Source: an optimization exercise on an open RTL-to-GDS flow (aim: small area and a short achievable clock period). Production flows keep margins and buffers that such runs may drop. RTL that was checked went through simulation tests only; none was proved equivalent to the original. The series may have gaps, and a smaller design here may also do less where the tests do not look. No functional check of the RTL was part of runs 3 to 8 and 10. Power is estimated from default activity; no workload was simulated.

`flow/run.sh`:
```
#!/bin/bash
# synth_recipe.tcl (not shown) runs the flow's synth.tcl, then flattens the netlist and writes it again
# the make line also repeats each setting of config.mk as NAME=value (left out here)
make -C /OpenROAD-flow-scripts/flow DESIGN_CONFIG=/design/flow/config.mk WORK_HOME=/design/flow/orfs CLKGATE_MAP_FILE= SYNTH_SCRIPT=/design/flow/synth_recipe.tcl finish
```
`flow/config.mk`:
```
export PLATFORM = sky130hd
export DESIGN_NAME = simd_alu_top
export DESIGN_NICKNAME = simd_alu_top
export VERILOG_FILES = /design/flow/design.v
export SDC_FILE = /design/flow/constraint.sdc
export NUM_CORES = 4
export LEC_CHECK = 0
export CAP_MARGIN = 20
export CELL_PAD_IN_SITES_DETAIL_PLACEMENT = 2
export CELL_PAD_IN_SITES_GLOBAL_PLACEMENT = 4
export CORE_MARGIN = 2
export CORE_UTILIZATION = 30
export SETUP_SLACK_MARGIN = 5
export SLEW_MARGIN = 20
```
`flow/constraint.sdc`:
```
create_clock -name core_clock -period 12.0 [get_ports {clk}]
set_input_delay 2.4000 -clock core_clock [delete_from_list [all_inputs] [get_ports {clk}]]
set_output_delay 2.4000 -clock core_clock [all_outputs]
set_load 0.01 [all_outputs]
```
`flow/design.v`:
```
module register #(
    parameter N = 32
) (
    input  logic         clk,
    input  logic         reset,
    input  logic         enable,
    input  logic [N-1:0] dataIn,
    output logic [N-1:0] dataOut
);
    always_ff @(posedge clk or posedge reset) begin
        if (reset)       dataOut <= '0;
        else if (enable) dataOut <= dataIn;
    end
endmodule
module booth_enc (
    input  logic [31:0] b,
    input  logic        is_mul,
    output logic [15:0] one, two, neg
);
    wire [31:0] bm = is_mul ? b : 32'd1;
    wire [32:0] bx = {bm, 1'b0};
    genvar j;
    generate for (j = 0; j < 16; j = j + 1) begin : enc
        wire b1 = bx[2*j+2], b0 = bx[2*j+1], bl = bx[2*j];
        assign one[j] = b0 ^ bl;
        assign two[j] = (b1 & ~b0 & ~bl) | (~b1 & b0 & bl);
        assign neg[j] = b1 & ~(b0 & bl);
    end endgenerate
endmodule
module alu (
    input  logic [31:0] a, b,
    input  logic [15:0] one, two, neg,
    input  logic en_mul, en_add, en_xor, en_shr, en_shl, sub, inc,
    output logic [31:0] result
);
    wire [31:0] bb = inc ? 32'd4 : ({32{en_add}} & (b ^ {32{sub}}));
    wire cin = sub;
    wire [32:0] ax = {a, 1'b0};
    wire [31:0] pp0 = (({32{one[0]}} & ax[32:1]) | ({32{two[0]}} & ax[31:0])) ^ {32{neg[0]}};
    wire [29:0] pp1 = (({30{one[1]}} & ax[30:1]) | ({30{two[1]}} & ax[29:0])) ^ {30{neg[1]}};
    wire [27:0] pp2 = (({28{one[2]}} & ax[28:1]) | ({28{two[2]}} & ax[27:0])) ^ {28{neg[2]}};
    wire [25:0] pp3 = (({26{one[3]}} & ax[26:1]) | ({26{two[3]}} & ax[25:0])) ^ {26{neg[3]}};
    wire [23:0] pp4 = (({24{one[4]}} & ax[24:1]) | ({24{two[4]}} & ax[23:0])) ^ {24{neg[4]}};
    wire [21:0] pp5 = (({22{one[5]}} & ax[22:1]) | ({22{two[5]}} & ax[21:0])) ^ {22{neg[5]}};
    wire [19:0] pp6 = (({20{one[6]}} & ax[20:1]) | ({20{two[6]}} & ax[19:0])) ^ {20{neg[6]}};
    wire [17:0] pp7 = (({18{one[7]}} & ax[18:1]) | ({18{two[7]}} & ax[17:0])) ^ {18{neg[7]}};
    wire [15:0] pp8 = (({16{one[8]}} & ax[16:1]) | ({16{two[8]}} & ax[15:0])) ^ {16{neg[8]}};
    wire [13:0] pp9 = (({14{one[9]}} & ax[14:1]) | ({14{two[9]}} & ax[13:0])) ^ {14{neg[9]}};
    wire [11:0] pp10 = (({12{one[10]}} & ax[12:1]) | ({12{two[10]}} & ax[11:0])) ^ {12{neg[10]}};
    wire [9:0] pp11 = (({10{one[11]}} & ax[10:1]) | ({10{two[11]}} & ax[9:0])) ^ {10{neg[11]}};
    wire [7:0] pp12 = (({8{one[12]}} & ax[8:1]) | ({8{two[12]}} & ax[7:0])) ^ {8{neg[12]}};
    wire [5:0] pp13 = (({6{one[13]}} & ax[6:1]) | ({6{two[13]}} & ax[5:0])) ^ {6{neg[13]}};
    wire [3:0] pp14 = (({4{one[14]}} & ax[4:1]) | ({4{two[14]}} & ax[3:0])) ^ {4{neg[14]}};
    wire [1:0] pp15 = (({2{one[15]}} & ax[2:1]) | ({2{two[15]}} & ax[1:0])) ^ {2{neg[15]}};
    logic [31:0] ms, mc;
    wire fs0, fc0;
    assign fs0 = neg[0] ^ bb[0] ^ cin;
    assign fc0 = (neg[0] & bb[0]) | (cin & (neg[0] | bb[0]));
    assign ms[0] = pp0[0];
    assign mc[0] = fs0;
    wire hs1, hc1;
    assign hs1 = bb[1] ^ pp0[1];
    assign hc1 = bb[1] & pp0[1];
    assign ms[1] = fc0;
    assign mc[1] = hs1;
    wire fs2, fc2;
    assign fs2 = neg[1] ^ bb[2] ^ pp0[2];
    assign fc2 = (neg[1] & bb[2]) | (pp0[2] & (neg[1] | bb[2]));
    wire hs3, hc3;
    assign hs3 = pp1[0] ^ hc1;
    assign hc3 = pp1[0] & hc1;
    assign ms[2] = fs2;
    assign mc[2] = hs3;
    wire fs4, fc4;
    assign fs4 = bb[3] ^ pp0[3] ^ pp1[1];
    assign fc4 = (bb[3] & pp0[3]) | (pp1[1] & (bb[3] | pp0[3]));
    wire hs5, hc5;
    assign hs5 = fc2 ^ fs4;
    assign hc5 = fc2 & fs4;
    assign ms[3] = hc3;
    assign mc[3] = hs5;
    wire fs6, fc6;
    assign fs6 = neg[2] ^ bb[4] ^ pp0[4];
    assign fc6 = (neg[2] & bb[4]) | (pp0[4] & (neg[2] | bb[4]));
    wire fs7, fc7;
    assign fs7 = pp1[2] ^ pp2[0] ^ fc4;
    assign fc7 = (pp1[2] & pp2[0]) | (fc4 & (pp1[2] | pp2[0]));
    wire hs8, hc8;
    assign hs8 = fs6 ^ hc5;
    assign hc8 = fs6 & hc5;
    assign ms[4] = fs7;
    assign mc[4] = hs8;
    wire fs9, fc9;
    assign fs9 = bb[5] ^ pp0[5] ^ pp1[3];
    assign fc9 = (bb[5] & pp0[5]) | (pp1[3] & (bb[5] | pp0[5]));
    wire fs10, fc10;
    assign fs10 = pp2[1] ^ fc6 ^ fs9;
    assign fc10 = (pp2[1] & fc6) | (fs9 & (pp2[1] | fc6));
    wire hs11, hc11;
    assign hs11 = fc7 ^ fs10;
    assign hc11 = fc7 & fs10;
    assign ms[5] = hc8;
    assign mc[5] = hs11;
    wire fs12, fc12;
    assign fs12 = neg[3] ^ bb[6] ^ pp0[6];
    assign fc12 = (neg[3] & bb[6]) | (pp0[6] & (neg[3] | bb[6]));
    wire fs13, fc13;
    assign fs13 = pp1[4] ^ pp2[2] ^ pp3[0];
    assign fc13 = (pp1[4] & pp2[2]) | (pp3[0] & (pp1[4] | pp2[2]));
    wire fs14, fc14;
    assign fs14 = fc9 ^ fs12 ^ fs13;
    assign fc14 = (fc9 & fs12) | (fs13 & (fc9 | fs12));
    wire hs15, hc15;
    assign hs15 = fc10 ^ fs14;
    assign hc15 = fc10 & fs14;
    assign ms[6] = hc11;
    assign mc[6] = hs15;
    wire fs16, fc16;
    assign fs16 = bb[7] ^ pp0[7] ^ pp1[5];
    assign fc16 = (bb[7] & pp0[7]) | (pp1[5] & (bb[7] | pp0[7]));
    wire fs17, fc17;
    assign fs17 = pp2[3] ^ pp3[1] ^ fc12;
    assign fc17 = (pp2[3] & pp3[1]) | (fc12 & (pp2[3] | pp3[1]));
    wire fs18, fc18;
    assign fs18 = fc13 ^ fs16 ^ fc14;
    assign fc18 = (fc13 & fs16) | (fc14 & (fc13 | fs16));
    wire hs19, hc19;
    assign hs19 = fs17 ^ hc15;
    assign hc19 = fs17 & hc15;
    assign ms[7] = fs18;
    assign mc[7] = hs19;
    wire fs20, fc20;
    assign fs20 = neg[4] ^ bb[8] ^ pp0[8];
    assign fc20 = (neg[4] & bb[8]) | (pp0[8] & (neg[4] | bb[8]));
    wire fs21, fc21;
    assign fs21 = pp1[6] ^ pp2[4] ^ pp3[2];
    assign fc21 = (pp1[6] & pp2[4]) | (pp3[2] & (pp1[6] | pp2[4]));
    wire fs22, fc22;
    assign fs22 = pp4[0] ^ fc16 ^ fs20;
    assign fc22 = (pp4[0] & fc16) | (fs20 & (pp4[0] | fc16));
    wire fs23, fc23;
    assign fs23 = fs21 ^ fc17 ^ fs22;
    assign fc23 = (fs21 & fc17) | (fs22 & (fs21 | fc17));
    wire hs24, hc24;
    assign hs24 = fc18 ^ fs23;
    assign hc24 = fc18 & fs23;
    assign ms[8] = hc19;
    assign mc[8] = hs24;
    wire fs25, fc25;
    assign fs25 = bb[9] ^ pp0[9] ^ pp1[7];
    assign fc25 = (bb[9] & pp0[9]) | (pp1[7] & (bb[9] | pp0[9]));
    wire fs26, fc26;
    assign fs26 = pp2[5] ^ pp3[3] ^ pp4[1];
    assign fc26 = (pp2[5] & pp3[3]) | (pp4[1] & (pp2[5] | pp3[3]));
    wire fs27, fc27;
    assign fs27 = fc20 ^ fc21 ^ fs25;
    assign fc27 = (fc20 & fc21) | (fs25 & (fc20 | fc21));
    wire fs28, fc28;
    assign fs28 = fs26 ^ fc22 ^ fs27;
    assign fc28 = (fs26 & fc22) | (fs27 & (fs26 | fc22));
    wire hs29, hc29;
    assign hs29 = fc23 ^ fs28;
    assign hc29 = fc23 & fs28;
    assign ms[9] = hc24;
    assign mc[9] = hs29;
    wire fs30, fc30;
    assign fs30 = neg[5] ^ bb[10] ^ pp0[10];
    assign fc30 = (neg[5] & bb[10]) | (pp0[10] & (neg[5] | bb[10]));
    wire fs31, fc31;
    assign fs31 = pp1[8] ^ pp2[6] ^ pp3[4];
    assign fc31 = (pp1[8] & pp2[6]) | (pp3[4] & (pp1[8] | pp2[6]));
    wire fs32, fc32;
    assign fs32 = pp4[2] ^ pp5[0] ^ fc25;
    assign fc32 = (pp4[2] & pp5[0]) | (fc25 & (pp4[2] | pp5[0]));
    wire fs33, fc33;
    assign fs33 = fc26 ^ fs30 ^ fs31;
    assign fc33 = (fc26 & fs30) | (fs31 & (fc26 | fs30));
    wire fs34, fc34;
    assign fs34 = fc27 ^ fs32 ^ fs33;
    assign fc34 = (fc27 & fs32) | (fs33 & (fc27 | fs32));
    wire hs35, hc35;
    assign hs35 = fc28 ^ fs34;
    assign hc35 = fc28 & fs34;
    assign ms[10] = hc29;
    assign mc[10] = hs35;
    wire fs36, fc36;
    assign fs36 = bb[11] ^ pp0[11] ^ pp1[9];
    assign fc36 = (bb[11] & pp0[11]) | (pp1[9] & (bb[11] | pp0[11]));
    wire fs37, fc37;
    assign fs37 = pp2[7] ^ pp3[5] ^ pp4[3];
    assign fc37 = (pp2[7] & pp3[5]) | (pp4[3] & (pp2[7] | pp3[5]));
    wire fs38, fc38;
    assign fs38 = pp5[1] ^ fc30 ^ fc31;
    assign fc38 = (pp5[1] & fc30) | (fc31 & (pp5[1] | fc30));
    wire fs39, fc39;
    assign fs39 = fs36 ^ fs37 ^ fc32;
    assign fc39 = (fs36 & fs37) | (fc32 & (fs36 | fs37));
    wire fs40, fc40;
    assign fs40 = fc33 ^ fs38 ^ fs39;
    assign fc40 = (fc33 & fs38) | (fs39 & (fc33 | fs38));
    wire hs41, hc41;
    assign hs41 = fc34 ^ hc35;
    assign hc41 = fc34 & hc35;
    assign ms[11] = fs40;
    assign mc[11] = hs41;
    wire fs42, fc42;
    assign fs42 = neg[6] ^ bb[12] ^ pp0[12];
    assign fc42 = (neg[6] & bb[12]) | (pp0[12] & (neg[6] | bb[12]));
    wire fs43, fc43;
    assign fs43 = pp1[10] ^ pp2[8] ^ pp3[6];
    assign fc43 = (pp1[10] & pp2[8]) | (pp3[6] & (pp1[10] | pp2[8]));
    wire fs44, fc44;
    assign fs44 = pp4[4] ^ pp5[2] ^ pp6[0];
    assign fc44 = (pp4[4] & pp5[2]) | (pp6[0] & (pp4[4] | pp5[2]));
    wire fs45, fc45;
    assign fs45 = fc36 ^ fc37 ^ fs42;
    assign fc45 = (fc36 & fc37) | (fs42 & (fc36 | fc37));
    wire fs46, fc46;
    assign fs46 = fs43 ^ fs44 ^ fc38;
    assign fc46 = (fs43 & fs44) | (fc38 & (fs43 | fs44));
    wire fs47, fc47;
    assign fs47 = fs45 ^ fc39 ^ fs46;
    assign fc47 = (fs45 & fc39) | (fs46 & (fs45 | fc39));
    wire hs48, hc48;
    assign hs48 = fc40 ^ fs47;
    assign hc48 = fc40 & fs47;
    assign ms[12] = hc41;
    assign mc[12] = hs48;
    wire fs49, fc49;
    assign fs49 = bb[13] ^ pp0[13] ^ pp1[11];
    assign fc49 = (bb[13] & pp0[13]) | (pp1[11] & (bb[13] | pp0[13]));
    wire fs50, fc50;
    assign fs50 = pp2[9] ^ pp3[7] ^ pp4[5];
    assign fc50 = (pp2[9] & pp3[7]) | (pp4[5] & (pp2[9] | pp3[7]));
    wire fs51, fc51;
    assign fs51 = pp5[3] ^ pp6[1] ^ fc42;
    assign fc51 = (pp5[3] & pp6[1]) | (fc42 & (pp5[3] | pp6[1]));
    wire fs52, fc52;
    assign fs52 = fc43 ^ fc44 ^ fs49;
    assign fc52 = (fc43 & fc44) | (fs49 & (fc43 | fc44));
    wire fs53, fc53;
    assign fs53 = fs50 ^ fc45 ^ fs51;
    assign fc53 = (fs50 & fc45) | (fs51 & (fs50 | fc45));
    wire fs54, fc54;
    assign fs54 = fs52 ^ fc46 ^ fs53;
    assign fc54 = (fs52 & fc46) | (fs53 & (fs52 | fc46));
    wire hs55, hc55;
    assign hs55 = fc47 ^ fs54;
    assign hc55 = fc47 & fs54;
    assign ms[13] = hc48;
    assign mc[13] = hs55;
    wire fs56, fc56;
    assign fs56 = neg[7] ^ bb[14] ^ pp0[14];
    assign fc56 = (neg[7] & bb[14]) | (pp0[14] & (neg[7] | bb[14]));
    wire fs57, fc57;
    assign fs57 = pp1[12] ^ pp2[10] ^ pp3[8];
    assign fc57 = (pp1[12] & pp2[10]) | (pp3[8] & (pp1[12] | pp2[10]));
    wire fs58, fc58;
    assign fs58 = pp4[6] ^ pp5[4] ^ pp6[2];
    assign fc58 = (pp4[6] & pp5[4]) | (pp6[2] & (pp4[6] | pp5[4]));
    wire fs59, fc59;
    assign fs59 = pp7[0] ^ fc49 ^ fc50;
    assign fc59 = (pp7[0] & fc49) | (fc50 & (pp7[0] | fc49));
    wire fs60, fc60;
    assign fs60 = fs56 ^ fs57 ^ fs58;
    assign fc60 = (fs56 & fs57) | (fs58 & (fs56 | fs57));
    wire fs61, fc61;
    assign fs61 = fc51 ^ fc52 ^ fs59;
    assign fc61 = (fc51 & fc52) | (fs59 & (fc51 | fc52));
    wire fs62, fc62;
    assign fs62 = fs60 ^ fc53 ^ fs61;
    assign fc62 = (fs60 & fc53) | (fs61 & (fs60 | fc53));
    wire hs63, hc63;
    assign hs63 = fc54 ^ fs62;
    assign hc63 = fc54 & fs62;
    assign ms[14] = hc55;
    assign mc[14] = hs63;
    wire fs64, fc64;
    assign fs64 = bb[15] ^ pp0[15] ^ pp1[13];
    assign fc64 = (bb[15] & pp0[15]) | (pp1[13] & (bb[15] | pp0[15]));
    wire fs65, fc65;
    assign fs65 = pp2[11] ^ pp3[9] ^ pp4[7];
    assign fc65 = (pp2[11] & pp3[9]) | (pp4[7] & (pp2[11] | pp3[9]));
    wire fs66, fc66;
    assign fs66 = pp5[5] ^ pp6[3] ^ pp7[1];
    assign fc66 = (pp5[5] & pp6[3]) | (pp7[1] & (pp5[5] | pp6[3]));
    wire fs67, fc67;
    assign fs67 = fc56 ^ fc57 ^ fc58;
    assign fc67 = (fc56 & fc57) | (fc58 & (fc56 | fc57));
    wire fs68, fc68;
    assign fs68 = fs64 ^ fs65 ^ fs66;
    assign fc68 = (fs64 & fs65) | (fs66 & (fs64 | fs65));
    wire fs69, fc69;
    assign fs69 = fc59 ^ fc60 ^ fs67;
    assign fc69 = (fc59 & fc60) | (fs67 & (fc59 | fc60));
    wire fs70, fc70;
    assign fs70 = fs68 ^ fc61 ^ fs69;
    assign fc70 = (fs68 & fc61) | (fs69 & (fs68 | fc61));
    wire hs71, hc71;
    assign hs71 = fc62 ^ fs70;
    assign hc71 = fc62 & fs70;
    assign ms[15] = hc63;
    assign mc[15] = hs71;
    wire fs72, fc72;
    assign fs72 = neg[8] ^ bb[16] ^ pp0[16];
    assign fc72 = (neg[8] & bb[16]) | (pp0[16] & (neg[8] | bb[16]));
    wire fs73, fc73;
    assign fs73 = pp1[14] ^ pp2[12] ^ pp3[10];
    assign fc73 = (pp1[14] & pp2[12]) | (pp3[10] & (pp1[14] | pp2[12]));
    wire fs74, fc74;
    assign fs74 = pp4[8] ^ pp5[6] ^ pp6[4];
    assign fc74 = (pp4[8] & pp5[6]) | (pp6[4] & (pp4[8] | pp5[6]));
    wire fs75, fc75;
    assign fs75 = pp7[2] ^ pp8[0] ^ fc64;
    assign fc75 = (pp7[2] & pp8[0]) | (fc64 & (pp7[2] | pp8[0]));
    wire fs76, fc76;
    assign fs76 = fc65 ^ fc66 ^ fs72;
    assign fc76 = (fc65 & fc66) | (fs72 & (fc65 | fc66));
    wire fs77, fc77;
    assign fs77 = fs73 ^ fs74 ^ fc67;
    assign fc77 = (fs73 & fs74) | (fc67 & (fs73 | fs74));
    wire fs78, fc78;
    assign fs78 = fc68 ^ fs75 ^ fs76;
    assign fc78 = (fc68 & fs75) | (fs76 & (fc68 | fs75));
    wire fs79, fc79;
    assign fs79 = fc69 ^ fs77 ^ fs78;
    assign fc79 = (fc69 & fs77) | (fs78 & (fc69 | fs77));
    wire hs80, hc80;
    assign hs80 = fc70 ^ fs79;
    assign hc80 = fc70 & fs79;
    assign ms[16] = hc71;
    assign mc[16] = hs80;
    wire fs81, fc81;
    assign fs81 = bb[17] ^ pp0[17] ^ pp1[15];
    assign fc81 = (bb[17] & pp0[17]) | (pp1[15] & (bb[17] | pp0[17]));
    wire fs82, fc82;
    assign fs82 = pp2[13] ^ pp3[11] ^ pp4[9];
    assign fc82 = (pp2[13] & pp3[11]) | (pp4[9] & (pp2[13] | pp3[11]));
    wire fs83, fc83;
    assign fs83 = pp5[7] ^ pp6[5] ^ pp7[3];
    assign fc83 = (pp5[7] & pp6[5]) | (pp7[3] & (pp5[7] | pp6[5]));
    wire fs84, fc84;
    assign fs84 = pp8[1] ^ fc72 ^ fc73;
    assign fc84 = (pp8[1] & fc72) | (fc73 & (pp8[1] | fc72));
    wire fs85, fc85;
    assign fs85 = fc74 ^ fs81 ^ fs82;
    assign fc85 = (fc74 & fs81) | (fs82 & (fc74 | fs81));
    wire fs86, fc86;
    assign fs86 = fs83 ^ fc75 ^ fc76;
    assign fc86 = (fs83 & fc75) | (fc76 & (fs83 | fc75));
    wire fs87, fc87;
    assign fs87 = fs84 ^ fs85 ^ fc77;
    assign fc87 = (fs84 & fs85) | (fc77 & (fs84 | fs85));
    wire fs88, fc88;
    assign fs88 = fc78 ^ fs86 ^ fs87;
    assign fc88 = (fc78 & fs86) | (fs87 & (fc78 | fs86));
    wire hs89, hc89;
    assign hs89 = fc79 ^ fs88;
    assign hc89 = fc79 & fs88;
    assign ms[17] = hc80;
    assign mc[17] = hs89;
    wire fs90, fc90;
    assign fs90 = neg[9] ^ bb[18] ^ pp0[18];
    assign fc90 = (neg[9] & bb[18]) | (pp0[18] & (neg[9] | bb[18]));
    wire fs91, fc91;
    assign fs91 = pp1[16] ^ pp2[14] ^ pp3[12];
    assign fc91 = (pp1[16] & pp2[14]) | (pp3[12] & (pp1[16] | pp2[14]));
    wire fs92, fc92;
    assign fs92 = pp4[10] ^ pp5[8] ^ pp6[6];
    assign fc92 = (pp4[10] & pp5[8]) | (pp6[6] & (pp4[10] | pp5[8]));
    wire fs93, fc93;
    assign fs93 = pp7[4] ^ pp8[2] ^ pp9[0];
    assign fc93 = (pp7[4] & pp8[2]) | (pp9[0] & (pp7[4] | pp8[2]));
    wire fs94, fc94;
    assign fs94 = fc81 ^ fc82 ^ fc83;
    assign fc94 = (fc81 & fc82) | (fc83 & (fc81 | fc82));
    wire fs95, fc95;
    assign fs95 = fs90 ^ fs91 ^ fs92;
    assign fc95 = (fs90 & fs91) | (fs92 & (fs90 | fs91));
    wire fs96, fc96;
    assign fs96 = fs93 ^ fc84 ^ fc85;
    assign fc96 = (fs93 & fc84) | (fc85 & (fs93 | fc84));
    wire fs97, fc97;
    assign fs97 = fs94 ^ fs95 ^ fc86;
    assign fc97 = (fs94 & fs95) | (fc86 & (fs94 | fs95));
    wire fs98, fc98;
    assign fs98 = fs96 ^ fc87 ^ fs97;
    assign fc98 = (fs96 & fc87) | (fs97 & (fs96 | fc87));
    wire hs99, hc99;
    assign hs99 = fc88 ^ fs98;
    assign hc99 = fc88 & fs98;
    assign ms[18] = hc89;
    assign mc[18] = hs99;
    wire fs100, fc100;
    assign fs100 = bb[19] ^ pp0[19] ^ pp1[17];
    assign fc100 = (bb[19] & pp0[19]) | (pp1[17] & (bb[19] | pp0[19]));
    wire fs101, fc101;
    assign fs101 = pp2[15] ^ pp3[13] ^ pp4[11];
    assign fc101 = (pp2[15] & pp3[13]) | (pp4[11] & (pp2[15] | pp3[13]));
    wire fs102, fc102;
    assign fs102 = pp5[9] ^ pp6[7] ^ pp7[5];
    assign fc102 = (pp5[9] & pp6[7]) | (pp7[5] & (pp5[9] | pp6[7]));
    wire fs103, fc103;
    assign fs103 = pp8[3] ^ pp9[1] ^ fc90;
    assign fc103 = (pp8[3] & pp9[1]) | (fc90 & (pp8[3] | pp9[1]));
    wire fs104, fc104;
    assign fs104 = fc91 ^ fc92 ^ fc93;
    assign fc104 = (fc91 & fc92) | (fc93 & (fc91 | fc92));
    wire fs105, fc105;
    assign fs105 = fs100 ^ fs101 ^ fs102;
    assign fc105 = (fs100 & fs101) | (fs102 & (fs100 | fs101));
    wire fs106, fc106;
    assign fs106 = fc94 ^ fc95 ^ fs103;
    assign fc106 = (fc94 & fc95) | (fs103 & (fc94 | fc95));
    wire fs107, fc107;
    assign fs107 = fs104 ^ fs105 ^ fc96;
    assign fc107 = (fs104 & fs105) | (fc96 & (fs104 | fs105));
    wire fs108, fc108;
    assign fs108 = fs106 ^ fc97 ^ fs107;
    assign fc108 = (fs106 & fc97) | (fs107 & (fs106 | fc97));
    wire hs109, hc109;
    assign hs109 = fc98 ^ fs108;
    assign hc109 = fc98 & fs108;
    assign ms[19] = hc99;
    assign mc[19] = hs109;
    wire fs110, fc110;
    assign fs110 = neg[10] ^ bb[20] ^ pp0[20];
    assign fc110 = (neg[10] & bb[20]) | (pp0[20] & (neg[10] | bb[20]));
    wire fs111, fc111;
    assign fs111 = pp10[0] ^ pp1[18] ^ pp2[16];
    assign fc111 = (pp10[0] & pp1[18]) | (pp2[16] & (pp10[0] | pp1[18]));
    wire fs112, fc112;
    assign fs112 = pp3[14] ^ pp4[12] ^ pp5[10];
    assign fc112 = (pp3[14] & pp4[12]) | (pp5[10] & (pp3[14] | pp4[12]));
    wire fs113, fc113;
    assign fs113 = pp6[8] ^ pp7[6] ^ pp8[4];
    assign fc113 = (pp6[8] & pp7[6]) | (pp8[4] & (pp6[8] | pp7[6]));
    wire fs114, fc114;
    assign fs114 = pp9[2] ^ fc100 ^ fc101;
    assign fc114 = (pp9[2] & fc100) | (fc101 & (pp9[2] | fc100));
    wire fs115, fc115;
    assign fs115 = fc102 ^ fs110 ^ fs111;
    assign fc115 = (fc102 & fs110) | (fs111 & (fc102 | fs110));
    wire fs116, fc116;
    assign fs116 = fs112 ^ fs113 ^ fc103;
    assign fc116 = (fs112 & fs113) | (fc103 & (fs112 | fs113));
    wire fs117, fc117;
    assign fs117 = fc104 ^ fc105 ^ fs114;
    assign fc117 = (fc104 & fc105) | (fs114 & (fc104 | fc105));
    wire fs118, fc118;
    assign fs118 = fs115 ^ fc106 ^ fs116;
    assign fc118 = (fs115 & fc106) | (fs116 & (fs115 | fc106));
    wire fs119, fc119;
    assign fs119 = fs117 ^ fc107 ^ fs118;
    assign fc119 = (fs117 & fc107) | (fs118 & (fs117 | fc107));
    wire hs120, hc120;
    assign hs120 = fc108 ^ fs119;
    assign hc120 = fc108 & fs119;
    assign ms[20] = hc109;
    assign mc[20] = hs120;
    wire fs121, fc121;
    assign fs121 = bb[21] ^ pp0[21] ^ pp10[1];
    assign fc121 = (bb[21] & pp0[21]) | (pp10[1] & (bb[21] | pp0[21]));
    wire fs122, fc122;
    assign fs122 = pp1[19] ^ pp2[17] ^ pp3[15];
    assign fc122 = (pp1[19] & pp2[17]) | (pp3[15] & (pp1[19] | pp2[17]));
    wire fs123, fc123;
    assign fs123 = pp4[13] ^ pp5[11] ^ pp6[9];
    assign fc123 = (pp4[13] & pp5[11]) | (pp6[9] & (pp4[13] | pp5[11]));
    wire fs124, fc124;
    assign fs124 = pp7[7] ^ pp8[5] ^ pp9[3];
    assign fc124 = (pp7[7] & pp8[5]) | (pp9[3] & (pp7[7] | pp8[5]));
    wire fs125, fc125;
    assign fs125 = fc110 ^ fc111 ^ fc112;
    assign fc125 = (fc110 & fc111) | (fc112 & (fc110 | fc111));
    wire fs126, fc126;
    assign fs126 = fc113 ^ fs121 ^ fs122;
    assign fc126 = (fc113 & fs121) | (fs122 & (fc113 | fs121));
    wire fs127, fc127;
    assign fs127 = fs123 ^ fs124 ^ fc114;
    assign fc127 = (fs123 & fs124) | (fc114 & (fs123 | fs124));
    wire fs128, fc128;
    assign fs128 = fc115 ^ fs125 ^ fs126;
    assign fc128 = (fc115 & fs125) | (fs126 & (fc115 | fs125));
    wire fs129, fc129;
    assign fs129 = fc116 ^ fc117 ^ fs127;
    assign fc129 = (fc116 & fc117) | (fs127 & (fc116 | fc117));
    wire fs130, fc130;
    assign fs130 = fs128 ^ fc118 ^ fs129;
    assign fc130 = (fs128 & fc118) | (fs129 & (fs128 | fc118));
    wire hs131, hc131;
    assign hs131 = fc119 ^ fs130;
    assign hc131 = fc119 & fs130;
    assign ms[21] = hc120;
    assign mc[21] = hs131;
    wire fs132, fc132;
    assign fs132 = neg[11] ^ bb[22] ^ pp0[22];
    assign fc132 = (neg[11] & bb[22]) | (pp0[22] & (neg[11] | bb[22]));
    wire fs133, fc133;
    assign fs133 = pp10[2] ^ pp11[0] ^ pp1[20];
    assign fc133 = (pp10[2] & pp11[0]) | (pp1[20] & (pp10[2] | pp11[0]));
    wire fs134, fc134;
    assign fs134 = pp2[18] ^ pp3[16] ^ pp4[14];
    assign fc134 = (pp2[18] & pp3[16]) | (pp4[14] & (pp2[18] | pp3[16]));
    wire fs135, fc135;
    assign fs135 = pp5[12] ^ pp6[10] ^ pp7[8];
    assign fc135 = (pp5[12] & pp6[10]) | (pp7[8] & (pp5[12] | pp6[10]));
    wire fs136, fc136;
    assign fs136 = pp8[6] ^ pp9[4] ^ fc121;
    assign fc136 = (pp8[6] & pp9[4]) | (fc121 & (pp8[6] | pp9[4]));
    wire fs137, fc137;
    assign fs137 = fc122 ^ fc123 ^ fc124;
    assign fc137 = (fc122 & fc123) | (fc124 & (fc122 | fc123));
    wire fs138, fc138;
    assign fs138 = fs132 ^ fs133 ^ fs134;
    assign fc138 = (fs132 & fs133) | (fs134 & (fs132 | fs133));
    wire fs139, fc139;
    assign fs139 = fs135 ^ fc125 ^ fc126;
    assign fc139 = (fs135 & fc125) | (fc126 & (fs135 | fc125));
    wire fs140, fc140;
    assign fs140 = fs136 ^ fs137 ^ fs138;
    assign fc140 = (fs136 & fs137) | (fs138 & (fs136 | fs137));
    wire fs141, fc141;
    assign fs141 = fc127 ^ fc128 ^ fs139;
    assign fc141 = (fc127 & fc128) | (fs139 & (fc127 | fc128));
    wire fs142, fc142;
    assign fs142 = fs140 ^ fc129 ^ fs141;
    assign fc142 = (fs140 & fc129) | (fs141 & (fs140 | fc129));
    wire hs143, hc143;
    assign hs143 = fc130 ^ fs142;
    assign hc143 = fc130 & fs142;
    assign ms[22] = hc131;
    assign mc[22] = hs143;
    wire fs144, fc144;
    assign fs144 = bb[23] ^ pp0[23] ^ pp10[3];
    assign fc144 = (bb[23] & pp0[23]) | (pp10[3] & (bb[23] | pp0[23]));
    wire fs145, fc145;
    assign fs145 = pp11[1] ^ pp1[21] ^ pp2[19];
    assign fc145 = (pp11[1] & pp1[21]) | (pp2[19] & (pp11[1] | pp1[21]));
    wire fs146, fc146;
    assign fs146 = pp3[17] ^ pp4[15] ^ pp5[13];
    assign fc146 = (pp3[17] & pp4[15]) | (pp5[13] & (pp3[17] | pp4[15]));
    wire fs147, fc147;
    assign fs147 = pp6[11] ^ pp7[9] ^ pp8[7];
    assign fc147 = (pp6[11] & pp7[9]) | (pp8[7] & (pp6[11] | pp7[9]));
    wire fs148, fc148;
    assign fs148 = pp9[5] ^ fc132 ^ fc133;
    assign fc148 = (pp9[5] & fc132) | (fc133 & (pp9[5] | fc132));
    wire fs149, fc149;
    assign fs149 = fc134 ^ fc135 ^ fs144;
    assign fc149 = (fc134 & fc135) | (fs144 & (fc134 | fc135));
    wire fs150, fc150;
    assign fs150 = fs145 ^ fs146 ^ fs147;
    assign fc150 = (fs145 & fs146) | (fs147 & (fs145 | fs146));
    wire fs151, fc151;
    assign fs151 = fc136 ^ fc137 ^ fc138;
    assign fc151 = (fc136 & fc137) | (fc138 & (fc136 | fc137));
    wire fs152, fc152;
    assign fs152 = fs148 ^ fs149 ^ fs150;
    assign fc152 = (fs148 & fs149) | (fs150 & (fs148 | fs149));
    wire fs153, fc153;
    assign fs153 = fc139 ^ fc140 ^ fs151;
    assign fc153 = (fc139 & fc140) | (fs151 & (fc139 | fc140));
    wire fs154, fc154;
    assign fs154 = fs152 ^ fc141 ^ fs153;
    assign fc154 = (fs152 & fc141) | (fs153 & (fs152 | fc141));
    wire hs155, hc155;
    assign hs155 = fc142 ^ fs154;
    assign hc155 = fc142 & fs154;
    assign ms[23] = hc143;
    assign mc[23] = hs155;
    wire fs156, fc156;
    assign fs156 = neg[12] ^ bb[24] ^ pp0[24];
    assign fc156 = (neg[12] & bb[24]) | (pp0[24] & (neg[12] | bb[24]));
    wire fs157, fc157;
    assign fs157 = pp10[4] ^ pp11[2] ^ pp12[0];
    assign fc157 = (pp10[4] & pp11[2]) | (pp12[0] & (pp10[4] | pp11[2]));
    wire fs158, fc158;
    assign fs158 = pp1[22] ^ pp2[20] ^ pp3[18];
    assign fc158 = (pp1[22] & pp2[20]) | (pp3[18] & (pp1[22] | pp2[20]));
    wire fs159, fc159;
    assign fs159 = pp4[16] ^ pp5[14] ^ pp6[12];
    assign fc159 = (pp4[16] & pp5[14]) | (pp6[12] & (pp4[16] | pp5[14]));
    wire fs160, fc160;
    assign fs160 = pp7[10] ^ pp8[8] ^ pp9[6];
    assign fc160 = (pp7[10] & pp8[8]) | (pp9[6] & (pp7[10] | pp8[8]));
    wire fs161, fc161;
    assign fs161 = fc144 ^ fc145 ^ fc146;
    assign fc161 = (fc144 & fc145) | (fc146 & (fc144 | fc145));
    wire fs162, fc162;
    assign fs162 = fc147 ^ fs156 ^ fs157;
    assign fc162 = (fc147 & fs156) | (fs157 & (fc147 | fs156));
    wire fs163, fc163;
    assign fs163 = fs158 ^ fs159 ^ fs160;
    assign fc163 = (fs158 & fs159) | (fs160 & (fs158 | fs159));
    wire fs164, fc164;
    assign fs164 = fc148 ^ fc149 ^ fc150;
    assign fc164 = (fc148 & fc149) | (fc150 & (fc148 | fc149));
    wire fs165, fc165;
    assign fs165 = fs161 ^ fs162 ^ fs163;
    assign fc165 = (fs161 & fs162) | (fs163 & (fs161 | fs162));
    wire fs166, fc166;
    assign fs166 = fc151 ^ fc152 ^ fs164;
    assign fc166 = (fc151 & fc152) | (fs164 & (fc151 | fc152));
    wire fs167, fc167;
    assign fs167 = fs165 ^ fc153 ^ fs166;
    assign fc167 = (fs165 & fc153) | (fs166 & (fs165 | fc153));
    wire hs168, hc168;
    assign hs168 = fc154 ^ fs167;
    assign hc168 = fc154 & fs167;
    assign ms[24] = hc155;
    assign mc[24] = hs168;
    wire fs169, fc169;
    assign fs169 = bb[25] ^ pp0[25] ^ pp10[5];
    assign fc169 = (bb[25] & pp0[25]) | (pp10[5] & (bb[25] | pp0[25]));
    wire fs170, fc170;
    assign fs170 = pp11[3] ^ pp12[1] ^ pp1[23];
    assign fc170 = (pp11[3] & pp12[1]) | (pp1[23] & (pp11[3] | pp12[1]));
    wire fs171, fc171;
    assign fs171 = pp2[21] ^ pp3[19] ^ pp4[17];
    assign fc171 = (pp2[21] & pp3[19]) | (pp4[17] & (pp2[21] | pp3[19]));
    wire fs172, fc172;
    assign fs172 = pp5[15] ^ pp6[13] ^ pp7[11];
    assign fc172 = (pp5[15] & pp6[13]) | (pp7[11] & (pp5[15] | pp6[13]));
    wire fs173, fc173;
    assign fs173 = pp8[9] ^ pp9[7] ^ fc156;
    assign fc173 = (pp8[9] & pp9[7]) | (fc156 & (pp8[9] | pp9[7]));
    wire fs174, fc174;
    assign fs174 = fc157 ^ fc158 ^ fc159;
    assign fc174 = (fc157 & fc158) | (fc159 & (fc157 | fc158));
    wire fs175, fc175;
    assign fs175 = fc160 ^ fs169 ^ fs170;
    assign fc175 = (fc160 & fs169) | (fs170 & (fc160 | fs169));
    wire fs176, fc176;
    assign fs176 = fs171 ^ fs172 ^ fc161;
    assign fc176 = (fs171 & fs172) | (fc161 & (fs171 | fs172));
    wire fs177, fc177;
    assign fs177 = fc162 ^ fc163 ^ fs173;
    assign fc177 = (fc162 & fc163) | (fs173 & (fc162 | fc163));
    wire fs178, fc178;
    assign fs178 = fs174 ^ fs175 ^ fc164;
    assign fc178 = (fs174 & fs175) | (fc164 & (fs174 | fs175));
    wire fs179, fc179;
    assign fs179 = fs176 ^ fc165 ^ fs177;
    assign fc179 = (fs176 & fc165) | (fs177 & (fs176 | fc165));
    wire fs180, fc180;
    assign fs180 = fc166 ^ fs178 ^ fs179;
    assign fc180 = (fc166 & fs178) | (fs179 & (fc166 | fs178));
    wire hs181, hc181;
    assign hs181 = fc167 ^ fs180;
    assign hc181 = fc167 & fs180;
    assign ms[25] = hc168;
    assign mc[25] = hs181;
    wire fs182, fc182;
    assign fs182 = neg[13] ^ bb[26] ^ pp0[26];
    assign fc182 = (neg[13] & bb[26]) | (pp0[26] & (neg[13] | bb[26]));
    wire fs183, fc183;
    assign fs183 = pp10[6] ^ pp11[4] ^ pp12[2];
    assign fc183 = (pp10[6] & pp11[4]) | (pp12[2] & (pp10[6] | pp11[4]));
    wire fs184, fc184;
    assign fs184 = pp13[0] ^ pp1[24] ^ pp2[22];
    assign fc184 = (pp13[0] & pp1[24]) | (pp2[22] & (pp13[0] | pp1[24]));
    wire fs185, fc185;
    assign fs185 = pp3[20] ^ pp4[18] ^ pp5[16];
    assign fc185 = (pp3[20] & pp4[18]) | (pp5[16] & (pp3[20] | pp4[18]));
    wire fs186, fc186;
    assign fs186 = pp6[14] ^ pp7[12] ^ pp8[10];
    assign fc186 = (pp6[14] & pp7[12]) | (pp8[10] & (pp6[14] | pp7[12]));
    wire fs187, fc187;
    assign fs187 = pp9[8] ^ fc169 ^ fc170;
    assign fc187 = (pp9[8] & fc169) | (fc170 & (pp9[8] | fc169));
    wire fs188, fc188;
    assign fs188 = fc171 ^ fc172 ^ fs182;
    assign fc188 = (fc171 & fc172) | (fs182 & (fc171 | fc172));
    wire fs189, fc189;
    assign fs189 = fs183 ^ fs184 ^ fs185;
    assign fc189 = (fs183 & fs184) | (fs185 & (fs183 | fs184));
    wire fs190, fc190;
    assign fs190 = fs186 ^ fc173 ^ fc174;
    assign fc190 = (fs186 & fc173) | (fc174 & (fs186 | fc173));
    wire fs191, fc191;
    assign fs191 = fc175 ^ fs187 ^ fs188;
    assign fc191 = (fc175 & fs187) | (fs188 & (fc175 | fs187));
    wire fs192, fc192;
    assign fs192 = fs189 ^ fc176 ^ fc177;
    assign fc192 = (fs189 & fc176) | (fc177 & (fs189 | fc176));
    wire fs193, fc193;
    assign fs193 = fs190 ^ fs191 ^ fc178;
    assign fc193 = (fs190 & fs191) | (fc178 & (fs190 | fs191));
    wire fs194, fc194;
    assign fs194 = fc179 ^ fs192 ^ fs193;
    assign fc194 = (fc179 & fs192) | (fs193 & (fc179 | fs192));
    wire hs195, hc195;
    assign hs195 = fc180 ^ hc181;
    assign hc195 = fc180 & hc181;
    assign ms[26] = fs194;
    assign mc[26] = hs195;
    wire fs196, fc196;
    assign fs196 = bb[27] ^ pp0[27] ^ pp10[7];
    assign fc196 = (bb[27] & pp0[27]) | (pp10[7] & (bb[27] | pp0[27]));
    wire fs197, fc197;
    assign fs197 = pp11[5] ^ pp12[3] ^ pp13[1];
    assign fc197 = (pp11[5] & pp12[3]) | (pp13[1] & (pp11[5] | pp12[3]));
    wire fs198, fc198;
    assign fs198 = pp1[25] ^ pp2[23] ^ pp3[21];
    assign fc198 = (pp1[25] & pp2[23]) | (pp3[21] & (pp1[25] | pp2[23]));
    wire fs199, fc199;
    assign fs199 = pp4[19] ^ pp5[17] ^ pp6[15];
    assign fc199 = (pp4[19] & pp5[17]) | (pp6[15] & (pp4[19] | pp5[17]));
    wire fs200, fc200;
    assign fs200 = pp7[13] ^ pp8[11] ^ pp9[9];
    assign fc200 = (pp7[13] & pp8[11]) | (pp9[9] & (pp7[13] | pp8[11]));
    wire fs201, fc201;
    assign fs201 = fc182 ^ fc183 ^ fc184;
    assign fc201 = (fc182 & fc183) | (fc184 & (fc182 | fc183));
    wire fs202, fc202;
    assign fs202 = fc185 ^ fc186 ^ fs196;
    assign fc202 = (fc185 & fc186) | (fs196 & (fc185 | fc186));
    wire fs203, fc203;
    assign fs203 = fs197 ^ fs198 ^ fs199;
    assign fc203 = (fs197 & fs198) | (fs199 & (fs197 | fs198));
    wire fs204, fc204;
    assign fs204 = fs200 ^ fc187 ^ fc188;
    assign fc204 = (fs200 & fc187) | (fc188 & (fs200 | fc187));
    wire fs205, fc205;
    assign fs205 = fc189 ^ fs201 ^ fs202;
    assign fc205 = (fc189 & fs201) | (fs202 & (fc189 | fs201));
    wire fs206, fc206;
    assign fs206 = fs203 ^ fc190 ^ fc191;
    assign fc206 = (fs203 & fc190) | (fc191 & (fs203 | fc190));
    wire fs207, fc207;
    assign fs207 = fs204 ^ fs205 ^ fc192;
    assign fc207 = (fs204 & fs205) | (fc192 & (fs204 | fs205));
    wire fs208, fc208;
    assign fs208 = fs206 ^ fc193 ^ fs207;
    assign fc208 = (fs206 & fc193) | (fs207 & (fs206 | fc193));
    wire hs209, hc209;
    assign hs209 = fc194 ^ fs208;
    assign hc209 = fc194 & fs208;
    assign ms[27] = hc195;
    assign mc[27] = hs209;
    wire fs210, fc210;
    assign fs210 = neg[14] ^ bb[28] ^ pp0[28];
    assign fc210 = (neg[14] & bb[28]) | (pp0[28] & (neg[14] | bb[28]));
    wire fs211, fc211;
    assign fs211 = pp10[8] ^ pp11[6] ^ pp12[4];
    assign fc211 = (pp10[8] & pp11[6]) | (pp12[4] & (pp10[8] | pp11[6]));
    wire fs212, fc212;
    assign fs212 = pp13[2] ^ pp14[0] ^ pp1[26];
    assign fc212 = (pp13[2] & pp14[0]) | (pp1[26] & (pp13[2] | pp14[0]));
    wire fs213, fc213;
    assign fs213 = pp2[24] ^ pp3[22] ^ pp4[20];
    assign fc213 = (pp2[24] & pp3[22]) | (pp4[20] & (pp2[24] | pp3[22]));
    wire fs214, fc214;
    assign fs214 = pp5[18] ^ pp6[16] ^ pp7[14];
    assign fc214 = (pp5[18] & pp6[16]) | (pp7[14] & (pp5[18] | pp6[16]));
    wire fs215, fc215;
    assign fs215 = pp8[12] ^ pp9[10] ^ fc196;
    assign fc215 = (pp8[12] & pp9[10]) | (fc196 & (pp8[12] | pp9[10]));
    wire fs216, fc216;
    assign fs216 = fc197 ^ fc198 ^ fc199;
    assign fc216 = (fc197 & fc198) | (fc199 & (fc197 | fc198));
    wire fs217, fc217;
    assign fs217 = fc200 ^ fs210 ^ fs211;
    assign fc217 = (fc200 & fs210) | (fs211 & (fc200 | fs210));
    wire fs218, fc218;
    assign fs218 = fs212 ^ fs213 ^ fs214;
    assign fc218 = (fs212 & fs213) | (fs214 & (fs212 | fs213));
    wire fs219, fc219;
    assign fs219 = fc201 ^ fc202 ^ fc203;
    assign fc219 = (fc201 & fc202) | (fc203 & (fc201 | fc202));
    wire fs220, fc220;
    assign fs220 = fs215 ^ fs216 ^ fs217;
    assign fc220 = (fs215 & fs216) | (fs217 & (fs215 | fs216));
    wire fs221, fc221;
    assign fs221 = fs218 ^ fc204 ^ fc205;
    assign fc221 = (fs218 & fc204) | (fc205 & (fs218 | fc204));
    wire fs222, fc222;
    assign fs222 = fs219 ^ fs220 ^ fc206;
    assign fc222 = (fs219 & fs220) | (fc206 & (fs219 | fs220));
    wire fs223, fc223;
    assign fs223 = fs221 ^ fc207 ^ fs222;
    assign fc223 = (fs221 & fc207) | (fs222 & (fs221 | fc207));
    wire hs224, hc224;
    assign hs224 = fc208 ^ fs223;
    assign hc224 = fc208 & fs223;
    assign ms[28] = hc209;
    assign mc[28] = hs224;
    wire fs225, fc225;
    assign fs225 = bb[29] ^ pp0[29] ^ pp10[9];
    assign fc225 = (bb[29] & pp0[29]) | (pp10[9] & (bb[29] | pp0[29]));
    wire fs226, fc226;
    assign fs226 = pp11[7] ^ pp12[5] ^ pp13[3];
    assign fc226 = (pp11[7] & pp12[5]) | (pp13[3] & (pp11[7] | pp12[5]));
    wire fs227, fc227;
    assign fs227 = pp14[1] ^ pp1[27] ^ pp2[25];
    assign fc227 = (pp14[1] & pp1[27]) | (pp2[25] & (pp14[1] | pp1[27]));
    wire fs228, fc228;
    assign fs228 = pp3[23] ^ pp4[21] ^ pp5[19];
    assign fc228 = (pp3[23] & pp4[21]) | (pp5[19] & (pp3[23] | pp4[21]));
    wire fs229, fc229;
    assign fs229 = pp6[17] ^ pp7[15] ^ pp8[13];
    assign fc229 = (pp6[17] & pp7[15]) | (pp8[13] & (pp6[17] | pp7[15]));
    wire fs230, fc230;
    assign fs230 = pp9[11] ^ fc210 ^ fc211;
    assign fc230 = (pp9[11] & fc210) | (fc211 & (pp9[11] | fc210));
    wire fs231, fc231;
    assign fs231 = fc212 ^ fc213 ^ fc214;
    assign fc231 = (fc212 & fc213) | (fc214 & (fc212 | fc213));
    wire fs232, fc232;
    assign fs232 = fs225 ^ fs226 ^ fs227;
    assign fc232 = (fs225 & fs226) | (fs227 & (fs225 | fs226));
    wire fs233, fc233;
    assign fs233 = fs228 ^ fs229 ^ fc215;
    assign fc233 = (fs228 & fs229) | (fc215 & (fs228 | fs229));
    wire fs234, fc234;
    assign fs234 = fc216 ^ fc217 ^ fc218;
    assign fc234 = (fc216 & fc217) | (fc218 & (fc216 | fc217));
    wire fs235, fc235;
    assign fs235 = fs230 ^ fs231 ^ fs232;
    assign fc235 = (fs230 & fs231) | (fs232 & (fs230 | fs231));
    wire fs236, fc236;
    assign fs236 = fc219 ^ fs233 ^ fc220;
    assign fc236 = (fc219 & fs233) | (fc220 & (fc219 | fs233));
    wire fs237, fc237;
    assign fs237 = fs234 ^ fs235 ^ fc221;
    assign fc237 = (fs234 & fs235) | (fc221 & (fs234 | fs235));
    wire fs238, fc238;
    assign fs238 = fs236 ^ fc222 ^ fs237;
    assign fc238 = (fs236 & fc222) | (fs237 & (fs236 | fc222));
    wire hs239, hc239;
    assign hs239 = fc223 ^ fs238;
    assign hc239 = fc223 & fs238;
    assign ms[29] = hc224;
    assign mc[29] = hs239;
    wire fs240, fc240;
    assign fs240 = neg[15] ^ bb[30] ^ pp0[30];
    assign fc240 = (neg[15] & bb[30]) | (pp0[30] & (neg[15] | bb[30]));
    wire fs241, fc241;
    assign fs241 = pp10[10] ^ pp11[8] ^ pp12[6];
    assign fc241 = (pp10[10] & pp11[8]) | (pp12[6] & (pp10[10] | pp11[8]));
    wire fs242, fc242;
    assign fs242 = pp13[4] ^ pp14[2] ^ pp15[0];
    assign fc242 = (pp13[4] & pp14[2]) | (pp15[0] & (pp13[4] | pp14[2]));
    wire fs243, fc243;
    assign fs243 = pp1[28] ^ pp2[26] ^ pp3[24];
    assign fc243 = (pp1[28] & pp2[26]) | (pp3[24] & (pp1[28] | pp2[26]));
    wire fs244, fc244;
    assign fs244 = pp4[22] ^ pp5[20] ^ pp6[18];
    assign fc244 = (pp4[22] & pp5[20]) | (pp6[18] & (pp4[22] | pp5[20]));
    wire fs245, fc245;
    assign fs245 = pp7[16] ^ pp8[14] ^ pp9[12];
    assign fc245 = (pp7[16] & pp8[14]) | (pp9[12] & (pp7[16] | pp8[14]));
    wire fs246, fc246;
    assign fs246 = fc225 ^ fc226 ^ fc227;
    assign fc246 = (fc225 & fc226) | (fc227 & (fc225 | fc226));
    wire fs247, fc247;
    assign fs247 = fc228 ^ fc229 ^ fs240;
    assign fc247 = (fc228 & fc229) | (fs240 & (fc228 | fc229));
    wire fs248, fc248;
    assign fs248 = fs241 ^ fs242 ^ fs243;
    assign fc248 = (fs241 & fs242) | (fs243 & (fs241 | fs242));
    wire fs249, fc249;
    assign fs249 = fs244 ^ fs245 ^ fc230;
    assign fc249 = (fs244 & fs245) | (fc230 & (fs244 | fs245));
    wire fs250, fc250;
    assign fs250 = fc231 ^ fc232 ^ fs246;
    assign fc250 = (fc231 & fc232) | (fs246 & (fc231 | fc232));
    wire fs251, fc251;
    assign fs251 = fs247 ^ fs248 ^ fc233;
    assign fc251 = (fs247 & fs248) | (fc233 & (fs247 | fs248));
    wire fs252, fc252;
    assign fs252 = fc234 ^ fs249 ^ fc235;
    assign fc252 = (fc234 & fs249) | (fc235 & (fc234 | fs249));
    wire fs253, fc253;
    assign fs253 = fs250 ^ fs251 ^ fc236;
    assign fc253 = (fs250 & fs251) | (fc236 & (fs250 | fs251));
    wire fs254, fc254;
    assign fs254 = fs252 ^ fc237 ^ fs253;
    assign fc254 = (fs252 & fc237) | (fs253 & (fs252 | fc237));
    wire hs255, hc255;
    assign hs255 = fc238 ^ fs254;
    assign hc255 = fc238 & fs254;
    assign ms[30] = hc239;
    assign mc[30] = hs255;
    wire fs256, fc256;
    assign fs256 = bb[31] ^ pp0[31] ^ pp10[11];
    assign fc256 = (bb[31] & pp0[31]) | (pp10[11] & (bb[31] | pp0[31]));
    wire fs257, fc257;
    assign fs257 = pp11[9] ^ pp12[7] ^ pp13[5];
    assign fc257 = (pp11[9] & pp12[7]) | (pp13[5] & (pp11[9] | pp12[7]));
    wire fs258, fc258;
    assign fs258 = pp14[3] ^ pp15[1] ^ pp1[29];
    assign fc258 = (pp14[3] & pp15[1]) | (pp1[29] & (pp14[3] | pp15[1]));
    wire fs259, fc259;
    assign fs259 = pp2[27] ^ pp3[25] ^ pp4[23];
    assign fc259 = (pp2[27] & pp3[25]) | (pp4[23] & (pp2[27] | pp3[25]));
    wire fs260, fc260;
    assign fs260 = pp5[21] ^ pp6[19] ^ pp7[17];
    assign fc260 = (pp5[21] & pp6[19]) | (pp7[17] & (pp5[21] | pp6[19]));
    wire fs261, fc261;
    assign fs261 = pp8[15] ^ pp9[13] ^ fc240;
    assign fc261 = (pp8[15] & pp9[13]) | (fc240 & (pp8[15] | pp9[13]));
    wire fs262, fc262;
    assign fs262 = fc241 ^ fc242 ^ fc243;
    assign fc262 = (fc241 & fc242) | (fc243 & (fc241 | fc242));
    wire fs263, fc263;
    assign fs263 = fc244 ^ fc245 ^ fs256;
    assign fc263 = (fc244 & fc245) | (fs256 & (fc244 | fc245));
    wire fs264, fc264;
    assign fs264 = fs257 ^ fs258 ^ fs259;
    assign fc264 = (fs257 & fs258) | (fs259 & (fs257 | fs258));
    wire fs265, fc265;
    assign fs265 = fs260 ^ fc246 ^ fc247;
    assign fc265 = (fs260 & fc246) | (fc247 & (fs260 | fc246));
    wire fs266, fc266;
    assign fs266 = fc248 ^ fs261 ^ fs262;
    assign fc266 = (fc248 & fs261) | (fs262 & (fc248 | fs261));
    wire fs267, fc267;
    assign fs267 = fs263 ^ fs264 ^ fc249;
    assign fc267 = (fs263 & fs264) | (fc249 & (fs263 | fs264));
    wire fs268, fc268;
    assign fs268 = fc250 ^ fs265 ^ fs266;
    assign fc268 = (fc250 & fs265) | (fs266 & (fc250 | fs265));
    wire fs269, fc269;
    assign fs269 = fc251 ^ fs267 ^ fc252;
    assign fc269 = (fc251 & fs267) | (fc252 & (fc251 | fs267));
    wire fs270, fc270;
    assign fs270 = fs268 ^ fc253 ^ fs269;
    assign fc270 = (fs268 & fc253) | (fs269 & (fs268 | fc253));
    wire hs271, hc271;
    assign hs271 = fc254 ^ fs270;
    assign hc271 = fc254 & fs270;
    assign ms[31] = hc255;
    assign mc[31] = hs271;
    wire [31:0] m_p = ms ^ mc;
    wire [31:0] m_g0 = ms & mc;
    wire m_G0_1 = m_g0[1] | (m_p[1] & m_g0[0]);
    wire m_P0_1 = m_p[1] & m_p[0];
    wire m_G0_3 = m_g0[3] | (m_p[3] & m_g0[2]);
    wire m_P0_3 = m_p[3] & m_p[2];
    wire m_G0_5 = m_g0[5] | (m_p[5] & m_g0[4]);
    wire m_P0_5 = m_p[5] & m_p[4];
    wire m_G0_7 = m_g0[7] | (m_p[7] & m_g0[6]);
    wire m_P0_7 = m_p[7] & m_p[6];
    wire m_G0_9 = m_g0[9] | (m_p[9] & m_g0[8]);
    wire m_P0_9 = m_p[9] & m_p[8];
    wire m_G0_11 = m_g0[11] | (m_p[11] & m_g0[10]);
    wire m_P0_11 = m_p[11] & m_p[10];
    wire m_G0_13 = m_g0[13] | (m_p[13] & m_g0[12]);
    wire m_P0_13 = m_p[13] & m_p[12];
    wire m_G0_15 = m_g0[15] | (m_p[15] & m_g0[14]);
    wire m_P0_15 = m_p[15] & m_p[14];
    wire m_G0_17 = m_g0[17] | (m_p[17] & m_g0[16]);
    wire m_P0_17 = m_p[17] & m_p[16];
    wire m_G0_19 = m_g0[19] | (m_p[19] & m_g0[18]);
    wire m_P0_19 = m_p[19] & m_p[18];
    wire m_G0_21 = m_g0[21] | (m_p[21] & m_g0[20]);
    wire m_P0_21 = m_p[21] & m_p[20];
    wire m_G0_23 = m_g0[23] | (m_p[23] & m_g0[22]);
    wire m_P0_23 = m_p[23] & m_p[22];
    wire m_G0_25 = m_g0[25] | (m_p[25] & m_g0[24]);
    wire m_P0_25 = m_p[25] & m_p[24];
    wire m_G0_27 = m_g0[27] | (m_p[27] & m_g0[26]);
    wire m_P0_27 = m_p[27] & m_p[26];
    wire m_G0_29 = m_g0[29] | (m_p[29] & m_g0[28]);
    wire m_P0_29 = m_p[29] & m_p[28];
    wire m_G0_31 = m_g0[31] | (m_p[31] & m_g0[30]);
    wire m_P0_31 = m_p[31] & m_p[30];
    wire m_G1_2 = m_g0[2] | (m_p[2] & m_G0_1);
    wire m_P1_2 = m_p[2] & m_P0_1;
    wire m_G1_3 = m_G0_3 | (m_P0_3 & m_G0_1);
    wire m_P1_3 = m_P0_3 & m_P0_1;
    wire m_G1_6 = m_g0[6] | (m_p[6] & m_G0_5);
    wire m_P1_6 = m_p[6] & m_P0_5;
    wire m_G1_7 = m_G0_7 | (m_P0_7 & m_G0_5);
    wire m_P1_7 = m_P0_7 & m_P0_5;
    wire m_G1_10 = m_g0[10] | (m_p[10] & m_G0_9);
    wire m_P1_10 = m_p[10] & m_P0_9;
    wire m_G1_11 = m_G0_11 | (m_P0_11 & m_G0_9);
    wire m_P1_11 = m_P0_11 & m_P0_9;
    wire m_G1_14 = m_g0[14] | (m_p[14] & m_G0_13);
    wire m_P1_14 = m_p[14] & m_P0_13;
    wire m_G1_15 = m_G0_15 | (m_P0_15 & m_G0_13);
    wire m_P1_15 = m_P0_15 & m_P0_13;
    wire m_G1_18 = m_g0[18] | (m_p[18] & m_G0_17);
    wire m_P1_18 = m_p[18] & m_P0_17;
    wire m_G1_19 = m_G0_19 | (m_P0_19 & m_G0_17);
    wire m_P1_19 = m_P0_19 & m_P0_17;
    wire m_G1_22 = m_g0[22] | (m_p[22] & m_G0_21);
    wire m_P1_22 = m_p[22] & m_P0_21;
    wire m_G1_23 = m_G0_23 | (m_P0_23 & m_G0_21);
    wire m_P1_23 = m_P0_23 & m_P0_21;
    wire m_G1_26 = m_g0[26] | (m_p[26] & m_G0_25);
    wire m_P1_26 = m_p[26] & m_P0_25;
    wire m_G1_27 = m_G0_27 | (m_P0_27 & m_G0_25);
    wire m_P1_27 = m_P0_27 & m_P0_25;
    wire m_G1_30 = m_g0[30] | (m_p[30] & m_G0_29);
    wire m_P1_30 = m_p[30] & m_P0_29;
    wire m_G1_31 = m_G0_31 | (m_P0_31 & m_G0_29);
    wire m_P1_31 = m_P0_31 & m_P0_29;
    wire m_G2_4 = m_g0[4] | (m_p[4] & m_G1_3);
    wire m_P2_4 = m_p[4] & m_P1_3;
    wire m_G2_5 = m_G0_5 | (m_P0_5 & m_G1_3);
    wire m_P2_5 = m_P0_5 & m_P1_3;
    wire m_G2_6 = m_G1_6 | (m_P1_6 & m_G1_3);
    wire m_P2_6 = m_P1_6 & m_P1_3;
    wire m_G2_7 = m_G1_7 | (m_P1_7 & m_G1_3);
    wire m_P2_7 = m_P1_7 & m_P1_3;
    wire m_G2_12 = m_g0[12] | (m_p[12] & m_G1_11);
    wire m_P2_12 = m_p[12] & m_P1_11;
    wire m_G2_13 = m_G0_13 | (m_P0_13 & m_G1_11);
    wire m_P2_13 = m_P0_13 & m_P1_11;
    wire m_G2_14 = m_G1_14 | (m_P1_14 & m_G1_11);
    wire m_P2_14 = m_P1_14 & m_P1_11;
    wire m_G2_15 = m_G1_15 | (m_P1_15 & m_G1_11);
    wire m_P2_15 = m_P1_15 & m_P1_11;
    wire m_G2_20 = m_g0[20] | (m_p[20] & m_G1_19);
    wire m_P2_20 = m_p[20] & m_P1_19;
    wire m_G2_21 = m_G0_21 | (m_P0_21 & m_G1_19);
    wire m_P2_21 = m_P0_21 & m_P1_19;
    wire m_G2_22 = m_G1_22 | (m_P1_22 & m_G1_19);
    wire m_P2_22 = m_P1_22 & m_P1_19;
    wire m_G2_23 = m_G1_23 | (m_P1_23 & m_G1_19);
    wire m_P2_23 = m_P1_23 & m_P1_19;
    wire m_G2_28 = m_g0[28] | (m_p[28] & m_G1_27);
    wire m_P2_28 = m_p[28] & m_P1_27;
    wire m_G2_29 = m_G0_29 | (m_P0_29 & m_G1_27);
    wire m_P2_29 = m_P0_29 & m_P1_27;
    wire m_G2_30 = m_G1_30 | (m_P1_30 & m_G1_27);
    wire m_P2_30 = m_P1_30 & m_P1_27;
    wire m_G2_31 = m_G1_31 | (m_P1_31 & m_G1_27);
    wire m_P2_31 = m_P1_31 & m_P1_27;
    wire m_G3_8 = m_g0[8] | (m_p[8] & m_G2_7);
    wire m_P3_8 = m_p[8] & m_P2_7;
    wire m_G3_9 = m_G0_9 | (m_P0_9 & m_G2_7);
    wire m_P3_9 = m_P0_9 & m_P2_7;
    wire m_G3_10 = m_G1_10 | (m_P1_10 & m_G2_7);
    wire m_P3_10 = m_P1_10 & m_P2_7;
    wire m_G3_11 = m_G1_11 | (m_P1_11 & m_G2_7);
    wire m_P3_11 = m_P1_11 & m_P2_7;
    wire m_G3_12 = m_G2_12 | (m_P2_12 & m_G2_7);
    wire m_P3_12 = m_P2_12 & m_P2_7;
    wire m_G3_13 = m_G2_13 | (m_P2_13 & m_G2_7);
    wire m_P3_13 = m_P2_13 & m_P2_7;
    wire m_G3_14 = m_G2_14 | (m_P2_14 & m_G2_7);
    wire m_P3_14 = m_P2_14 & m_P2_7;
    wire m_G3_15 = m_G2_15 | (m_P2_15 & m_G2_7);
    wire m_P3_15 = m_P2_15 & m_P2_7;
    wire m_G3_24 = m_g0[24] | (m_p[24] & m_G2_23);
    wire m_P3_24 = m_p[24] & m_P2_23;
    wire m_G3_25 = m_G0_25 | (m_P0_25 & m_G2_23);
    wire m_P3_25 = m_P0_25 & m_P2_23;
    wire m_G3_26 = m_G1_26 | (m_P1_26 & m_G2_23);
    wire m_P3_26 = m_P1_26 & m_P2_23;
    wire m_G3_27 = m_G1_27 | (m_P1_27 & m_G2_23);
    wire m_P3_27 = m_P1_27 & m_P2_23;
    wire m_G3_28 = m_G2_28 | (m_P2_28 & m_G2_23);
    wire m_P3_28 = m_P2_28 & m_P2_23;
    wire m_G3_29 = m_G2_29 | (m_P2_29 & m_G2_23);
    wire m_P3_29 = m_P2_29 & m_P2_23;
    wire m_G3_30 = m_G2_30 | (m_P2_30 & m_G2_23);
    wire m_P3_30 = m_P2_30 & m_P2_23;
    wire m_G3_31 = m_G2_31 | (m_P2_31 & m_G2_23);
    wire m_P3_31 = m_P2_31 & m_P2_23;
    wire m_G4_16 = m_g0[16] | (m_p[16] & m_G3_15);
    wire m_P4_16 = m_p[16] & m_P3_15;
    wire m_G4_17 = m_G0_17 | (m_P0_17 & m_G3_15);
    wire m_P4_17 = m_P0_17 & m_P3_15;
    wire m_G4_18 = m_G1_18 | (m_P1_18 & m_G3_15);
    wire m_P4_18 = m_P1_18 & m_P3_15;
    wire m_G4_19 = m_G1_19 | (m_P1_19 & m_G3_15);
    wire m_P4_19 = m_P1_19 & m_P3_15;
    wire m_G4_20 = m_G2_20 | (m_P2_20 & m_G3_15);
    wire m_P4_20 = m_P2_20 & m_P3_15;
    wire m_G4_21 = m_G2_21 | (m_P2_21 & m_G3_15);
    wire m_P4_21 = m_P2_21 & m_P3_15;
    wire m_G4_22 = m_G2_22 | (m_P2_22 & m_G3_15);
    wire m_P4_22 = m_P2_22 & m_P3_15;
    wire m_G4_23 = m_G2_23 | (m_P2_23 & m_G3_15);
    wire m_P4_23 = m_P2_23 & m_P3_15;
    wire m_G4_24 = m_G3_24 | (m_P3_24 & m_G3_15);
    wire m_P4_24 = m_P3_24 & m_P3_15;
    wire m_G4_25 = m_G3_25 | (m_P3_25 & m_G3_15);
    wire m_P4_25 = m_P3_25 & m_P3_15;
    wire m_G4_26 = m_G3_26 | (m_P3_26 & m_G3_15);
    wire m_P4_26 = m_P3_26 & m_P3_15;
    wire m_G4_27 = m_G3_27 | (m_P3_27 & m_G3_15);
    wire m_P4_27 = m_P3_27 & m_P3_15;
    wire m_G4_28 = m_G3_28 | (m_P3_28 & m_G3_15);
    wire m_P4_28 = m_P3_28 & m_P3_15;
    wire m_G4_29 = m_G3_29 | (m_P3_29 & m_G3_15);
    wire m_P4_29 = m_P3_29 & m_P3_15;
    wire m_G4_30 = m_G3_30 | (m_P3_30 & m_G3_15);
    wire m_P4_30 = m_P3_30 & m_P3_15;
    wire m_G4_31 = m_G3_31 | (m_P3_31 & m_G3_15);
    wire m_P4_31 = m_P3_31 & m_P3_15;
    wire [31:0] m_s = m_p ^ {m_G4_30, m_G4_29, m_G4_28, m_G4_27, m_G4_26, m_G4_25, m_G4_24, m_G4_23, m_G4_22, m_G4_21, m_G4_20, m_G4_19, m_G4_18, m_G4_17, m_G4_16, m_G3_15, m_G3_14, m_G3_13, m_G3_12, m_G3_11, m_G3_10, m_G3_9, m_G3_8, m_G2_7, m_G2_6, m_G2_5, m_G2_4, m_G1_3, m_G1_2, m_G0_1, m_g0[0], 1'b0};
    wire [39:0] X = {a, 8'b0} | {8'b0, a};
    logic [39:0] Xr;
    always_comb for (int m = 0; m < 40; m++) Xr[m] = X[39-m];
    wire [39:0] Y = en_shl ? Xr : X;
    wire [39:0] sh = Y >> b[2:0];
    logic [31:0] shl;
    always_comb for (int i = 0; i < 32; i++) shl[i] = sh[31-i];
    wire [31:0] other = ({32{en_xor}} & (a ^ b)) | ({32{en_shr}} & sh[31:0]) | ({32{en_shl}} & shl);
    assign result = (en_mul | en_add) ? m_s : other;
endmodule
module execute (
    input  logic         clk, reset,
    input  logic         en_mul, en_add, en_xor, en_shr, en_shl, sub, inc,
    input  logic [127:0] vect1, vect2,
    input  logic [63:0]  one, two, neg,
    output logic [127:0] vectOut_d,
    input  logic [127:0] vectOut_q,
    input  logic [3:0]   a31_q,
    input  logic         pend,
    input  logic         selNZ, selZ, selN,
    output logic         pcWrEnOut
);
    genvar i;
    generate for (i = 0; i < 4; i = i + 1) begin : alu_block
        alu alu (
            .a(vect1[32*i +: 32]), .b(vect2[32*i +: 32]),
            .one(one[16*i +: 16]), .two(two[16*i +: 16]), .neg(neg[16*i +: 16]),
            .en_mul(en_mul), .en_add(en_add), .en_xor(en_xor),
            .en_shr(en_shr), .en_shl(en_shl), .sub(sub), .inc(inc),
            .result(vectOut_d[32*i +: 32])
        );
    end endgenerate
    logic [3:0] zero, negf;
    generate for (i = 0; i < 4; i = i + 1) begin : flags
        assign zero[i] = vectOut_q[32*i +: 32] == 32'd0;
        assign negf[i] = (a31_q[i] != vectOut_q[32*i + 31]) && !zero[i];
    end endgenerate
    logic [1:0] NZ_new, NZ_stored, NZ;
    assign NZ_new = {&zero, |negf};
    assign NZ = pend ? NZ_new : NZ_stored;
    register #(2) nz_register (
        .clk(clk), .reset(reset), .enable(pend),
        .dataIn(NZ_new), .dataOut(NZ_stored)
    );
    assign pcWrEnOut = (selNZ & ~NZ[1]) | (selZ & NZ[1]) | (selN & NZ[0]);
endmodule
module simd_alu_top (
    input  logic         clk,
    input  logic         rst,
    input  logic         overwriteFlags,
    input  logic [2:0]   pcWrEn,
    input  logic [2:0]   ExecuteOp,
    input  logic [127:0] vect1,
    input  logic [127:0] vect2,
    output logic [127:0] vectOut,
    output logic         pcWrEnOut
);
    logic         ow_q;
    logic         en_mul, en_add, en_xor, en_shr, en_shl, sub, inc;
    logic         selNZ, selZ, selN;
    logic [127:0] vect1_q, vect2_q, vectOut_d;
    logic [63:0]  one_d, two_d, neg_d, one_q, two_q, neg_q;
    logic [3:0]   a31_q;
    logic         pend;
    genvar i;
    generate for (i = 0; i < 4; i = i + 1) begin : enc
        booth_enc booth_enc (
            .b(vect2[32*i +: 32]), .is_mul(ExecuteOp == 3'd4),
            .one(one_d[16*i +: 16]), .two(two_d[16*i +: 16]), .neg(neg_d[16*i +: 16])
        );
    end endgenerate
    always_ff @(posedge clk) begin
        ow_q    <= overwriteFlags;
        en_mul  <= ExecuteOp == 3'd4;
        en_add  <= ExecuteOp == 3'd2 || ExecuteOp == 3'd3 || ExecuteOp == 3'd7;
        en_xor  <= ExecuteOp == 3'd1;
        en_shr  <= ExecuteOp == 3'd5;
        en_shl  <= ExecuteOp == 3'd6;
        sub     <= ExecuteOp == 3'd3;
        inc     <= ExecuteOp == 3'd7;
        selNZ   <= pcWrEn == 3'b100;
        selZ    <= pcWrEn == 3'b010;
        selN    <= pcWrEn == 3'b001;
        vect1_q <= vect1;
        vect2_q <= vect2;
        one_q   <= one_d;
        two_q   <= two_d;
        neg_q   <= neg_d;
        vectOut <= vectOut_d;
        a31_q   <= {vect1_q[127], vect1_q[95], vect1_q[63], vect1_q[31]};
    end
    always_ff @(posedge clk or posedge rst) begin
        if (rst) pend <= 1'b0;
        else     pend <= ow_q;
    end
    execute execute_stage (
        .clk(clk), .reset(rst),
        .en_mul(en_mul), .en_add(en_add), .en_xor(en_xor),
        .en_shr(en_shr), .en_shl(en_shl), .sub(sub), .inc(inc),
        .vect1(vect1_q), .vect2(vect2_q),
        .one(one_q), .two(two_q), .neg(neg_q),
        .vectOut_d(vectOut_d),
        .vectOut_q(vectOut), .a31_q(a31_q), .pend(pend),
        .selNZ(selNZ), .selZ(selZ), .selN(selN),
        .pcWrEnOut(pcWrEnOut)
    );
endmodule
```
Fig. 1: run 1, signal wires by layer
Scale: 1 px per um. Two of the layers only.
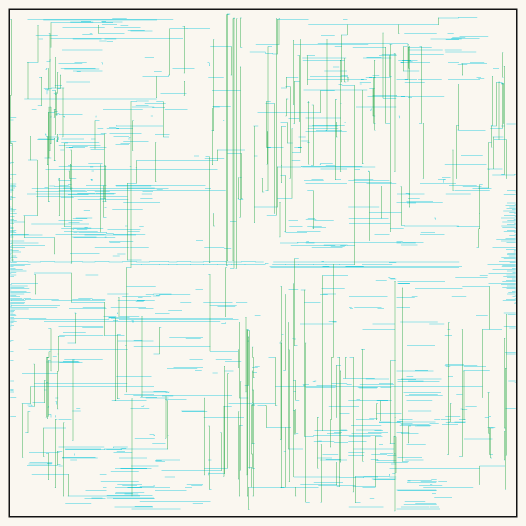
color	layer	wire length
cyan	metal 3	19200 um
green	metal 4	15200 um
drt total wl: 400000 um
vias: 64587

Fig. 2: run 1, cell placement
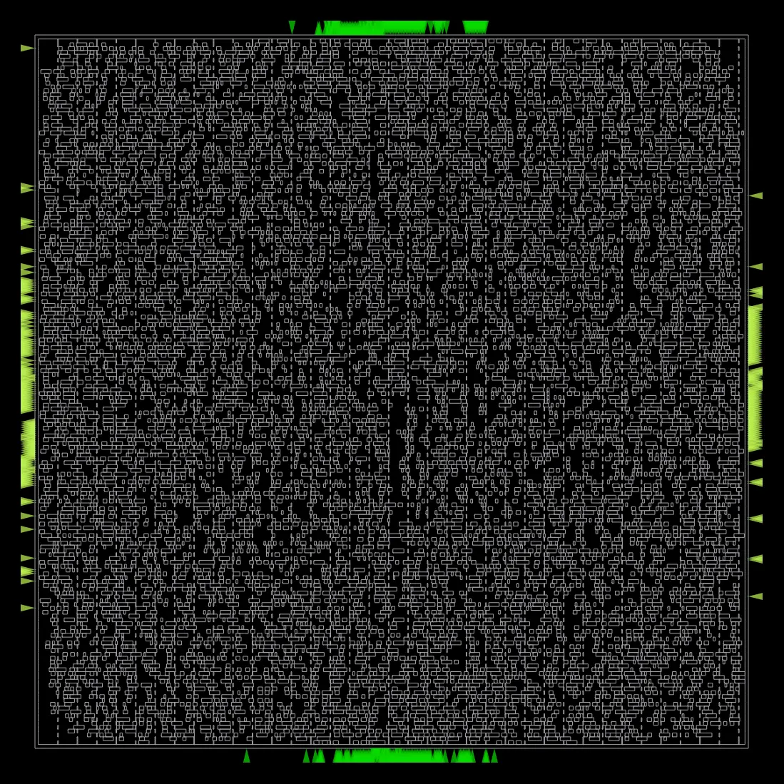
number of well taps: 3348
sequential cell count: 594

Fig. 3: run 1, layout detail
Window x 365 to 395, y 112 to 142 um. Cells in gray, sequential cells in the stronger gray; small squares are vias.
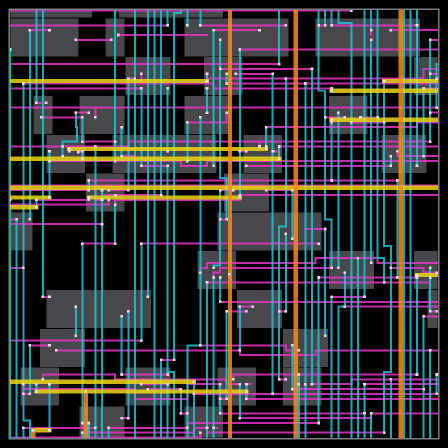
color	layer
magenta	metal 1
cyan	metal 2
orange	metal 4
yellow	metal 3
sequential cells in the window	0
cells with their middle in the window	32
most frequent	a22oi_1 (11), xnor2_1 (8), fa_1 (6)

Fig. 4: run 1, supply network
Scale: 1 px per um. Pins as bars on the die edge. Tap cells in gray.
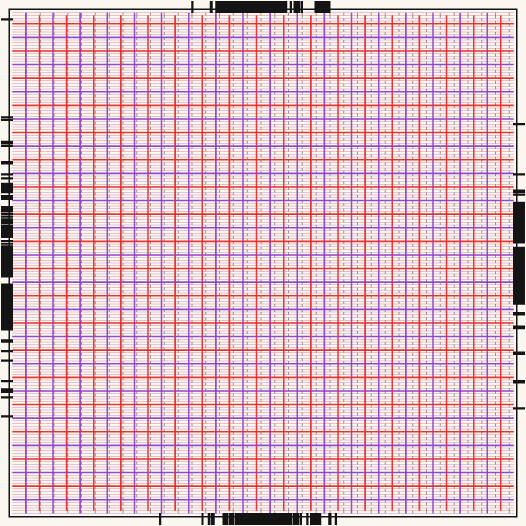
color	net
purple	VSS
red	VDD
signal pins	394
met4 straps	36
Peak VDD IR: 0.202 mV
die height: 506 um
core footprint: 0.251 mm^2

==> reports/metrics.yaml, run 1 <==
outcome:
  status: "complete, no violations"
clock_tree:
  cts_made_buffers: 85
  cts_hold_buf: 0
  cts_max_level: 3
  clock_sinks: 594
  insertion_delay_ns: 0.78
  clock_path_buffers: 3
  clk_pin_slew_ns: 0.06
  cts_root_buffer: "clkbuf_16"
  cts_tree: "yes"
yosys:
  synth_cell_types: 69
  ys_ff_latch: 594
  syn_nets: 9610
  syn-cell-area_mm2: 0.0756
  synth_cells: 8121
  ys_warn_count: 3
  synthArstFlopShare_pct: 0.505
  synth_top_family_by_area: "adder cells"
  yosysSeqAreaShare_pct: 15.7
  synth_top_cell_by_area: "fa_1"
  synth_edf_count: 0
  synthAdderAreaFrac_pct: 29.4
  synth_top_area_share_pct: 24.5
  syn_avg_cell_area_um2: 9.31
  synth_xor_area_share_pct: 18.1
  synthTopCellsByArea: "fa_1 (24%), dfxtp_1 (16%), xnor2_1 (11%)"
  synth-simple-area-share_pct: 7.33
route:
  wl_per_cell_um: 34.9
  drt_iter0_markers: 5184
  drt_first_pass_iters: 8
  ant_nets: 0
critical_path:
  worstReg2RegStart: "one_q[34]$_DFF_P_"
  crit_end: "pcWrEnOut"
  worstPathRequired_ns: 9.60
  setup.worst_path.class: "reg -> out"
  cp-start-kind: "flip-flop"
  r2r_slack_ns: 5.19
  reg2regPathDepth: 18
  cp.arrival_ns: 4.53
  startpoint: "vectOut[0]$_DFF_P_"
  end_kind: "output pin"
  path_max_fanout: 2
pwr:
  clk-power_w: 0.00282
  clkPwrFrac_pct: 16.1
  swShare_pct: 49.0
  leakagePower_nw: 33.5
  seqPwrFrac_pct: 15.6
  power.density_mw_per_mm2: 204
  power_leader: "combinational logic"
  comb_power_w: 0.0120
  p_int_w: 0.00893
  pg_seq_w: 0.00272
  switchingPower_w: 0.00859
  pwr-share-comb_pct: 68.4
hold_path:
  worstHoldStart: "ow_q$_DFF_P_"
  whs_path_depth: 0
  hold_end: "pend$_DFF_PP0_"
  hold_path_class: "reg -> reg"
grt:
  grt_max_degree: 81
  grt_pass1_vias: 72017
  overflow: 0
  grt_antenna_before_repair: 9
  grt_pass1_wl_um: 564000
  grt_usage_pct: 30.6
job:
  max_cap_violations: 0
sta:
  worst_pin_slew_ns: 1.11
  hold_slack_ns: 0.365
  period_needed_ns: 6.93
  fmax_mhz: 144
  hold_viol_final: 0
  relSlewSlack_pct: 25.8
  clock_skew_ns: 0.0395
  finalMaxSlewViolations: 0
  rsz0062_at_grt: "no"
  period_share_pct: 57.8
  setup_tns_ns: 0
  finalSetupViolCount: 0
place:
  numPortBuffers: 393
  place_congestion: 0.852
  hpwl_um: 281000
die:
  rows: 184
  io_pins: 394
  start_util_pct: 30.1
  fp.dieW_um: 506
  die_area_mm2: 0.256
layout:
  seq_area_mm2: 0.0120
  reg.largest.list: "vect1_q x128, vect2_q x128, vectOut x128"
  fillers: 27342
  area_delta_synth_final_pct: 13.4
  multi_input_area_mm2: 0.0580
  finalCoreUtilization_pct: 34.2
-- run 1: cell usage in the layout, fill, tap and decap left out, types with 20 or more instances in the layout --
cell type	instances
o21ai_0	139
nand2_1	259
a22oi_1	1030
o21a_1	24
and2_1	125
a21o_1	42
a21oi_1	332
nor3b_1	23
xor2_1	619
clkbuf_16	85
dfxtp_2	51
xnor2_1	940
buf_4	214
nor2b_1	63
mux2i_1	259
mux4_2	40
dfxtp_1	526
or3b_2	56
mux2_2	28
ha_1	300
nor3_1	106
fa_1	924
nor2_1	256
o221ai_1	22
nand3b_1	59
inv_1	693
nor4_1	32
a211oi_1	55
o211ai_1	26
clkdlybuf4s50_1	393
o22ai_1	20
a222oi_1	42
-- run 1: timing repair --
item / in CTS / in global routing
gates resized for setup: 12 / 21
setup endpoints to repair: 36 / 12
buffers inserted: 3 / 7
cloned: 2 / 0
-- run 1: routing by layer --
metal  part of all wire [%]  track usage (%)  wire length (um)  up-vias
met2                     47             50.6            188000     2040
met4                    3.8             11.1             15200        0
met3                    4.8             3.42             19200      529
met1                     44             41.1            177000    34831
li1                       -                -                 -    27187
met5                      0                0                 0        -
-- run 1: metrics by stage --
step	cells	total power (W)	area, um^2	setup WS (ns)
finish	11451	0.0175	85700	5.07
global route	11441	0.0189	85700	5.00
CTS	11432	0.0178	85600	5.01
detailed placement	11271	0.0148	82400	4.24
global placement	11271	0.0146	82400	4.35
floorplan	8121	0.0103	75600	5.15
-- run 1: cell usage after synthesis, types with 59 or more instances --
cell / count
o21ai_0: 139
nor3_1: 106
clkbuf_1: 537
a22oi_1: 1030
buf_1: 238
xor2_1: 619
nand2_1: 259
nor2_1: 258
dfxtp_1: 591
inv_1: 697
mux2i_1: 259
nand3b_1: 59
ha_1: 300
a21oi_1: 332
nor2b_1: 64
and2_1: 125
fa_1: 924
xnor2_1: 940
-- run 1: final cells by class --
cell class                      count  area share, %
Inverter                          717           3.15
Clock buffer                      110           2.75
Antenna cell                       12         0.0350
Sequential cell                   594           14.0
Tap cell                         3348           4.89
Multi-Input combinational cell   6006           67.7
Timing Repair Buffer              618           6.63
Clock inverter                     46          0.820
-- run 1: worst max-delay path, stage by stage, from the launching register on --
cell,delay [ns]
dfxtp_1,0.36
nor4_1,0.71
nand4_1,0.26
nor2_2,0.54
o22ai_1,0.51
o32a_1,0.51
a221o_1,0.37
clkdlybuf4s50_1,0.49
==> run 1 -> run 2 <==
==> flow/flow/run.sh (new file) <==
#!/bin/bash
# Standard layout, with one netlist clean-up between synthesis and floorplan:
# flow/fixinv.py removes the inverters that Yosys's full-adder extraction
# leaves between full adders (a full adder is self-dual, so flipping the
# polarity of some adders cancels them). Registers are not touched.
# Every port is buffered as in the standard flow, with the library's smallest
# buffer (buf_1) rather than buffer_ports' default pick.
set -euo pipefail
RES=orfs/results/$FLOW_PLATFORM/simd_alu_top/base
bash standard.sh synth > synth.log 2>&1
python3 flow/fixinv.py $RES/1_2_yosys.v $RES/1_2_yosys.fixinv.v > fixinv.log 2>&1
cp $RES/1_2_yosys.v $RES/1_2_yosys.orig.v
mv $RES/1_2_yosys.fixinv.v $RES/1_2_yosys.v
rm -f $RES/1_synth.odb $RES/1_synth.sdc
bash standard.sh "BUFFER_PORTS_ARGS=-buffer_cell sky130_fd_sc_hd__buf_1" finish > layout.log 2>&1
==> flow/flow/fixinv.py (new file) <==
#!/usr/bin/env python3
"""Removes inverters between full adders in a flat sky130 netlist written by Yosys.

A full adder is self-dual: FA(~a, ~b, ~c) = (~cout, ~sum). Each fa cell may
therefore be "flipped" (its outputs then carry the complements of their
values, and its inputs must be fed complemented) without changing the
circuit. This picks flips greedily to minimise the number of nets that need
an inverted copy, then rewrites the netlist with one inverter per such net.

usage: fixinv.py IN.v OUT.v"""
import re
import sys

INV = re.compile(r"sky130_fd_sc_hd__(clk)?inv_\d+$")
FA = re.compile(r"sky130_fd_sc_hd__fa_\d+$")
OUT_PINS = {"X", "Y", "Q", "Q_N", "SUM", "COUT", "HI", "LO"}

src = open(sys.argv[1]).read()
m = re.search(r"^module\s+(\S+)\s*\((.*?)\);", src, re.S | re.M)
head_end = src.index(";", m.end() - 1) + 1
end = src.rindex("endmodule")
body = re.sub(r"\(\*.*?\*\)", "", src[head_end:end], flags=re.S)

# split the body into statements
stmts = [s.strip() for s in re.split(r";\s*\n", body) if s.strip()]
cells = []          # [type, name, [(pin, net)]]
others = []         # declarations and assigns, kept verbatim
ports_out = set()
cell_re = re.compile(r"^(sky130_fd_sc_hd__\w+)\s+(\S+)\s*\((.*)\)\s*$", re.S)
pin_re = re.compile(r"\.(\w+)\(\s*((?:\\\S+\s)|[^()]*?)\s*\)")
for s in stmts:
    s2 = s.rstrip(";").strip()
    cm = cell_re.match(s2)
    if cm:
        pins = [(p, n.strip()) for p, n in pin_re.findall(cm.group(3))]
        cells.append([cm.group(1), cm.group(2), pins])
    else:
        others.append(s2)
        om = re.match(r"output\s+(?:\[(\d+):(\d+)\]\s+)?(\S+)", s2)
        if om:
            if om.group(1):
                hi, lo = int(om.group(1)), int(om.group(2))
                for i in range(min(hi, lo), max(hi, lo) + 1):
                    ports_out.add(f"{om.group(3)}[{i}]")
            else:
                ports_out.add(om.group(3))
# nets used by assign statements count as fixed loads/drivers: keep them untouched
assign_nets = set()
for s in others:
    if s.startswith("assign"):
        for tok in re.findall(r"\\\S+|[A-Za-z_][\w$]*(?:\[\d+\])?", s[6:]):
            assign_nets.add(tok)

# inverters we may remove: output not a port and not used by an assign
inv_of = {}
removable = set()
for i, (t, name, pins) in enumerate(cells):
    if INV.match(t):
        d = dict(pins)
        y, a = d.get("Y"), d.get("A")
        if y and a and y not in ports_out and y not in assign_nets and a not in assign_nets:
            inv_of[y] = a
            removable.add(i)

def lit(net):
    pol = 0
    seen = 0
    while net in inv_of and seen < 100:
        net = inv_of[net]
        pol ^= 1
        seen += 1
    return net, pol

driver_fa = {}      # base net -> fa cell index
fa_ids = []
for i, (t, name, pins) in enumerate(cells):
    if FA.match(t):
        fa_ids.append(i)
        for p, n in pins:
            if p in ("SUM", "COUT"):
                driver_fa[n] = i

# loads: (cell index, pin, base, pol)
loads = []
for i, (t, name, pins) in enumerate(cells):
    if i in removable:
        continue
    for p, n in pins:
        if p in OUT_PINS:
            continue
        b, pol = lit(n)
        loads.append((i, p, b, pol))

x = {i: 0 for i in fa_ids}
loads_by_net = {}
for k, (i, p, b, pol) in enumerate(loads):
    loads_by_net.setdefault(b, []).append(k)
nets_of_fa = {i: set() for i in fa_ids}
for k, (i, p, b, pol) in enumerate(loads):
    if i in x:
        nets_of_fa[i].add(b)
for b, i in driver_fa.items():
    nets_of_fa[i].add(b)

def need_inv(k):
    i, p, b, pol = loads[k]
    par = pol ^ x.get(driver_fa.get(b, -1), 0)
    if i in x:
        par ^= x[i]
    return par

def net_cost(b):
    return 1 if any(need_inv(k) for k in loads_by_net.get(b, ())) else 0

def total():
    return sum(net_cost(b) for b in loads_by_net)

before = total()
improved = True
rounds = 0
while improved and rounds < 50:
    improved = False
    rounds += 1
    for f in fa_ids:
        nets = nets_of_fa[f]
        c0 = sum(net_cost(b) for b in nets)
        x[f] ^= 1
        c1 = sum(net_cost(b) for b in nets)
        if c1 < c0:
            improved = True
        else:
            x[f] ^= 1
after = total()

# rewrite
new_inv = {}
out_cells = []
for i, (t, name, pins) in enumerate(cells):
    if i in removable:
        continue
    newpins = []
    for p, n in pins:
        if p in OUT_PINS:
            newpins.append((p, n))
            continue
        b, pol = lit(n)
        par = pol ^ x.get(driver_fa.get(b, -1), 0)
        if i in x:
            par ^= x[i]
        if par:
            if b not in new_inv:
                new_inv[b] = f"fixinv_n{len(new_inv)}"
            newpins.append((p, new_inv[b]))
        else:
            newpins.append((p, b))
    out_cells.append((t, name, newpins))

lines = [src[:head_end]]
for s in others:
    lines.append("  " + s + " ;")
for b, nn in new_inv.items():
    lines.append(f"  wire {nn};")
for t, name, pins in out_cells:
    ps = ",\n".join(f"    .{p}({n}{' ' if n.startswith(chr(92)) else ''})" for p, n in pins)
    lines.append(f"  {t} {name} (\n{ps}\n  );")
for k, (b, nn) in enumerate(new_inv.items()):
    bb = b + (" " if b.startswith("\\") else "")
    lines.append(f"  sky130_fd_sc_hd__inv_1 fixinv_{k} (\n    .A({bb}),\n    .Y({nn})\n  );")
lines.append("endmodule")
open(sys.argv[2], "w").write("\n".join(lines) + "\n")
sys.stderr.write(f"fixinv: {len(fa_ids)} full adders, {sum(x.values())} flipped; "
                 f"{len(removable)} inverters removed, {len(new_inv)} inserted "
                 f"(nets needing inversion {before} -> {after})\n")
==> flow/standard.sh (new file) <==
#!/bin/bash
# synth_recipe.tcl (not shown) runs the flow's synth.tcl, then flattens the netlist and writes it again
# the make line also repeats each setting of config.mk as NAME=value (left out here)
make -C /OpenROAD-flow-scripts/flow DESIGN_CONFIG=/design/flow/config.mk WORK_HOME=/design/flow/orfs CLKGATE_MAP_FILE= SYNTH_SCRIPT=/design/flow/synth_recipe.tcl "${@:-finish}"
removed: flow/run.sh
Fig. 5: run 2, layout detail
Window x 362 to 392, y 111 to 141 um. Cells in gray, sequential cells in the stronger gray; small squares are vias.
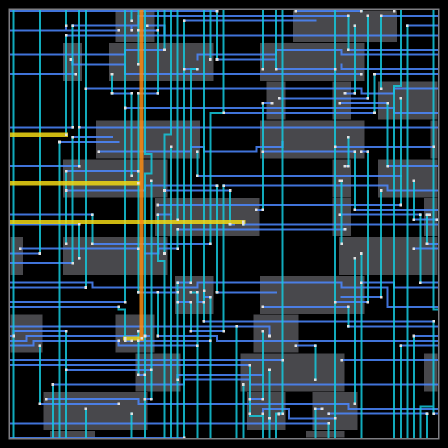
color	layer
yellow	metal 3
blue	metal 1
orange	metal 4
cyan	metal 2
cells with their middle in the window	28
sequential cells in the window	0
most frequent	fa_1 (14), inv_1 (6)

==> reports/metrics.yaml, run 2 <==
yosys:
  syn-cell-area_mm2: 0.0746  # -1.3%
  syn_nets: 9346  # -2.7%
  synth_cells: 7857  # -3.3%
  ys_warn_count: 3  # unchanged
  syn_avg_cell_area_um2: 9.50  # +2.0%
pwr:
  power.density_mw_per_mm2: 206  # +0.99%
  switchingPower_w: 0.00847  # -1.4%
  p_int_w: 0.00845  # -5.3%
  leakagePower_nw: 31.4  # -6.3%
  ir_drop_mv: 0.187  # -7.1%
  clkPwrFrac_pct: 15.2  # -0.9 points
  swShare_pct: 50.1  # +1.0 points
  seqPwrFrac_pct: 16.1  # +0.5 points
  pwr-share-comb_pct: 68.6  # +0.2 points
sta:
  period_needed_ns: 6.90  # -0.0331 ns
  relSlewSlack_pct: 28.8  # +2.9 points
  fmax_mhz: 145  # +0.48%
  clock_skew_ns: 0.0365  # -0.00300 ns
  worst_pin_slew_ns: 1.06  # -0.0534 ns
  rsz0062_at_grt: "yes"
  finalSetupViolCount: 0  # unchanged
  period_share_pct: 57.5  # -0.28 points
  hold_viol_final: 0  # unchanged
  finalMaxSlewViolations: 0  # unchanged
  setup_tns_ns: 0  # unchanged
critical_path:
  path_max_fanout: 26  # +24
  end_kind: "flip-flop"
  cp-start-kind: "flip-flop"
  worstPathRequired_ns: 12.64  # +3.04 ns
  setup.worst_path.class: "reg -> reg"
  cp.arrival_ns: 7.54  # +3.01 ns
grt:
  grt_pass1_vias: 70554  # -2.0%
  use_met2_pct: 50.4  # -0.24 points
  grt_busiest_layer: "met2"
  grt_use_met3_pct: 3.14  # -0.27 points
  grt_max_degree: 77  # -4.9%
  use_met1_pct: 40.9  # -0.20 points
  grt_usage_pct: 30.3  # -0.30 points
  grt_antenna_before_repair: 23  # +14
  grt_pass1_wl_um: 549000  # -2.6%
  overflow: 0  # unchanged
clock_tree:
  cts_tree: "yes"
  insertion_delay_ns: 0.77  # about the same
  clk_pin_slew_ns: 0.06  # about the same
  cts_made_buffers: 83  # -2.4%
  clock_sinks: 594  # unchanged
  clock_path_buffers: 3  # unchanged
  cts_root_buffer: "clkbuf_16"
  cts_max_level: 3  # unchanged
route:
  wl_met2_um: 183000  # -2.6%
  drt_first_pass_iters: 12  # +4
  met1_length_um: 175000  # -1.5%
  wl_per_cell_um: 34.9  # -0.12%
  drt_iter0_markers: 4718  # -9.0%
  route.met3.wl_um: 16500  # -14%
  wl_um: 389000  # -2.6%
  num_vias: 63117  # -2.3%
  maxUsedRoutingLayer: "met5"
  ant_nets: 0  # unchanged
  drt-vias-per-instance: 5.65
  drc: 0
hold_path:
  hold_path_class: "reg -> reg"
die:
  die_area_mm2: 0.253  # -1.3%
  die_h_um: 503  # -0.65%
  core_region_area_mm2: 0.248  # -1.2%
  io_pins: 394  # unchanged
  fp.dieW_um: 503  # -0.65%
  start_util_pct: 30.1  # -0.039 points
layout:
  fin_nets: 9253
  reg.largest.list: "vect1_q x128, vect2_q x128, vectOut x128"
  layout_common_cells: "a22oi_1 (1030), xnor2_1 (940), fa_1 (924), xor2_1 (619), dfxtp_1 (521)"
  multi_input_area_mm2: 0.0580  # about the same
  seq_area_mm2: 0.0120  # about the same
  layout-drive-gt1-share_pct: 7.51
  area_delta_synth_final_pct: 9.87
  final_common_cell: "a22oi_1"
place:
  hpwl_um: 277000  # -1.7%
  numPortBuffers: 393  # unchanged
  place_congestion: 0.840  # -1.4%
job:
  max_cap_violations: 0  # unchanged
outcome:
  status: "complete, no violations"
Fig. 6: run 2, cell placement
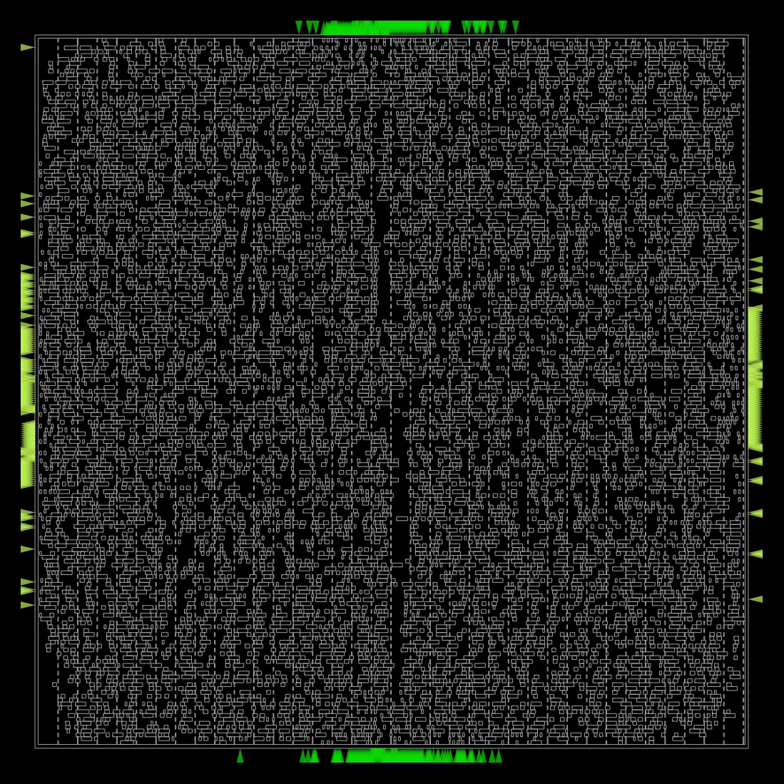
number of well taps: 3330
Rows: 183
FILL cells: 27140
Layout Utilization: 33.1%

==> run 2: worst paths after layout <==
path                                start                                        endpoint  slack (ns)  cells after the start
setup / recovery           en_add$_DFF_P_                            vectOut[125]$_DFF_P_        5.10                     20
hold / removal               ow_q$_DFF_P_                                  pend$_DFF_PP0_        0.34                      0
setup reg to reg           en_add$_DFF_P_                            vectOut[125]$_DFF_P_        5.10                     20
hold reg to reg              ow_q$_DFF_P_                                  pend$_DFF_PP0_        0.34                      0
max in group asynchronous             rst  execute_stage.nz_register.dataOut[0]$_DFF_PP0_       10.38                      2
min in group asynchronous             rst                                  pend$_DFF_PP0_        1.49                      2
==> run 2: final cells by class <==
type | instances | share of cell area [%]
repair buffers | 628 | 4.05
clock inverters | 46 | 0.650
multi-input cells | 6004 | 70.7
well taps | 3330 | 5.08
inverters | 453 | 2.10
flip-flops and latches | 594 | 14.7
clock buffers | 105 | 2.71
diodes | 5 | 0.0153
==> run 2: power by group through the flow <==
stage / registers, W / clock network, W / logic (W)
final: 0.00273 / 0.00258 / 0.0116
after global routing: 0.00275 / 0.00273 / 0.0128
after CTS: 0.00273 / 0.00266 / 0.0117
after detailed placement: 0.00277 / 0 / 0.0116
after global placement: 0.00277 / 0 / 0.0115
after floorplan: 0.00255 / 0 / 0.00769
==> run 2: critical path: stages, from the launching register on <==
cell and delay (ns):
dfxtp_2 0.46, nor2b_4 0.33, clkbuf_16 0.39, nand2_1 0.14, fa_1 0.56, inv_1 0.06
fa_1 0.45, fa_1 0.45, fa_1 0.56, fa_1 0.42, ha_1 0.30, ha_1 0.32
and2_4 0.18, a221o_1 0.31, a221o_1 0.33, and3_1 0.18, a221o_1 0.32, o41ai_4 0.35
nor2b_1 0.10, or3_1 0.32, a31o_1 0.22
==> run 2: repair_timing <==
| action | in CTS | in global routing |
|---|---|---|
| buffers inserted | 1 | 23 |
| setup endpoints to repair | 7 | 24 |
| cloned | 0 | 1 |
| gates resized for setup | 1 | 29 |
| hold buffers | 0 | 0 |
==> run 2: per-stage QoR <==
stage	instances	hold slack (ns)	setup slack, ns	cell area [um^2]	power [W]
floorplan	7857	0.316	5.15	74600	0.0102
global placement	10984	0.322	4.74	78900	0.0142
detailed placement	10984	0.328	4.60	78900	0.0144
CTS	11136	0.342	4.91	81700	0.0171
global route	11165	0.358	4.86	82000	0.0183
finish	11165	0.341	5.10	82000	0.0169
Fig. 7: run 2, supply network
Scale: 1 px per um. Pins as bars on the die edge. Tap cells in gray.
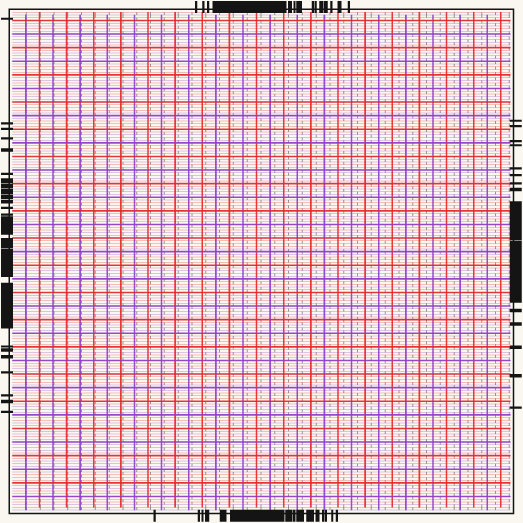

==> run 3: a larger rewrite; changed files in full <==
removed: flow/flow/run.sh
removed: flow/flow/fixinv.py
removed: flow/standard.sh
==> flow/design.v <==
module register #(
    parameter N = 32
) (
    input  logic         clk,
    input  logic         reset,
    input  logic         enable,
    input  logic [N-1:0] dataIn,
    output logic [N-1:0] dataOut
);
    always_ff @(posedge clk or posedge reset) begin
        if (reset)       dataOut <= '0;
        else if (enable) dataOut <= dataIn;
    end
endmodule
module alu_pre (
    input  logic [31:0] a, b,
    input  logic [2:0]  op,
    output logic [135:0] q
);
    wire is_mul = op == 3'd4;
    wire is_add = op == 3'd2 || op == 3'd3 || op == 3'd7;
    wire [32:0] bx = {b, 1'b0};
    logic [15:0] one, two, neg;
    genvar j;
    generate for (j = 0; j < 16; j = j + 1) begin : enc
        wire b1 = bx[2*j+2], b0 = bx[2*j+1], bl = bx[2*j];
        if (j == 0) assign one[j] = (is_mul & (b0 ^ bl)) | is_add;
        else        assign one[j] = is_mul & (b0 ^ bl);
        assign two[j] = is_mul & ((b1 & ~b0 & ~bl) | (~b1 & b0 & bl));
        assign neg[j] = is_mul & b1 & ~(b0 & bl);
    end endgenerate
    wire [32:0] ax = {a, 1'b0};
    wire [39:0] X = {a, 8'b0} | {8'b0, a};
    logic [39:0] Xr;
    always_comb for (int m = 0; m < 40; m++) Xr[m] = X[39-m];
    wire [39:0] Y = op == 3'd6 ? Xr : X;
    wire [39:0] sh = Y >> b[2:0];
    logic [31:0] shl;
    always_comb for (int i = 0; i < 32; i++) shl[i] = sh[31-i];
    logic [31:0] bb;
    always_comb
        case (op)
            3'd1: bb = a ^ b;
            3'd2: bb = b;
            3'd3: bb = ~b;
            3'd5: bb = sh[31:0];
            3'd6: bb = shl;
            3'd7: bb = 32'd4;
            default: bb = 32'd0;
        endcase
    wire cin = op == 3'd3;
    wire [31:0] pp0 = (({32{one[0]}} & ax[32:1]) | ({32{two[0]}} & ax[31:0])) ^ {32{neg[0]}};
    wire [29:0] pp1 = (({30{one[1]}} & ax[30:1]) | ({30{two[1]}} & ax[29:0])) ^ {30{neg[1]}};
    wire [27:0] pp2 = (({28{one[2]}} & ax[28:1]) | ({28{two[2]}} & ax[27:0])) ^ {28{neg[2]}};
    wire [25:0] pp3 = (({26{one[3]}} & ax[26:1]) | ({26{two[3]}} & ax[25:0])) ^ {26{neg[3]}};
    wire [23:0] pp4 = (({24{one[4]}} & ax[24:1]) | ({24{two[4]}} & ax[23:0])) ^ {24{neg[4]}};
    wire [21:0] pp5 = (({22{one[5]}} & ax[22:1]) | ({22{two[5]}} & ax[21:0])) ^ {22{neg[5]}};
    wire [19:0] pp6 = (({20{one[6]}} & ax[20:1]) | ({20{two[6]}} & ax[19:0])) ^ {20{neg[6]}};
    wire [17:0] pp7 = (({18{one[7]}} & ax[18:1]) | ({18{two[7]}} & ax[17:0])) ^ {18{neg[7]}};
    wire [15:0] pp8 = (({16{one[8]}} & ax[16:1]) | ({16{two[8]}} & ax[15:0])) ^ {16{neg[8]}};
    wire [13:0] pp9 = (({14{one[9]}} & ax[14:1]) | ({14{two[9]}} & ax[13:0])) ^ {14{neg[9]}};
    wire [11:0] pp10 = (({12{one[10]}} & ax[12:1]) | ({12{two[10]}} & ax[11:0])) ^ {12{neg[10]}};
    wire [9:0] pp11 = (({10{one[11]}} & ax[10:1]) | ({10{two[11]}} & ax[9:0])) ^ {10{neg[11]}};
    wire [7:0] pp12 = (({8{one[12]}} & ax[8:1]) | ({8{two[12]}} & ax[7:0])) ^ {8{neg[12]}};
    wire [5:0] pp13 = (({6{one[13]}} & ax[6:1]) | ({6{two[13]}} & ax[5:0])) ^ {6{neg[13]}};
    wire [3:0] pp14 = (({4{one[14]}} & ax[4:1]) | ({4{two[14]}} & ax[3:0])) ^ {4{neg[14]}};
    wire [1:0] pp15 = (({2{one[15]}} & ax[2:1]) | ({2{two[15]}} & ax[1:0])) ^ {2{neg[15]}};
    wire hs0 = neg[2] ^ pp0[4];
    wire hc0 = neg[2] & pp0[4];
    wire hs1 = pp0[5] ^ pp1[3];
    wire hc1 = pp0[5] & pp1[3];
    wire fs2 = neg[3] ^ pp0[6] ^ pp1[4];
    wire fc2 = (neg[3] & pp0[6]) | (pp1[4] & (neg[3] | pp0[6]));
    wire hs3 = pp2[2] ^ pp3[0];
    wire hc3 = pp2[2] & pp3[0];
    wire fs4 = pp0[7] ^ pp1[5] ^ pp2[3];
    wire fc4 = (pp0[7] & pp1[5]) | (pp2[3] & (pp0[7] | pp1[5]));
    wire hs5 = pp3[1] ^ hc3;
    wire hc5 = pp3[1] & hc3;
    wire fs6 = neg[4] ^ pp0[8] ^ pp1[6];
    wire fc6 = (neg[4] & pp0[8]) | (pp1[6] & (neg[4] | pp0[8]));
    wire fs7 = pp2[4] ^ pp3[2] ^ pp4[0];
    wire fc7 = (pp2[4] & pp3[2]) | (pp4[0] & (pp2[4] | pp3[2]));
    wire hs8 = bb[8] ^ fc4;
    wire hc8 = bb[8] & fc4;
    wire fs9 = pp0[9] ^ pp1[7] ^ pp2[5];
    wire fc9 = (pp0[9] & pp1[7]) | (pp2[5] & (pp0[9] | pp1[7]));
    wire fs10 = pp3[3] ^ pp4[1] ^ bb[9];
    wire fc10 = (pp3[3] & pp4[1]) | (bb[9] & (pp3[3] | pp4[1]));
    wire hs11 = fc6 ^ fc7;
    wire hc11 = fc6 & fc7;
    wire fs12 = neg[5] ^ pp0[10] ^ pp1[8];
    wire fc12 = (neg[5] & pp0[10]) | (pp1[8] & (neg[5] | pp0[10]));
    wire fs13 = pp2[6] ^ pp3[4] ^ pp4[2];
    wire fc13 = (pp2[6] & pp3[4]) | (pp4[2] & (pp2[6] | pp3[4]));
    wire fs14 = pp5[0] ^ bb[10] ^ fc9;
    wire fc14 = (pp5[0] & bb[10]) | (fc9 & (pp5[0] | bb[10]));
    wire hs15 = fs12 ^ fs13;
    wire hc15 = fs12 & fs13;
    wire fs16 = pp0[11] ^ pp1[9] ^ pp2[7];
    wire fc16 = (pp0[11] & pp1[9]) | (pp2[7] & (pp0[11] | pp1[9]));
    wire fs17 = pp3[5] ^ pp4[3] ^ pp5[1];
    wire fc17 = (pp3[5] & pp4[3]) | (pp5[1] & (pp3[5] | pp4[3]));
    wire fs18 = bb[11] ^ fc12 ^ fc13;
    wire fc18 = (bb[11] & fc12) | (fc13 & (bb[11] | fc12));
    wire hs19 = fs16 ^ fs17;
    wire hc19 = fs16 & fs17;
    wire fs20 = neg[6] ^ pp0[12] ^ pp1[10];
    wire fc20 = (neg[6] & pp0[12]) | (pp1[10] & (neg[6] | pp0[12]));
    wire fs21 = pp2[8] ^ pp3[6] ^ pp4[4];
    wire fc21 = (pp2[8] & pp3[6]) | (pp4[4] & (pp2[8] | pp3[6]));
    wire fs22 = pp5[2] ^ pp6[0] ^ bb[12];
    wire fc22 = (pp5[2] & pp6[0]) | (bb[12] & (pp5[2] | pp6[0]));
    wire fs23 = fc16 ^ fc17 ^ fs20;
    wire fc23 = (fc16 & fc17) | (fs20 & (fc16 | fc17));
    wire hs24 = fs21 ^ hc19;
    wire hc24 = fs21 & hc19;
    wire fs25 = pp0[13] ^ pp1[11] ^ pp2[9];
    wire fc25 = (pp0[13] & pp1[11]) | (pp2[9] & (pp0[13] | pp1[11]));
    wire fs26 = pp3[7] ^ pp4[5] ^ pp5[3];
    wire fc26 = (pp3[7] & pp4[5]) | (pp5[3] & (pp3[7] | pp4[5]));
    wire fs27 = pp6[1] ^ bb[13] ^ fc20;
    wire fc27 = (pp6[1] & bb[13]) | (fc20 & (pp6[1] | bb[13]));
    wire fs28 = fc21 ^ fs25 ^ fs26;
    wire fc28 = (fc21 & fs25) | (fs26 & (fc21 | fs25));
    wire hs29 = fc22 ^ fc23;
    wire hc29 = fc22 & fc23;
    wire fs30 = neg[7] ^ pp0[14] ^ pp1[12];
    wire fc30 = (neg[7] & pp0[14]) | (pp1[12] & (neg[7] | pp0[14]));
    wire fs31 = pp2[10] ^ pp3[8] ^ pp4[6];
    wire fc31 = (pp2[10] & pp3[8]) | (pp4[6] & (pp2[10] | pp3[8]));
    wire fs32 = pp5[4] ^ pp6[2] ^ pp7[0];
    wire fc32 = (pp5[4] & pp6[2]) | (pp7[0] & (pp5[4] | pp6[2]));
    wire fs33 = bb[14] ^ fc25 ^ fc26;
    wire fc33 = (bb[14] & fc25) | (fc26 & (bb[14] | fc25));
    wire fs34 = fs30 ^ fs31 ^ fs32;
    wire fc34 = (fs30 & fs31) | (fs32 & (fs30 | fs31));
    wire hs35 = fc27 ^ fc28;
    wire hc35 = fc27 & fc28;
    wire fs36 = pp0[15] ^ pp1[13] ^ pp2[11];
    wire fc36 = (pp0[15] & pp1[13]) | (pp2[11] & (pp0[15] | pp1[13]));
    wire fs37 = pp3[9] ^ pp4[7] ^ pp5[5];
    wire fc37 = (pp3[9] & pp4[7]) | (pp5[5] & (pp3[9] | pp4[7]));
    wire fs38 = pp6[3] ^ pp7[1] ^ bb[15];
    wire fc38 = (pp6[3] & pp7[1]) | (bb[15] & (pp6[3] | pp7[1]));
    wire fs39 = fc30 ^ fc31 ^ fc32;
    wire fc39 = (fc30 & fc31) | (fc32 & (fc30 | fc31));
    wire fs40 = fs36 ^ fs37 ^ fs38;
    wire fc40 = (fs36 & fs37) | (fs38 & (fs36 | fs37));
    wire hs41 = fc33 ^ fc34;
    wire hc41 = fc33 & fc34;
    wire fs42 = neg[8] ^ pp0[16] ^ pp1[14];
    wire fc42 = (neg[8] & pp0[16]) | (pp1[14] & (neg[8] | pp0[16]));
    wire fs43 = pp2[12] ^ pp3[10] ^ pp4[8];
    wire fc43 = (pp2[12] & pp3[10]) | (pp4[8] & (pp2[12] | pp3[10]));
    wire fs44 = pp5[6] ^ pp6[4] ^ pp7[2];
    wire fc44 = (pp5[6] & pp6[4]) | (pp7[2] & (pp5[6] | pp6[4]));
    wire fs45 = pp8[0] ^ bb[16] ^ fc36;
    wire fc45 = (pp8[0] & bb[16]) | (fc36 & (pp8[0] | bb[16]));
    wire fs46 = fc37 ^ fs42 ^ fs43;
    wire fc46 = (fc37 & fs42) | (fs43 & (fc37 | fs42));
    wire fs47 = fs44 ^ fc38 ^ fc39;
    wire fc47 = (fs44 & fc38) | (fc39 & (fs44 | fc38));
    wire hs48 = fs45 ^ fs46;
    wire hc48 = fs45 & fs46;
    wire fs49 = pp0[17] ^ pp1[15] ^ pp2[13];
    wire fc49 = (pp0[17] & pp1[15]) | (pp2[13] & (pp0[17] | pp1[15]));
    wire fs50 = pp3[11] ^ pp4[9] ^ pp5[7];
    wire fc50 = (pp3[11] & pp4[9]) | (pp5[7] & (pp3[11] | pp4[9]));
    wire fs51 = pp6[5] ^ pp7[3] ^ pp8[1];
    wire fc51 = (pp6[5] & pp7[3]) | (pp8[1] & (pp6[5] | pp7[3]));
    wire fs52 = bb[17] ^ fc42 ^ fc43;
    wire fc52 = (bb[17] & fc42) | (fc43 & (bb[17] | fc42));
    wire fs53 = fc44 ^ fs49 ^ fs50;
    wire fc53 = (fc44 & fs49) | (fs50 & (fc44 | fs49));
    wire fs54 = fs51 ^ fc45 ^ fc46;
    wire fc54 = (fs51 & fc45) | (fc46 & (fs51 | fc45));
    wire hs55 = fs52 ^ fs53;
    wire hc55 = fs52 & fs53;
    wire fs56 = neg[9] ^ pp0[18] ^ pp1[16];
    wire fc56 = (neg[9] & pp0[18]) | (pp1[16] & (neg[9] | pp0[18]));
    wire fs57 = pp2[14] ^ pp3[12] ^ pp4[10];
    wire fc57 = (pp2[14] & pp3[12]) | (pp4[10] & (pp2[14] | pp3[12]));
    wire fs58 = pp5[8] ^ pp6[6] ^ pp7[4];
    wire fc58 = (pp5[8] & pp6[6]) | (pp7[4] & (pp5[8] | pp6[6]));
    wire fs59 = pp8[2] ^ pp9[0] ^ bb[18];
    wire fc59 = (pp8[2] & pp9[0]) | (bb[18] & (pp8[2] | pp9[0]));
    wire fs60 = fc49 ^ fc50 ^ fc51;
    wire fc60 = (fc49 & fc50) | (fc51 & (fc49 | fc50));
    wire fs61 = fs56 ^ fs57 ^ fs58;
    wire fc61 = (fs56 & fs57) | (fs58 & (fs56 | fs57));
    wire fs62 = fs59 ^ fc52 ^ fc53;
    wire fc62 = (fs59 & fc52) | (fc53 & (fs59 | fc52));
    wire hs63 = fs60 ^ fs61;
    wire hc63 = fs60 & fs61;
    wire fs64 = pp0[19] ^ pp1[17] ^ pp2[15];
    wire fc64 = (pp0[19] & pp1[17]) | (pp2[15] & (pp0[19] | pp1[17]));
    wire fs65 = pp3[13] ^ pp4[11] ^ pp5[9];
    wire fc65 = (pp3[13] & pp4[11]) | (pp5[9] & (pp3[13] | pp4[11]));
    wire fs66 = pp6[7] ^ pp7[5] ^ pp8[3];
    wire fc66 = (pp6[7] & pp7[5]) | (pp8[3] & (pp6[7] | pp7[5]));
    wire fs67 = pp9[1] ^ bb[19] ^ fc56;
    wire fc67 = (pp9[1] & bb[19]) | (fc56 & (pp9[1] | bb[19]));
    wire fs68 = fc57 ^ fc58 ^ fs64;
    wire fc68 = (fc57 & fc58) | (fs64 & (fc57 | fc58));
    wire fs69 = fs65 ^ fs66 ^ fc59;
    wire fc69 = (fs65 & fs66) | (fc59 & (fs65 | fs66));
    wire fs70 = fc60 ^ fc61 ^ fs67;
    wire fc70 = (fc60 & fc61) | (fs67 & (fc60 | fc61));
    wire hs71 = fs68 ^ hc63;
    wire hc71 = fs68 & hc63;
    wire fs72 = neg[10] ^ pp0[20] ^ pp10[0];
    wire fc72 = (neg[10] & pp0[20]) | (pp10[0] & (neg[10] | pp0[20]));
    wire fs73 = pp1[18] ^ pp2[16] ^ pp3[14];
    wire fc73 = (pp1[18] & pp2[16]) | (pp3[14] & (pp1[18] | pp2[16]));
    wire fs74 = pp4[12] ^ pp5[10] ^ pp6[8];
    wire fc74 = (pp4[12] & pp5[10]) | (pp6[8] & (pp4[12] | pp5[10]));
    wire fs75 = pp7[6] ^ pp8[4] ^ pp9[2];
    wire fc75 = (pp7[6] & pp8[4]) | (pp9[2] & (pp7[6] | pp8[4]));
    wire fs76 = bb[20] ^ fc64 ^ fc65;
    wire fc76 = (bb[20] & fc64) | (fc65 & (bb[20] | fc64));
    wire fs77 = fc66 ^ fs72 ^ fs73;
    wire fc77 = (fc66 & fs72) | (fs73 & (fc66 | fs72));
    wire fs78 = fs74 ^ fs75 ^ fc67;
    wire fc78 = (fs74 & fs75) | (fc67 & (fs74 | fs75));
    wire fs79 = fc68 ^ fs76 ^ fs77;
    wire fc79 = (fc68 & fs76) | (fs77 & (fc68 | fs76));
    wire hs80 = fc69 ^ fc70;
    wire hc80 = fc69 & fc70;
    wire fs81 = pp0[21] ^ pp10[1] ^ pp1[19];
    wire fc81 = (pp0[21] & pp10[1]) | (pp1[19] & (pp0[21] | pp10[1]));
    wire fs82 = pp2[17] ^ pp3[15] ^ pp4[13];
    wire fc82 = (pp2[17] & pp3[15]) | (pp4[13] & (pp2[17] | pp3[15]));
    wire fs83 = pp5[11] ^ pp6[9] ^ pp7[7];
    wire fc83 = (pp5[11] & pp6[9]) | (pp7[7] & (pp5[11] | pp6[9]));
    wire fs84 = pp8[5] ^ pp9[3] ^ bb[21];
    wire fc84 = (pp8[5] & pp9[3]) | (bb[21] & (pp8[5] | pp9[3]));
    wire fs85 = fc72 ^ fc73 ^ fc74;
    wire fc85 = (fc72 & fc73) | (fc74 & (fc72 | fc73));
    wire fs86 = fc75 ^ fs81 ^ fs82;
    wire fc86 = (fc75 & fs81) | (fs82 & (fc75 | fs81));
    wire fs87 = fs83 ^ fs84 ^ fc76;
    wire fc87 = (fs83 & fs84) | (fc76 & (fs83 | fs84));
    wire fs88 = fc77 ^ fs85 ^ fs86;
    wire fc88 = (fc77 & fs85) | (fs86 & (fc77 | fs85));
    wire hs89 = fc78 ^ fs87;
    wire hc89 = fc78 & fs87;
    wire fs90 = neg[11] ^ pp0[22] ^ pp10[2];
    wire fc90 = (neg[11] & pp0[22]) | (pp10[2] & (neg[11] | pp0[22]));
    wire fs91 = pp11[0] ^ pp1[20] ^ pp2[18];
    wire fc91 = (pp11[0] & pp1[20]) | (pp2[18] & (pp11[0] | pp1[20]));
    wire fs92 = pp3[16] ^ pp4[14] ^ pp5[12];
    wire fc92 = (pp3[16] & pp4[14]) | (pp5[12] & (pp3[16] | pp4[14]));
    wire fs93 = pp6[10] ^ pp7[8] ^ pp8[6];
    wire fc93 = (pp6[10] & pp7[8]) | (pp8[6] & (pp6[10] | pp7[8]));
    wire fs94 = pp9[4] ^ bb[22] ^ fc81;
    wire fc94 = (pp9[4] & bb[22]) | (fc81 & (pp9[4] | bb[22]));
    wire fs95 = fc82 ^ fc83 ^ fs90;
    wire fc95 = (fc82 & fc83) | (fs90 & (fc82 | fc83));
    wire fs96 = fs91 ^ fs92 ^ fs93;
    wire fc96 = (fs91 & fs92) | (fs93 & (fs91 | fs92));
    wire fs97 = fc84 ^ fc85 ^ fc86;
    wire fc97 = (fc84 & fc85) | (fc86 & (fc84 | fc85));
    wire fs98 = fs94 ^ fs95 ^ fs96;
    wire fc98 = (fs94 & fs95) | (fs96 & (fs94 | fs95));
    wire hs99 = fc87 ^ fc88;
    wire hc99 = fc87 & fc88;
    wire fs100 = pp0[23] ^ pp10[3] ^ pp11[1];
    wire fc100 = (pp0[23] & pp10[3]) | (pp11[1] & (pp0[23] | pp10[3]));
    wire fs101 = pp1[21] ^ pp2[19] ^ pp3[17];
    wire fc101 = (pp1[21] & pp2[19]) | (pp3[17] & (pp1[21] | pp2[19]));
    wire fs102 = pp4[15] ^ pp5[13] ^ pp6[11];
    wire fc102 = (pp4[15] & pp5[13]) | (pp6[11] & (pp4[15] | pp5[13]));
    wire fs103 = pp7[9] ^ pp8[7] ^ pp9[5];
    wire fc103 = (pp7[9] & pp8[7]) | (pp9[5] & (pp7[9] | pp8[7]));
    wire fs104 = bb[23] ^ fc90 ^ fc91;
    wire fc104 = (bb[23] & fc90) | (fc91 & (bb[23] | fc90));
    wire fs105 = fc92 ^ fc93 ^ fs100;
    wire fc105 = (fc92 & fc93) | (fs100 & (fc92 | fc93));
    wire fs106 = fs101 ^ fs102 ^ fs103;
    wire fc106 = (fs101 & fs102) | (fs103 & (fs101 | fs102));
    wire fs107 = fc94 ^ fc95 ^ fc96;
    wire fc107 = (fc94 & fc95) | (fc96 & (fc94 | fc95));
    wire fs108 = fs104 ^ fs105 ^ fs106;
    wire fc108 = (fs104 & fs105) | (fs106 & (fs104 | fs105));
    wire hs109 = fc97 ^ fc98;
    wire hc109 = fc97 & fc98;
    wire fs110 = neg[12] ^ pp0[24] ^ pp10[4];
    wire fc110 = (neg[12] & pp0[24]) | (pp10[4] & (neg[12] | pp0[24]));
    wire fs111 = pp11[2] ^ pp12[0] ^ pp1[22];
    wire fc111 = (pp11[2] & pp12[0]) | (pp1[22] & (pp11[2] | pp12[0]));
    wire fs112 = pp2[20] ^ pp3[18] ^ pp4[16];
    wire fc112 = (pp2[20] & pp3[18]) | (pp4[16] & (pp2[20] | pp3[18]));
    wire fs113 = pp5[14] ^ pp6[12] ^ pp7[10];
    wire fc113 = (pp5[14] & pp6[12]) | (pp7[10] & (pp5[14] | pp6[12]));
    wire fs114 = pp8[8] ^ pp9[6] ^ bb[24];
    wire fc114 = (pp8[8] & pp9[6]) | (bb[24] & (pp8[8] | pp9[6]));
    wire fs115 = fc100 ^ fc101 ^ fc102;
    wire fc115 = (fc100 & fc101) | (fc102 & (fc100 | fc101));
    wire fs116 = fc103 ^ fs110 ^ fs111;
    wire fc116 = (fc103 & fs110) | (fs111 & (fc103 | fs110));
    wire fs117 = fs112 ^ fs113 ^ fs114;
    wire fc117 = (fs112 & fs113) | (fs114 & (fs112 | fs113));
    wire fs118 = fc104 ^ fc105 ^ fc106;
    wire fc118 = (fc104 & fc105) | (fc106 & (fc104 | fc105));
    wire fs119 = fs115 ^ fs116 ^ fs117;
    wire fc119 = (fs115 & fs116) | (fs117 & (fs115 | fs116));
    wire hs120 = fc107 ^ fc108;
    wire hc120 = fc107 & fc108;
    wire fs121 = pp0[25] ^ pp10[5] ^ pp11[3];
    wire fc121 = (pp0[25] & pp10[5]) | (pp11[3] & (pp0[25] | pp10[5]));
    wire fs122 = pp12[1] ^ pp1[23] ^ pp2[21];
    wire fc122 = (pp12[1] & pp1[23]) | (pp2[21] & (pp12[1] | pp1[23]));
    wire fs123 = pp3[19] ^ pp4[17] ^ pp5[15];
    wire fc123 = (pp3[19] & pp4[17]) | (pp5[15] & (pp3[19] | pp4[17]));
    wire fs124 = pp6[13] ^ pp7[11] ^ pp8[9];
    wire fc124 = (pp6[13] & pp7[11]) | (pp8[9] & (pp6[13] | pp7[11]));
    wire fs125 = pp9[7] ^ bb[25] ^ fc110;
    wire fc125 = (pp9[7] & bb[25]) | (fc110 & (pp9[7] | bb[25]));
    wire fs126 = fc111 ^ fc112 ^ fc113;
    wire fc126 = (fc111 & fc112) | (fc113 & (fc111 | fc112));
    wire fs127 = fs121 ^ fs122 ^ fs123;
    wire fc127 = (fs121 & fs122) | (fs123 & (fs121 | fs122));
    wire fs128 = fs124 ^ fc114 ^ fc115;
    wire fc128 = (fs124 & fc114) | (fc115 & (fs124 | fc114));
    wire fs129 = fc116 ^ fs125 ^ fs126;
    wire fc129 = (fc116 & fs125) | (fs126 & (fc116 | fs125));
    wire fs130 = fs127 ^ fc117 ^ fc118;
    wire fc130 = (fs127 & fc117) | (fc118 & (fs127 | fc117));
    wire hs131 = fs128 ^ fs129;
    wire hc131 = fs128 & fs129;
    wire fs132 = neg[13] ^ pp0[26] ^ pp10[6];
    wire fc132 = (neg[13] & pp0[26]) | (pp10[6] & (neg[13] | pp0[26]));
    wire fs133 = pp11[4] ^ pp12[2] ^ pp13[0];
    wire fc133 = (pp11[4] & pp12[2]) | (pp13[0] & (pp11[4] | pp12[2]));
    wire fs134 = pp1[24] ^ pp2[22] ^ pp3[20];
    wire fc134 = (pp1[24] & pp2[22]) | (pp3[20] & (pp1[24] | pp2[22]));
    wire fs135 = pp4[18] ^ pp5[16] ^ pp6[14];
    wire fc135 = (pp4[18] & pp5[16]) | (pp6[14] & (pp4[18] | pp5[16]));
    wire fs136 = pp7[12] ^ pp8[10] ^ pp9[8];
    wire fc136 = (pp7[12] & pp8[10]) | (pp9[8] & (pp7[12] | pp8[10]));
    wire fs137 = bb[26] ^ fc121 ^ fc122;
    wire fc137 = (bb[26] & fc121) | (fc122 & (bb[26] | fc121));
    wire fs138 = fc123 ^ fc124 ^ fs132;
    wire fc138 = (fc123 & fc124) | (fs132 & (fc123 | fc124));
    wire fs139 = fs133 ^ fs134 ^ fs135;
    wire fc139 = (fs133 & fs134) | (fs135 & (fs133 | fs134));
    wire fs140 = fs136 ^ fc125 ^ fc126;
    wire fc140 = (fs136 & fc125) | (fc126 & (fs136 | fc125));
    wire fs141 = fc127 ^ fs137 ^ fs138;
    wire fc141 = (fc127 & fs137) | (fs138 & (fc127 | fs137));
    wire fs142 = fs139 ^ fc128 ^ fc129;
    wire fc142 = (fs139 & fc128) | (fc129 & (fs139 | fc128));
    wire hs143 = fs140 ^ fs141;
    wire hc143 = fs140 & fs141;
    wire fs144 = pp0[27] ^ pp10[7] ^ pp11[5];
    wire fc144 = (pp0[27] & pp10[7]) | (pp11[5] & (pp0[27] | pp10[7]));
    wire fs145 = pp12[3] ^ pp13[1] ^ pp1[25];
    wire fc145 = (pp12[3] & pp13[1]) | (pp1[25] & (pp12[3] | pp13[1]));
    wire fs146 = pp2[23] ^ pp3[21] ^ pp4[19];
    wire fc146 = (pp2[23] & pp3[21]) | (pp4[19] & (pp2[23] | pp3[21]));
    wire fs147 = pp5[17] ^ pp6[15] ^ pp7[13];
    wire fc147 = (pp5[17] & pp6[15]) | (pp7[13] & (pp5[17] | pp6[15]));
    wire fs148 = pp8[11] ^ pp9[9] ^ bb[27];
    wire fc148 = (pp8[11] & pp9[9]) | (bb[27] & (pp8[11] | pp9[9]));
    wire fs149 = fc132 ^ fc133 ^ fc134;
    wire fc149 = (fc132 & fc133) | (fc134 & (fc132 | fc133));
    wire fs150 = fc135 ^ fc136 ^ fs144;
    wire fc150 = (fc135 & fc136) | (fs144 & (fc135 | fc136));
    wire fs151 = fs145 ^ fs146 ^ fs147;
    wire fc151 = (fs145 & fs146) | (fs147 & (fs145 | fs146));
    wire fs152 = fs148 ^ fc137 ^ fc138;
    wire fc152 = (fs148 & fc137) | (fc138 & (fs148 | fc137));
    wire fs153 = fc139 ^ fs149 ^ fs150;
    wire fc153 = (fc139 & fs149) | (fs150 & (fc139 | fs149));
    wire fs154 = fs151 ^ fc140 ^ fc141;
    wire fc154 = (fs151 & fc140) | (fc141 & (fs151 | fc140));
    wire hs155 = fs152 ^ fs153;
    wire hc155 = fs152 & fs153;
    wire fs156 = neg[14] ^ pp0[28] ^ pp10[8];
    wire fc156 = (neg[14] & pp0[28]) | (pp10[8] & (neg[14] | pp0[28]));
    wire fs157 = pp11[6] ^ pp12[4] ^ pp13[2];
    wire fc157 = (pp11[6] & pp12[4]) | (pp13[2] & (pp11[6] | pp12[4]));
    wire fs158 = pp14[0] ^ pp1[26] ^ pp2[24];
    wire fc158 = (pp14[0] & pp1[26]) | (pp2[24] & (pp14[0] | pp1[26]));
    wire fs159 = pp3[22] ^ pp4[20] ^ pp5[18];
    wire fc159 = (pp3[22] & pp4[20]) | (pp5[18] & (pp3[22] | pp4[20]));
    wire fs160 = pp6[16] ^ pp7[14] ^ pp8[12];
    wire fc160 = (pp6[16] & pp7[14]) | (pp8[12] & (pp6[16] | pp7[14]));
    wire fs161 = pp9[10] ^ bb[28] ^ fc144;
    wire fc161 = (pp9[10] & bb[28]) | (fc144 & (pp9[10] | bb[28]));
    wire fs162 = fc145 ^ fc146 ^ fc147;
    wire fc162 = (fc145 & fc146) | (fc147 & (fc145 | fc146));
    wire fs163 = fs156 ^ fs157 ^ fs158;
    wire fc163 = (fs156 & fs157) | (fs158 & (fs156 | fs157));
    wire fs164 = fs159 ^ fs160 ^ fc148;
    wire fc164 = (fs159 & fs160) | (fc148 & (fs159 | fs160));
    wire fs165 = fc149 ^ fc150 ^ fc151;
    wire fc165 = (fc149 & fc150) | (fc151 & (fc149 | fc150));
    wire fs166 = fs161 ^ fs162 ^ fs163;
    wire fc166 = (fs161 & fs162) | (fs163 & (fs161 | fs162));
    wire fs167 = fs164 ^ fc152 ^ fc153;
    wire fc167 = (fs164 & fc152) | (fc153 & (fs164 | fc152));
    wire hs168 = fs165 ^ fs166;
    wire hc168 = fs165 & fs166;
    wire fs169 = pp0[29] ^ pp10[9] ^ pp11[7];
    wire fc169 = (pp0[29] & pp10[9]) | (pp11[7] & (pp0[29] | pp10[9]));
    wire fs170 = pp12[5] ^ pp13[3] ^ pp14[1];
    wire fc170 = (pp12[5] & pp13[3]) | (pp14[1] & (pp12[5] | pp13[3]));
    wire fs171 = pp1[27] ^ pp2[25] ^ pp3[23];
    wire fc171 = (pp1[27] & pp2[25]) | (pp3[23] & (pp1[27] | pp2[25]));
    wire fs172 = pp4[21] ^ pp5[19] ^ pp6[17];
    wire fc172 = (pp4[21] & pp5[19]) | (pp6[17] & (pp4[21] | pp5[19]));
    wire fs173 = pp7[15] ^ pp8[13] ^ pp9[11];
    wire fc173 = (pp7[15] & pp8[13]) | (pp9[11] & (pp7[15] | pp8[13]));
    wire fs174 = bb[29] ^ fc156 ^ fc157;
    wire fc174 = (bb[29] & fc156) | (fc157 & (bb[29] | fc156));
    wire fs175 = fc158 ^ fc159 ^ fc160;
    wire fc175 = (fc158 & fc159) | (fc160 & (fc158 | fc159));
    wire fs176 = fs169 ^ fs170 ^ fs171;
    wire fc176 = (fs169 & fs170) | (fs171 & (fs169 | fs170));
    wire fs177 = fs172 ^ fs173 ^ fc161;
    wire fc177 = (fs172 & fs173) | (fc161 & (fs172 | fs173));
    wire fs178 = fc162 ^ fc163 ^ fs174;
    wire fc178 = (fc162 & fc163) | (fs174 & (fc162 | fc163));
    wire fs179 = fs175 ^ fs176 ^ fc164;
    wire fc179 = (fs175 & fs176) | (fc164 & (fs175 | fs176));
    wire fs180 = fc165 ^ fs177 ^ fc166;
    wire fc180 = (fc165 & fs177) | (fc166 & (fc165 | fs177));
    wire hs181 = fs178 ^ fs179;
    wire hc181 = fs178 & fs179;
    wire fs182 = neg[15] ^ pp0[30] ^ pp10[10];
    wire fc182 = (neg[15] & pp0[30]) | (pp10[10] & (neg[15] | pp0[30]));
    wire fs183 = pp11[8] ^ pp12[6] ^ pp13[4];
    wire fc183 = (pp11[8] & pp12[6]) | (pp13[4] & (pp11[8] | pp12[6]));
    wire fs184 = pp14[2] ^ pp15[0] ^ pp1[28];
    wire fc184 = (pp14[2] & pp15[0]) | (pp1[28] & (pp14[2] | pp15[0]));
    wire fs185 = pp2[26] ^ pp3[24] ^ pp4[22];
    wire fc185 = (pp2[26] & pp3[24]) | (pp4[22] & (pp2[26] | pp3[24]));
    wire fs186 = pp5[20] ^ pp6[18] ^ pp7[16];
    wire fc186 = (pp5[20] & pp6[18]) | (pp7[16] & (pp5[20] | pp6[18]));
    wire fs187 = pp8[14] ^ pp9[12] ^ bb[30];
    wire fc187 = (pp8[14] & pp9[12]) | (bb[30] & (pp8[14] | pp9[12]));
    wire fs188 = fc169 ^ fc170 ^ fc171;
    wire fc188 = (fc169 & fc170) | (fc171 & (fc169 | fc170));
    wire fs189 = fc172 ^ fc173 ^ fs182;
    wire fc189 = (fc172 & fc173) | (fs182 & (fc172 | fc173));
    wire fs190 = fs183 ^ fs184 ^ fs185;
    wire fc190 = (fs183 & fs184) | (fs185 & (fs183 | fs184));
    wire fs191 = fs186 ^ fs187 ^ fc174;
    wire fc191 = (fs186 & fs187) | (fc174 & (fs186 | fs187));
    wire fs192 = fc175 ^ fc176 ^ fs188;
    wire fc192 = (fc175 & fc176) | (fs188 & (fc175 | fc176));
    wire fs193 = fs189 ^ fs190 ^ fc177;
    wire fc193 = (fs189 & fs190) | (fc177 & (fs189 | fs190));
    wire fs194 = fc178 ^ fs191 ^ fs192;
    wire fc194 = (fc178 & fs191) | (fs192 & (fc178 | fs191));
    wire hs195 = fc179 ^ fs193;
    wire hc195 = fc179 & fs193;
    wire xs196 = pp0[31] ^ pp10[11] ^ pp11[9];
    wire xs197 = pp12[7] ^ pp13[5] ^ pp14[3];
    wire xs198 = pp15[1] ^ pp1[29] ^ pp2[27];
    wire xs199 = pp3[25] ^ pp4[23] ^ pp5[21];
    wire xs200 = pp6[19] ^ pp7[17] ^ pp8[15];
    wire xs201 = pp9[13] ^ bb[31] ^ xs196;
    wire xs202 = xs197 ^ xs198 ^ xs199;
    wire xs203 = xs200 ^ xs201 ^ xs202;
    assign q[0] = cin;
    assign q[1] = neg[0];
    assign q[2] = pp0[0];
    assign q[3] = bb[0];
    assign q[4] = pp0[1];
    assign q[5] = bb[1];
    assign q[6] = neg[1];
    assign q[7] = pp0[2];
    assign q[8] = pp1[0];
    assign q[9] = bb[2];
    assign q[10] = pp0[3];
    assign q[11] = pp1[1];
    assign q[12] = bb[3];
    assign q[13] = pp1[2];
    assign q[14] = pp2[0];
    assign q[15] = bb[4];
    assign q[16] = hs0;
    assign q[17] = pp2[1];
    assign q[18] = hc0;
    assign q[19] = bb[5];
    assign q[20] = hs1;
    assign q[21] = hc1;
    assign q[22] = bb[6];
    assign q[23] = hs3;
    assign q[24] = fs2;
    assign q[25] = bb[7];
    assign q[26] = fc2;
    assign q[27] = fs4;
    assign q[28] = hs5;
    assign q[29] = fs6;
    assign q[30] = fs7;
    assign q[31] = hc5;
    assign q[32] = hs8;
    assign q[33] = fs9;
    assign q[34] = hc8;
    assign q[35] = hs11;
    assign q[36] = fs10;
    assign q[37] = hc11;
    assign q[38] = fc10;
    assign q[39] = hs15;
    assign q[40] = fs14;
    assign q[41] = hc15;
    assign q[42] = hs19;
    assign q[43] = fc14;
    assign q[44] = fs18;
    assign q[45] = fs22;
    assign q[46] = fc18;
    assign q[47] = fs23;
    assign q[48] = hs24;
    assign q[49] = fs27;
    assign q[50] = fs28;
    assign q[51] = hc24;
    assign q[52] = hs29;
    assign q[53] = fs33;
    assign q[54] = fs34;
    assign q[55] = hc29;
    assign q[56] = hs35;
    assign q[57] = fs39;
    assign q[58] = hc35;
    assign q[59] = hs41;
    assign q[60] = fs40;
    assign q[61] = hc41;
    assign q[62] = fc40;
    assign q[63] = hs48;
    assign q[64] = fs47;
    assign q[65] = hc48;
    assign q[66] = fc47;
    assign q[67] = hs55;
    assign q[68] = fs54;
    assign q[69] = hc55;
    assign q[70] = hs63;
    assign q[71] = fc54;
    assign q[72] = fs62;
    assign q[73] = fs69;
    assign q[74] = fc62;
    assign q[75] = fs70;
    assign q[76] = hs71;
    assign q[77] = fs78;
    assign q[78] = fs79;
    assign q[79] = hc71;
    assign q[80] = hs80;
    assign q[81] = fc79;
    assign q[82] = fs88;
    assign q[83] = hc80;
    assign q[84] = hs89;
    assign q[85] = fs97;
    assign q[86] = fs98;
    assign q[87] = hc89;
    assign q[88] = hs99;
    assign q[89] = fs107;
    assign q[90] = fs108;
    assign q[91] = hc99;
    assign q[92] = hs109;
    assign q[93] = fs118;
    assign q[94] = hc109;
    assign q[95] = hs120;
    assign q[96] = fs119;
    assign q[97] = hc120;
    assign q[98] = fc119;
    assign q[99] = hs131;
    assign q[100] = fs130;
    assign q[101] = hc131;
    assign q[102] = fc130;
    assign q[103] = hs143;
    assign q[104] = fs142;
    assign q[105] = hc143;
    assign q[106] = fc142;
    assign q[107] = hs155;
    assign q[108] = fs154;
    assign q[109] = hc155;
    assign q[110] = hs168;
    assign q[111] = fc154;
    assign q[112] = fs167;
    assign q[113] = hc168;
    assign q[114] = fc167;
    assign q[115] = fs180;
    assign q[116] = hs181;
    assign q[117] = fc180;
    assign q[118] = fs194;
    assign q[119] = hc181;
    assign q[120] = hs195;
    assign q[121] = fc182;
    assign q[122] = fc183;
    assign q[123] = fc184;
    assign q[124] = fc185;
    assign q[125] = fc186;
    assign q[126] = fc187;
    assign q[127] = fc188;
    assign q[128] = fc189;
    assign q[129] = fc190;
    assign q[130] = fc191;
    assign q[131] = xs203;
    assign q[132] = fc192;
    assign q[133] = fc193;
    assign q[134] = fc194;
    assign q[135] = hc195;
endmodule
module alu_post (
    input  logic [135:0] q,
    output logic [31:0] result,
    output logic        zero
);
    wire hs204 = q[0] ^ q[1];
    wire hc204 = q[0] & q[1];
    wire hs205 = q[6] ^ q[7];
    wire hc205 = q[6] & q[7];
    wire hs206 = q[10] ^ q[11];
    wire hc206 = q[10] & q[11];
    wire fs207 = q[13] ^ q[14] ^ q[15];
    wire fc207 = (q[13] & q[14]) | (q[15] & (q[13] | q[14]));
    wire fs208 = q[17] ^ q[18] ^ q[19];
    wire fc208 = (q[17] & q[18]) | (q[19] & (q[17] | q[18]));
    wire fs209 = q[21] ^ q[22] ^ q[23];
    wire fc209 = (q[21] & q[22]) | (q[23] & (q[21] | q[22]));
    wire fs210 = q[25] ^ q[26] ^ q[27];
    wire fc210 = (q[25] & q[26]) | (q[27] & (q[25] | q[26]));
    wire fs211 = q[29] ^ q[30] ^ q[31];
    wire fc211 = (q[29] & q[30]) | (q[31] & (q[29] | q[30]));
    wire fs212 = q[33] ^ q[34] ^ q[35];
    wire fc212 = (q[33] & q[34]) | (q[35] & (q[33] | q[34]));
    wire fs213 = q[37] ^ q[38] ^ q[39];
    wire fc213 = (q[37] & q[38]) | (q[39] & (q[37] | q[38]));
    wire fs214 = q[41] ^ q[42] ^ q[43];
    wire fc214 = (q[41] & q[42]) | (q[43] & (q[41] | q[42]));
    wire fs215 = q[45] ^ q[46] ^ q[47];
    wire fc215 = (q[45] & q[46]) | (q[47] & (q[45] | q[46]));
    wire fs216 = q[49] ^ q[50] ^ q[51];
    wire fc216 = (q[49] & q[50]) | (q[51] & (q[49] | q[50]));
    wire fs217 = q[53] ^ q[54] ^ q[55];
    wire fc217 = (q[53] & q[54]) | (q[55] & (q[53] | q[54]));
    wire fs218 = q[57] ^ q[58] ^ q[59];
    wire fc218 = (q[57] & q[58]) | (q[59] & (q[57] | q[58]));
    wire fs219 = q[61] ^ q[62] ^ q[63];
    wire fc219 = (q[61] & q[62]) | (q[63] & (q[61] | q[62]));
    wire fs220 = q[65] ^ q[66] ^ q[67];
    wire fc220 = (q[65] & q[66]) | (q[67] & (q[65] | q[66]));
    wire fs221 = q[69] ^ q[70] ^ q[71];
    wire fc221 = (q[69] & q[70]) | (q[71] & (q[69] | q[70]));
    wire fs222 = q[73] ^ q[74] ^ q[75];
    wire fc222 = (q[73] & q[74]) | (q[75] & (q[73] | q[74]));
    wire fs223 = q[77] ^ q[78] ^ q[79];
    wire fc223 = (q[77] & q[78]) | (q[79] & (q[77] | q[78]));
    wire fs224 = q[81] ^ q[82] ^ q[83];
    wire fc224 = (q[81] & q[82]) | (q[83] & (q[81] | q[82]));
    wire fs225 = q[85] ^ q[86] ^ q[87];
    wire fc225 = (q[85] & q[86]) | (q[87] & (q[85] | q[86]));
    wire fs226 = q[89] ^ q[90] ^ q[91];
    wire fc226 = (q[89] & q[90]) | (q[91] & (q[89] | q[90]));
    wire fs227 = q[93] ^ q[94] ^ q[95];
    wire fc227 = (q[93] & q[94]) | (q[95] & (q[93] | q[94]));
    wire fs228 = q[100] ^ q[97] ^ q[98];
    wire fc228 = (q[100] & q[97]) | (q[98] & (q[100] | q[97]));
    wire fs229 = q[101] ^ q[102] ^ q[103];
    wire fc229 = (q[101] & q[102]) | (q[103] & (q[101] | q[102]));
    wire fs230 = q[105] ^ q[106] ^ q[107];
    wire fc230 = (q[105] & q[106]) | (q[107] & (q[105] | q[106]));
    wire fs231 = q[109] ^ q[110] ^ q[111];
    wire fc231 = (q[109] & q[110]) | (q[111] & (q[109] | q[110]));
    wire fs232 = q[113] ^ q[114] ^ q[115];
    wire fc232 = (q[113] & q[114]) | (q[115] & (q[113] | q[114]));
    wire fs233 = q[117] ^ q[118] ^ q[119];
    wire fc233 = (q[117] & q[118]) | (q[119] & (q[117] | q[118]));
    wire hs234 = q[2] ^ q[3];
    wire hc234 = q[2] & q[3];
    wire fs235 = q[4] ^ q[5] ^ hc204;
    wire fc235 = (q[4] & q[5]) | (hc204 & (q[4] | q[5]));
    wire fs236 = q[8] ^ q[9] ^ hs205;
    wire fc236 = (q[8] & q[9]) | (hs205 & (q[8] | q[9]));
    wire fs237 = q[12] ^ hc205 ^ hs206;
    wire fc237 = (q[12] & hc205) | (hs206 & (q[12] | hc205));
    wire fs238 = q[16] ^ hc206 ^ fs207;
    wire fc238 = (q[16] & hc206) | (fs207 & (q[16] | hc206));
    wire fs239 = q[20] ^ fc207 ^ fs208;
    wire fc239 = (q[20] & fc207) | (fs208 & (q[20] | fc207));
    wire fs240 = q[24] ^ fc208 ^ fs209;
    wire fc240 = (q[24] & fc208) | (fs209 & (q[24] | fc208));
    wire fs241 = q[28] ^ fc209 ^ fs210;
    wire fc241 = (q[28] & fc209) | (fs210 & (q[28] | fc209));
    wire fs242 = q[32] ^ fc210 ^ fs211;
    wire fc242 = (q[32] & fc210) | (fs211 & (q[32] | fc210));
    wire fs243 = q[36] ^ fc211 ^ fs212;
    wire fc243 = (q[36] & fc211) | (fs212 & (q[36] | fc211));
    wire fs244 = q[40] ^ fc212 ^ fs213;
    wire fc244 = (q[40] & fc212) | (fs213 & (q[40] | fc212));
    wire fs245 = q[44] ^ fc213 ^ fs214;
    wire fc245 = (q[44] & fc213) | (fs214 & (q[44] | fc213));
    wire fs246 = q[48] ^ fc214 ^ fs215;
    wire fc246 = (q[48] & fc214) | (fs215 & (q[48] | fc214));
    wire fs247 = q[52] ^ fc215 ^ fs216;
    wire fc247 = (q[52] & fc215) | (fs216 & (q[52] | fc215));
    wire fs248 = q[56] ^ fc216 ^ fs217;
    wire fc248 = (q[56] & fc216) | (fs217 & (q[56] | fc216));
    wire fs249 = q[60] ^ fc217 ^ fs218;
    wire fc249 = (q[60] & fc217) | (fs218 & (q[60] | fc217));
    wire fs250 = q[64] ^ fc218 ^ fs219;
    wire fc250 = (q[64] & fc218) | (fs219 & (q[64] | fc218));
    wire fs251 = q[68] ^ fc219 ^ fs220;
    wire fc251 = (q[68] & fc219) | (fs220 & (q[68] | fc219));
    wire fs252 = q[72] ^ fc220 ^ fs221;
    wire fc252 = (q[72] & fc220) | (fs221 & (q[72] | fc220));
    wire fs253 = q[76] ^ fc221 ^ fs222;
    wire fc253 = (q[76] & fc221) | (fs222 & (q[76] | fc221));
    wire fs254 = q[80] ^ fc222 ^ fs223;
    wire fc254 = (q[80] & fc222) | (fs223 & (q[80] | fc222));
    wire fs255 = q[84] ^ fc223 ^ fs224;
    wire fc255 = (q[84] & fc223) | (fs224 & (q[84] | fc223));
    wire fs256 = q[88] ^ fc224 ^ fs225;
    wire fc256 = (q[88] & fc224) | (fs225 & (q[88] | fc224));
    wire fs257 = q[92] ^ fc225 ^ fs226;
    wire fc257 = (q[92] & fc225) | (fs226 & (q[92] | fc225));
    wire fs258 = q[96] ^ fc226 ^ fs227;
    wire fc258 = (q[96] & fc226) | (fs227 & (q[96] | fc226));
    wire fs259 = q[99] ^ fc227 ^ fs228;
    wire fc259 = (q[99] & fc227) | (fs228 & (q[99] | fc227));
    wire fs260 = q[104] ^ fc228 ^ fs229;
    wire fc260 = (q[104] & fc228) | (fs229 & (q[104] | fc228));
    wire fs261 = q[108] ^ fc229 ^ fs230;
    wire fc261 = (q[108] & fc229) | (fs230 & (q[108] | fc229));
    wire fs262 = q[112] ^ fc230 ^ fs231;
    wire fc262 = (q[112] & fc230) | (fs231 & (q[112] | fc230));
    wire fs263 = q[116] ^ fc231 ^ fs232;
    wire fc263 = (q[116] & fc231) | (fs232 & (q[116] | fc231));
    wire fs264 = q[120] ^ fc232 ^ fs233;
    wire fc264 = (q[120] & fc232) | (fs233 & (q[120] | fc232));
    logic [31:0] ms, mc;
    wire top_par = q[121] ^ q[122] ^ q[123] ^ q[124] ^ q[125] ^ q[126] ^ q[127] ^ q[128] ^ q[129] ^ q[130] ^ q[131] ^ q[132] ^ q[133] ^ q[134] ^ q[135] ^ fc233 ^ fc264;
    assign ms[0] = hs204;
    assign mc[0] = hs234;
    assign ms[1] = hc234;
    assign mc[1] = fs235;
    assign ms[2] = fc235;
    assign mc[2] = fs236;
    assign ms[3] = fc236;
    assign mc[3] = fs237;
    assign ms[4] = fc237;
    assign mc[4] = fs238;
    assign ms[5] = fc238;
    assign mc[5] = fs239;
    assign ms[6] = fc239;
    assign mc[6] = fs240;
    assign ms[7] = fc240;
    assign mc[7] = fs241;
    assign ms[8] = fc241;
    assign mc[8] = fs242;
    assign ms[9] = fc242;
    assign mc[9] = fs243;
    assign ms[10] = fc243;
    assign mc[10] = fs244;
    assign ms[11] = fc244;
    assign mc[11] = fs245;
    assign ms[12] = fc245;
    assign mc[12] = fs246;
    assign ms[13] = fc246;
    assign mc[13] = fs247;
    assign ms[14] = fc247;
    assign mc[14] = fs248;
    assign ms[15] = fc248;
    assign mc[15] = fs249;
    assign ms[16] = fc249;
    assign mc[16] = fs250;
    assign ms[17] = fc250;
    assign mc[17] = fs251;
    assign ms[18] = fc251;
    assign mc[18] = fs252;
    assign ms[19] = fc252;
    assign mc[19] = fs253;
    assign ms[20] = fc253;
    assign mc[20] = fs254;
    assign ms[21] = fc254;
    assign mc[21] = fs255;
    assign ms[22] = fc255;
    assign mc[22] = fs256;
    assign ms[23] = fc256;
    assign mc[23] = fs257;
    assign ms[24] = fc257;
    assign mc[24] = fs258;
    assign ms[25] = fc258;
    assign mc[25] = fs259;
    assign ms[26] = fc259;
    assign mc[26] = fs260;
    assign ms[27] = fc260;
    assign mc[27] = fs261;
    assign ms[28] = fc261;
    assign mc[28] = fs262;
    assign ms[29] = fc262;
    assign mc[29] = fs263;
    assign ms[30] = fc263;
    assign mc[30] = fs264;
    assign ms[31] = top_par;
    assign mc[31] = 1'b0;
    assign result = ms + mc;
    assign zero = (ms ^ mc) == {ms[30:0] | mc[30:0], 1'b0};
endmodule
module execute #(
    parameter NQ = 136
) (
    input  logic            clk, reset, overwriteFlags,
    input  logic [2:0]      pcWrEn,
    input  logic [4*NQ-1:0] q,         
    input  logic [3:0]      a31,       
    output logic [127:0]    vectOut,
    output logic            pcWrEnOut
);
    logic [1:0] NZ_flags;
    logic [3:0] negativeFlags, zeroFlags;
    genvar i;
    generate for (i = 0; i < 4; i = i + 1) begin : alu_block
        alu_post alu (
            .q(q[NQ*i +: NQ]), .result(vectOut[32*i +: 32]), .zero(zeroFlags[i])
        );
        assign negativeFlags[i] = (a31[i] != vectOut[32*i + 31]) && !zeroFlags[i];
    end endgenerate
    register #(1) negative_flag_register (
        .clk(clk), .reset(reset), .enable(overwriteFlags),
        .dataIn(|negativeFlags), .dataOut(NZ_flags[0])
    );
    register #(1) zeroFlag_register (
        .clk(clk), .reset(reset), .enable(overwriteFlags),
        .dataIn(&zeroFlags), .dataOut(NZ_flags[1])
    );
    assign pcWrEnOut = (pcWrEn[2] & ~NZ_flags[1]) | (pcWrEn[1] & NZ_flags[1]) |
                       (pcWrEn[0] & NZ_flags[0]);
endmodule
module simd_alu_top (
    input  logic         clk,
    input  logic         rst,
    input  logic         overwriteFlags,
    input  logic [2:0]   pcWrEn,
    input  logic [2:0]   ExecuteOp,
    input  logic [127:0] vect1,
    input  logic [127:0] vect2,
    output logic [127:0] vectOut,
    output logic         pcWrEnOut
);
    localparam NQ = 136;
    logic            overwriteFlags_q;
    logic [2:0]      pcWrEn_q;
    logic [4*NQ-1:0] q_d, q_q;
    logic [3:0]      a31_q;
    logic [127:0]    vectOut_d;
    genvar i;
    generate for (i = 0; i < 4; i = i + 1) begin : lane
        alu_pre alu_pre (
            .a(vect1[32*i +: 32]), .b(vect2[32*i +: 32]), .op(ExecuteOp),
            .q(q_d[NQ*i +: NQ])
        );
    end endgenerate
    always_ff @(posedge clk) begin
        overwriteFlags_q <= overwriteFlags;
        pcWrEn_q         <= {pcWrEn == 3'b100, pcWrEn == 3'b010, pcWrEn == 3'b001};
        q_q              <= q_d;
        a31_q            <= {vect1[127], vect1[95], vect1[63], vect1[31]};
        vectOut          <= vectOut_d;
    end
    execute #(
        .NQ(NQ)
    ) execute_stage (
        .clk(clk),
        .reset(rst),
        .overwriteFlags(overwriteFlags_q),
        .pcWrEn(pcWrEn_q),
        .q(q_q),
        .a31(a31_q),
        .vectOut(vectOut_d),
        .pcWrEnOut(pcWrEnOut)
    );
endmodule
==> flow/run.sh <==
#!/bin/bash
# synth_recipe.tcl (not shown) runs the flow's synth.tcl, then flattens the netlist and writes it again
# the make line also repeats each setting of config.mk as NAME=value (left out here)
make -C /OpenROAD-flow-scripts/flow DESIGN_CONFIG=/design/flow/config.mk WORK_HOME=/design/flow/orfs CLKGATE_MAP_FILE= SYNTH_SCRIPT=/design/flow/synth_recipe.tcl finish
Fig. 8: run 3, supply network
Scale: 1 px per um. Pins as bars on the die edge. Tap cells in gray.
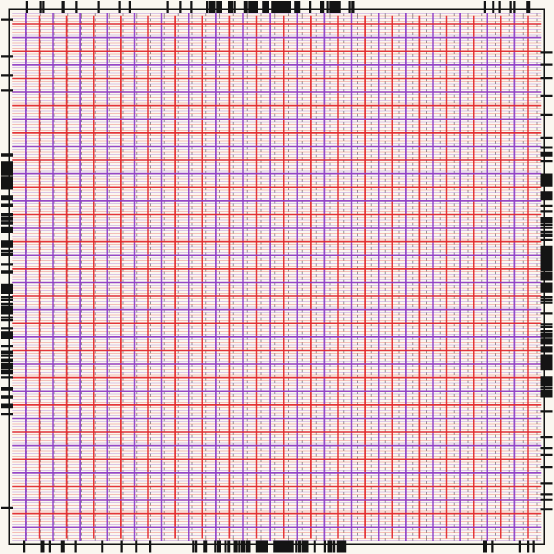
color	net
red	VDD
purple	VSS
met5 straps	38
met4 straps	38
signal pins	394
tap cells	3724
Peak VDD IR: 0.246 mV
core footprint: 0.279 mm^2
Die W: 534 um
die height: 534 um

==> reports/metrics.yaml, run 3 <==
sta:
  hold_viol_final: 0  # unchanged
  clock_skew_ns: 0.0837  # +0.0472 ns
  setup_tns_ns: 0  # unchanged
  rsz0062_at_grt: "no"
  relSlewSlack_pct: 21.7  # -7.0 points
  finalMaxSlewViolations: 0  # unchanged
  fmax_mhz: 147  # +1.6%
  period_needed_ns: 6.79  # -0.109 ns
  hold_slack_ns: 0.543  # +0.201 ns
  period_share_pct: 56.6  # -0.91 points
  finalSetupViolCount: 0  # unchanged
  worst_pin_slew_ns: 1.17  # +0.117 ns
layout:
  area_delta_synth_final_pct: 13.2
  fin_nets: 10951  # +18%
  reg.largest.list: "q_q x541, vectOut x128, a31_q x4"
  final_common_cell: "inv_1"
  largest_register_ffs: 541
  layout_common_cells: "inv_1 (1381), xnor2_1 (1080), a22oi_1 (910), fa_1 (904), dfxtp_1 (677)"
  regMostFlops: "q_q"
  layout-drive-gt1-share_pct: 7.44  # -0.073 points
  fillers: 30775  # +13%
route:
  drt-vias-per-instance: 5.48  # -3.1%
  wl_met2_um: 195000  # +6.7%
  met1_length_um: 188000  # +7.5%
  drt_first_pass_iters: 6  # -6
  ant_nets: 0  # unchanged
  drt_iter0_markers: 5143  # +9.0%
  route.met3.wl_um: 20900  # +26%
  drc: 0  # unchanged
  maxUsedRoutingLayer: "met5"
clock_tree:
  clock_path_buffers: 4  # +1
  cts_max_level: 3  # unchanged
  clk_pin_slew_ns: 0.06  # about the same
  cts_tree: "yes"
  cts_hold_buf: 0  # unchanged
  clock_sinks: 679  # +14%
  insertion_delay_ns: 0.88  # +0.11 ns
  cts_root_buffer: "clkbuf_16"
  cts_made_buffers: 102  # +23%
die:
  start_util_pct: 30.1  # +0.046 points
  io_pins: 394  # unchanged
  rows: 194  # +6.0%
  die_area_mm2: 0.285  # +13%
yosys:
  syn-cell-area_mm2: 0.0841  # +13%
  ys_warn_count: 3  # unchanged
  syn_nets: 11036  # +18%
  synth_cell_types: 88
  synth_cells: 9435  # +20%
  synth_top_area_share_pct: 21.5
  synth_edf_count: 0
  yosysSeqAreaShare_pct: 16.2
  synthTopCellsByCount: "inv_1 (1386), xnor2_1 (1080), a22oi_1 (910), fa_1 (904), clkbuf_1 (717)"
  synthArstFlopShare_pct: 0.295
  synthTopCellsByArea: "fa_1 (22%), dfxtp_1 (16%), xnor2_1 (11%)"
  synth_flop_cell: "dfxtp_1"
  ys_ff_latch: 679
  synth_top_cell_by_area: "fa_1"
  syn_avg_cell_area_um2: 8.92  # -6.1%
  synth_most_common_cell: "inv_1"
job:
  max_cap_violations: 0  # unchanged
critical_path:
  reg2regPathDepth: 14  # -30%
  worstReg2RegStart: "q_q[408]$_DFF_P_"
  cp-start-kind: "input pin"
  worstPathRequired_ns: 12.77  # +0.13 ns
  cp.arrival_ns: 7.56  # +0.02 ns
  crit_end: "q_q[224]$_DFF_P_"
  setup.worst_path.class: "in -> reg"
  r2r-end: "execute_stage.negative_flag_register.dataOut$_DFFE_PP0P_"
  path_max_fanout: 37  # +42%
  r2r_slack_ns: 5.79  # +0.69 ns
  end_kind: "flip-flop"
  startpoint: "ExecuteOp[1]"
grt:
  grt_busiest_layer: "met2"
  use_met1_pct: 38.9  # -2.0 points
  grt_pass1_vias: 78887  # +12%
  grt_use_met3_pct: 3.41  # +0.27 points
  use_met2_pct: 47.4  # -3.0 points
  grt_antenna_before_repair: 41  # +78%
  grt_pass1_wl_um: 594000  # +8.2%
  overflow: 0  # unchanged
  grt_max_degree: 171  # +120%
pwr:
  leakagePower_nw: 39.8  # +27%
  fin_total_pwr_w: 0.0183  # +8.0%
  power.density_mw_per_mm2: 192  # -7.0%
place:
  hpwl_um: 304000  # +9.8%
  numPortBuffers: 393  # unchanged
  place_congestion: 0.834  # -0.66%
outcome:
  status: "complete, no violations"
hold_path:
  hold_path_class: "reg -> reg"
  worstHoldStart: "execute_stage.negative_flag_register.dataOut$_DFFE_PP0P_"
Fig. 9: run 3, signal wires by layer
Scale: 1 px per um. Two of the layers only.
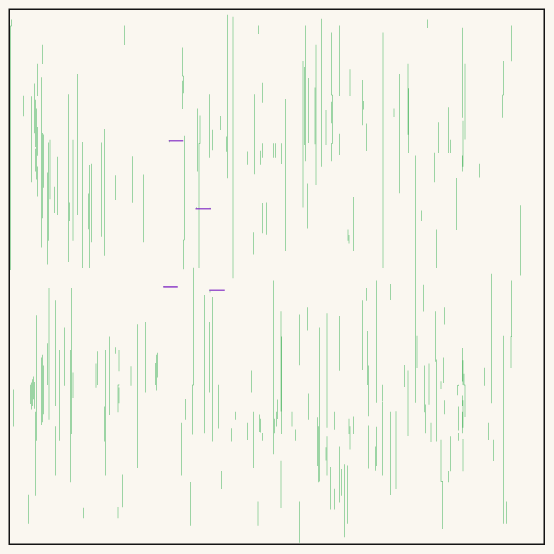
color	layer	wire length
green	metal 4	12900 um
purple	metal 5	53.4 um
GRT Overall Usage: 28.6%
Routed WL per cell: 31.7 um
drt total wl: 417000 um
vias: 72108

## run 3: layout make-up
type	instances	area, um^2	share of cell area (%)
Timing Repair Buffer	704	6220	6.53
Tap cell	3724	4660	4.89
Sequential cell	679	13600	14.3
Inverter	1400	5260	5.53
Clock buffer	125	2790	2.93
Clock inverter	55	659	0.692
Multi-Input combinational cell	6463	62000	65.1
Antenna cell	13	32.5	0.0342
## run 3: worst min path at each step
stage / endpoint / slack, ns / depth (start not counted)
2_1_floorplan: execute_stage.zeroFlag_register.dataOut$_DFFE_PP0P_ / 0.46 / 1
3_3_place_gp: execute_stage.zeroFlag_register.dataOut$_DFFE_PP0P_ / 0.54 / 2
3_5_place_dp: execute_stage.negative_flag_register.dataOut$_DFFE_PP0P_ / 0.54 / 1
4_1_cts: execute_stage.negative_flag_register.dataOut$_DFFE_PP0P_ / 0.55 / 1
5_1_grt: execute_stage.negative_flag_register.dataOut$_DFFE_PP0P_ / 0.56 / 1
6_report: execute_stage.negative_flag_register.dataOut$_DFFE_PP0P_ / 0.54 / 1
## run 3: cell families (layout without fill, tap and decap cells)
kind of cell / count (synthesis) / count (layout) / share of synthesized area, %
other cells: 0 / 13 / 0
xor+xnor: 1450 / 1450 / 15.2
mux: 469 / 469 / 6.33
flops: 679 / 679 / 16.2
buf+inv: 2293 / 2284 / 10.4
compound gates: 2117 / 2117 / 17.8
simple gates: 1091 / 1091 / 6.23
fa+ha+maj: 1336 / 1336 / 27.9
## run 3: worst max-delay path, cell delays in order
cell	delay [ns]
buf_8	0.24
inv_2	0.33
buf_4	0.37
nor2_2	0.58
a21o_1	0.15
buf_4	0.43
and2_1	0.55
buf_4	0.40
a21oi_1	0.20
fa_1	0.53
inv_1	0.07
fa_1	0.48
fa_1	0.43
ha_1	0.29
## run 3: power breakdown
group          internal, W  switching (W)
Clock              0.00189        0.00129
Combinational      0.00452        0.00741
Sequential         0.00295       0.000208
Total              0.00937        0.00891
## run 3: repair_timing
item / 4_1_cts / 5_1_grt
pin swaps: 0 / 3
endpoints found under the setup margin: 10 / 18
resized for setup: 2 / 4
setup buffers: 0 / 11
## run 3: through the flow
step	setup slack (ns)	cells	cell area, um^2	util, %
after floorplan	5.54	9435	84100	-
after global placement	3.92	12958	91700	32.8
after detailed placement	3.91	12959	91700	32.8
after CTS	5.07	13139	95100	34.1
after global routing	5.01	13158	95200	34.1
final	5.21	13163	95300	34.1
Fig. 10: run 3, cell placement
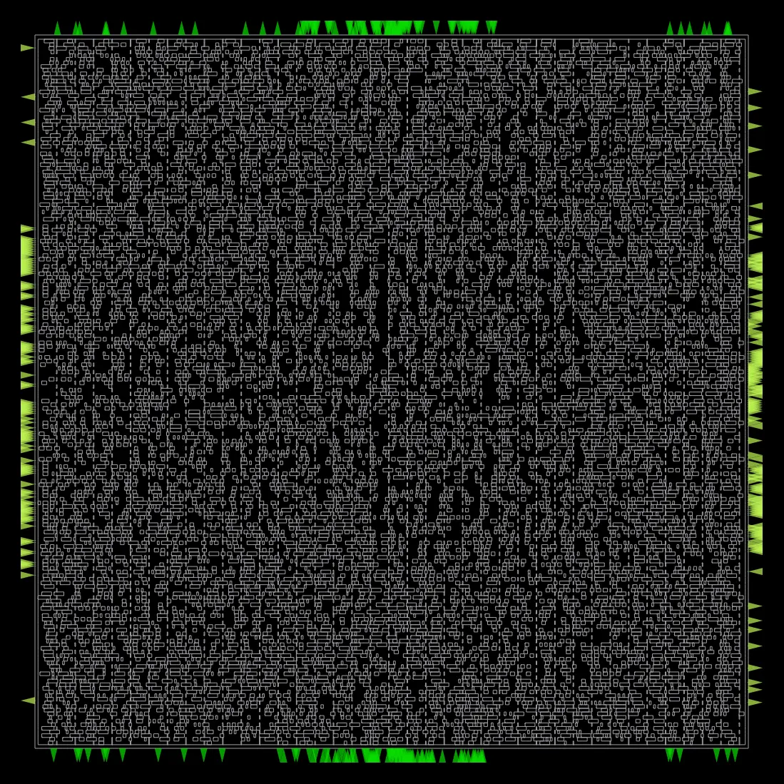

==> run 3 -> run 4 <==
==> flow/flow/run.sh (new file) <==
#!/bin/bash
# Standard layout, with one netlist clean-up between synthesis and floorplan:
# flow/fixinv.py removes the inverters that Yosys's full-adder extraction
# leaves between full adders (a full adder is self-dual, so flipping the
# polarity of some adders cancels them). Registers are not touched.
set -euo pipefail
RES=orfs/results/$FLOW_PLATFORM/simd_alu_top/base
bash standard.sh synth > synth.log 2>&1
python3 flow/fixinv.py $RES/1_2_yosys.v $RES/1_2_yosys.fixinv.v > fixinv.log 2>&1
cp $RES/1_2_yosys.v $RES/1_2_yosys.orig.v
mv $RES/1_2_yosys.fixinv.v $RES/1_2_yosys.v
rm -f $RES/1_synth.odb $RES/1_synth.sdc
bash standard.sh > layout.log 2>&1
==> flow/flow/fixinv.py (new file) <==
#!/usr/bin/env python3
"""Removes inverters between full adders in a flat sky130 netlist written by Yosys.

A full adder is self-dual: FA(~a, ~b, ~c) = (~cout, ~sum). Each fa cell may
therefore be "flipped" (its outputs then carry the complements of their
values, and its inputs must be fed complemented) without changing the
circuit. This picks flips greedily to minimise the number of nets that need
an inverted copy, then rewrites the netlist with one inverter per such net.

usage: fixinv.py IN.v OUT.v"""
import re
import sys

INV = re.compile(r"sky130_fd_sc_hd__(clk)?inv_\d+$")
FA = re.compile(r"sky130_fd_sc_hd__fa_\d+$")
OUT_PINS = {"X", "Y", "Q", "Q_N", "SUM", "COUT", "HI", "LO"}

src = open(sys.argv[1]).read()
m = re.search(r"^module\s+(\S+)\s*\((.*?)\);", src, re.S | re.M)
head_end = src.index(";", m.end() - 1) + 1
end = src.rindex("endmodule")
body = re.sub(r"\(\*.*?\*\)", "", src[head_end:end], flags=re.S)

# split the body into statements
stmts = [s.strip() for s in re.split(r";\s*\n", body) if s.strip()]
cells = []          # [type, name, [(pin, net)]]
others = []         # declarations and assigns, kept verbatim
ports_out = set()
cell_re = re.compile(r"^(sky130_fd_sc_hd__\w+)\s+(\S+)\s*\((.*)\)\s*$", re.S)
pin_re = re.compile(r"\.(\w+)\(\s*((?:\\\S+\s)|[^()]*?)\s*\)")
for s in stmts:
    s2 = s.rstrip(";").strip()
    cm = cell_re.match(s2)
    if cm:
        pins = [(p, n.strip()) for p, n in pin_re.findall(cm.group(3))]
        cells.append([cm.group(1), cm.group(2), pins])
    else:
        others.append(s2)
        om = re.match(r"output\s+(?:\[(\d+):(\d+)\]\s+)?(\S+)", s2)
        if om:
            if om.group(1):
                hi, lo = int(om.group(1)), int(om.group(2))
                for i in range(min(hi, lo), max(hi, lo) + 1):
                    ports_out.add(f"{om.group(3)}[{i}]")
            else:
                ports_out.add(om.group(3))
# nets used by assign statements count as fixed loads/drivers: keep them untouched
assign_nets = set()
for s in others:
    if s.startswith("assign"):
        for tok in re.findall(r"\\\S+|[A-Za-z_][\w$]*(?:\[\d+\])?", s[6:]):
            assign_nets.add(tok)

# inverters we may remove: output not a port and not used by an assign
inv_of = {}
removable = set()
for i, (t, name, pins) in enumerate(cells):
    if INV.match(t):
        d = dict(pins)
        y, a = d.get("Y"), d.get("A")
        if y and a and y not in ports_out and y not in assign_nets and a not in assign_nets:
            inv_of[y] = a
            removable.add(i)

def lit(net):
    pol = 0
    seen = 0
    while net in inv_of and seen < 100:
        net = inv_of[net]
        pol ^= 1
        seen += 1
    return net, pol

driver_fa = {}      # base net -> fa cell index
fa_ids = []
for i, (t, name, pins) in enumerate(cells):
    if FA.match(t):
        fa_ids.append(i)
        for p, n in pins:
            if p in ("SUM", "COUT"):
                driver_fa[n] = i

# loads: (cell index, pin, base, pol)
loads = []
for i, (t, name, pins) in enumerate(cells):
    if i in removable:
        continue
    for p, n in pins:
        if p in OUT_PINS:
            continue
        b, pol = lit(n)
        loads.append((i, p, b, pol))

x = {i: 0 for i in fa_ids}
loads_by_net = {}
for k, (i, p, b, pol) in enumerate(loads):
    loads_by_net.setdefault(b, []).append(k)
nets_of_fa = {i: set() for i in fa_ids}
for k, (i, p, b, pol) in enumerate(loads):
    if i in x:
        nets_of_fa[i].add(b)
for b, i in driver_fa.items():
    nets_of_fa[i].add(b)

def need_inv(k):
    i, p, b, pol = loads[k]
    par = pol ^ x.get(driver_fa.get(b, -1), 0)
    if i in x:
        par ^= x[i]
    return par

def net_cost(b):
    return 1 if any(need_inv(k) for k in loads_by_net.get(b, ())) else 0

def total():
    return sum(net_cost(b) for b in loads_by_net)

before = total()
improved = True
rounds = 0
while improved and rounds < 50:
    improved = False
    rounds += 1
    for f in fa_ids:
        nets = nets_of_fa[f]
        c0 = sum(net_cost(b) for b in nets)
        x[f] ^= 1
        c1 = sum(net_cost(b) for b in nets)
        if c1 < c0:
            improved = True
        else:
            x[f] ^= 1
after = total()

# rewrite
new_inv = {}
out_cells = []
for i, (t, name, pins) in enumerate(cells):
    if i in removable:
        continue
    newpins = []
    for p, n in pins:
        if p in OUT_PINS:
            newpins.append((p, n))
            continue
        b, pol = lit(n)
        par = pol ^ x.get(driver_fa.get(b, -1), 0)
        if i in x:
            par ^= x[i]
        if par:
            if b not in new_inv:
                new_inv[b] = f"fixinv_n{len(new_inv)}"
            newpins.append((p, new_inv[b]))
        else:
            newpins.append((p, b))
    out_cells.append((t, name, newpins))

lines = [src[:head_end]]
for s in others:
    lines.append("  " + s + " ;")
for b, nn in new_inv.items():
    lines.append(f"  wire {nn};")
for t, name, pins in out_cells:
    ps = ",\n".join(f"    .{p}({n}{' ' if n.startswith(chr(92)) else ''})" for p, n in pins)
    lines.append(f"  {t} {name} (\n{ps}\n  );")
for k, (b, nn) in enumerate(new_inv.items()):
    bb = b + (" " if b.startswith("\\") else "")
    lines.append(f"  sky130_fd_sc_hd__inv_1 fixinv_{k} (\n    .A({bb}),\n    .Y({nn})\n  );")
lines.append("endmodule")
open(sys.argv[2], "w").write("\n".join(lines) + "\n")
sys.stderr.write(f"fixinv: {len(fa_ids)} full adders, {sum(x.values())} flipped; "
                 f"{len(removable)} inverters removed, {len(new_inv)} inserted "
                 f"(nets needing inversion {before} -> {after})\n")
==> flow/standard.sh (new file) <==
#!/bin/bash
# synth_recipe.tcl (not shown) runs the flow's synth.tcl, then flattens the netlist and writes it again
# the make line also repeats each setting of config.mk as NAME=value (left out here)
make -C /OpenROAD-flow-scripts/flow DESIGN_CONFIG=/design/flow/config.mk WORK_HOME=/design/flow/orfs CLKGATE_MAP_FILE= SYNTH_SCRIPT=/design/flow/synth_recipe.tcl "${@:-finish}"
removed: flow/run.sh
Fig. 11: run 4, cell placement
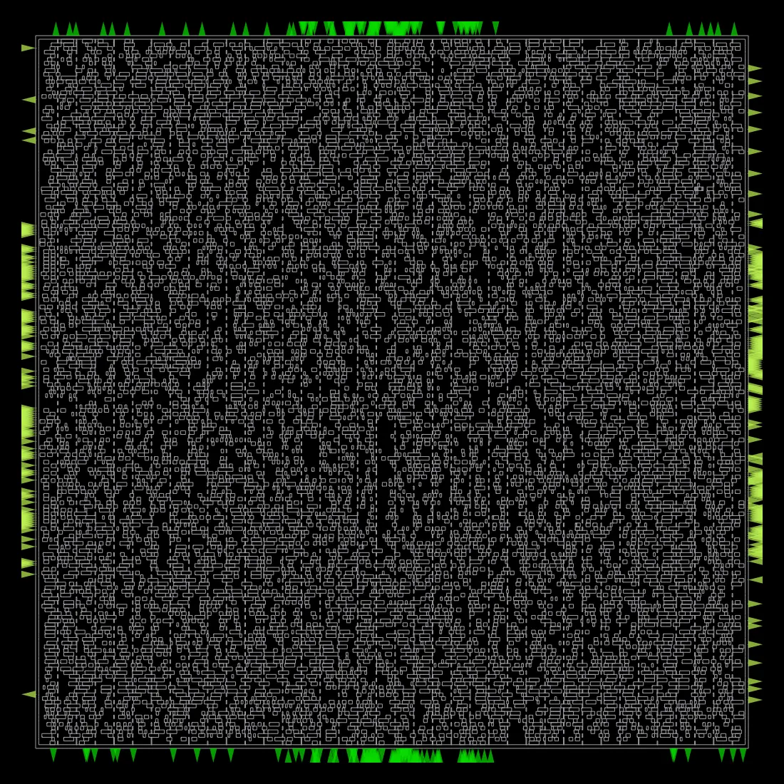
FILL cells: 29296
core footprint: 0.270 mm^2

==> reports/metrics.yaml, run 4 <==
critical_path:
  crit_family: "adder cells"
  crit_end: "q_q[251]$_DFF_P_"
  r2r-end: "execute_stage.negative_flag_register.dataOut$_DFFE_PP0P_"
  cpMaxStageDelayCell: "or3_1"
  path_depth: 10  # -4
  path_max_fanout: 78  # +110%
  r2r_slack_ns: 5.98  # +0.19 ns
  critical_path_buf_inv_count: 3  # -3
  setup.worst_path.class: "in -> reg"
  worstReg2RegStart: "q_q[408]$_DFF_P_"
  worstPathRequired_ns: 12.70  # -0.07 ns
  max_stage_delay_ns: 0.77  # +0.19 ns
  end_kind: "flip-flop"
  startpoint: "ExecuteOp[1]"
  cp-start-kind: "input pin"
  path_cells: "buf_8 -> inv_2 -> nand2_8 -> or3_1 -> inv_1 -> xnor2_1 -> fa_1 -> fa_1 -> fa_1 -> fa_1"
  reg2regPathDepth: 14  # unchanged
  cp.arrival_ns: 7.58  # +0.02 ns
  path_common_cell: "fa_1"
layout:
  largest_register_ffs: 541  # unchanged
  fin_nets: 10214  # -6.7%
  fin_area_mm2: 0.0925  # -2.9%
  layout-drive-gt1-share_pct: 7.77  # +0.33 points
  layout_common_cells: "xnor2_1 (1080), a22oi_1 (910), fa_1 (904), dfxtp_1 (677), inv_1 (663)"
  regMostFlops: "q_q"
  area_delta_synth_final_pct: 13.6
  final_common_cell: "xnor2_1"
  reg.largest.list: "q_q x541, vectOut x128, a31_q x4"
clock_tree:
  cts_tree: "yes"
  insertion_delay_ns: 0.88  # about the same
  cts_made_buffers: 102  # unchanged
  clk_pin_slew_ns: 0.06  # about the same
  clock_sinks: 679  # unchanged
  cts_root_buffer: "clkbuf_16"
  clock_path_buffers: 4  # unchanged
  cts_hold_buf: 0  # unchanged
  cts_max_level: 3  # unchanged
hold_path:
  hold_path_class: "reg -> reg"
  hold_end: "execute_stage.negative_flag_register.dataOut$_DFFE_PP0P_"
  whs_path_depth: 1  # unchanged
  worstHoldStart: "execute_stage.negative_flag_register.dataOut$_DFFE_PP0P_"
die:
  start_util_pct: 30.1  # about the same
  die_area_mm2: 0.275  # -3.2%
  rows: 191  # -1.5%
  io_pins: 394  # unchanged
sta:
  rsz0062_at_grt: "yes"
  setup_tns_ns: 0  # unchanged
  finalMaxSlewViolations: 0  # unchanged
  clock_skew_ns: 0.0783  # -0.00541 ns
  worst_pin_slew_ns: 1.22  # +0.0471 ns
  hold_viol_final: 0  # unchanged
  fmax_mhz: 145  # -1.3%
  period_needed_ns: 6.88  # +0.0864 ns
  relSlewSlack_pct: 18.4  # -3.3 points
  period_share_pct: 57.3  # +0.72 points
  finalSetupViolCount: 0  # unchanged
route:
  wl_um: 411000  # -1.4%
  drt_iter0_markers: 5088  # -1.1%
  drc: 0  # unchanged
  drt-vias-per-instance: 5.64  # +2.9%
  wl_per_cell_um: 33.5  # +5.7%
  drt_first_pass_iters: 6  # unchanged
  num_vias: 69235  # -4.0%
  ant_nets: 0  # unchanged
grt:
  grt_busiest_layer: "met2"
  use_met1_pct: 39.3  # +0.45 points
  grt_pass1_vias: 75783  # -3.9%
  grt_usage_pct: 29.2  # +0.52 points
  grt_max_degree: 118  # -31%
  overflow: 0  # unchanged
  grt_antenna_before_repair: 48  # +17%
  use_met2_pct: 48.8  # +1.4 points
  grt_pass1_wl_um: 585000  # -1.7%
  grt_use_met3_pct: 3.38  # -0.030 points
yosys:
  syn_avg_cell_area_um2: 9.35  # +4.9%
  syn_nets: 10305  # -6.6%
  syn-cell-area_mm2: 0.0814  # -3.3%
  synth_cells: 8704  # -7.7%
  ys_warn_count: 3  # unchanged
pwr:
  leakagePower_nw: 38.5  # -3.3%
  power.density_mw_per_mm2: 196  # +2.2%
place:
  hpwl_um: 298000  # -1.8%
  dpl_cell_area_mm2: 0.0887  # -3.2%
  place_congestion: 0.850  # +1.9%
  numPortBuffers: 393  # unchanged
outcome:
  status: "complete, no violations"
job:
  max_cap_violations: 0  # unchanged
Fig. 12: run 4, supply network
Scale: 1 px per um. Pins as bars on the die edge. Tap cells in gray.
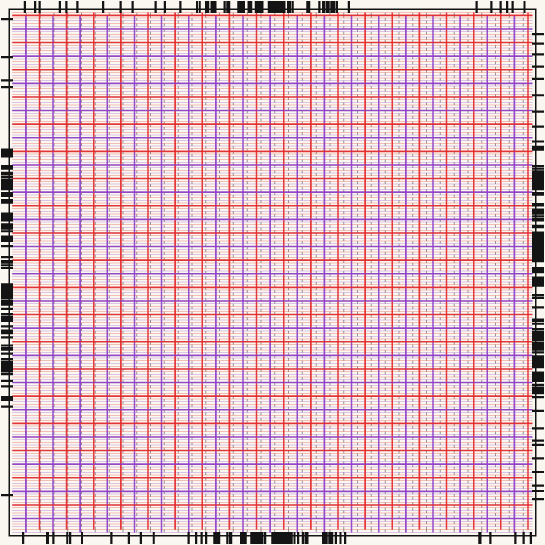
color	net
purple	VSS
red	VDD
tap cells	3570
met4 straps	38
Die W: 525 um
die height: 525 um
Peak VDD IR: 0.623 mV

run 4: layer usage:
| metal | up-vias | wire length, um |
|---|---|---|
| li1 | 29674 | - |
| met1 | 36868 | 183000 |
| met2 | 2148 | 196000 |
| met3 | 529 | 20600 |
| met4 | 16 | 12400 |
| met5 | - | 106 |
run 4: report_power, final:
part           total [W]  leakage (nW)  switching (W)  internal, W
logic             0.0116          31.1        0.00709      0.00447
registers        0.00327          5.64       0.000318      0.00296
clock network    0.00331          1.74        0.00130      0.00201
run 4: what timing repair did:
action / CTS / global route
setup buffers: 5 / 0
gates resized for setup: 3 / 8
endpoints found under the setup margin: 114 / 32
cloned: 2 / 1
pin swaps: 2 / 1
run 4: worst register-to-register path, delay by kind of cell (launching register included):
kind / cells / cell delay [ns]
XOR/XNOR: 1 / 0.87
adder cells (fa/ha/maj): 3 / 0.97
buffers and inverters: 1 / 0.09
AO/OA/AOI/OAI: 9 / 3.09
flip-flops: 1 / 0.92
run 4: cell type report:
class	count	area, um^2	area share [%]
multi-input cells	6466	62100	67.1
flip-flops and latches	679	13600	14.7
repair buffers	695	6180	6.68
well taps	3570	4470	4.83
clock buffers	134	2870	3.11
inverters	669	2510	2.72
clock inverters	49	716	0.774
diodes	18	45.0	0.0487
run 4: metrics by stage:
stage	std cells	hold slack [ns]	util (%)	worst slack (ns)	power, W
3_5_place_dp	12071	0.514	32.8	3.51	0.0151
5_1_grt	12266	0.569	34.2	4.98	0.0196
6_report	12280	0.520	34.2	5.12	0.0181
4_1_cts	12261	0.527	34.2	5.00	0.0185
3_3_place_gp	12070	0.516	32.8	3.67	0.0148
2_1_floorplan	8704	0.456	-	5.55	0.0102
Fig. 13: run 4, layout detail
Window x 379 to 409, y 116 to 146 um. Cells in gray, sequential cells in the stronger gray; small squares are vias.
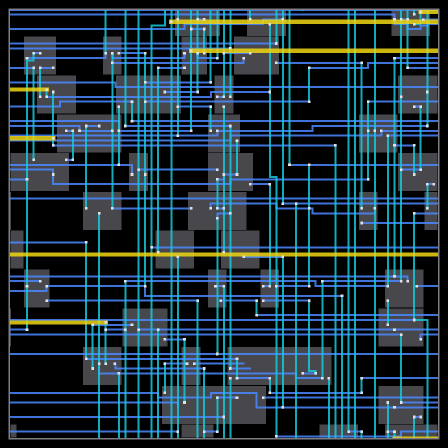

==> run 4 -> run 5 <==
==> flow/flow/run.sh (replaced) <==
#!/bin/bash
# Standard layout, with one netlist clean-up between synthesis and floorplan:
# flow/fixinv.py removes the inverters that Yosys's full-adder extraction
# leaves between full adders (a full adder is self-dual, so flipping the
# polarity of some adders cancels them). Registers are not touched.
# Timing repair aims at a setup slack of $MARGIN ns at the design's clock.
set -euo pipefail
MARGIN=6.5
RES=orfs/results/$FLOW_PLATFORM/simd_alu_top/base
bash standard.sh synth > synth.log 2>&1
python3 flow/fixinv.py $RES/1_2_yosys.v $RES/1_2_yosys.fixinv.v > fixinv.log 2>&1
cp $RES/1_2_yosys.v $RES/1_2_yosys.orig.v
mv $RES/1_2_yosys.fixinv.v $RES/1_2_yosys.v
rm -f $RES/1_synth.odb $RES/1_synth.sdc
bash standard.sh SETUP_SLACK_MARGIN=$MARGIN finish > layout.log 2>&1
--- a/flow/config.mk
+++ b/flow/config.mk
@@ -10,5 +10,4 @@
 export CELL_PAD_IN_SITES_GLOBAL_PLACEMENT = 4
 export CORE_MARGIN = 2
 export CORE_UTILIZATION = 30
-export SETUP_SLACK_MARGIN = 5
 export SLEW_MARGIN = 20
Fig. 14: run 5, layout detail
Window x 379 to 409, y 116 to 146 um. Cells in gray, sequential cells in the stronger gray; small squares are vias.
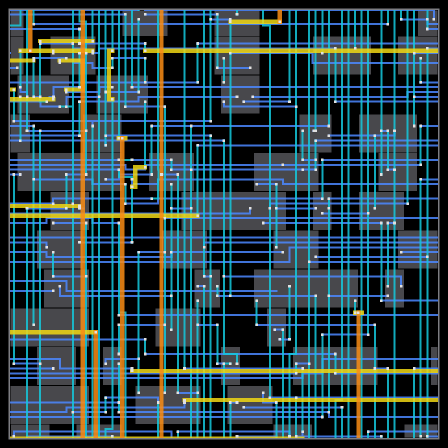
color	layer
blue	metal 1
orange	metal 4
cyan	metal 2
yellow	metal 3
cells with their middle in the window	40
most frequent	xnor2_1 (7), buf_4 (4), buf_12 (3)
sequential cells in the window	0

==> reports/metrics.yaml, run 5 <==
route:
  num_vias: 73627  # +6.3%
  drt_iter0_markers: 6419  # +26%
  drc: 0  # unchanged
  drt-vias-per-instance: 5.81  # +3.1%
  drt_first_pass_iters: 6  # unchanged
  ant_nets: 0  # unchanged
  wl_per_cell_um: 35.8  # +7.0%
  wl_um: 454000  # +10%
sta:
  fmax_mhz: 179  # +23%
  hold_viol_final: 0  # unchanged
  relSlewSlack_pct: 27.8  # +9.4 points
  hold_slack_ns: 0.489  # -0.0306 ns
  setup_tns_ns: 0  # unchanged
  period_needed_ns: 5.58  # -1.30 ns
  finalMaxSlewViolations: 0  # unchanged
  clock_skew_ns: 0.0684  # -0.00995 ns
  period_share_pct: 46.5  # -11 points
  rsz0062_at_grt: "yes"
  worst_pin_slew_ns: 1.08  # -0.142 ns
  finalSetupViolCount: 0  # unchanged
  worst_slack_ns: 6.42  # +1.30 ns
critical_path:
  path_max_fanout: 36  # -54%
  max_stage_delay_ns: 0.52  # -0.25 ns
  setup.worst_path.class: "in -> reg"
  startpoint: "vect1[2]"
  crit_family: "adder cells"
  cp-start-kind: "input pin"
  r2r_slack_ns: 6.54  # +0.56 ns
  end_kind: "flip-flop"
  cpMaxStageDelayCell: "buf_4"
  crit_end: "q_q[116]$_DFF_P_"
  r2r-end: "execute_stage.negative_flag_register.dataOut$_DFFE_PP0P_"
  path_depth: 16  # +6
  reg2regPathDepth: 13  # -1
  worstPathRequired_ns: 12.64  # -0.06 ns
  critical_path_buf_inv_count: 3  # unchanged
  path_cells: "buf_2 -> buf_4 -> nor2_1 -> a21oi_2 -> mux2i_2 -> nand2_1 -> o21ai_2 -> mux2i_2 -> nand2_1 -> o21ai_0 -> a22oi_2 -> fa_2 -> fa_2 -> inv_2 -> fa_1 -> ha_2"
  worstReg2RegStart: "q_q[19]$_DFF_P_"
  cp.arrival_ns: 6.21  # -1.37 ns
clock_tree:
  cts_made_buffers: 94  # -7.8%
  insertion_delay_ns: 0.79  # -0.09 ns
  clk_pin_slew_ns: 0.06  # about the same
  clock_sinks: 679  # unchanged
  cts_max_level: 3  # unchanged
  cts_tree: "yes"
  cts_root_buffer: "clkbuf_16"
  cts_hold_buf: 0  # unchanged
  clock_path_buffers: 3  # -1
die:
  rows: 191  # unchanged
  fp.dieW_um: 525  # unchanged
  core_region_area_mm2: 0.270  # unchanged
  start_util_pct: 30.1  # unchanged
  die_h_um: 525  # unchanged
  io_pins: 394  # unchanged
  die_area_mm2: 0.275  # unchanged
layout:
  layout-drive-gt1-share_pct: 19.1  # +11 points
  fin_area_mm2: 0.103  # +12%
  final_common_cell: "xnor2_1"
  reg.largest.list: "q_q x541, vectOut x128, a31_q x4"
  regMostFlops: "q_q"
  layout_common_cells: "xnor2_1 (1061), a22oi_1 (861), fa_1 (768), dfxtp_1 (677), inv_1 (612)"
  largest_register_ffs: 541  # unchanged
  fin_nets: 10610  # +3.9%
  area_delta_synth_final_pct: 26.7
grt:
  overflow: 0  # unchanged
  grt_usage_pct: 31.4  # +2.2 points
  grt_use_met3_pct: 4.35  # +0.97 points
  grt_max_degree: 88  # -25%
  grt_busiest_layer: "met2"
  use_met1_pct: 43.4  # +4.0 points
  use_met2_pct: 50.6  # +1.7 points
  grt_pass1_wl_um: 623000  # +6.5%
  grt_pass1_vias: 78597  # +3.7%
  grt_antenna_before_repair: 54  # +13%
pwr:
  fin_total_pwr_w: 0.0186  # +2.6%
  power.density_mw_per_mm2: 180  # -8.0%
  leakagePower_nw: 42.8  # +11%
  ir_drop_mv: 0.376  # -40%
place:
  place_ws_ns: 3.64  # +0.131 ns
  numPortBuffers: 393  # unchanged
  place_congestion: 0.852  # +0.31%
  dpl_cell_area_mm2: 0.0894  # +0.81%
  dp_cells: 12055  # -0.13%
  hpwl_um: 293000  # -1.7%
yosys:
  syn_avg_cell_area_um2: 9.35  # unchanged
  ys_warn_count: 3  # unchanged
  synth_cells: 8704  # unchanged
  syn_nets: 10305  # unchanged
  syn-cell-area_mm2: 0.0814  # unchanged
outcome:
  status: "complete, no violations"
job:
  max_cap_violations: 0  # unchanged
hold_path:
  hold_path_class: "reg -> reg"
Fig. 15: run 5, cell placement
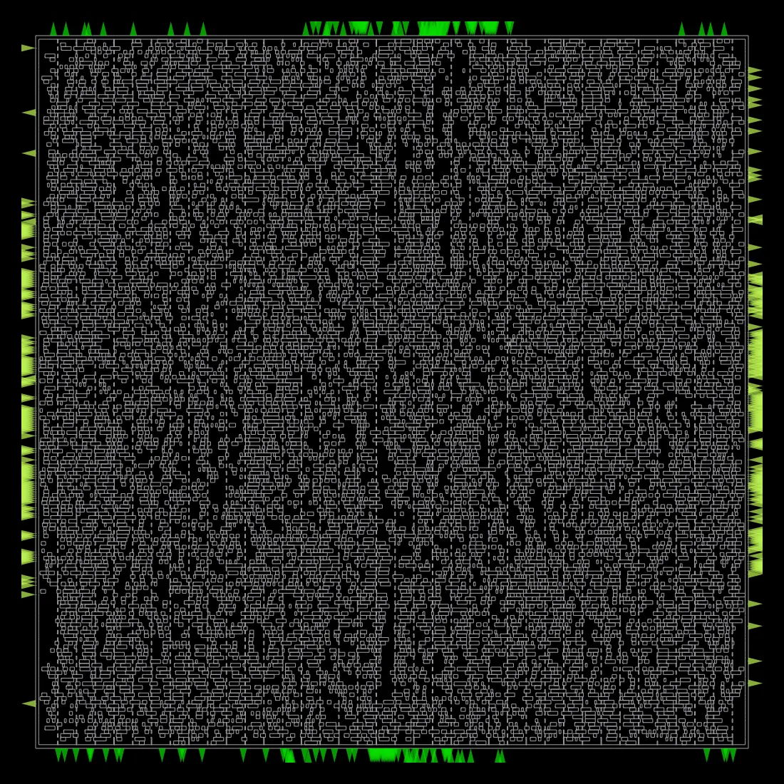
post-route insts no fill: 12671
Seq/total area: 13.2%
FILL cells: 28481
number of well taps: 3570
Layout Utilization: 38.2%

-- run 5: worst min path at each step --
stage	start	to	slack (ns)	cells past startpoint
2_1_floorplan	overwriteFlags_q$_DFF_P_	execute_stage.zeroFlag_register.dataOut$_DFFE_PP0P_	0.46	1
3_3_place_gp	overwriteFlags_q$_DFF_P_	execute_stage.zeroFlag_register.dataOut$_DFFE_PP0P_	0.48	1
3_5_place_dp	overwriteFlags_q$_DFF_P_	execute_stage.zeroFlag_register.dataOut$_DFFE_PP0P_	0.49	1
4_1_cts	overwriteFlags_q$_DFF_P_	execute_stage.zeroFlag_register.dataOut$_DFFE_PP0P_	0.49	1
5_1_grt	overwriteFlags_q$_DFF_P_	execute_stage.zeroFlag_register.dataOut$_DFFE_PP0P_	0.52	1
6_report	overwriteFlags_q$_DFF_P_	execute_stage.zeroFlag_register.dataOut$_DFFE_PP0P_	0.49	1
-- run 5: power breakdown --
group | switching (W) | leakage (nW) | internal, W | total [W]
clock network | 0.00126 | 1.61 | 0.00186 | 0.00312
registers | 0.000331 | 5.64 | 0.00296 | 0.00329
logic | 0.00741 | 35.5 | 0.00478 | 0.0122
total | 0.00901 | 42.8 | 0.00959 | 0.0186
-- run 5: worst register-to-register path: stages (launching register included) --
cell and delay [ns]:
dfxtp_1 0.40, fa_1 0.47, fa_1 0.54, ha_1 0.42, nor3_1 0.33, nor3b_1 0.13
a211o_1 0.39, a41o_1 0.34, a21o_1 0.28, a21oi_1 0.26, o211ai_1 0.50, xnor2_2 0.75
o22ai_4 0.30, o22a_1 0.25
-- run 5: metal layers --
metal	up-vias	part of all wire (%)
met4	30	3.7
li1	30566	-
met3	730	6.8
met2	3070	46
met5	-	0.048
met1	39231	44
-- run 5: what timing repair did --
item	CTS	global route
pin swaps	72	123
buffers inserted	199	106
endpoints found under the setup margin	434	129
gates resized for setup	900	490
cloned	90	33
-- run 5: cell type report --
type | count | area (um^2) | area share, %
Inverter | 669 | 2670 | 2.59
Clock inverter | 49 | 677 | 0.656
Timing Repair Buffer | 1084 | 13800 | 13.3
Multi-Input combinational cell | 6475 | 65200 | 63.2
Timing Repair inverter | 6 | 43.8 | 0.0425
Antenna cell | 16 | 40.0 | 0.0388
Sequential cell | 679 | 13600 | 13.2
Tap cell | 3570 | 4470 | 4.33
Clock buffer | 123 | 2650 | 2.57
Fig. 16: run 5, signal wires by layer
Scale: 1 px per um. Two of the layers only.
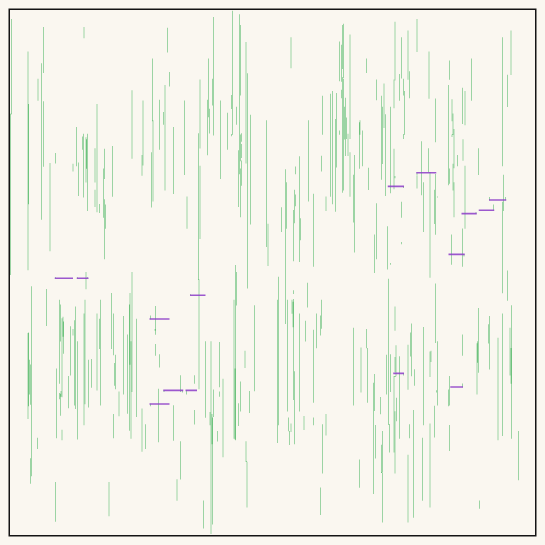

## Run 6: large edit since run 5, in outline
flow/design.v: 874 -> 874 lines; modules unchanged: 4
  alu_pre: edited, 590 -> 590 lines
--- a/flow/flow/run.sh
+++ b/flow/flow/run.sh
@@ -4,4 +4,6 @@
 # leaves between full adders (a full adder is self-dual, so flipping the
 # polarity of some adders cancels them). Registers are not touched.
+# Every port is buffered as in the standard flow, with the library's smallest
+# buffer (buf_1) rather than buffer_ports' default pick.
 # Timing repair aims at a setup slack of $MARGIN ns at the design's clock.
 set -euo pipefail
@@ -13,3 +15,3 @@
 mv $RES/1_2_yosys.fixinv.v $RES/1_2_yosys.v
 rm -f $RES/1_synth.odb $RES/1_synth.sdc
-bash standard.sh SETUP_SLACK_MARGIN=$MARGIN finish > layout.log 2>&1
+bash standard.sh SETUP_SLACK_MARGIN=$MARGIN "BUFFER_PORTS_ARGS=-buffer_cell sky130_fd_sc_hd__buf_1" finish > layout.log 2>&1
Fig. 17: run 6, signal wires by layer
Scale: 1 px per um. Two of the layers only.
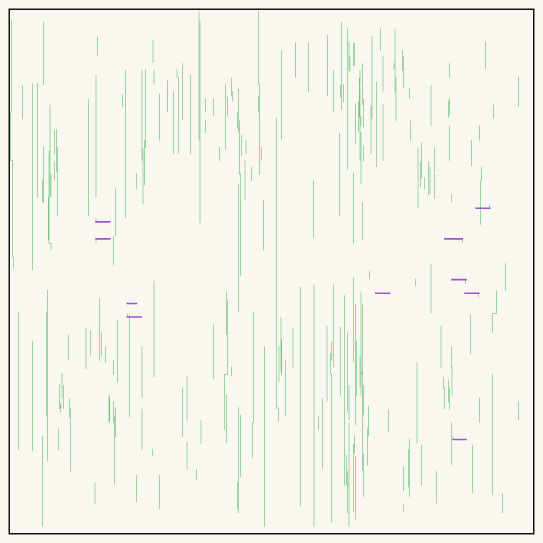
color	layer	wire length
green	metal 4	12100 um
purple	metal 5	136 um
Routed WL per cell: 34.3 um
drt total wl: 426000 um
GRT Overall Usage: 30.4%

==> reports/metrics.yaml, run 6 <==
outcome:
  status: "complete, no violations"
grt:
  overflow: 0  # unchanged
  grt_max_degree: 101  # +15%
  grt_pass1_wl_um: 598000  # -4.0%
  grt_antenna_before_repair: 41  # -24%
  grt_pass1_vias: 77158  # -1.8%
critical_path:
  path_cells: "clkbuf_2 -> inv_4 -> buf_6 -> mux2_2 -> mux2i_1 -> nand2_1 -> o21ai_0 -> nand2_1 -> o21ai_0 -> o2bb2ai_2 -> fa_1 -> ha_1"
  end_kind: "flip-flop"
  worstReg2RegStart: "q_q[454]$_DFF_P_"
  worstPathRequired_ns: 12.75  # +0.11 ns
  max_stage_delay_ns: 0.51  # about the same
  setup.worst_path.class: "in -> reg"
  cp.arrival_ns: 6.28  # +0.07 ns
  cp-start-kind: "input pin"
  reg2regPathDepth: 15  # +2
  path_max_fanout: 39  # +8.3%
  r2r-end: "execute_stage.negative_flag_register.dataOut$_DFFE_PP0P_"
  cpMaxStageDelayCell: "clkbuf_2"
  r2r_slack_ns: 6.65  # +0.11 ns
clock_tree:
  cts_tree: "yes"
  cts_hold_buf: 0  # unchanged
  clock_sinks: 679  # unchanged
  cts_made_buffers: 97  # +3.2%
  insertion_delay_ns: 0.87  # +0.08 ns
  clk_pin_slew_ns: 0.06  # about the same
  cts_root_buffer: "clkbuf_16"
  cts_max_level: 3  # unchanged
  clock_path_buffers: 4  # +1
place:
  place_ws_ns: 4.01  # +0.373 ns
  place_congestion: 0.826  # -3.1%
  numPortBuffers: 393  # unchanged
  hpwl_um: 297000  # +1.3%
  dpl_cell_area_mm2: 0.0868  # -3.0%
route:
  wl_met2_um: 200000  # -3.1%
  drt_first_pass_iters: 5  # -1
  drc: 0  # unchanged
  route.met3.wl_um: 22500  # -27%
  ant_nets: 0  # unchanged
  num_vias: 70797  # -3.8%
  drt_iter0_markers: 5571  # -13%
  drt-vias-per-instance: 5.70  # -1.9%
  maxUsedRoutingLayer: "met5"
  met1_length_um: 191000  # -4.5%
hold_path:
  hold_path_class: "reg -> reg"
  worstHoldStart: "overwriteFlags_q$_DFF_P_"
  whs_path_depth: 1  # unchanged
  hold_end: "execute_stage.zeroFlag_register.dataOut$_DFFE_PP0P_"
layout:
  finalCoreUtilization_pct: 35.3  # -2.8 points
  regMostFlops: "q_q"
  reg.largest.list: "q_q x541, vectOut x128, a31_q x4"
  layout-drive-gt1-share_pct: 15.7  # -3.4 points
  fin_nets: 10366  # -2.3%
  layout_common_cells: "xnor2_1 (1069), a22oi_1 (781), fa_1 (706), dfxtp_1 (676), inv_1 (579)"
  largest_register_ffs: 541  # unchanged
  fin_area_mm2: 0.0947  # -8.2%
  fillers: 29080  # +2.1%
  final_common_cell: "xnor2_1"
  area_delta_synth_final_pct: 17.2
die:
  fp.dieW_um: 523  # -0.37%
  rows: 190  # -0.52%
  start_util_pct: 30.2  # +0.042 points
  die_h_um: 523  # -0.37%
  io_pins: 394  # unchanged
  die_area_mm2: 0.273  # -0.73%
  core_region_area_mm2: 0.268  # -0.88%
sta:
  rsz0062_at_grt: "yes"
  fmax_mhz: 181  # +0.98%
  clock_skew_ns: 0.0857  # +0.0173 ns
  period_share_pct: 46.0  # -0.45 points
  worst_pin_slew_ns: 1.19  # +0.108 ns
  finalSetupViolCount: 0  # unchanged
  finalMaxSlewViolations: 0  # unchanged
  relSlewSlack_pct: 20.9  # -6.9 points
  period_needed_ns: 5.52  # -0.0540 ns
  hold_viol_final: 0  # unchanged
  setup_tns_ns: 0  # unchanged
  worst_slack_ns: 6.48  # +0.0540 ns
pwr:
  leakagePower_nw: 39.0  # -8.9%
  power.density_mw_per_mm2: 187  # +3.5%
  ir_drop_mv: 0.342  # -9.1%
yosys:
  syn_nets: 10243  # -0.60%
  synth_cells: 8642  # -0.71%
  syn_avg_cell_area_um2: 9.35  # about the same
  syn-cell-area_mm2: 0.0808  # -0.74%
  ys_warn_count: 3  # unchanged
job:
  max_cap_violations: 0  # unchanged
Fig. 18: run 6, layout detail
Window x 377 to 407, y 116 to 146 um. Cells in gray, sequential cells in the stronger gray; small squares are vias.
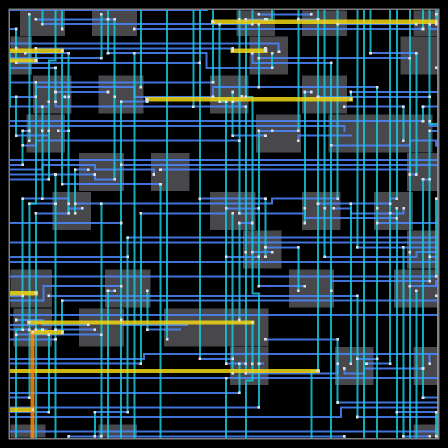
color	layer
orange	metal 4
blue	metal 1
cyan	metal 2
yellow	metal 3
most frequent	a22oi_1 (14), xnor2_1 (9), xor2_1 (5)
cells with their middle in the window	33
sequential cells in the window	0

## run 6: critical path: cells and delay by family
family / cells / cell delay [ns]
AOI/OAI and AO/OA: 3 / 0.67
adders and majority gates: 2 / 0.80
buffers and inverters: 3 / 1.39
muxes: 2 / 0.67
and+or+nand+nor: 2 / 0.22
## run 6: layout make-up
class	instances	area, um^2	share of cell area (%)
Timing Repair inverter	1	8.76	0.00925
Antenna cell	25	62.6	0.0661
Inverter	614	2500	2.64
Timing Repair Buffer	890	7070	7.47
Clock buffer	127	2710	2.86
Tap cell	3552	4440	4.69
Multi-Input combinational cell	6482	63700	67.3
Clock inverter	47	549	0.580
Sequential cell	679	13600	14.4
## run 6: worst max-delay path by stage
stage	start	slack (ns)	to	depth (start not counted)
4_1_cts	ExecuteOp[1]	6.44	q_q[390]$_DFF_P_	14
3_5_place_dp	ExecuteOp[0]	4.01	q_q[240]$_DFF_P_	14
6_report	vect2[32]	6.48	q_q[248]$_DFF_P_	12
5_1_grt	vect2[32]	6.40	q_q[248]$_DFF_P_	12
3_3_place_gp	ExecuteOp[0]	4.04	q_q[246]$_DFF_P_	14
2_1_floorplan	ExecuteOp[2]	6.09	q_q[246]$_DFF_P_	17
## run 6: timing repair
item                       4_1_cts  5_1_grt
cloned                          27       16
setup endpoints to repair      408      119
pin swaps                       35       31
gates resized for setup        243      166
setup buffers                  144       68
## run 6: through the flow
| stage | power, W | std cells | hold slack, ns |
|---|---|---|---|
| 6_report | 0.0177 | 12417 | 0.503 |
| 5_1_grt | 0.0190 | 12405 | 0.529 |
| 4_1_cts | 0.0179 | 12307 | 0.496 |
| 3_5_place_dp | 0.0144 | 11962 | 0.484 |
| 3_3_place_gp | 0.0142 | 11962 | 0.472 |
| 2_1_floorplan | 0.0101 | 8642 | 0.441 |
## run 6: layer usage
metal  GRT usage (%)  vias up
met5               0        -
met2            49.8     2346
met3            4.10      527
li1                -    30014
met1            41.5    37890
met4            8.66       20
## run 6: where the power goes
group / switching [W] / internal, W / total (W)
Combinational: 0.00709 / 0.00426 / 0.0114
Sequential: 0.000321 / 0.00295 / 0.00327
Clock: 0.00126 / 0.00178 / 0.00304
Fig. 19: run 6, cell placement
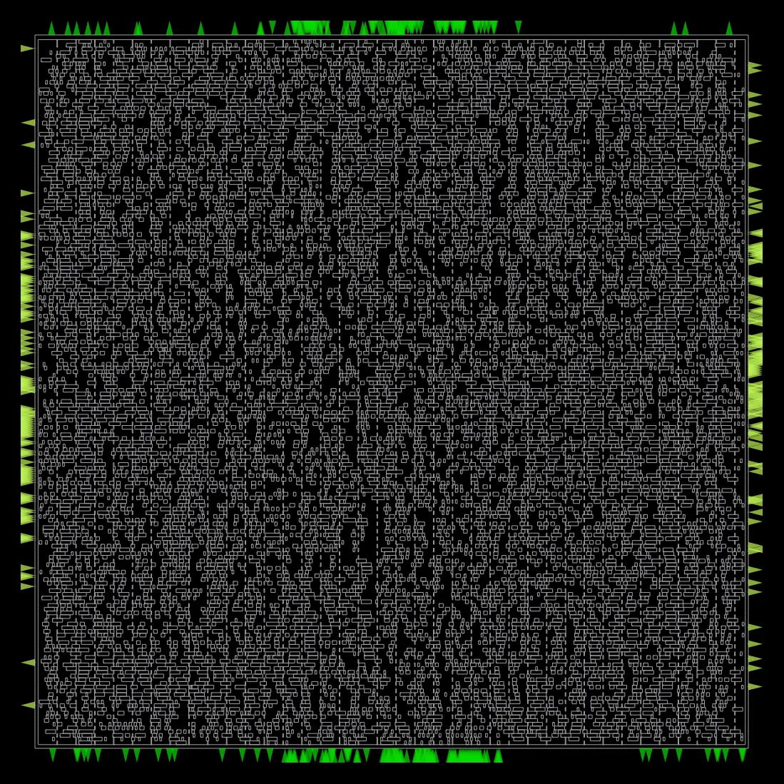

==> run 6 -> run 7 <==
--- a/flow/flow/run.sh
+++ b/flow/flow/run.sh
@@ -7,7 +7,7 @@
 # buffer (buf_1) rather than buffer_ports' default pick.
 # Timing repair aims at a setup slack of $MARGIN ns at the design's clock.
 set -euo pipefail
-MARGIN=6.5
+MARGIN=7.0
 RES=orfs/results/$FLOW_PLATFORM/simd_alu_top/base
 bash standard.sh synth > synth.log 2>&1
 python3 flow/fixinv.py $RES/1_2_yosys.v $RES/1_2_yosys.fixinv.v > fixinv.log 2>&1
Fig. 20: run 7, cell placement
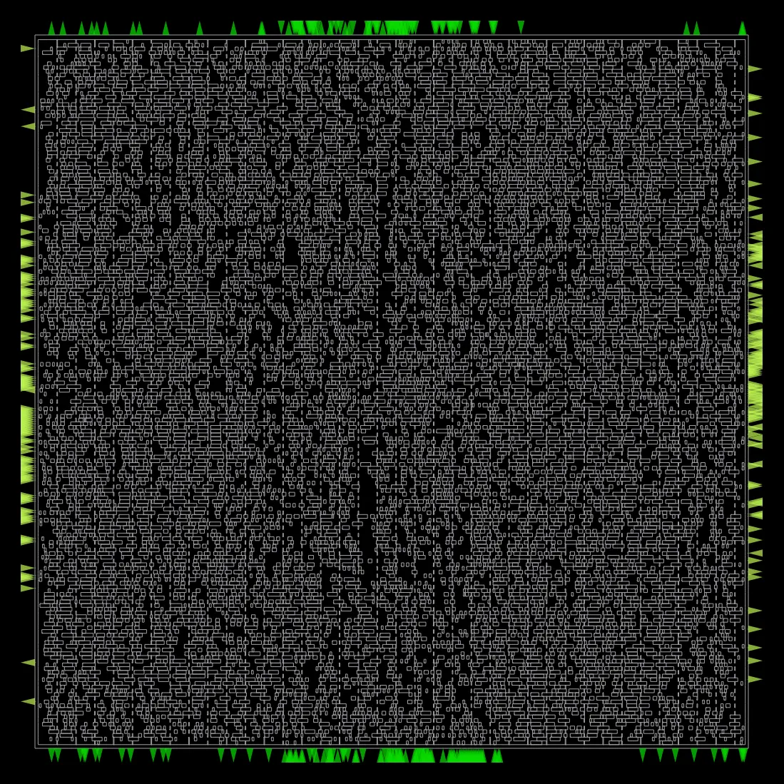
post-route insts no fill: 12801
Seq/total area: 13.1%
sequential cell count: 679
Layout Utilization: 38.9%

==> reports/metrics.yaml, run 7 <==
route:
  drt-vias-per-instance: 5.73  # +0.52%
  drt_iter0_markers: 5808  # +4.3%
  met1_length_um: 197000  # +3.2%
  ant_nets: 0  # unchanged
  wl_per_cell_um: 35.4  # +3.1%
  route.met3.wl_um: 25900  # +15%
  drt_first_pass_iters: 6  # +1
  wl_met2_um: 211000  # +5.4%
  maxUsedRoutingLayer: "met5"
  drc: 0  # unchanged
die:
  die_area_mm2: 0.273  # unchanged
  core_region_area_mm2: 0.268  # unchanged
  die_h_um: 523  # unchanged
  rows: 190  # unchanged
  fp.dieW_um: 523  # unchanged
  io_pins: 394  # unchanged
  start_util_pct: 30.2  # unchanged
sta:
  period_needed_ns: 5.46  # -0.0639 ns
  clock_skew_ns: 0.104  # +0.0185 ns
  finalSetupViolCount: 0  # unchanged
  period_share_pct: 45.5  # -0.53 points
  worst_pin_slew_ns: 1.28  # +0.0961 ns
  hold_viol_final: 0  # unchanged
  fmax_mhz: 183  # +1.2%
  rsz0062_at_grt: "yes"
  setup_tns_ns: 0  # unchanged
  finalMaxSlewViolations: 0  # unchanged
  relSlewSlack_pct: 14.4  # -6.4 points
layout:
  regMostFlops: "q_q"
  layout_common_cells: "xnor2_1 (967), dfxtp_1 (676), a22oi_1 (661), inv_1 (526), buf_4 (499)"
  largest_register_ffs: 541  # unchanged
  reg.largest.list: "q_q x541, vectOut x128, a31_q x4"
  fin_area_mm2: 0.104  # +10%
  fin_nets: 10752  # +3.7%
  seq_area_mm2: 0.0136  # about the same
  fillers: 28235  # -2.9%
  area_delta_synth_final_pct: 28.9
  layout-drive-gt1-share_pct: 27.1  # +11 points
  final_common_cell: "xnor2_1"
  multi_input_area_mm2: 0.0676  # +6.1%
critical_path:
  cp-start-kind: "input pin"
  cp.arrival_ns: 6.24  # -0.04 ns
  setup.worst_path.class: "in -> reg"
  end_kind: "flip-flop"
  path_max_fanout: 5  # -87%
  worstPathRequired_ns: 12.78  # +0.03 ns
clock_tree:
  insertion_delay_ns: 0.91  # +0.04 ns
  cts_max_level: 3  # unchanged
  cts_root_buffer: "clkbuf_16"
  clock_path_buffers: 4  # unchanged
  cts_tree: "yes"
  cts_made_buffers: 100  # +3.1%
  clk_pin_slew_ns: 0.06  # about the same
  clock_sinks: 679  # unchanged
grt:
  grt_max_degree: 92  # -8.9%
  grt_antenna_before_repair: 45  # +9.8%
  use_met1_pct: 43.4  # +1.9 points
  grt_pass1_vias: 79566  # +3.1%
  grt_busiest_layer: "met2"
  grt_use_met3_pct: 4.12  # +0.024 points
  use_met2_pct: 52.9  # +3.1 points
  grt_pass1_wl_um: 628000  # +5.1%
  overflow: 0  # unchanged
  grt_usage_pct: 32.2  # +1.8 points
yosys:
  syn_nets: 10243  # unchanged
  syn-cell-area_mm2: 0.0808  # unchanged
  ys_warn_count: 3  # unchanged
  syn_avg_cell_area_um2: 9.35  # unchanged
  synth_cells: 8642  # unchanged
place:
  numPortBuffers: 393  # unchanged
  place_congestion: 0.836  # +1.2%
  hpwl_um: 296000  # -0.31%
  dpl_cell_area_mm2: 0.0871  # +0.37%
outcome:
  status: "complete, no violations"
job:
  max_cap_violations: 0  # unchanged
pwr:
  power.density_mw_per_mm2: 178  # -4.9%
  leakagePower_nw: 42.2  # +8.5%
  ir_drop_mv: 0.247  # -28%
hold_path:
  hold_path_class: "reg -> reg"
Fig. 21: run 7, signal wires by layer
Scale: 1 px per um. Two of the layers only.
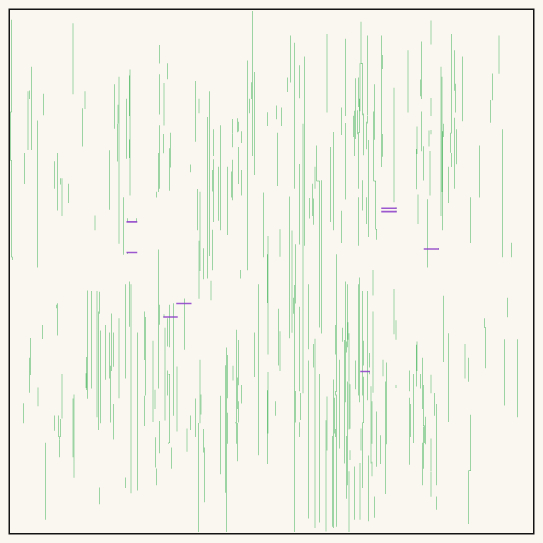
color	layer	wire length
green	metal 4	18500 um
purple	metal 5	94.8 um
vias: 73365
drt total wl: 453000 um

## run 7: critical path, stage by stage
cell and delay (ns):
clkbuf_16 0.13, nor2b_4 0.14, buf_4 0.15, buf_12 0.14
buf_16 0.15, buf_12 0.13, buf_6 0.11, buf_6 0.11
and3_4 0.22, buf_12 0.14, a22oi_2 0.19, xor2_1 0.22
fa_2 0.50, inv_2 0.08, fa_2 0.44, fa_2 0.37
fa_2 0.60
## run 7: what timing repair did
action	CTS	global route
endpoints found under the setup margin	524	272
pin swaps	426	326
gates resized for setup	1040	399
buffers inserted	417	127
hold buffers	0	0
cloned	80	15
## run 7: layout make-up
class	instances	area share [%]
Clock inverter	54	0.793
Antenna cell	20	0.0481
Multi-Input combinational cell	6492	64.9
Inverter	614	2.44
Timing Repair inverter	3	0.0240
Sequential cell	679	13.1
Clock buffer	126	2.61
Tap cell	3552	4.27
Timing Repair Buffer	1261	11.8
## run 7: report_power, final
group / total [W] / leakage [nW] / switching (W) / internal (W)
clock network: 0.00331 / 1.71 / 0.00130 / 0.00201
logic: 0.0119 / 34.9 / 0.00731 / 0.00459
registers: 0.00327 / 5.64 / 0.000322 / 0.00295
total: 0.0185 / 42.2 / 0.00894 / 0.00955
## run 7: worst paths after layout
kind	start	to	slack, ns	cells after the start
worst max-delay path	ExecuteOp[2]	q_q[368]$_DFF_P_	6.54	17
worst min-delay path	overwriteFlags_q$_DFF_P_	execute_stage.zeroFlag_register.dataOut$_DFFE_PP0P_	0.49	1
worst max register to register	q_q[157]$_DFF_P_	execute_stage.negative_flag_register.dataOut$_DFFE_PP0P_	7.16	13
worst min register to register	overwriteFlags_q$_DFF_P_	execute_stage.zeroFlag_register.dataOut$_DFFE_PP0P_	0.49	1
max in group asynchronous	rst	execute_stage.zeroFlag_register.dataOut$_DFFE_PP0P_	10.46	2
min in group asynchronous	rst	execute_stage.negative_flag_register.dataOut$_DFFE_PP0P_	1.42	2
## run 7: per-stage QoR
stage	setup slack (ns)	hold WS, ns	total power, W	instances
floorplan	6.09	0.441	0.0101	8642
CTS	6.59	0.500	0.0186	12639
global route	6.51	0.520	0.0198	12790
finish	6.54	0.494	0.0185	12801
global placement	3.67	0.477	0.0143	11961
detailed placement	3.51	0.483	0.0145	11962
Fig. 22: run 7, supply network
Scale: 1 px per um. Pins as bars on the die edge. Tap cells in gray.
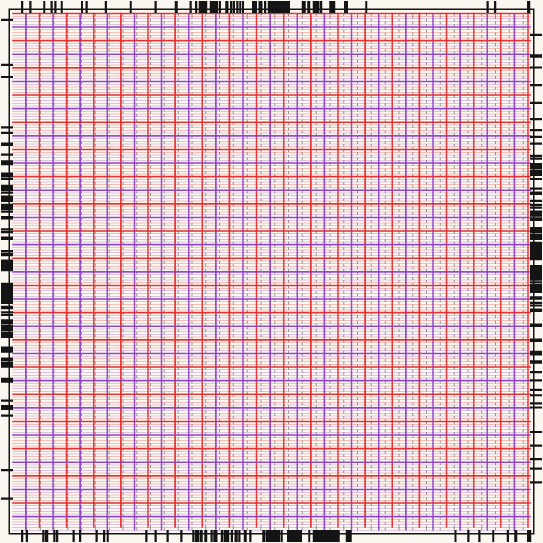

==> run 7 -> run 8 <==
--- a/flow/flow/run.sh
+++ b/flow/flow/run.sh
@@ -7,7 +7,7 @@
 # buffer (buf_1) rather than buffer_ports' default pick.
 # Timing repair aims at a setup slack of $MARGIN ns at the design's clock.
 set -euo pipefail
-MARGIN=7.0
+MARGIN=6.5
 RES=orfs/results/$FLOW_PLATFORM/simd_alu_top/base
 bash standard.sh synth > synth.log 2>&1
 python3 flow/fixinv.py $RES/1_2_yosys.v $RES/1_2_yosys.fixinv.v > fixinv.log 2>&1
==> flow/config.mk (replaced) <==
export PLATFORM = sky130hd
export DESIGN_NAME = simd_alu_top
export DESIGN_NICKNAME = simd_alu_top
export VERILOG_FILES = /design/flow/design.v
export SDC_FILE = /design/flow/constraint.sdc
export NUM_CORES = 4
export LEC_CHECK = 0
export CAP_MARGIN = 20
export CELL_PAD_IN_SITES_DETAIL_PLACEMENT = 1
export CELL_PAD_IN_SITES_GLOBAL_PLACEMENT = 2
export CORE_MARGIN = 2
export CORE_UTILIZATION = 45
export SLEW_MARGIN = 20
Fig. 23: run 8, supply network
Scale: 1 px per um. Pins as bars on the die edge. Tap cells in gray.
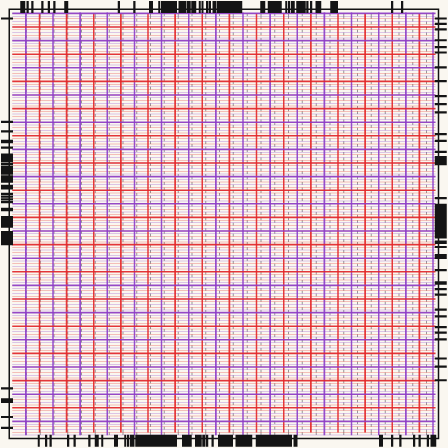
color	net
red	VDD
purple	VSS
met5 straps	31
met4 straps	31
signal pins	394
die height: 428 um
core footprint: 0.178 mm^2
Die W: 428 um
Peak VDD IR: 0.444 mV

Fig. 24: run 8, layout detail
Window x 306 to 336, y 92 to 122 um. Cells in gray, sequential cells in the stronger gray; small squares are vias.
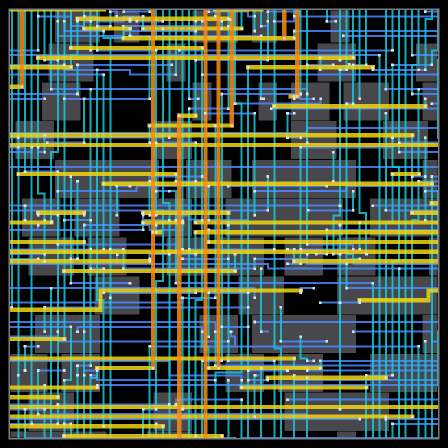
color	layer
orange	metal 4
blue	metal 1
cyan	metal 2
yellow	metal 3
most frequent	a22oi_1 (14), xnor2_1 (7), xor2_1 (6)
cells with their middle in the window	46
sequential cells in the window	0

==> reports/metrics.yaml, run 8 <==
place:
  hpwl_um: 245000  # -17%
  dp_cells: 10741  # -10%
  place_congestion: 0.917  # +9.7%
  numPortBuffers: 393  # unchanged
  place_ws_ns: 3.56  # +0.0479 ns
sta:
  setup_tns_ns: 0  # unchanged
  finalMaxSlewViolations: 0  # unchanged
  worst_slack_ns: 6.44  # -0.102 ns
  hold_viol_final: 0  # unchanged
  worst_pin_slew_ns: 1.10  # -0.188 ns
  clock_skew_ns: 0.0626  # -0.0415 ns
  finalSetupViolCount: 0  # unchanged
  period_share_pct: 46.4  # +0.85 points
  fmax_mhz: 180  # -1.8%
  period_needed_ns: 5.56  # +0.102 ns
  rsz0062_at_grt: "yes"
  relSlewSlack_pct: 27.0  # +13 points
critical_path:
  cp-start-kind: "input pin"
  setup.worst_path.class: "in -> reg"
  path_max_fanout: 6  # +1
  end_kind: "flip-flop"
  cp.arrival_ns: 6.26  # +0.02 ns
  worstPathRequired_ns: 12.70  # -0.08 ns
pwr:
  power_leader: "combinational logic"
  seqPwrFrac_pct: 19.3  # +1.6 points
  pg_seq_w: 0.00325  # about the same
  power.density_mw_per_mm2: 181  # +1.8%
  clk-power_w: 0.00288  # -13%
  leakagePower_nw: 38.9  # -8.0%
  swShare_pct: 47.8  # -0.58 points
  p_int_w: 0.00882  # -7.6%
  switchingPower_w: 0.00807  # -9.7%
  clkPwrFrac_pct: 17.1  # -0.8 points
  comb_power_w: 0.0108  # -9%
  pwr-share-comb_pct: 63.7  # -0.7 points
clock_tree:
  cts_tree: "yes"
  clock_sinks: 679  # unchanged
  insertion_delay_ns: 0.80  # -0.11 ns
  cts_made_buffers: 85  # -15%
  clock_path_buffers: 3  # -1
  cts_root_buffer: "clkbuf_16"
  cts_max_level: 3  # unchanged
  cts_hold_buf: 0  # unchanged
  clk_pin_slew_ns: 0.06  # about the same
route:
  wl_per_cell_um: 32.8  # -7.2%
  drc: 0  # unchanged
  drt_first_pass_iters: 6  # unchanged
  num_vias: 72095  # -1.7%
  ant_nets: 0  # unchanged
  wl_um: 367000  # -19%
  drt_iter0_markers: 7844  # +35%
  drt-vias-per-instance: 6.43  # +12%
die:
  die_area_mm2: 0.183  # -33%
  io_pins: 394  # unchanged
  start_util_pct: 45.3  # +15 points
  rows: 155  # -18%
grt:
  overflow: 0  # unchanged
  grt_usage_pct: 39.4  # +7.3 points
  grt_max_degree: 134  # +46%
  grt_antenna_before_repair: 48  # +6.7%
  grt_pass1_vias: 75718  # -4.8%
  grt_pass1_wl_um: 528000  # -16%
yosys:
  ys_warn_count: 3  # unchanged
  syn_nets: 10243  # unchanged
  syn-cell-area_mm2: 0.0808  # unchanged
  syn_avg_cell_area_um2: 9.35  # unchanged
  synth_cells: 8642  # unchanged
layout:
  final_common_cell: "xnor2_1"
  largest_register_ffs: 541  # unchanged
  layout-drive-gt1-share_pct: 15.1  # -12 points
  stdcell_count: 11204  # -12%
  layout_common_cells: "xnor2_1 (1070), a22oi_1 (780), fa_1 (708), dfxtp_1 (676), inv_1 (581)"
  fillers: 19777  # -30%
  regMostFlops: "q_q"
  reg.largest.list: "q_q x541, vectOut x128, a31_q x4"
  area_delta_synth_final_pct: 15.6
  fin_nets: 10346  # -3.8%
  finalCoreUtilization_pct: 52.3  # +13 points
hold_path:
  hold_path_class: "reg -> reg"
job:
  max_cap_violations: 0  # unchanged
outcome:
  status: "complete, no violations"
==> run 8: critical path, stage by stage <==
cell and delay [ns]:
clkbuf_16 0.14, buf_6 0.12, nor2b_4 0.14, buf_12 0.18, nand2_8 0.09, buf_12 0.16
buf_16 0.14, buf_12 0.14, a21oi_4 0.16, buf_4 0.20, a22oi_1 0.13, xor2_1 0.21
fa_1 0.59, inv_1 0.07, fa_1 0.45, fa_2 0.41, fa_2 0.52
==> run 8: layer usage <==
metal	GRT usage, %	vias to the layer above	wire [um]
met5	0	-	130
met4	22.9	22	23600
met3	8.95	1134	35500
met2	62.1	4147	168000
met1	49.6	36809	140000
li1	-	29983	-
==> run 8: metrics by stage <==
stage | total power [W] | hold slack, ns | instance area, um^2
2_1_floorplan | 0.0101 | 0.441 | 83400
3_3_place_gp | 0.0135 | 0.504 | 85100
3_5_place_dp | 0.0137 | 0.487 | 85100
4_1_cts | 0.0169 | 0.500 | 91900
5_1_grt | 0.0181 | 0.524 | 93400
6_report | 0.0169 | 0.492 | 93400
==> run 8: what timing repair did <==
item / CTS / global route
setup endpoints to repair: 474 / 119
cloned: 45 / 6
pin swaps: 50 / 60
buffers inserted: 153 / 67
resized for setup: 297 / 165
==> run 8: final timing paths <==
kind | slack, ns | from | end | cells after the start
min in group asynchronous | 1.47 | rst | execute_stage.zeroFlag_register.dataOut$_DFFE_PP0P_ | 2
worst max-delay path | 6.44 | ExecuteOp[0] | q_q[232]$_DFF_P_ | 17
max in group asynchronous | 10.41 | rst | execute_stage.negative_flag_register.dataOut$_DFFE_PP0P_ | 2
worst max register to register | 6.65 | q_q[408]$_DFF_P_ | execute_stage.negative_flag_register.dataOut$_DFFE_PP0P_ | 16
worst min-delay path | 0.49 | overwriteFlags_q$_DFF_P_ | execute_stage.zeroFlag_register.dataOut$_DFFE_PP0P_ | 1
worst min register to register | 0.49 | overwriteFlags_q$_DFF_P_ | execute_stage.zeroFlag_register.dataOut$_DFFE_PP0P_ | 1
==> run 8: final cells by class <==
type | count | area (um^2) | area share, %
multi-input cells | 6484 | 63800 | 68.4
clock buffers | 113 | 2420 | 2.59
repair inverters | 1 | 8.76 | 0.00938
flip-flops and latches | 679 | 13600 | 14.6
well taps | 2355 | 2950 | 3.15
repair buffers | 880 | 7380 | 7.90
inverters | 614 | 2480 | 2.65
diodes | 35 | 87.6 | 0.0938
clock inverters | 43 | 638 | 0.683
Fig. 25: run 8, cell placement
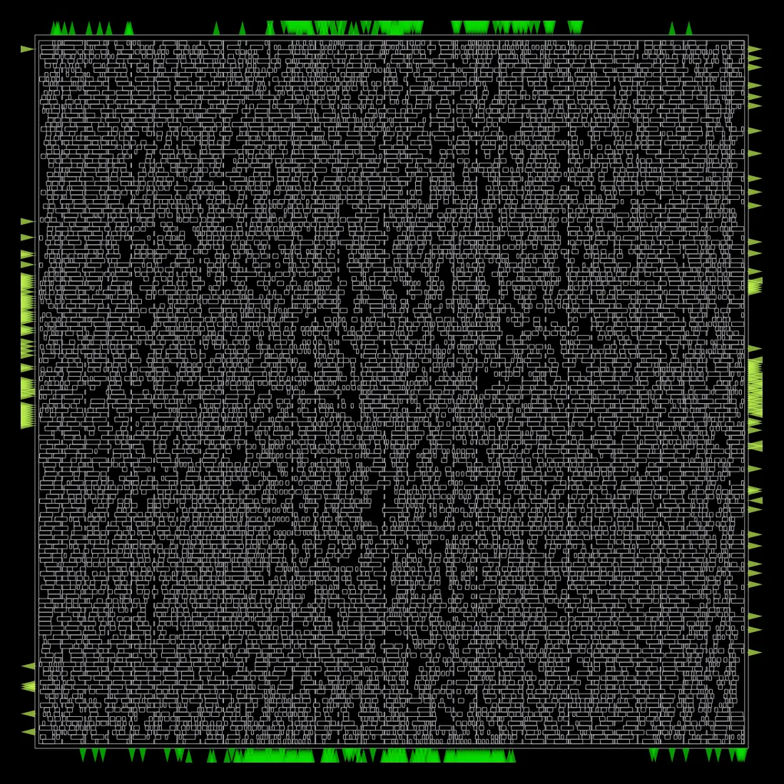

==> run 8 -> run 9 <==
--- a/flow/design.v
+++ b/flow/design.v
@@ -31,22 +31,22 @@
     end endgenerate
     wire [32:0] ax = {a, 1'b0};
     wire [39:0] X = {a, 8'b0} | {8'b0, a};
-    logic [39:0] Xr;
-    always_comb for (int m = 0; m < 40; m++) Xr[m] = X[39-m];
-    wire [39:0] Y = op == 3'd6 ? Xr : X;
-    wire [39:0] sh = Y >> b[2:0];
-    logic [31:0] shl;
-    always_comb for (int i = 0; i < 32; i++) shl[i] = sh[31-i];
+    logic [8:0] sel;
+    always_comb for (int k = 0; k < 9; k++)
+        sel[k] = (op == 3'd5 && b[2:0] == k) || (op == 3'd6 && 4'd8 - b[2:0] == k);
+    logic [31:0] sh;
+    always_comb for (int i = 0; i < 32; i++) begin
+        sh[i] = 1'b0;
+        for (int k = 0; k < 9; k++) sh[i] = sh[i] | (sel[k] & X[i+k]);
+    end
     logic [31:0] bb;
     always_comb
         case (op)
             3'd1: bb = a ^ b;
             3'd2: bb = b;
             3'd3: bb = ~b;
-            3'd5: bb = sh[31:0];
-            3'd6: bb = shl;
             3'd7: bb = 32'd4;
-            default: bb = 32'd0;
+            default: bb = sh;
         endcase
     wire cin = op == 3'd3;
     wire [31:0] pp0 = (({32{one[0]}} & ax[32:1]) | ({32{two[0]}} & ax[31:0])) ^ {32{neg[0]}};
==> flow/config.mk (replaced) <==
export PLATFORM = sky130hd
export DESIGN_NAME = simd_alu_top
export DESIGN_NICKNAME = simd_alu_top
export VERILOG_FILES = /design/flow/design.v
export SDC_FILE = /design/flow/constraint.sdc
export NUM_CORES = 4
export LEC_CHECK = 0
export CAP_MARGIN = 20
export CELL_PAD_IN_SITES_DETAIL_PLACEMENT = 2
export CELL_PAD_IN_SITES_GLOBAL_PLACEMENT = 4
export CORE_MARGIN = 2
export CORE_UTILIZATION = 30
export SLEW_MARGIN = 20
Fig. 26: run 9, cell placement
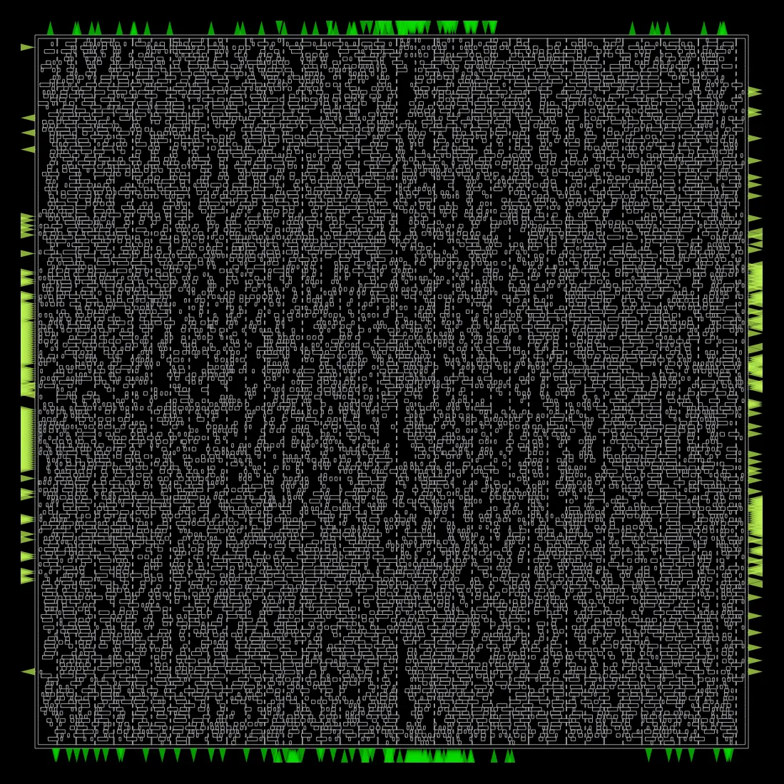
Rows: 190
Seq/total area: 14.4%
Layout Utilization: 35.4%
post-route insts no fill: 12842

Fig. 27: run 9, signal wires by layer
Scale: 1 px per um. Two of the layers only.
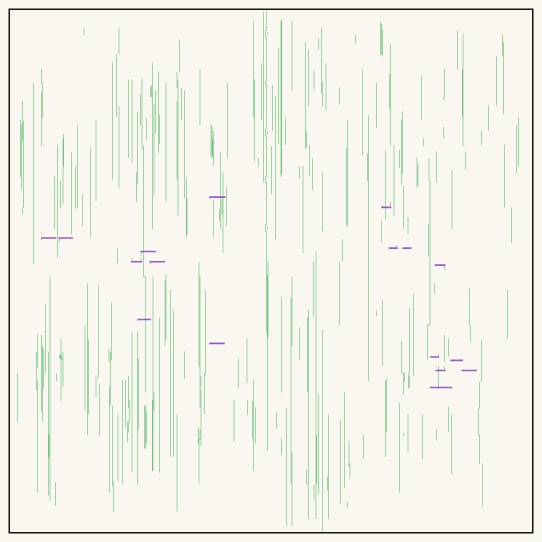
color	layer	wire length
purple	metal 5	197 um
green	metal 4	15900 um
vias: 75201
Routed WL per cell: 34.1 um
drt total wl: 438000 um
GRT Overall Usage: 31.1%

==> reports/metrics.yaml, run 9 <==
layout:
  final_common_cell: "xnor2_1"
  fin_area_mm2: 0.0948  # +1.5%
  fin_nets: 10795  # +4.3%
  seq_area_mm2: 0.0136  # about the same
  regMostFlops: "q_q"
  area_delta_synth_final_pct: 17.7
  multi_input_area_mm2: 0.0628  # -1.6%
  fillers: 29287  # +48%
  largest_register_ffs: 541  # unchanged
  layout_common_cells: "xnor2_1 (967), a22oi_1 (857), fa_1 (770), dfxtp_1 (676), inv_1 (663)"
  reg.largest.list: "q_q x541, vectOut x128, a31_q x4"
  layout-drive-gt1-share_pct: 14.4  # -0.72 points
hold_path:
  whs_path_depth: 1  # unchanged
  hold_path_class: "reg -> reg"
  worstHoldStart: "execute_stage.negative_flag_register.dataOut$_DFFE_PP0P_"
critical_path:
  startpoint: "ExecuteOp[1]"
  r2r_slack_ns: 6.64  # about the same
  setup.worst_path.class: "in -> reg"
  cp.arrival_ns: 6.23  # -0.03 ns
  end_kind: "flip-flop"
  worstReg2RegStart: "q_q[454]$_DFF_P_"
  r2r-end: "execute_stage.negative_flag_register.dataOut$_DFFE_PP0P_"
  cp-start-kind: "input pin"
  crit_end: "q_q[344]$_DFF_P_"
  reg2regPathDepth: 13  # -3
  worstPathRequired_ns: 12.71  # about the same
  path_max_fanout: 13  # +7
sta:
  rsz0062_at_grt: "yes"
  fmax_mhz: 181  # +0.91%
  setup_tns_ns: 0  # unchanged
  worst_pin_slew_ns: 1.20  # +0.106 ns
  finalMaxSlewViolations: 0  # unchanged
  period_needed_ns: 5.51  # -0.0499 ns
  hold_viol_final: 0  # unchanged
  worst_slack_ns: 6.49  # +0.0499 ns
  relSlewSlack_pct: 17.8  # -9.2 points
  clock_skew_ns: 0.0636  # +0.000969 ns
  finalSetupViolCount: 0  # unchanged
  period_share_pct: 45.9  # -0.42 points
yosys:
  synth_cells: 9044  # +4.7%
  syn_avg_cell_area_um2: 8.90  # -4.8%
  syn-cell-area_mm2: 0.0805  # -0.34%
  ys_warn_count: 3  # unchanged
  syn_nets: 10657  # +4.0%
pwr:
  fin_total_pwr_w: 0.0183  # +8.3%
  ir_drop_mv: 0.298  # -33%
  leakagePower_nw: 37.7  # -3.1%
  power.density_mw_per_mm2: 193  # +6.8%
place:
  place_congestion: 0.853  # -6.9%
  numPortBuffers: 393  # unchanged
  dpl_cell_area_mm2: 0.0863  # +1.5%
  place_ws_ns: 3.91  # +0.352 ns
  hpwl_um: 298000  # +22%
die:
  start_util_pct: 30.1  # -15 points
  io_pins: 394  # unchanged
  die_h_um: 522  # +22%
  fp.dieW_um: 522  # +22%
  die_area_mm2: 0.273  # +49%
  core_region_area_mm2: 0.267  # +50%
clock_tree:
  clock_sinks: 679  # unchanged
  clock_path_buffers: 4  # +1
  cts_max_level: 3  # unchanged
  cts_root_buffer: "clkbuf_16"
  cts_tree: "yes"
  insertion_delay_ns: 0.88  # +0.08 ns
  cts_made_buffers: 98  # +15%
  cts_hold_buf: 0  # unchanged
  clk_pin_slew_ns: 0.06  # about the same
route:
  drt-vias-per-instance: 5.86  # -9.0%
  drt_first_pass_iters: 6  # unchanged
  ant_nets: 0  # unchanged
  drc: 0  # unchanged
  drt_iter0_markers: 6381  # -19%
outcome:
  status: "complete, no violations"
grt:
  grt_pass1_vias: 80841  # +6.8%
  overflow: 0  # unchanged
  grt_pass1_wl_um: 616000  # +17%
  grt_max_degree: 95  # -29%
  grt_antenna_before_repair: 59  # +23%
job:
  max_cap_violations: 0  # unchanged
[run 9: changes by cell type in the layout (fill, tap and decap cells not counted), sizes merged, moves of 45 or more]
cell    delta
nor3      +60
mux2i    -377
o21ai    +207
o221ai    +76
a21oi    +107
nor2      +81
xnor2     -91
a22o      -76
o22ai     +93
mux4      -47
inv       +79
clkbuf    +45
[run 9: layout make-up]
cell class	count	area share [%]
multi-input combinational	6762	66.3
timing repair buffer	947	8.07
tap	3552	4.69
antenna	31	0.0819
clock buffer	125	2.92
inverter	694	2.86
sequential	679	14.4
clock inverter	52	0.760
[run 9: where the power goes]
| group | switching, W | internal, W |
|---|---|---|
| Combinational | 0.00733 | 0.00446 |
| Sequential | 0.000321 | 0.00297 |
| Clock | 0.00128 | 0.00194 |
| Total | 0.00893 | 0.00937 |
[run 9: worst min-delay path by stage]
stage | to | slack [ns]
6_report | execute_stage.negative_flag_register.dataOut$_DFFE_PP0P_ | 0.51
5_1_grt | execute_stage.negative_flag_register.dataOut$_DFFE_PP0P_ | 0.55
4_1_cts | execute_stage.negative_flag_register.dataOut$_DFFE_PP0P_ | 0.52
3_5_place_dp | execute_stage.negative_flag_register.dataOut$_DFFE_PP0P_ | 0.51
3_3_place_gp | execute_stage.negative_flag_register.dataOut$_DFFE_PP0P_ | 0.51
2_1_floorplan | execute_stage.zeroFlag_register.dataOut$_DFFE_PP0P_ | 0.46
[run 9: timing repair]
item | CTS | global route
gates cloned | 27 | 21
buffers inserted | 141 | 74
setup endpoints to repair | 403 | 113
gates resized for setup | 294 | 189
pin swaps | 33 | 66
[run 9: worst max-delay path, cell delays in order]
cell       delay, ns
clkbuf_16       0.15
and2b_4         0.27
buf_12          0.15
nand2_8         0.13
buf_12          0.18
clkbuf_16       0.19
buf_4           0.16
a21oi_4         0.49
a22oi_1         0.20
xnor2_1         0.20
fa_1            0.43
fa_1            0.53
fa_2            0.42
ha_1            0.28
[run 9: metal layers]
metal  GRT usage [%]  vias to the layer above  routed length [um]
li1                -                    31753                   -
met1            41.7                    40132              192000
met2            51.1                     2665              205000
met3            4.08                      617               24900
met4            10.9                       34               15900
met5               0                        -                 196
[run 9: per-stage QoR]
step	utilization, %	instances	hold slack, ns
2_1_floorplan	-	9044	0.463
3_3_place_gp	32.3	12371	0.506
3_5_place_dp	32.3	12371	0.506
4_1_cts	34.7	12716	0.518
5_1_grt	35.4	12825	0.549
6_report	35.4	12842	0.513
Fig. 28: run 9, supply network
Scale: 1 px per um. Pins as bars on the die edge. Tap cells in gray.
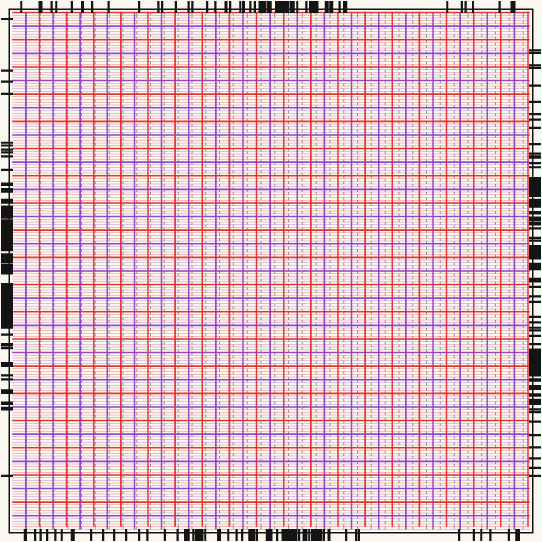

==> run 9 -> run 10 <==
--- a/flow/design.v
+++ b/flow/design.v
@@ -802,31 +802,40 @@
     parameter NQ = 136
 ) (
     input  logic            clk, reset, overwriteFlags,
-    input  logic [2:0]      pcWrEn,
+    input  logic [2:0]      pcWrEn,    
     input  logic [4*NQ-1:0] q,         
     input  logic [3:0]      a31,       
-    output logic [127:0]    vectOut,
+    output logic [127:0]    vectOut_d,
+    input  logic [127:0]    vectOut_q,
     output logic            pcWrEnOut
 );
-    logic [1:0] NZ_flags;
-    logic [3:0] negativeFlags, zeroFlags;
+    logic [3:0] zeroFlags, zero_q, a31_q, negativeFlags;
+    logic       Z, N_stored, N, pendN;
     genvar i;
     generate for (i = 0; i < 4; i = i + 1) begin : alu_block
         alu_post alu (
-            .q(q[NQ*i +: NQ]), .result(vectOut[32*i +: 32]), .zero(zeroFlags[i])
+            .q(q[NQ*i +: NQ]), .result(vectOut_d[32*i +: 32]), .zero(zeroFlags[i])
         );
-        assign negativeFlags[i] = (a31[i] != vectOut[32*i + 31]) && !zeroFlags[i];
+        assign negativeFlags[i] = (a31_q[i] != vectOut_q[32*i + 31]) && !zero_q[i];
     end endgenerate
-    register #(1) negative_flag_register (
-        .clk(clk), .reset(reset), .enable(overwriteFlags),
-        .dataIn(|negativeFlags), .dataOut(NZ_flags[0])
-    );
+    always_ff @(posedge clk) begin
+        zero_q <= zeroFlags;
+        a31_q  <= a31;
+    end
     register #(1) zeroFlag_register (
         .clk(clk), .reset(reset), .enable(overwriteFlags),
-        .dataIn(&zeroFlags), .dataOut(NZ_flags[1])
+        .dataIn(&zeroFlags), .dataOut(Z)
+    );
+    register #(1) pend_register (
+        .clk(clk), .reset(reset), .enable(1'b1),
+        .dataIn(overwriteFlags), .dataOut(pendN)
+    );
+    assign N = pendN ? |negativeFlags : N_stored;
+    register #(1) negative_flag_register (
+        .clk(clk), .reset(reset), .enable(pendN),
+        .dataIn(|negativeFlags), .dataOut(N_stored)
     );
-    assign pcWrEnOut = (pcWrEn[2] & ~NZ_flags[1]) | (pcWrEn[1] & NZ_flags[1]) |
-                       (pcWrEn[0] & NZ_flags[0]);
+    assign pcWrEnOut = (pcWrEn[2] & ~Z) | (pcWrEn[1] & Z) | (pcWrEn[0] & N);
 endmodule
 module simd_alu_top (
     input  logic         clk,
@@ -868,7 +877,8 @@
         .pcWrEn(pcWrEn_q),
         .q(q_q),
         .a31(a31_q),
-        .vectOut(vectOut_d),
+        .vectOut_d(vectOut_d),
+        .vectOut_q(vectOut),
         .pcWrEnOut(pcWrEnOut)
     );
 endmodule
Fig. 29: run 10, supply network
Scale: 1 px per um. Pins as bars on the die edge. Tap cells in gray.
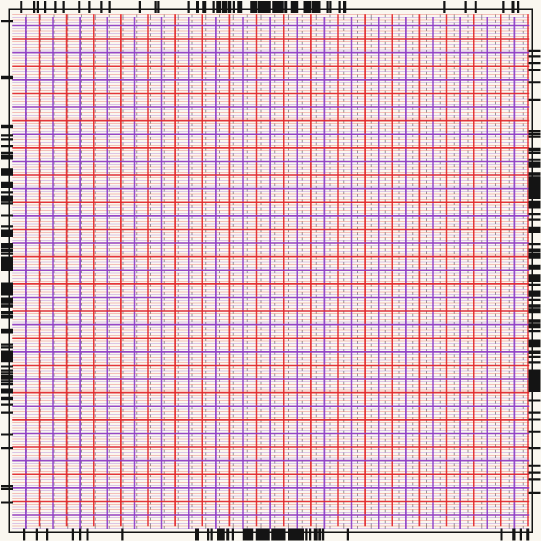
color	net
purple	VSS
red	VDD
met4 straps	38
met5 straps	37
core footprint: 0.266 mm^2
Die W: 521 um
die height: 521 um

==> reports/metrics.yaml, run 10 <==
pwr:
  power.density_mw_per_mm2: 188  # -2.6%
  ir_drop_mv: 0.324  # +9.0%
  leakagePower_nw: 37.8  # +0.26%
grt:
  overflow: 0  # unchanged
  grt_max_degree: 112  # +18%
  grt_pass1_wl_um: 603000  # -2.1%
  grt_antenna_before_repair: 64  # +8.5%
  grt_pass1_vias: 78693  # -2.7%
layout:
  layout-drive-gt1-share_pct: 15.9  # +1.5 points
  regMostFlops: "q_q"
  finalCoreUtilization_pct: 36.0  # +0.55 points
  final_common_cell: "xnor2_1"
  largest_register_ffs: 541  # unchanged
  reg.largest.list: "q_q x541, vectOut x128"
  fin_area_mm2: 0.0957  # +0.94%
  area_delta_synth_final_pct: 19.1
  fin_nets: 10744  # -0.47%
  fillers: 29078  # -0.71%
  layout_common_cells: "xnor2_1 (990), a22oi_1 (844), fa_1 (705), dfxtp_1 (685), inv_1 (624)"
route:
  drt_first_pass_iters: 6  # unchanged
  ant_nets: 0  # unchanged
  drc: 0  # unchanged
  drt_iter0_markers: 6261  # -1.9%
  drt-vias-per-instance: 5.83  # -0.44%
critical_path:
  crit_family: "adder cells"
  cp-start-kind: "input pin"
  setup.worst_path.class: "in -> reg"
  end_kind: "flip-flop"
  path_max_fanout: 23  # +10
  cp.arrival_ns: 6.41  # +0.18 ns
  path_cells: "buf_8 -> nor3b_4 -> buf_4 -> buf_6 -> buf_16 -> buf_4 -> and2_2 -> buf_12 -> a22oi_1 -> xnor2_1 -> fa_2 -> fa_1 -> fa_1 -> inv_1 -> fa_2"
  worstPathRequired_ns: 12.80  # +0.09 ns
  cpMaxStageDelayCell: "fa_1"
  max_stage_delay_ns: 0.59  # +0.06 ns
  critical_path_buf_inv_count: 7  # +2
sta:
  hold_viol_final: 0  # unchanged
  worst_slack_ns: 6.39  # -0.0967 ns
  period_share_pct: 46.7  # +0.81 points
  rsz0062_at_grt: "yes"
  relSlewSlack_pct: 17.3  # -0.55 points
  clock_skew_ns: 0.0720  # +0.00844 ns
  period_needed_ns: 5.61  # +0.0967 ns
  fmax_mhz: 178  # -1.7%
  finalSetupViolCount: 0  # unchanged
  finalMaxSlewViolations: 0  # unchanged
  worst_pin_slew_ns: 1.23  # +0.0264 ns
  setup_tns_ns: 0  # unchanged
yosys:
  syn_nets: 10500  # -1.5%
  synth_cells: 8887  # -1.7%
  syn_avg_cell_area_um2: 9.04  # +1.5%
  syn-cell-area_mm2: 0.0803  # -0.27%
  ys_warn_count: 4  # +1
die:
  die_area_mm2: 0.272  # -0.26%
  rows: 189  # -0.53%
  io_pins: 394  # unchanged
  start_util_pct: 30.2  # +0.11 points
clock_tree:
  cts_root_buffer: "clkbuf_16"
  insertion_delay_ns: 0.91  # +0.03 ns
  clock_path_buffers: 4  # unchanged
  cts_max_level: 3  # unchanged
  cts_made_buffers: 102  # +4.1%
  clock_sinks: 688  # +1.3%
  clk_pin_slew_ns: 0.06  # about the same
  cts_hold_buf: 0  # unchanged
  cts_tree: "yes"
place:
  place_congestion: 0.851  # -0.25%
  hpwl_um: 293000  # -1.5%
  numPortBuffers: 393  # unchanged
  place_ws_ns: 3.98  # +0.0731 ns
  dpl_cell_area_mm2: 0.0867  # +0.43%
outcome:
  status: "complete, no violations"
hold_path:
  hold_path_class: "reg -> reg"
job:
  max_cap_violations: 0  # unchanged
Fig. 30: run 10, signal wires by layer
Scale: 1 px per um. Two of the layers only.
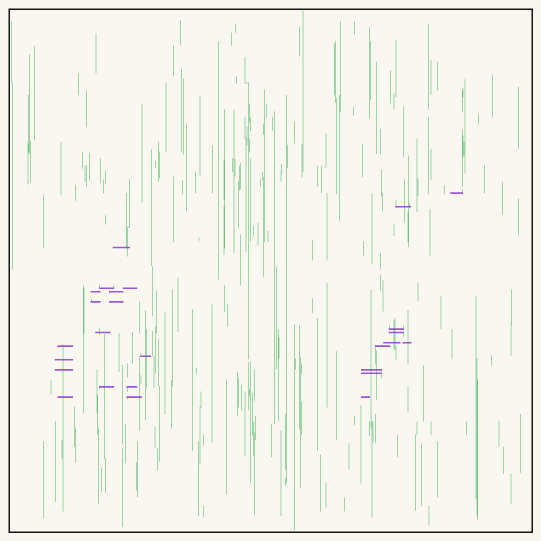
color	layer	wire length
green	metal 4	13600 um
purple	metal 5	341 um
drt total wl: 434000 um
vias: 74407
GRT Overall Usage: 30.4%
Routed WL per cell: 34.0 um

[run 10: layout make-up]
cell class,count,area [um^2],area share (%)
multi-input cells,6672,63000,65.9
flip-flops and latches,688,13800,14.4
repair buffers,1005,8470,8.86
well taps,3533,4420,4.62
clock buffers,140,2860,2.98
inverters,662,2580,2.70
clock inverters,38,468,0.489
diodes,24,60.1,0.0628
[run 10: power breakdown]
part	switching [W]	leakage (nW)	internal, W	total (W)
clock	0.00126	1.60	0.00183	0.00309
combinational	0.00720	30.4	0.00437	0.0116
sequential	0.000319	5.72	0.00301	0.00333
[run 10: timing repair]
item,CTS,global route
gates cloned,23,39
buffers inserted,107,157
pin swaps,24,70
setup endpoints to repair,351,133
gates resized for setup,236,210
[run 10: stage by stage]
step,hold slack (ns),total power [W],instances
after floorplan,0.310,0.0105,8887
after global placement,0.311,0.0148,12234
after detailed placement,0.315,0.0149,12234
after CTS,0.330,0.0183,12542
after global routing,0.337,0.0194,12748
final,0.328,0.0180,12762
[run 10: worst paths after layout]
| path | endpoint | cells after the start | slack [ns] | from |
|---|---|---|---|---|
| worst max-delay path | q_q[110]$_DFF_P_ | 15 | 6.39 | ExecuteOp[0] |
| worst min-delay path | execute_stage.a31_q[3]$_DFF_P_ | 0 | 0.33 | a31_q[3]$_DFF_P_ |
| worst max register to register | vectOut[95]$_DFF_P_ | 14 | 6.67 | q_q[408]$_DFF_P_ |
| worst min register to register | execute_stage.a31_q[3]$_DFF_P_ | 0 | 0.33 | a31_q[3]$_DFF_P_ |
| max in group asynchronous | execute_stage.zeroFlag_register.dataOut$_DFFE_PP0P_ | 2 | 10.50 | rst |
| min in group asynchronous | execute_stage.negative_flag_register.dataOut$_DFF_PP0_ | 2 | 1.37 | rst |
[run 10: layer usage]
layer | global-route usage (%) | wire length [um]
met3 | 4.81 | 26600
met1 | 41.9 | 193000
met2 | 48.9 | 201000
met5 | 0 | 340
met4 | 8.77 | 13600
Fig. 31: run 10, cell placement
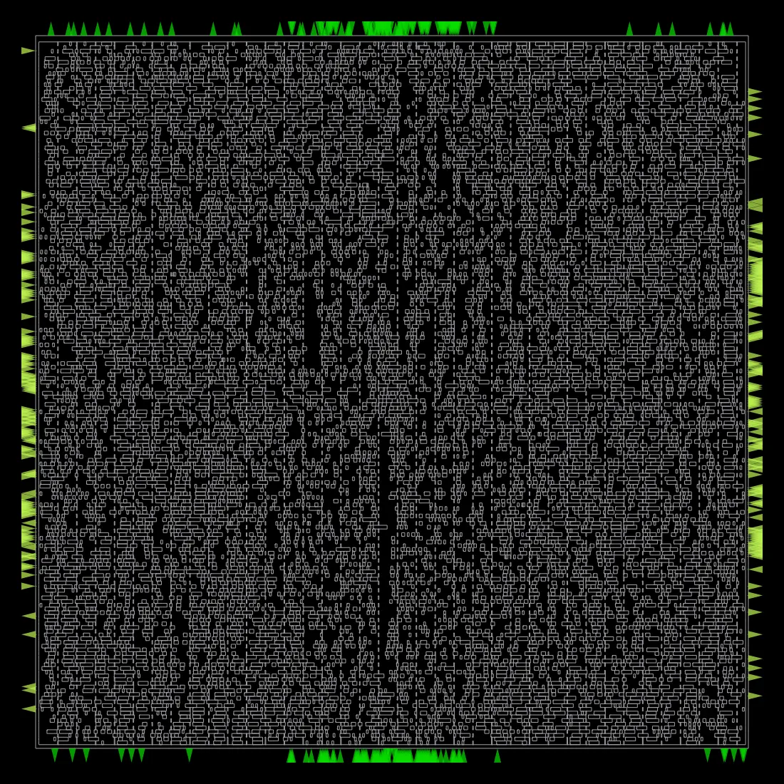

--- run 11: outline of the changes from run 10 ---
flow/design.v: 884 -> 880 lines; modules unchanged: 1
  alu_pre: edited, 590 -> 570 lines
  alu_post: edited, 196 -> 212 lines
  execute: edited, 39 -> 39 lines
  simd_alu_top: edited, 45 -> 45 lines
==> module execute as of run 11 <==
module execute #(
    parameter NQ = 133
) (
    input  logic            clk, reset, overwriteFlags,
    input  logic [2:0]      pcWrEn,    
    input  logic [4*NQ-1:0] q,         
    input  logic [3:0]      a31,       
    output logic [127:0]    vectOut_d,
    input  logic [127:0]    vectOut_q,
    output logic            pcWrEnOut
);
    logic [3:0] zeroFlags, zero_q, a31_q, negativeFlags;
    logic       Z, N_stored, N, pendN;
    genvar i;
    generate for (i = 0; i < 4; i = i + 1) begin : alu_block
        alu_post alu (
            .q(q[NQ*i +: NQ]), .result(vectOut_d[32*i +: 32]), .zero(zeroFlags[i])
        );
        assign negativeFlags[i] = (a31_q[i] != vectOut_q[32*i + 31]) && !zero_q[i];
    end endgenerate
    always_ff @(posedge clk) begin
        zero_q <= zeroFlags;
        a31_q  <= a31;
    end
    register #(1) zeroFlag_register (
        .clk(clk), .reset(reset), .enable(overwriteFlags),
        .dataIn(&zeroFlags), .dataOut(Z)
    );
    register #(1) pend_register (
        .clk(clk), .reset(reset), .enable(1'b1),
        .dataIn(overwriteFlags), .dataOut(pendN)
    );
    assign N = pendN ? |negativeFlags : N_stored;
    register #(1) negative_flag_register (
        .clk(clk), .reset(reset), .enable(pendN),
        .dataIn(|negativeFlags), .dataOut(N_stored)
    );
    assign pcWrEnOut = (pcWrEn[2] & ~Z) | (pcWrEn[1] & Z) | (pcWrEn[0] & N);
endmodule
==> module simd_alu_top as of run 11 <==
module simd_alu_top (
    input  logic         clk,
    input  logic         rst,
    input  logic         overwriteFlags,
    input  logic [2:0]   pcWrEn,
    input  logic [2:0]   ExecuteOp,
    input  logic [127:0] vect1,
    input  logic [127:0] vect2,
    output logic [127:0] vectOut,
    output logic         pcWrEnOut
);
    localparam NQ = 133;
    logic            overwriteFlags_q;
    logic [2:0]      pcWrEn_q;
    logic [4*NQ-1:0] q_d, q_q;
    logic [3:0]      a31_q;
    logic [127:0]    vectOut_d;
    genvar i;
    generate for (i = 0; i < 4; i = i + 1) begin : lane
        alu_pre alu_pre (
            .a(vect1[32*i +: 32]), .b(vect2[32*i +: 32]), .op(ExecuteOp),
            .q(q_d[NQ*i +: NQ])
        );
    end endgenerate
    always_ff @(posedge clk) begin
        overwriteFlags_q <= overwriteFlags;
        pcWrEn_q         <= {pcWrEn == 3'b100, pcWrEn == 3'b010, pcWrEn == 3'b001};
        q_q              <= q_d;
        a31_q            <= {vect1[127], vect1[95], vect1[63], vect1[31]};
        vectOut          <= vectOut_d;
    end
    execute #(
        .NQ(NQ)
    ) execute_stage (
        .clk(clk),
        .reset(rst),
        .overwriteFlags(overwriteFlags_q),
        .pcWrEn(pcWrEn_q),
        .q(q_q),
        .a31(a31_q),
        .vectOut_d(vectOut_d),
        .vectOut_q(vectOut),
        .pcWrEnOut(pcWrEnOut)
    );
endmodule
--- a/flow/flow/run.sh
+++ b/flow/flow/run.sh
@@ -3,10 +3,11 @@
 # flow/fixinv.py removes the inverters that Yosys's full-adder extraction
 # leaves between full adders (a full adder is self-dual, so flipping the
-# polarity of some adders cancels them). Registers are not touched.
+# polarity of some adders cancels them; half adders whose inputs would both
+# need inverting become xor2 + nor2). Registers are not touched.
 # Every port is buffered as in the standard flow, with the library's smallest
 # buffer (buf_1) rather than buffer_ports' default pick.
 # Timing repair aims at a setup slack of $MARGIN ns at the design's clock.
 set -euo pipefail
-MARGIN=6.5
+MARGIN=6.75
 RES=orfs/results/$FLOW_PLATFORM/simd_alu_top/base
 bash standard.sh synth > synth.log 2>&1
--- a/flow/flow/fixinv.py
+++ b/flow/flow/fixinv.py
@@ -7,4 +7,6 @@
 circuit. This picks flips greedily to minimise the number of nets that need
 an inverted copy, then rewrites the netlist with one inverter per such net.
+A half adder whose two inputs would both need an inverter is instead built as
+xor2 + nor2 on the uninverted signals: HA(~a, ~b) = (a ^ b, ~(a | b)).
 
 usage: fixinv.py IN.v OUT.v"""
@@ -14,4 +16,5 @@
 INV = re.compile(r"sky130_fd_sc_hd__(clk)?inv_\d+$")
 FA = re.compile(r"sky130_fd_sc_hd__fa_\d+$")
+HA = re.compile(r"sky130_fd_sc_hd__ha_\d+$")
 OUT_PINS = {"X", "Y", "Q", "Q_N", "SUM", "COUT", "HI", "LO"}
 
@@ -93,4 +96,15 @@
 
 x = {i: 0 for i in fa_ids}
+# a half adder whose two inputs both need inverting becomes xor2 + nor2 on the
+# uninverted signals: HA(~a, ~b) = (a ^ b, ~(a | b))
+partner = {}
+ha_pins = {}
+for k, (i, p, b, pol) in enumerate(loads):
+    if HA.match(cells[i][0]) and p in ("A", "B"):
+        ha_pins.setdefault(i, {})[p] = k
+for i, d in ha_pins.items():
+    if "A" in d and "B" in d:
+        partner[d["A"]] = d["B"]
+        partner[d["B"]] = d["A"]
 loads_by_net = {}
 for k, (i, p, b, pol) in enumerate(loads):
@@ -102,10 +116,23 @@
 for b, i in driver_fa.items():
     nets_of_fa[i].add(b)
-
-def need_inv(k):
+for i in fa_ids:
+    extra = set()
+    for b in nets_of_fa[i]:
+        for k in loads_by_net.get(b, ()):
+            if k in partner:
+                extra.add(loads[partner[k]][2])
+    nets_of_fa[i] |= extra
+
+def parity(k):
     i, p, b, pol = loads[k]
     par = pol ^ x.get(driver_fa.get(b, -1), 0)
     if i in x:
         par ^= x[i]
+    return par
+
+def need_inv(k):
+    par = parity(k)
+    if par and k in partner and parity(partner[k]):
+        return 0
     return par
 
@@ -136,7 +163,22 @@
 new_inv = {}
 out_cells = []
+k_of = {}
+for k, (i, p, b, pol) in enumerate(loads):
+    k_of[(i, p)] = k
+n_ha = 0
 for i, (t, name, pins) in enumerate(cells):
     if i in removable:
         continue
+    if HA.match(t) and (i, "A") in k_of and k_of[(i, "A")] in partner:
+        ka = k_of[(i, "A")]
+        if parity(ka) and parity(partner[ka]):
+            d = dict(pins)
+            a = loads[ka][2]
+            bnet = loads[partner[ka]][2]
+            out_cells.append(("sky130_fd_sc_hd__xor2_1", f"fixha_x{n_ha}", [("A", a), ("B", bnet), ("X", d["SUM"])]))
+            if "COUT" in d:
+                out_cells.append(("sky130_fd_sc_hd__nor2_1", f"fixha_n{n_ha}", [("A", a), ("B", bnet), ("Y", d["COUT"])]))
+            n_ha += 1
+            continue
     newpins = []
     for p, n in pins:
@@ -145,7 +187,5 @@
             continue
         b, pol = lit(n)
-        par = pol ^ x.get(driver_fa.get(b, -1), 0)
-        if i in x:
-            par ^= x[i]
+        par = need_inv(k_of[(i, p)])
         if par:
             if b not in new_inv:
@@ -170,4 +210,4 @@
 open(sys.argv[2], "w").write("\n".join(lines) + "\n")
 sys.stderr.write(f"fixinv: {len(fa_ids)} full adders, {sum(x.values())} flipped; "
-                 f"{len(removable)} inverters removed, {len(new_inv)} inserted "
+                 f"{len(removable)} inverters removed, {len(new_inv)} inserted, {n_ha} half adders split "
                  f"(nets needing inversion {before} -> {after})\n")
--- a/flow/config.mk
+++ b/flow/config.mk
@@ -6,8 +6,11 @@
 export NUM_CORES = 4
 export LEC_CHECK = 0
-export CAP_MARGIN = 20
+export CAP_MARGIN = 0
 export CELL_PAD_IN_SITES_DETAIL_PLACEMENT = 2
 export CELL_PAD_IN_SITES_GLOBAL_PLACEMENT = 4
 export CORE_MARGIN = 2
 export CORE_UTILIZATION = 30
-export SLEW_MARGIN = 20
+export CTS_BUF_LIST = sky130_fd_sc_hd__clkbuf_4 sky130_fd_sc_hd__clkbuf_8
+export CTS_CLUSTER_DIAMETER = 60
+export CTS_CLUSTER_SIZE = 20
+export SLEW_MARGIN = 0
Fig. 32: run 11, cell placement
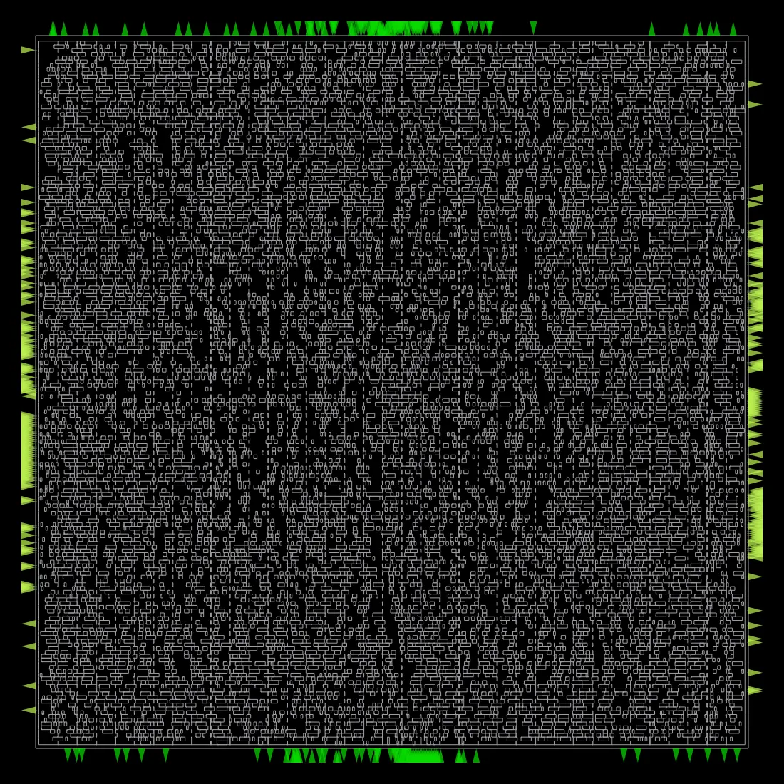
Seq/total area: 15.3%
Layout Utilization: 34.2%
post-route insts no fill: 12221
number of well taps: 3402

Fig. 33: run 11, layout detail
Window x 372 to 402, y 114 to 144 um. Cells in gray, sequential cells in the stronger gray; small squares are vias.
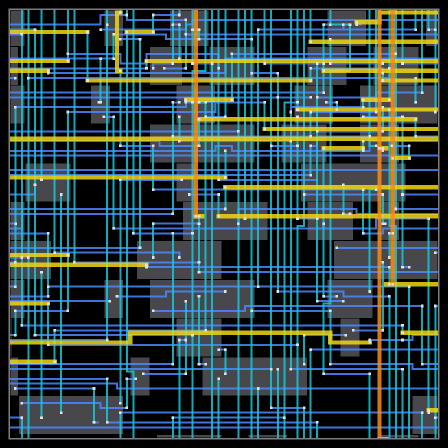
color	layer
yellow	metal 3
cyan	metal 2
orange	metal 4
blue	metal 1
cells with their middle in the window	32
most frequent	xnor2_1 (7), fa_1 (6), inv_1 (6)
sequential cells in the window	0

==> reports/metrics.yaml, run 11 <==
outcome:
  status: "complete, no violations"
layout:
  fin_area_mm2: 0.0889  # -7.1%
  layout-drive-gt1-share_pct: 11.7  # -4.2 points
  fin_nets: 10157  # -5.5%
  largest_register_ffs: 532  # -1.7%
  final_common_cell: "xnor2_1"
  reg.largest.list: "q_q x532, vectOut x128"
  layout_common_cells: "xnor2_1 (958), a22oi_1 (891), fa_1 (830), dfxtp_1 (672), nor2_1 (548)"
  regMostFlops: "q_q"
  area_delta_synth_final_pct: 13.3
grt:
  grt_pass1_vias: 78490  # -0.26%
  grt_usage_pct: 31.3  # +0.84 points
  grt_antenna_before_repair: 41  # -36%
  grt_max_degree: 75  # -33%
  grt_pass1_wl_um: 603000  # about the same
pwr:
  ir_drop_mv: 1.12  # +250%
  pwr-share-comb_pct: 79.2  # +15 points
  power.density_mw_per_mm2: 365  # +94%
  swShare_pct: 55.1  # +6.2 points
  seqPwrFrac_pct: 12.5  # -6.0 points
  clkPwrFrac_pct: 8.3  # -8.9 points
  p_int_w: 0.0146  # +58%
  leakagePower_nw: 33.1  # -12%
  switchingPower_w: 0.0179  # +100%
critical_path:
  startpoint: "ExecuteOp[2]"
  path_max_fanout: 13  # -43%
  worstReg2RegStart: "q_q[486]$_DFF_P_"
  cp-start-kind: "input pin"
  setup.worst_path.class: "in -> reg"
  end_kind: "flip-flop"
  worstPathRequired_ns: 12.90  # +0.10 ns
  crit_family: "adder cells"
  path_cells: "clkbuf_16 -> buf_16 -> or3b_4 -> buf_12 -> buf_16 -> buf_12 -> a21oi_2 -> buf_6 -> a22oi_1 -> xor2_1 -> fa_1 -> fa_1 -> fa_1"
  cp.arrival_ns: 6.15  # -0.26 ns
  critical_path_buf_inv_count: 6  # -1
  cpMaxStageDelayCell: "fa_1"
route:
  wl_um: 426000  # -1.9%
  drt_iter0_markers: 6498  # +3.8%
  drt-vias-per-instance: 5.95  # +2.1%
  ant_nets: 0  # unchanged
  drt_first_pass_iters: 6  # unchanged
  num_vias: 72762  # -2.2%
  drc: 0  # unchanged
  wl_per_cell_um: 34.9  # +2.5%
sta:
  setup_tns_ns: 0  # unchanged
  fmax_mhz: 191  # +6.9%
  rsz0062_at_grt: "no"
  finalSetupViolCount: 0  # unchanged
  clock_skew_ns: 0.0701  # -0.00193 ns
  period_needed_ns: 5.25  # -0.360 ns
  relSlewSlack_pct: 1.41  # -16 points
  worst_pin_slew_ns: 1.48  # +0.251 ns
  period_share_pct: 43.7  # -3.0 points
  hold_viol_final: 0  # unchanged
yosys:
  ys_warn_count: 4  # unchanged
  syn_avg_cell_area_um2: 9.07  # +0.42%
  syn-cell-area_mm2: 0.0784  # -2.3%
  synth_cells: 8644  # -2.7%
place:
  place_congestion: 0.834  # -2.0%
  dpl_cell_area_mm2: 0.0833  # -3.8%
  hpwl_um: 284000  # -3.2%
die:
  core_region_area_mm2: 0.260  # -2.3%
  rows: 187  # -1.1%
  io_pins: 394  # unchanged
  die_h_um: 515  # -1.2%
  fp.dieW_um: 515  # -1.2%
clock_tree:
  cts_max_level: 3  # unchanged
  clock_path_buffers: 4  # unchanged
  clock_sinks: 679  # -1.3%
  cts_made_buffers: 116  # +14%
  cts_root_buffer: "clkbuf_8"
  cts_tree: "yes"
  insertion_delay_ns: 1.06  # +0.15 ns
hold_path:
  hold_path_class: "reg -> reg"
  worstHoldStart: "a31_q[0]$_DFF_P_"
-- run 11: cell type report --
type	instances	area [um^2]
clock inverters	86	1110
repair buffers	817	5720
clock buffers	128	1730
multi-input cells	6636	60700
diodes	29	72.6
flip-flops and latches	679	13600
fillers	28682	171000
well taps	3402	4260
inverters	444	1690
-- run 11: timing repair --
item                                    in CTS  in global routing
endpoints found under the setup margin     497                117
cloned                                      19                  5
resized for setup                          133                 51
buffers inserted                           114                 26
pin swaps                                   15                 10
-- run 11: worst paths after layout --
kind / end / slack [ns] / depth (start not counted)
worst max-delay path: q_q[361]$_DFF_P_ / 6.75 / 13
worst max register to register: execute_stage.zeroFlag_register.dataOut$_DFFE_PP0P_ / 6.85 / 11
worst min register to register: execute_stage.a31_q[0]$_DFF_P_ / 0.33 / 0
min in group asynchronous: execute_stage.negative_flag_register.dataOut$_DFF_PP0_ / 1.19 / 2
max in group asynchronous: execute_stage.pend_register.dataOut$_DFF_PP0_ / 10.68 / 2
worst min-delay path: execute_stage.a31_q[0]$_DFF_P_ / 0.33 / 0
-- run 11: through the flow --
step           setup WS [ns]  hold slack, ns  total power [W]  std cells
2_1_floorplan           6.40           0.310           0.0204       8644
3_3_place_gp            4.06           0.311           0.0295      11814
3_5_place_dp            3.98           0.313           0.0300      11814
4_1_cts                 6.75           0.331           0.0331      12161
5_1_grt                 6.76           0.336           0.0354      12207
6_report                6.75           0.328           0.0324      12221
-- run 11: power groups by stage --
stage          logic (W)  registers (W)  clock network (W)
6_report          0.0257        0.00406            0.00270
5_1_grt           0.0283        0.00417            0.00289
4_1_cts           0.0262        0.00409            0.00280
3_5_place_dp      0.0259        0.00412                  0
3_3_place_gp      0.0254        0.00410                  0
2_1_floorplan     0.0164        0.00405                  0
-- run 11: per-layer routing --
metal	part of all wire [%]	vias to the layer above	track usage [%]	wire (um)
met5	0.024	-	0	103
li1	-	30523	-	-
met2	46	2735	50.7	198000
met4	3.3	14	10.1	14000
met3	6.0	587	4.17	25700
met1	44	38903	42.7	189000
Fig. 34: run 11, signal wires by layer
Scale: 1 px per um. Two of the layers only.
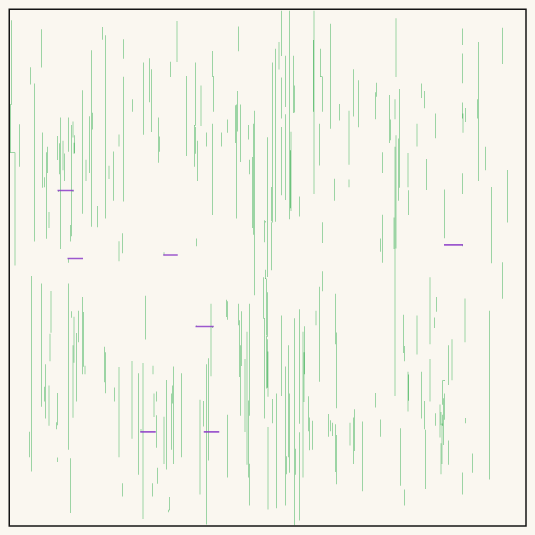

==> run 11 -> run 12 <==
--- a/flow/config.mk
+++ b/flow/config.mk
@@ -5,7 +5,7 @@
 export SDC_FILE = /design/flow/constraint.sdc
 export NUM_CORES = 4
 export LEC_CHECK = 0
-export CAP_MARGIN = 0
+export CAP_MARGIN = 20
 export CELL_PAD_IN_SITES_DETAIL_PLACEMENT = 2
 export CELL_PAD_IN_SITES_GLOBAL_PLACEMENT = 4
 export CORE_MARGIN = 2
@@ -13,4 +13,4 @@
 export CTS_BUF_LIST = sky130_fd_sc_hd__clkbuf_4 sky130_fd_sc_hd__clkbuf_8
 export CTS_CLUSTER_DIAMETER = 60
 export CTS_CLUSTER_SIZE = 20
-export SLEW_MARGIN = 0
+export SLEW_MARGIN = 20
Fig. 35: run 12, signal wires by layer
Scale: 1 px per um. Two of the layers only.
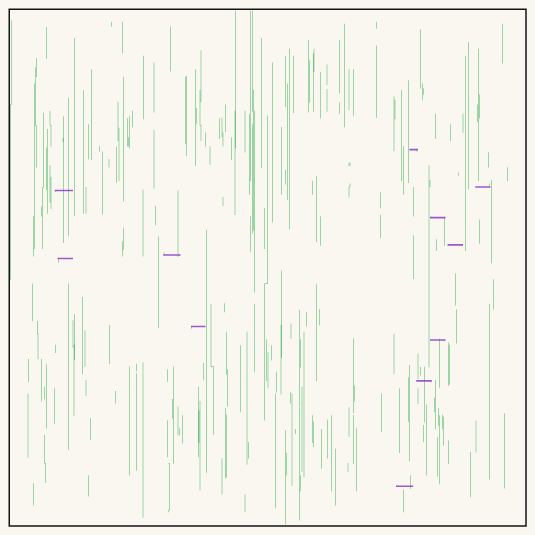
color	layer	wire length
purple	metal 5	150 um
green	metal 4	13400 um
vias: 72722
GRT Overall Usage: 31.1%
Routed WL per cell: 34.8 um

Fig. 36: run 12, layout detail
Window x 372 to 402, y 114 to 144 um. Cells in gray, sequential cells in the stronger gray; small squares are vias.
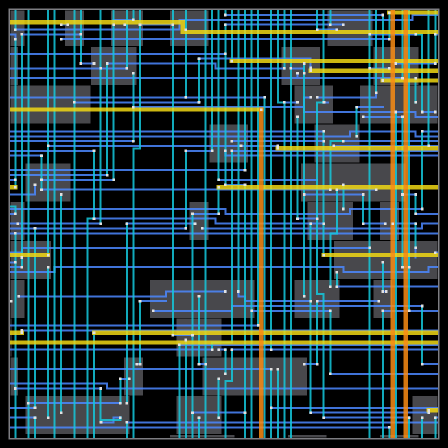
color	layer
yellow	metal 3
cyan	metal 2
orange	metal 4
blue	metal 1
cells with their middle in the window	29
most frequent	xnor2_1 (8), fa_1 (6), inv_1 (5)
sequential cells in the window	0

==> reports/metrics.yaml, run 12 <==
die:
  io_pins: 394  # unchanged
  core_region_area_mm2: 0.260  # unchanged
  rows: 187  # unchanged
  start_util_pct: 30.2
  fp.dieW_um: 515  # unchanged
  n_tap_cell: 3402  # unchanged
  die_area_mm2: 0.266
  die_h_um: 515  # unchanged
sta:
  rsz0062_at_grt: "yes"
  period_share_pct: 44.0  # +0.27 points
  clock_skew_ns: 0.0827  # +0.0126 ns
  worst_pin_slew_ns: 1.15  # -0.324 ns
  worst_slack_ns: 6.72  # -0.0328 ns
  hold_viol_final: 0  # unchanged
  setup_tns_ns: 0  # unchanged
  fmax_mhz: 189  # -0.62%
  finalSetupViolCount: 0  # unchanged
  hold_slack_ns: 0.329  # +0.000602 ns
  period_needed_ns: 5.28  # +0.0328 ns
  relSlewSlack_pct: 22.8  # +21 points
  finalMaxSlewViolations: 0
layout:
  fin_nets: 10153  # -0.039%
  clockNetworkAreaShare_pct: 3.09  # -0.11 points
  reg.largest.list: "q_q x532, vectOut x128"
  nClkBuffers: 121  # -5.5%
  seq_area_mm2: 0.0136  # about the same
  nFlopsAndLatches: 679  # unchanged
  antenna_cells: 20  # -31%
  bufAreaShareNonClock_pct: 6.42  # -0.023 points
  layout-drive-gt1-share_pct: 11.5  # -0.15 points
  multi_input_area_share_pct: 68.4  # +0.12 points
  seq_area_share_pct: 15.3  # +0.027 points
  layout_common_cells: "xnor2_1 (956), a22oi_1 (890), fa_1 (833), dfxtp_1 (673), nor2_1 (550)"
  largest_register_ffs: 532  # unchanged
  fillers: 28645  # -0.13%
  regMostFlops: "q_q"
  fin_area_mm2: 0.0887  # -0.19%
  multi_input_area_mm2: 0.0607  # about the same
  inverters_excl_clock: 444  # unchanged
  final_common_cell: "xnor2_1"
  area_delta_synth_final_pct: 13.1
  num-nonclk-buffers: 819  # +0.24%
  largest_cell_class: "multi-input gates"
  multi_input_cells: 6633  # -0.045%
critical_path:
  critical_path_buf_inv_count: 6  # unchanged
  cp-start-kind: "input pin"
  worstPathRequired_ns: 12.92  # +0.02 ns
  cpMaxStageDelayCell: "fa_1"
  end_kind: "flip-flop"
  max_stage_delay_ns: 0.67
  cp.arrival_ns: 6.20  # +0.05 ns
  path_cells: "clkbuf_16 -> buf_16 -> or3b_4 -> buf_6 -> buf_16 -> buf_16 -> a21oi_2 -> buf_4 -> a22oi_1 -> xor2_1 -> fa_1 -> fa_1 -> fa_1"
  path_max_fanout: 13  # unchanged
  setup.worst_path.class: "in -> reg"
  crit_family: "adder cells"
route:
  drt_iter0_markers: 6744  # +3.8%
  wl_um: 425000  # -0.37%
  ant_nets: 0  # unchanged
  drc: 0  # unchanged
  drt-vias-per-instance: 5.96  # about the same
  drt_first_pass_iters: 6  # unchanged
pwr:
  p_int_w: 0.0145  # -0.56%
  leakagePower_nw: 33.0  # -0.11%
  clkPwrFrac_pct: 8.1  # -0.2 points
  seqPwrFrac_pct: 12.6  # about the same
  switchingPower_w: 0.0179  # about the same
  swShare_pct: 55.2  # +0.12 points
  ir_drop_mv: 0.880  # -22%
  power.density_mw_per_mm2: 364  # about the same
  pwr-share-comb_pct: 79.3  # about the same
hold_path:
  hold_path_class: "reg -> reg"
clock_tree:
  cts_made_buffers: 113  # -2.6%
  cts_root_buffer: "clkbuf_8"
  clock_sinks: 679  # unchanged
  cts_max_level: 3  # unchanged
  clock_path_buffers: 4  # unchanged
  insertion_delay_ns: 1.05  # about the same
  cts_tree: "yes"
yosys:
  syn-cell-area_mm2: 0.0784  # unchanged
  synth_cells: 8644  # unchanged
  syn_avg_cell_area_um2: 9.07  # unchanged
  ys_warn_count: 4  # unchanged
grt:
  grt_max_degree: 75  # unchanged
  grt_pass1_wl_um: 600000  # -0.46%
  grt_pass1_vias: 78343  # -0.19%
  grt_antenna_before_repair: 41  # unchanged
place:
  hpwl_um: 285000  # +0.28%
  place_congestion: 0.834  # unchanged
  numPortBuffers: 393
  place_ws_ns: 4.07  # +0.0886 ns
  dpl_cell_area_mm2: 0.0834  # about the same
outcome:
  status: "complete, no violations"
==> run 12: cell types whose count changed in the layout (fill, tap and decap cells not counted), moves of 3 or more <==
cell / previous run / this run
and2_2: 12 / 8
buf_12: 44 / 40
buf_4: 343 / 354
buf_6: 14 / 9
clkbuf_2: 41 / 38
clkbuf_8: 126 / 118
clkinvlp_4: 16 / 11
diode_2: 29 / 20
fa_1: 830 / 833
fa_2: 66 / 63
inv_12: 0 / 4
inv_6: 13 / 23
inv_8: 16 / 11
==> run 12: final timing paths <==
kind	start	to	slack (ns)	depth (start not counted)
worst min-delay path	a31_q[0]$_DFF_P_	execute_stage.a31_q[0]$_DFF_P_	0.33	0
worst max register to register	q_q[380]$_DFF_P_	execute_stage.zeroFlag_register.dataOut$_DFFE_PP0P_	7.02	12
worst max-delay path	ExecuteOp[2]	q_q[361]$_DFF_P_	6.72	13
min in group asynchronous	rst	execute_stage.negative_flag_register.dataOut$_DFF_PP0_	1.19	2
max in group asynchronous	rst	execute_stage.pend_register.dataOut$_DFF_PP0_	10.68	2
worst min register to register	a31_q[0]$_DFF_P_	execute_stage.a31_q[0]$_DFF_P_	0.33	0
==> run 12: power groups by stage <==
stage	combinational (W)	sequential (W)	clock, W
floorplan	0.0164	0.00405	0
global placement	0.0254	0.00410	0
detailed placement	0.0259	0.00412	0
CTS	0.0262	0.00408	0.00273
global route	0.0283	0.00417	0.00282
finish	0.0257	0.00406	0.00262
==> run 12: metrics by stage <==
step           instances  utilization (%)  power [W]
6_report           12205             34.2     0.0323
5_1_grt            12197             34.2     0.0353
4_1_cts            12141             33.9     0.0330
3_5_place_dp       11816             32.1     0.0300
3_3_place_gp       11814             32.1     0.0295
2_1_floorplan       8644                -     0.0204
==> run 12: metal layers <==
layer  track usage (%)  part of all wire [%]  wire (um)
met5                 0                 0.035        150
met4              9.76                   3.2      13400
met3              4.12                   6.1      26100
met2              50.7                    47     198000
met1              42.6                    44     187000
==> run 12: timing repair <==
item / CTS / global route
gates resized for setup: 119 / 43
setup endpoints to repair: 501 / 124
pin swaps: 12 / 9
gates cloned: 16 / 6
hold buffers: 0 / 0
setup buffers: 101 / 38

==> gallery <==
Supply network.
Scale: 1 px per um. Pins as bars on the die edge. Tap cells in gray.
panel A
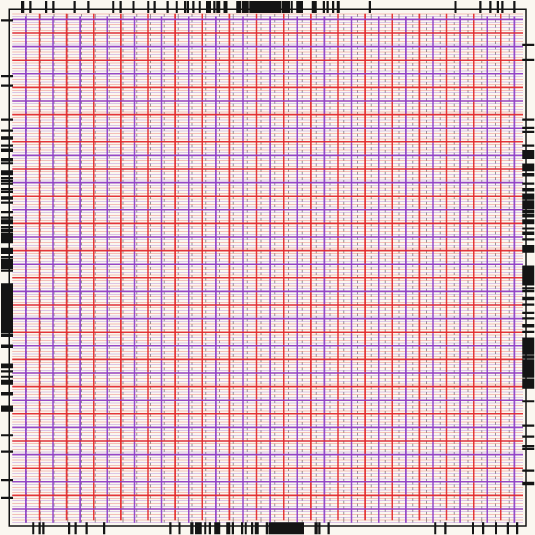
panel B
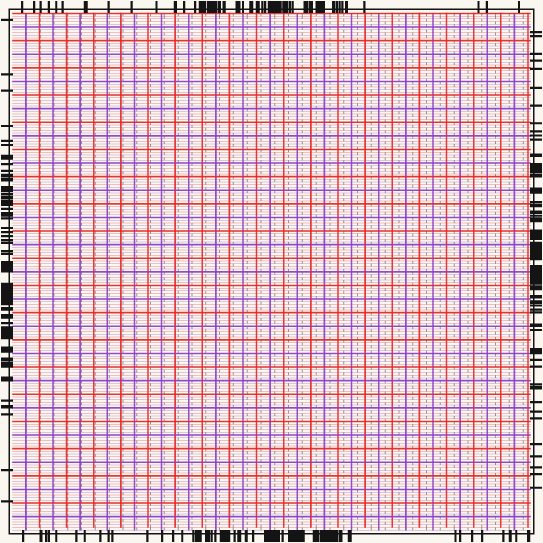
panel C
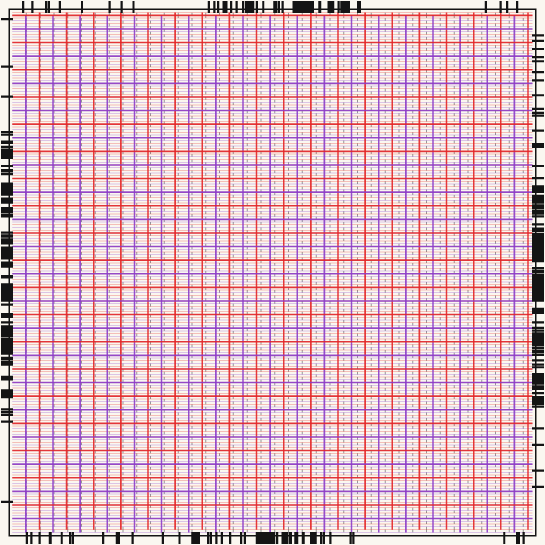
| picture | from |
|---|---|
| panel C | run 5 |
| panel A | run 12 |
| panel B | run 6 |

Key to panel A:
color	net
purple	VSS
red	VDD
met1 rails	188
met4 straps	37
signal pins	394
rows	187
tap cells	3402


==> screenshots <==
Signal wires by layer.
Scale: 1 px per um. Two of the layers only.
picture 1
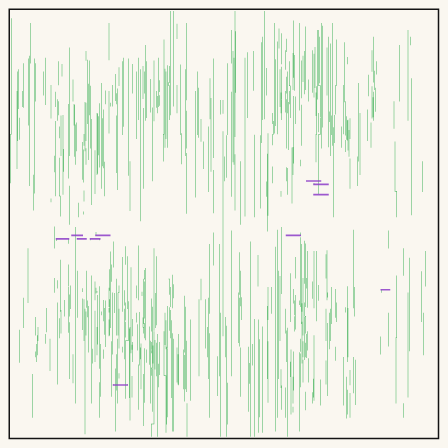
picture 2
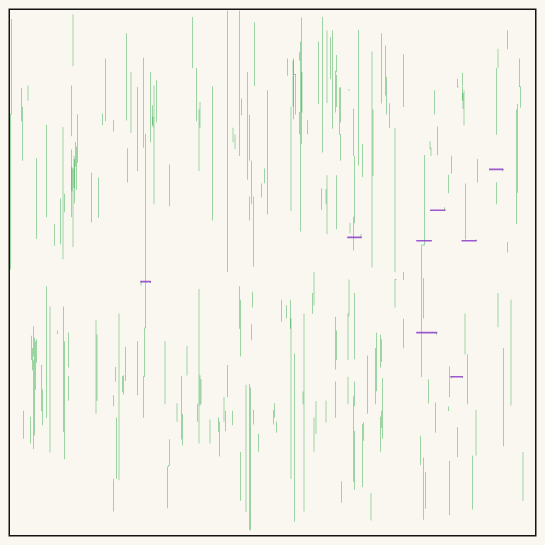
picture 3
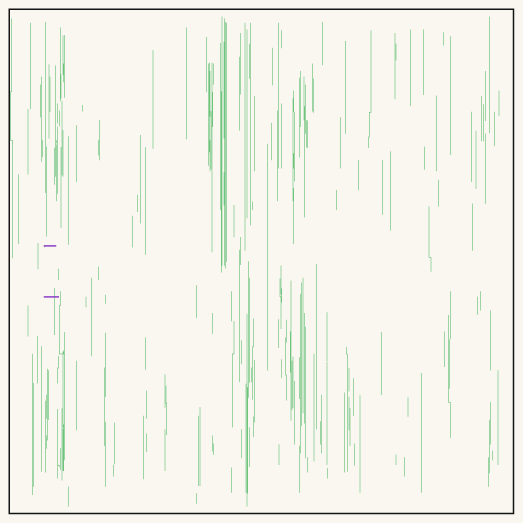
Of these, smallest die: picture 1
Picture 1 comes from run 8.
Picture 2 comes from run 4.
Picture 3 comes from run 2.

Key to picture 1:
color	layer	wire length
green	metal 4	23.6 mm
purple	metal 5	131 um

## port drivers added, routing unchanged
The results above use ideal ports. As a check the final layouts listed here were re-extracted and re-timed, cells and wires unchanged.
Step 1, drivers: a clkbuf_16 drives clk and a buf_2 each remaining input, both assumed.
Step 2, shift: input delay + t, output delay - t, t = (earliest + latest rising clock arrival at the registers) / 2. This alone moves slack from input paths to output paths.
Slacks: no drivers / after step 1 / after step 2; pairs: no drivers / after step 1.
| run | t (ns) | setup WS [ns] | worst hold slack (ns) | latest minus earliest clock arrival (ns) |
|---|---|---|---|---|
| run 1 | 0.873 | 5.068 / 4.964 / 5.194 | 0.365 / 0.365 / 0.365 | 0.053 / 0.053 |
| run 2 | 0.858 | 5.101 / 5.101 / 5.101 | 0.341 / 0.341 / 0.341 | 0.050 / 0.050 |
| run 3 | 0.941 | 5.210 / 5.115 / 4.174 | 0.543 / 0.543 / 0.543 | 0.100 / 0.101 |
| run 4 | 0.936 | 5.124 / 5.060 / 4.124 | 0.520 / 0.520 / 0.520 | 0.083 / 0.083 |
| run 5 | 0.859 | 6.422 / 6.188 / 5.328 | 0.489 / 0.489 / 0.489 | 0.069 / 0.069 |
| run 6 | 0.929 | 6.476 / 6.399 / 5.470 | 0.503 / 0.503 / 0.503 | 0.101 / 0.101 |
| run 7 | 0.956 | 6.540 / 6.331 / 5.375 | 0.494 / 0.494 / 0.494 | 0.110 / 0.110 |
| run 8 | 0.855 | 6.438 / 6.195 / 5.340 | 0.492 / 0.492 / 0.492 | 0.063 / 0.062 |
| run 9 | 0.948 | 6.488 / 6.242 / 5.295 | 0.513 / 0.513 / 0.513 | 0.077 / 0.077 |
| run 10 | 0.971 | 6.391 / 6.287 / 5.316 | 0.328 / 0.328 / 0.328 | 0.090 / 0.090 |
| run 11 | 1.120 | 6.751 / 6.513 / 5.393 | 0.328 / 0.328 / 0.328 | 0.082 / 0.082 |
| run 12 | 1.108 | 6.718 / 6.465 / 5.357 | 0.329 / 0.329 / 0.329 | 0.088 / 0.088 |
After both steps setup and hold are still met in every run listed. The setup slack of run 12, which loses most, moves by -0.253 ns with the drivers and by -1.361 ns with both steps.
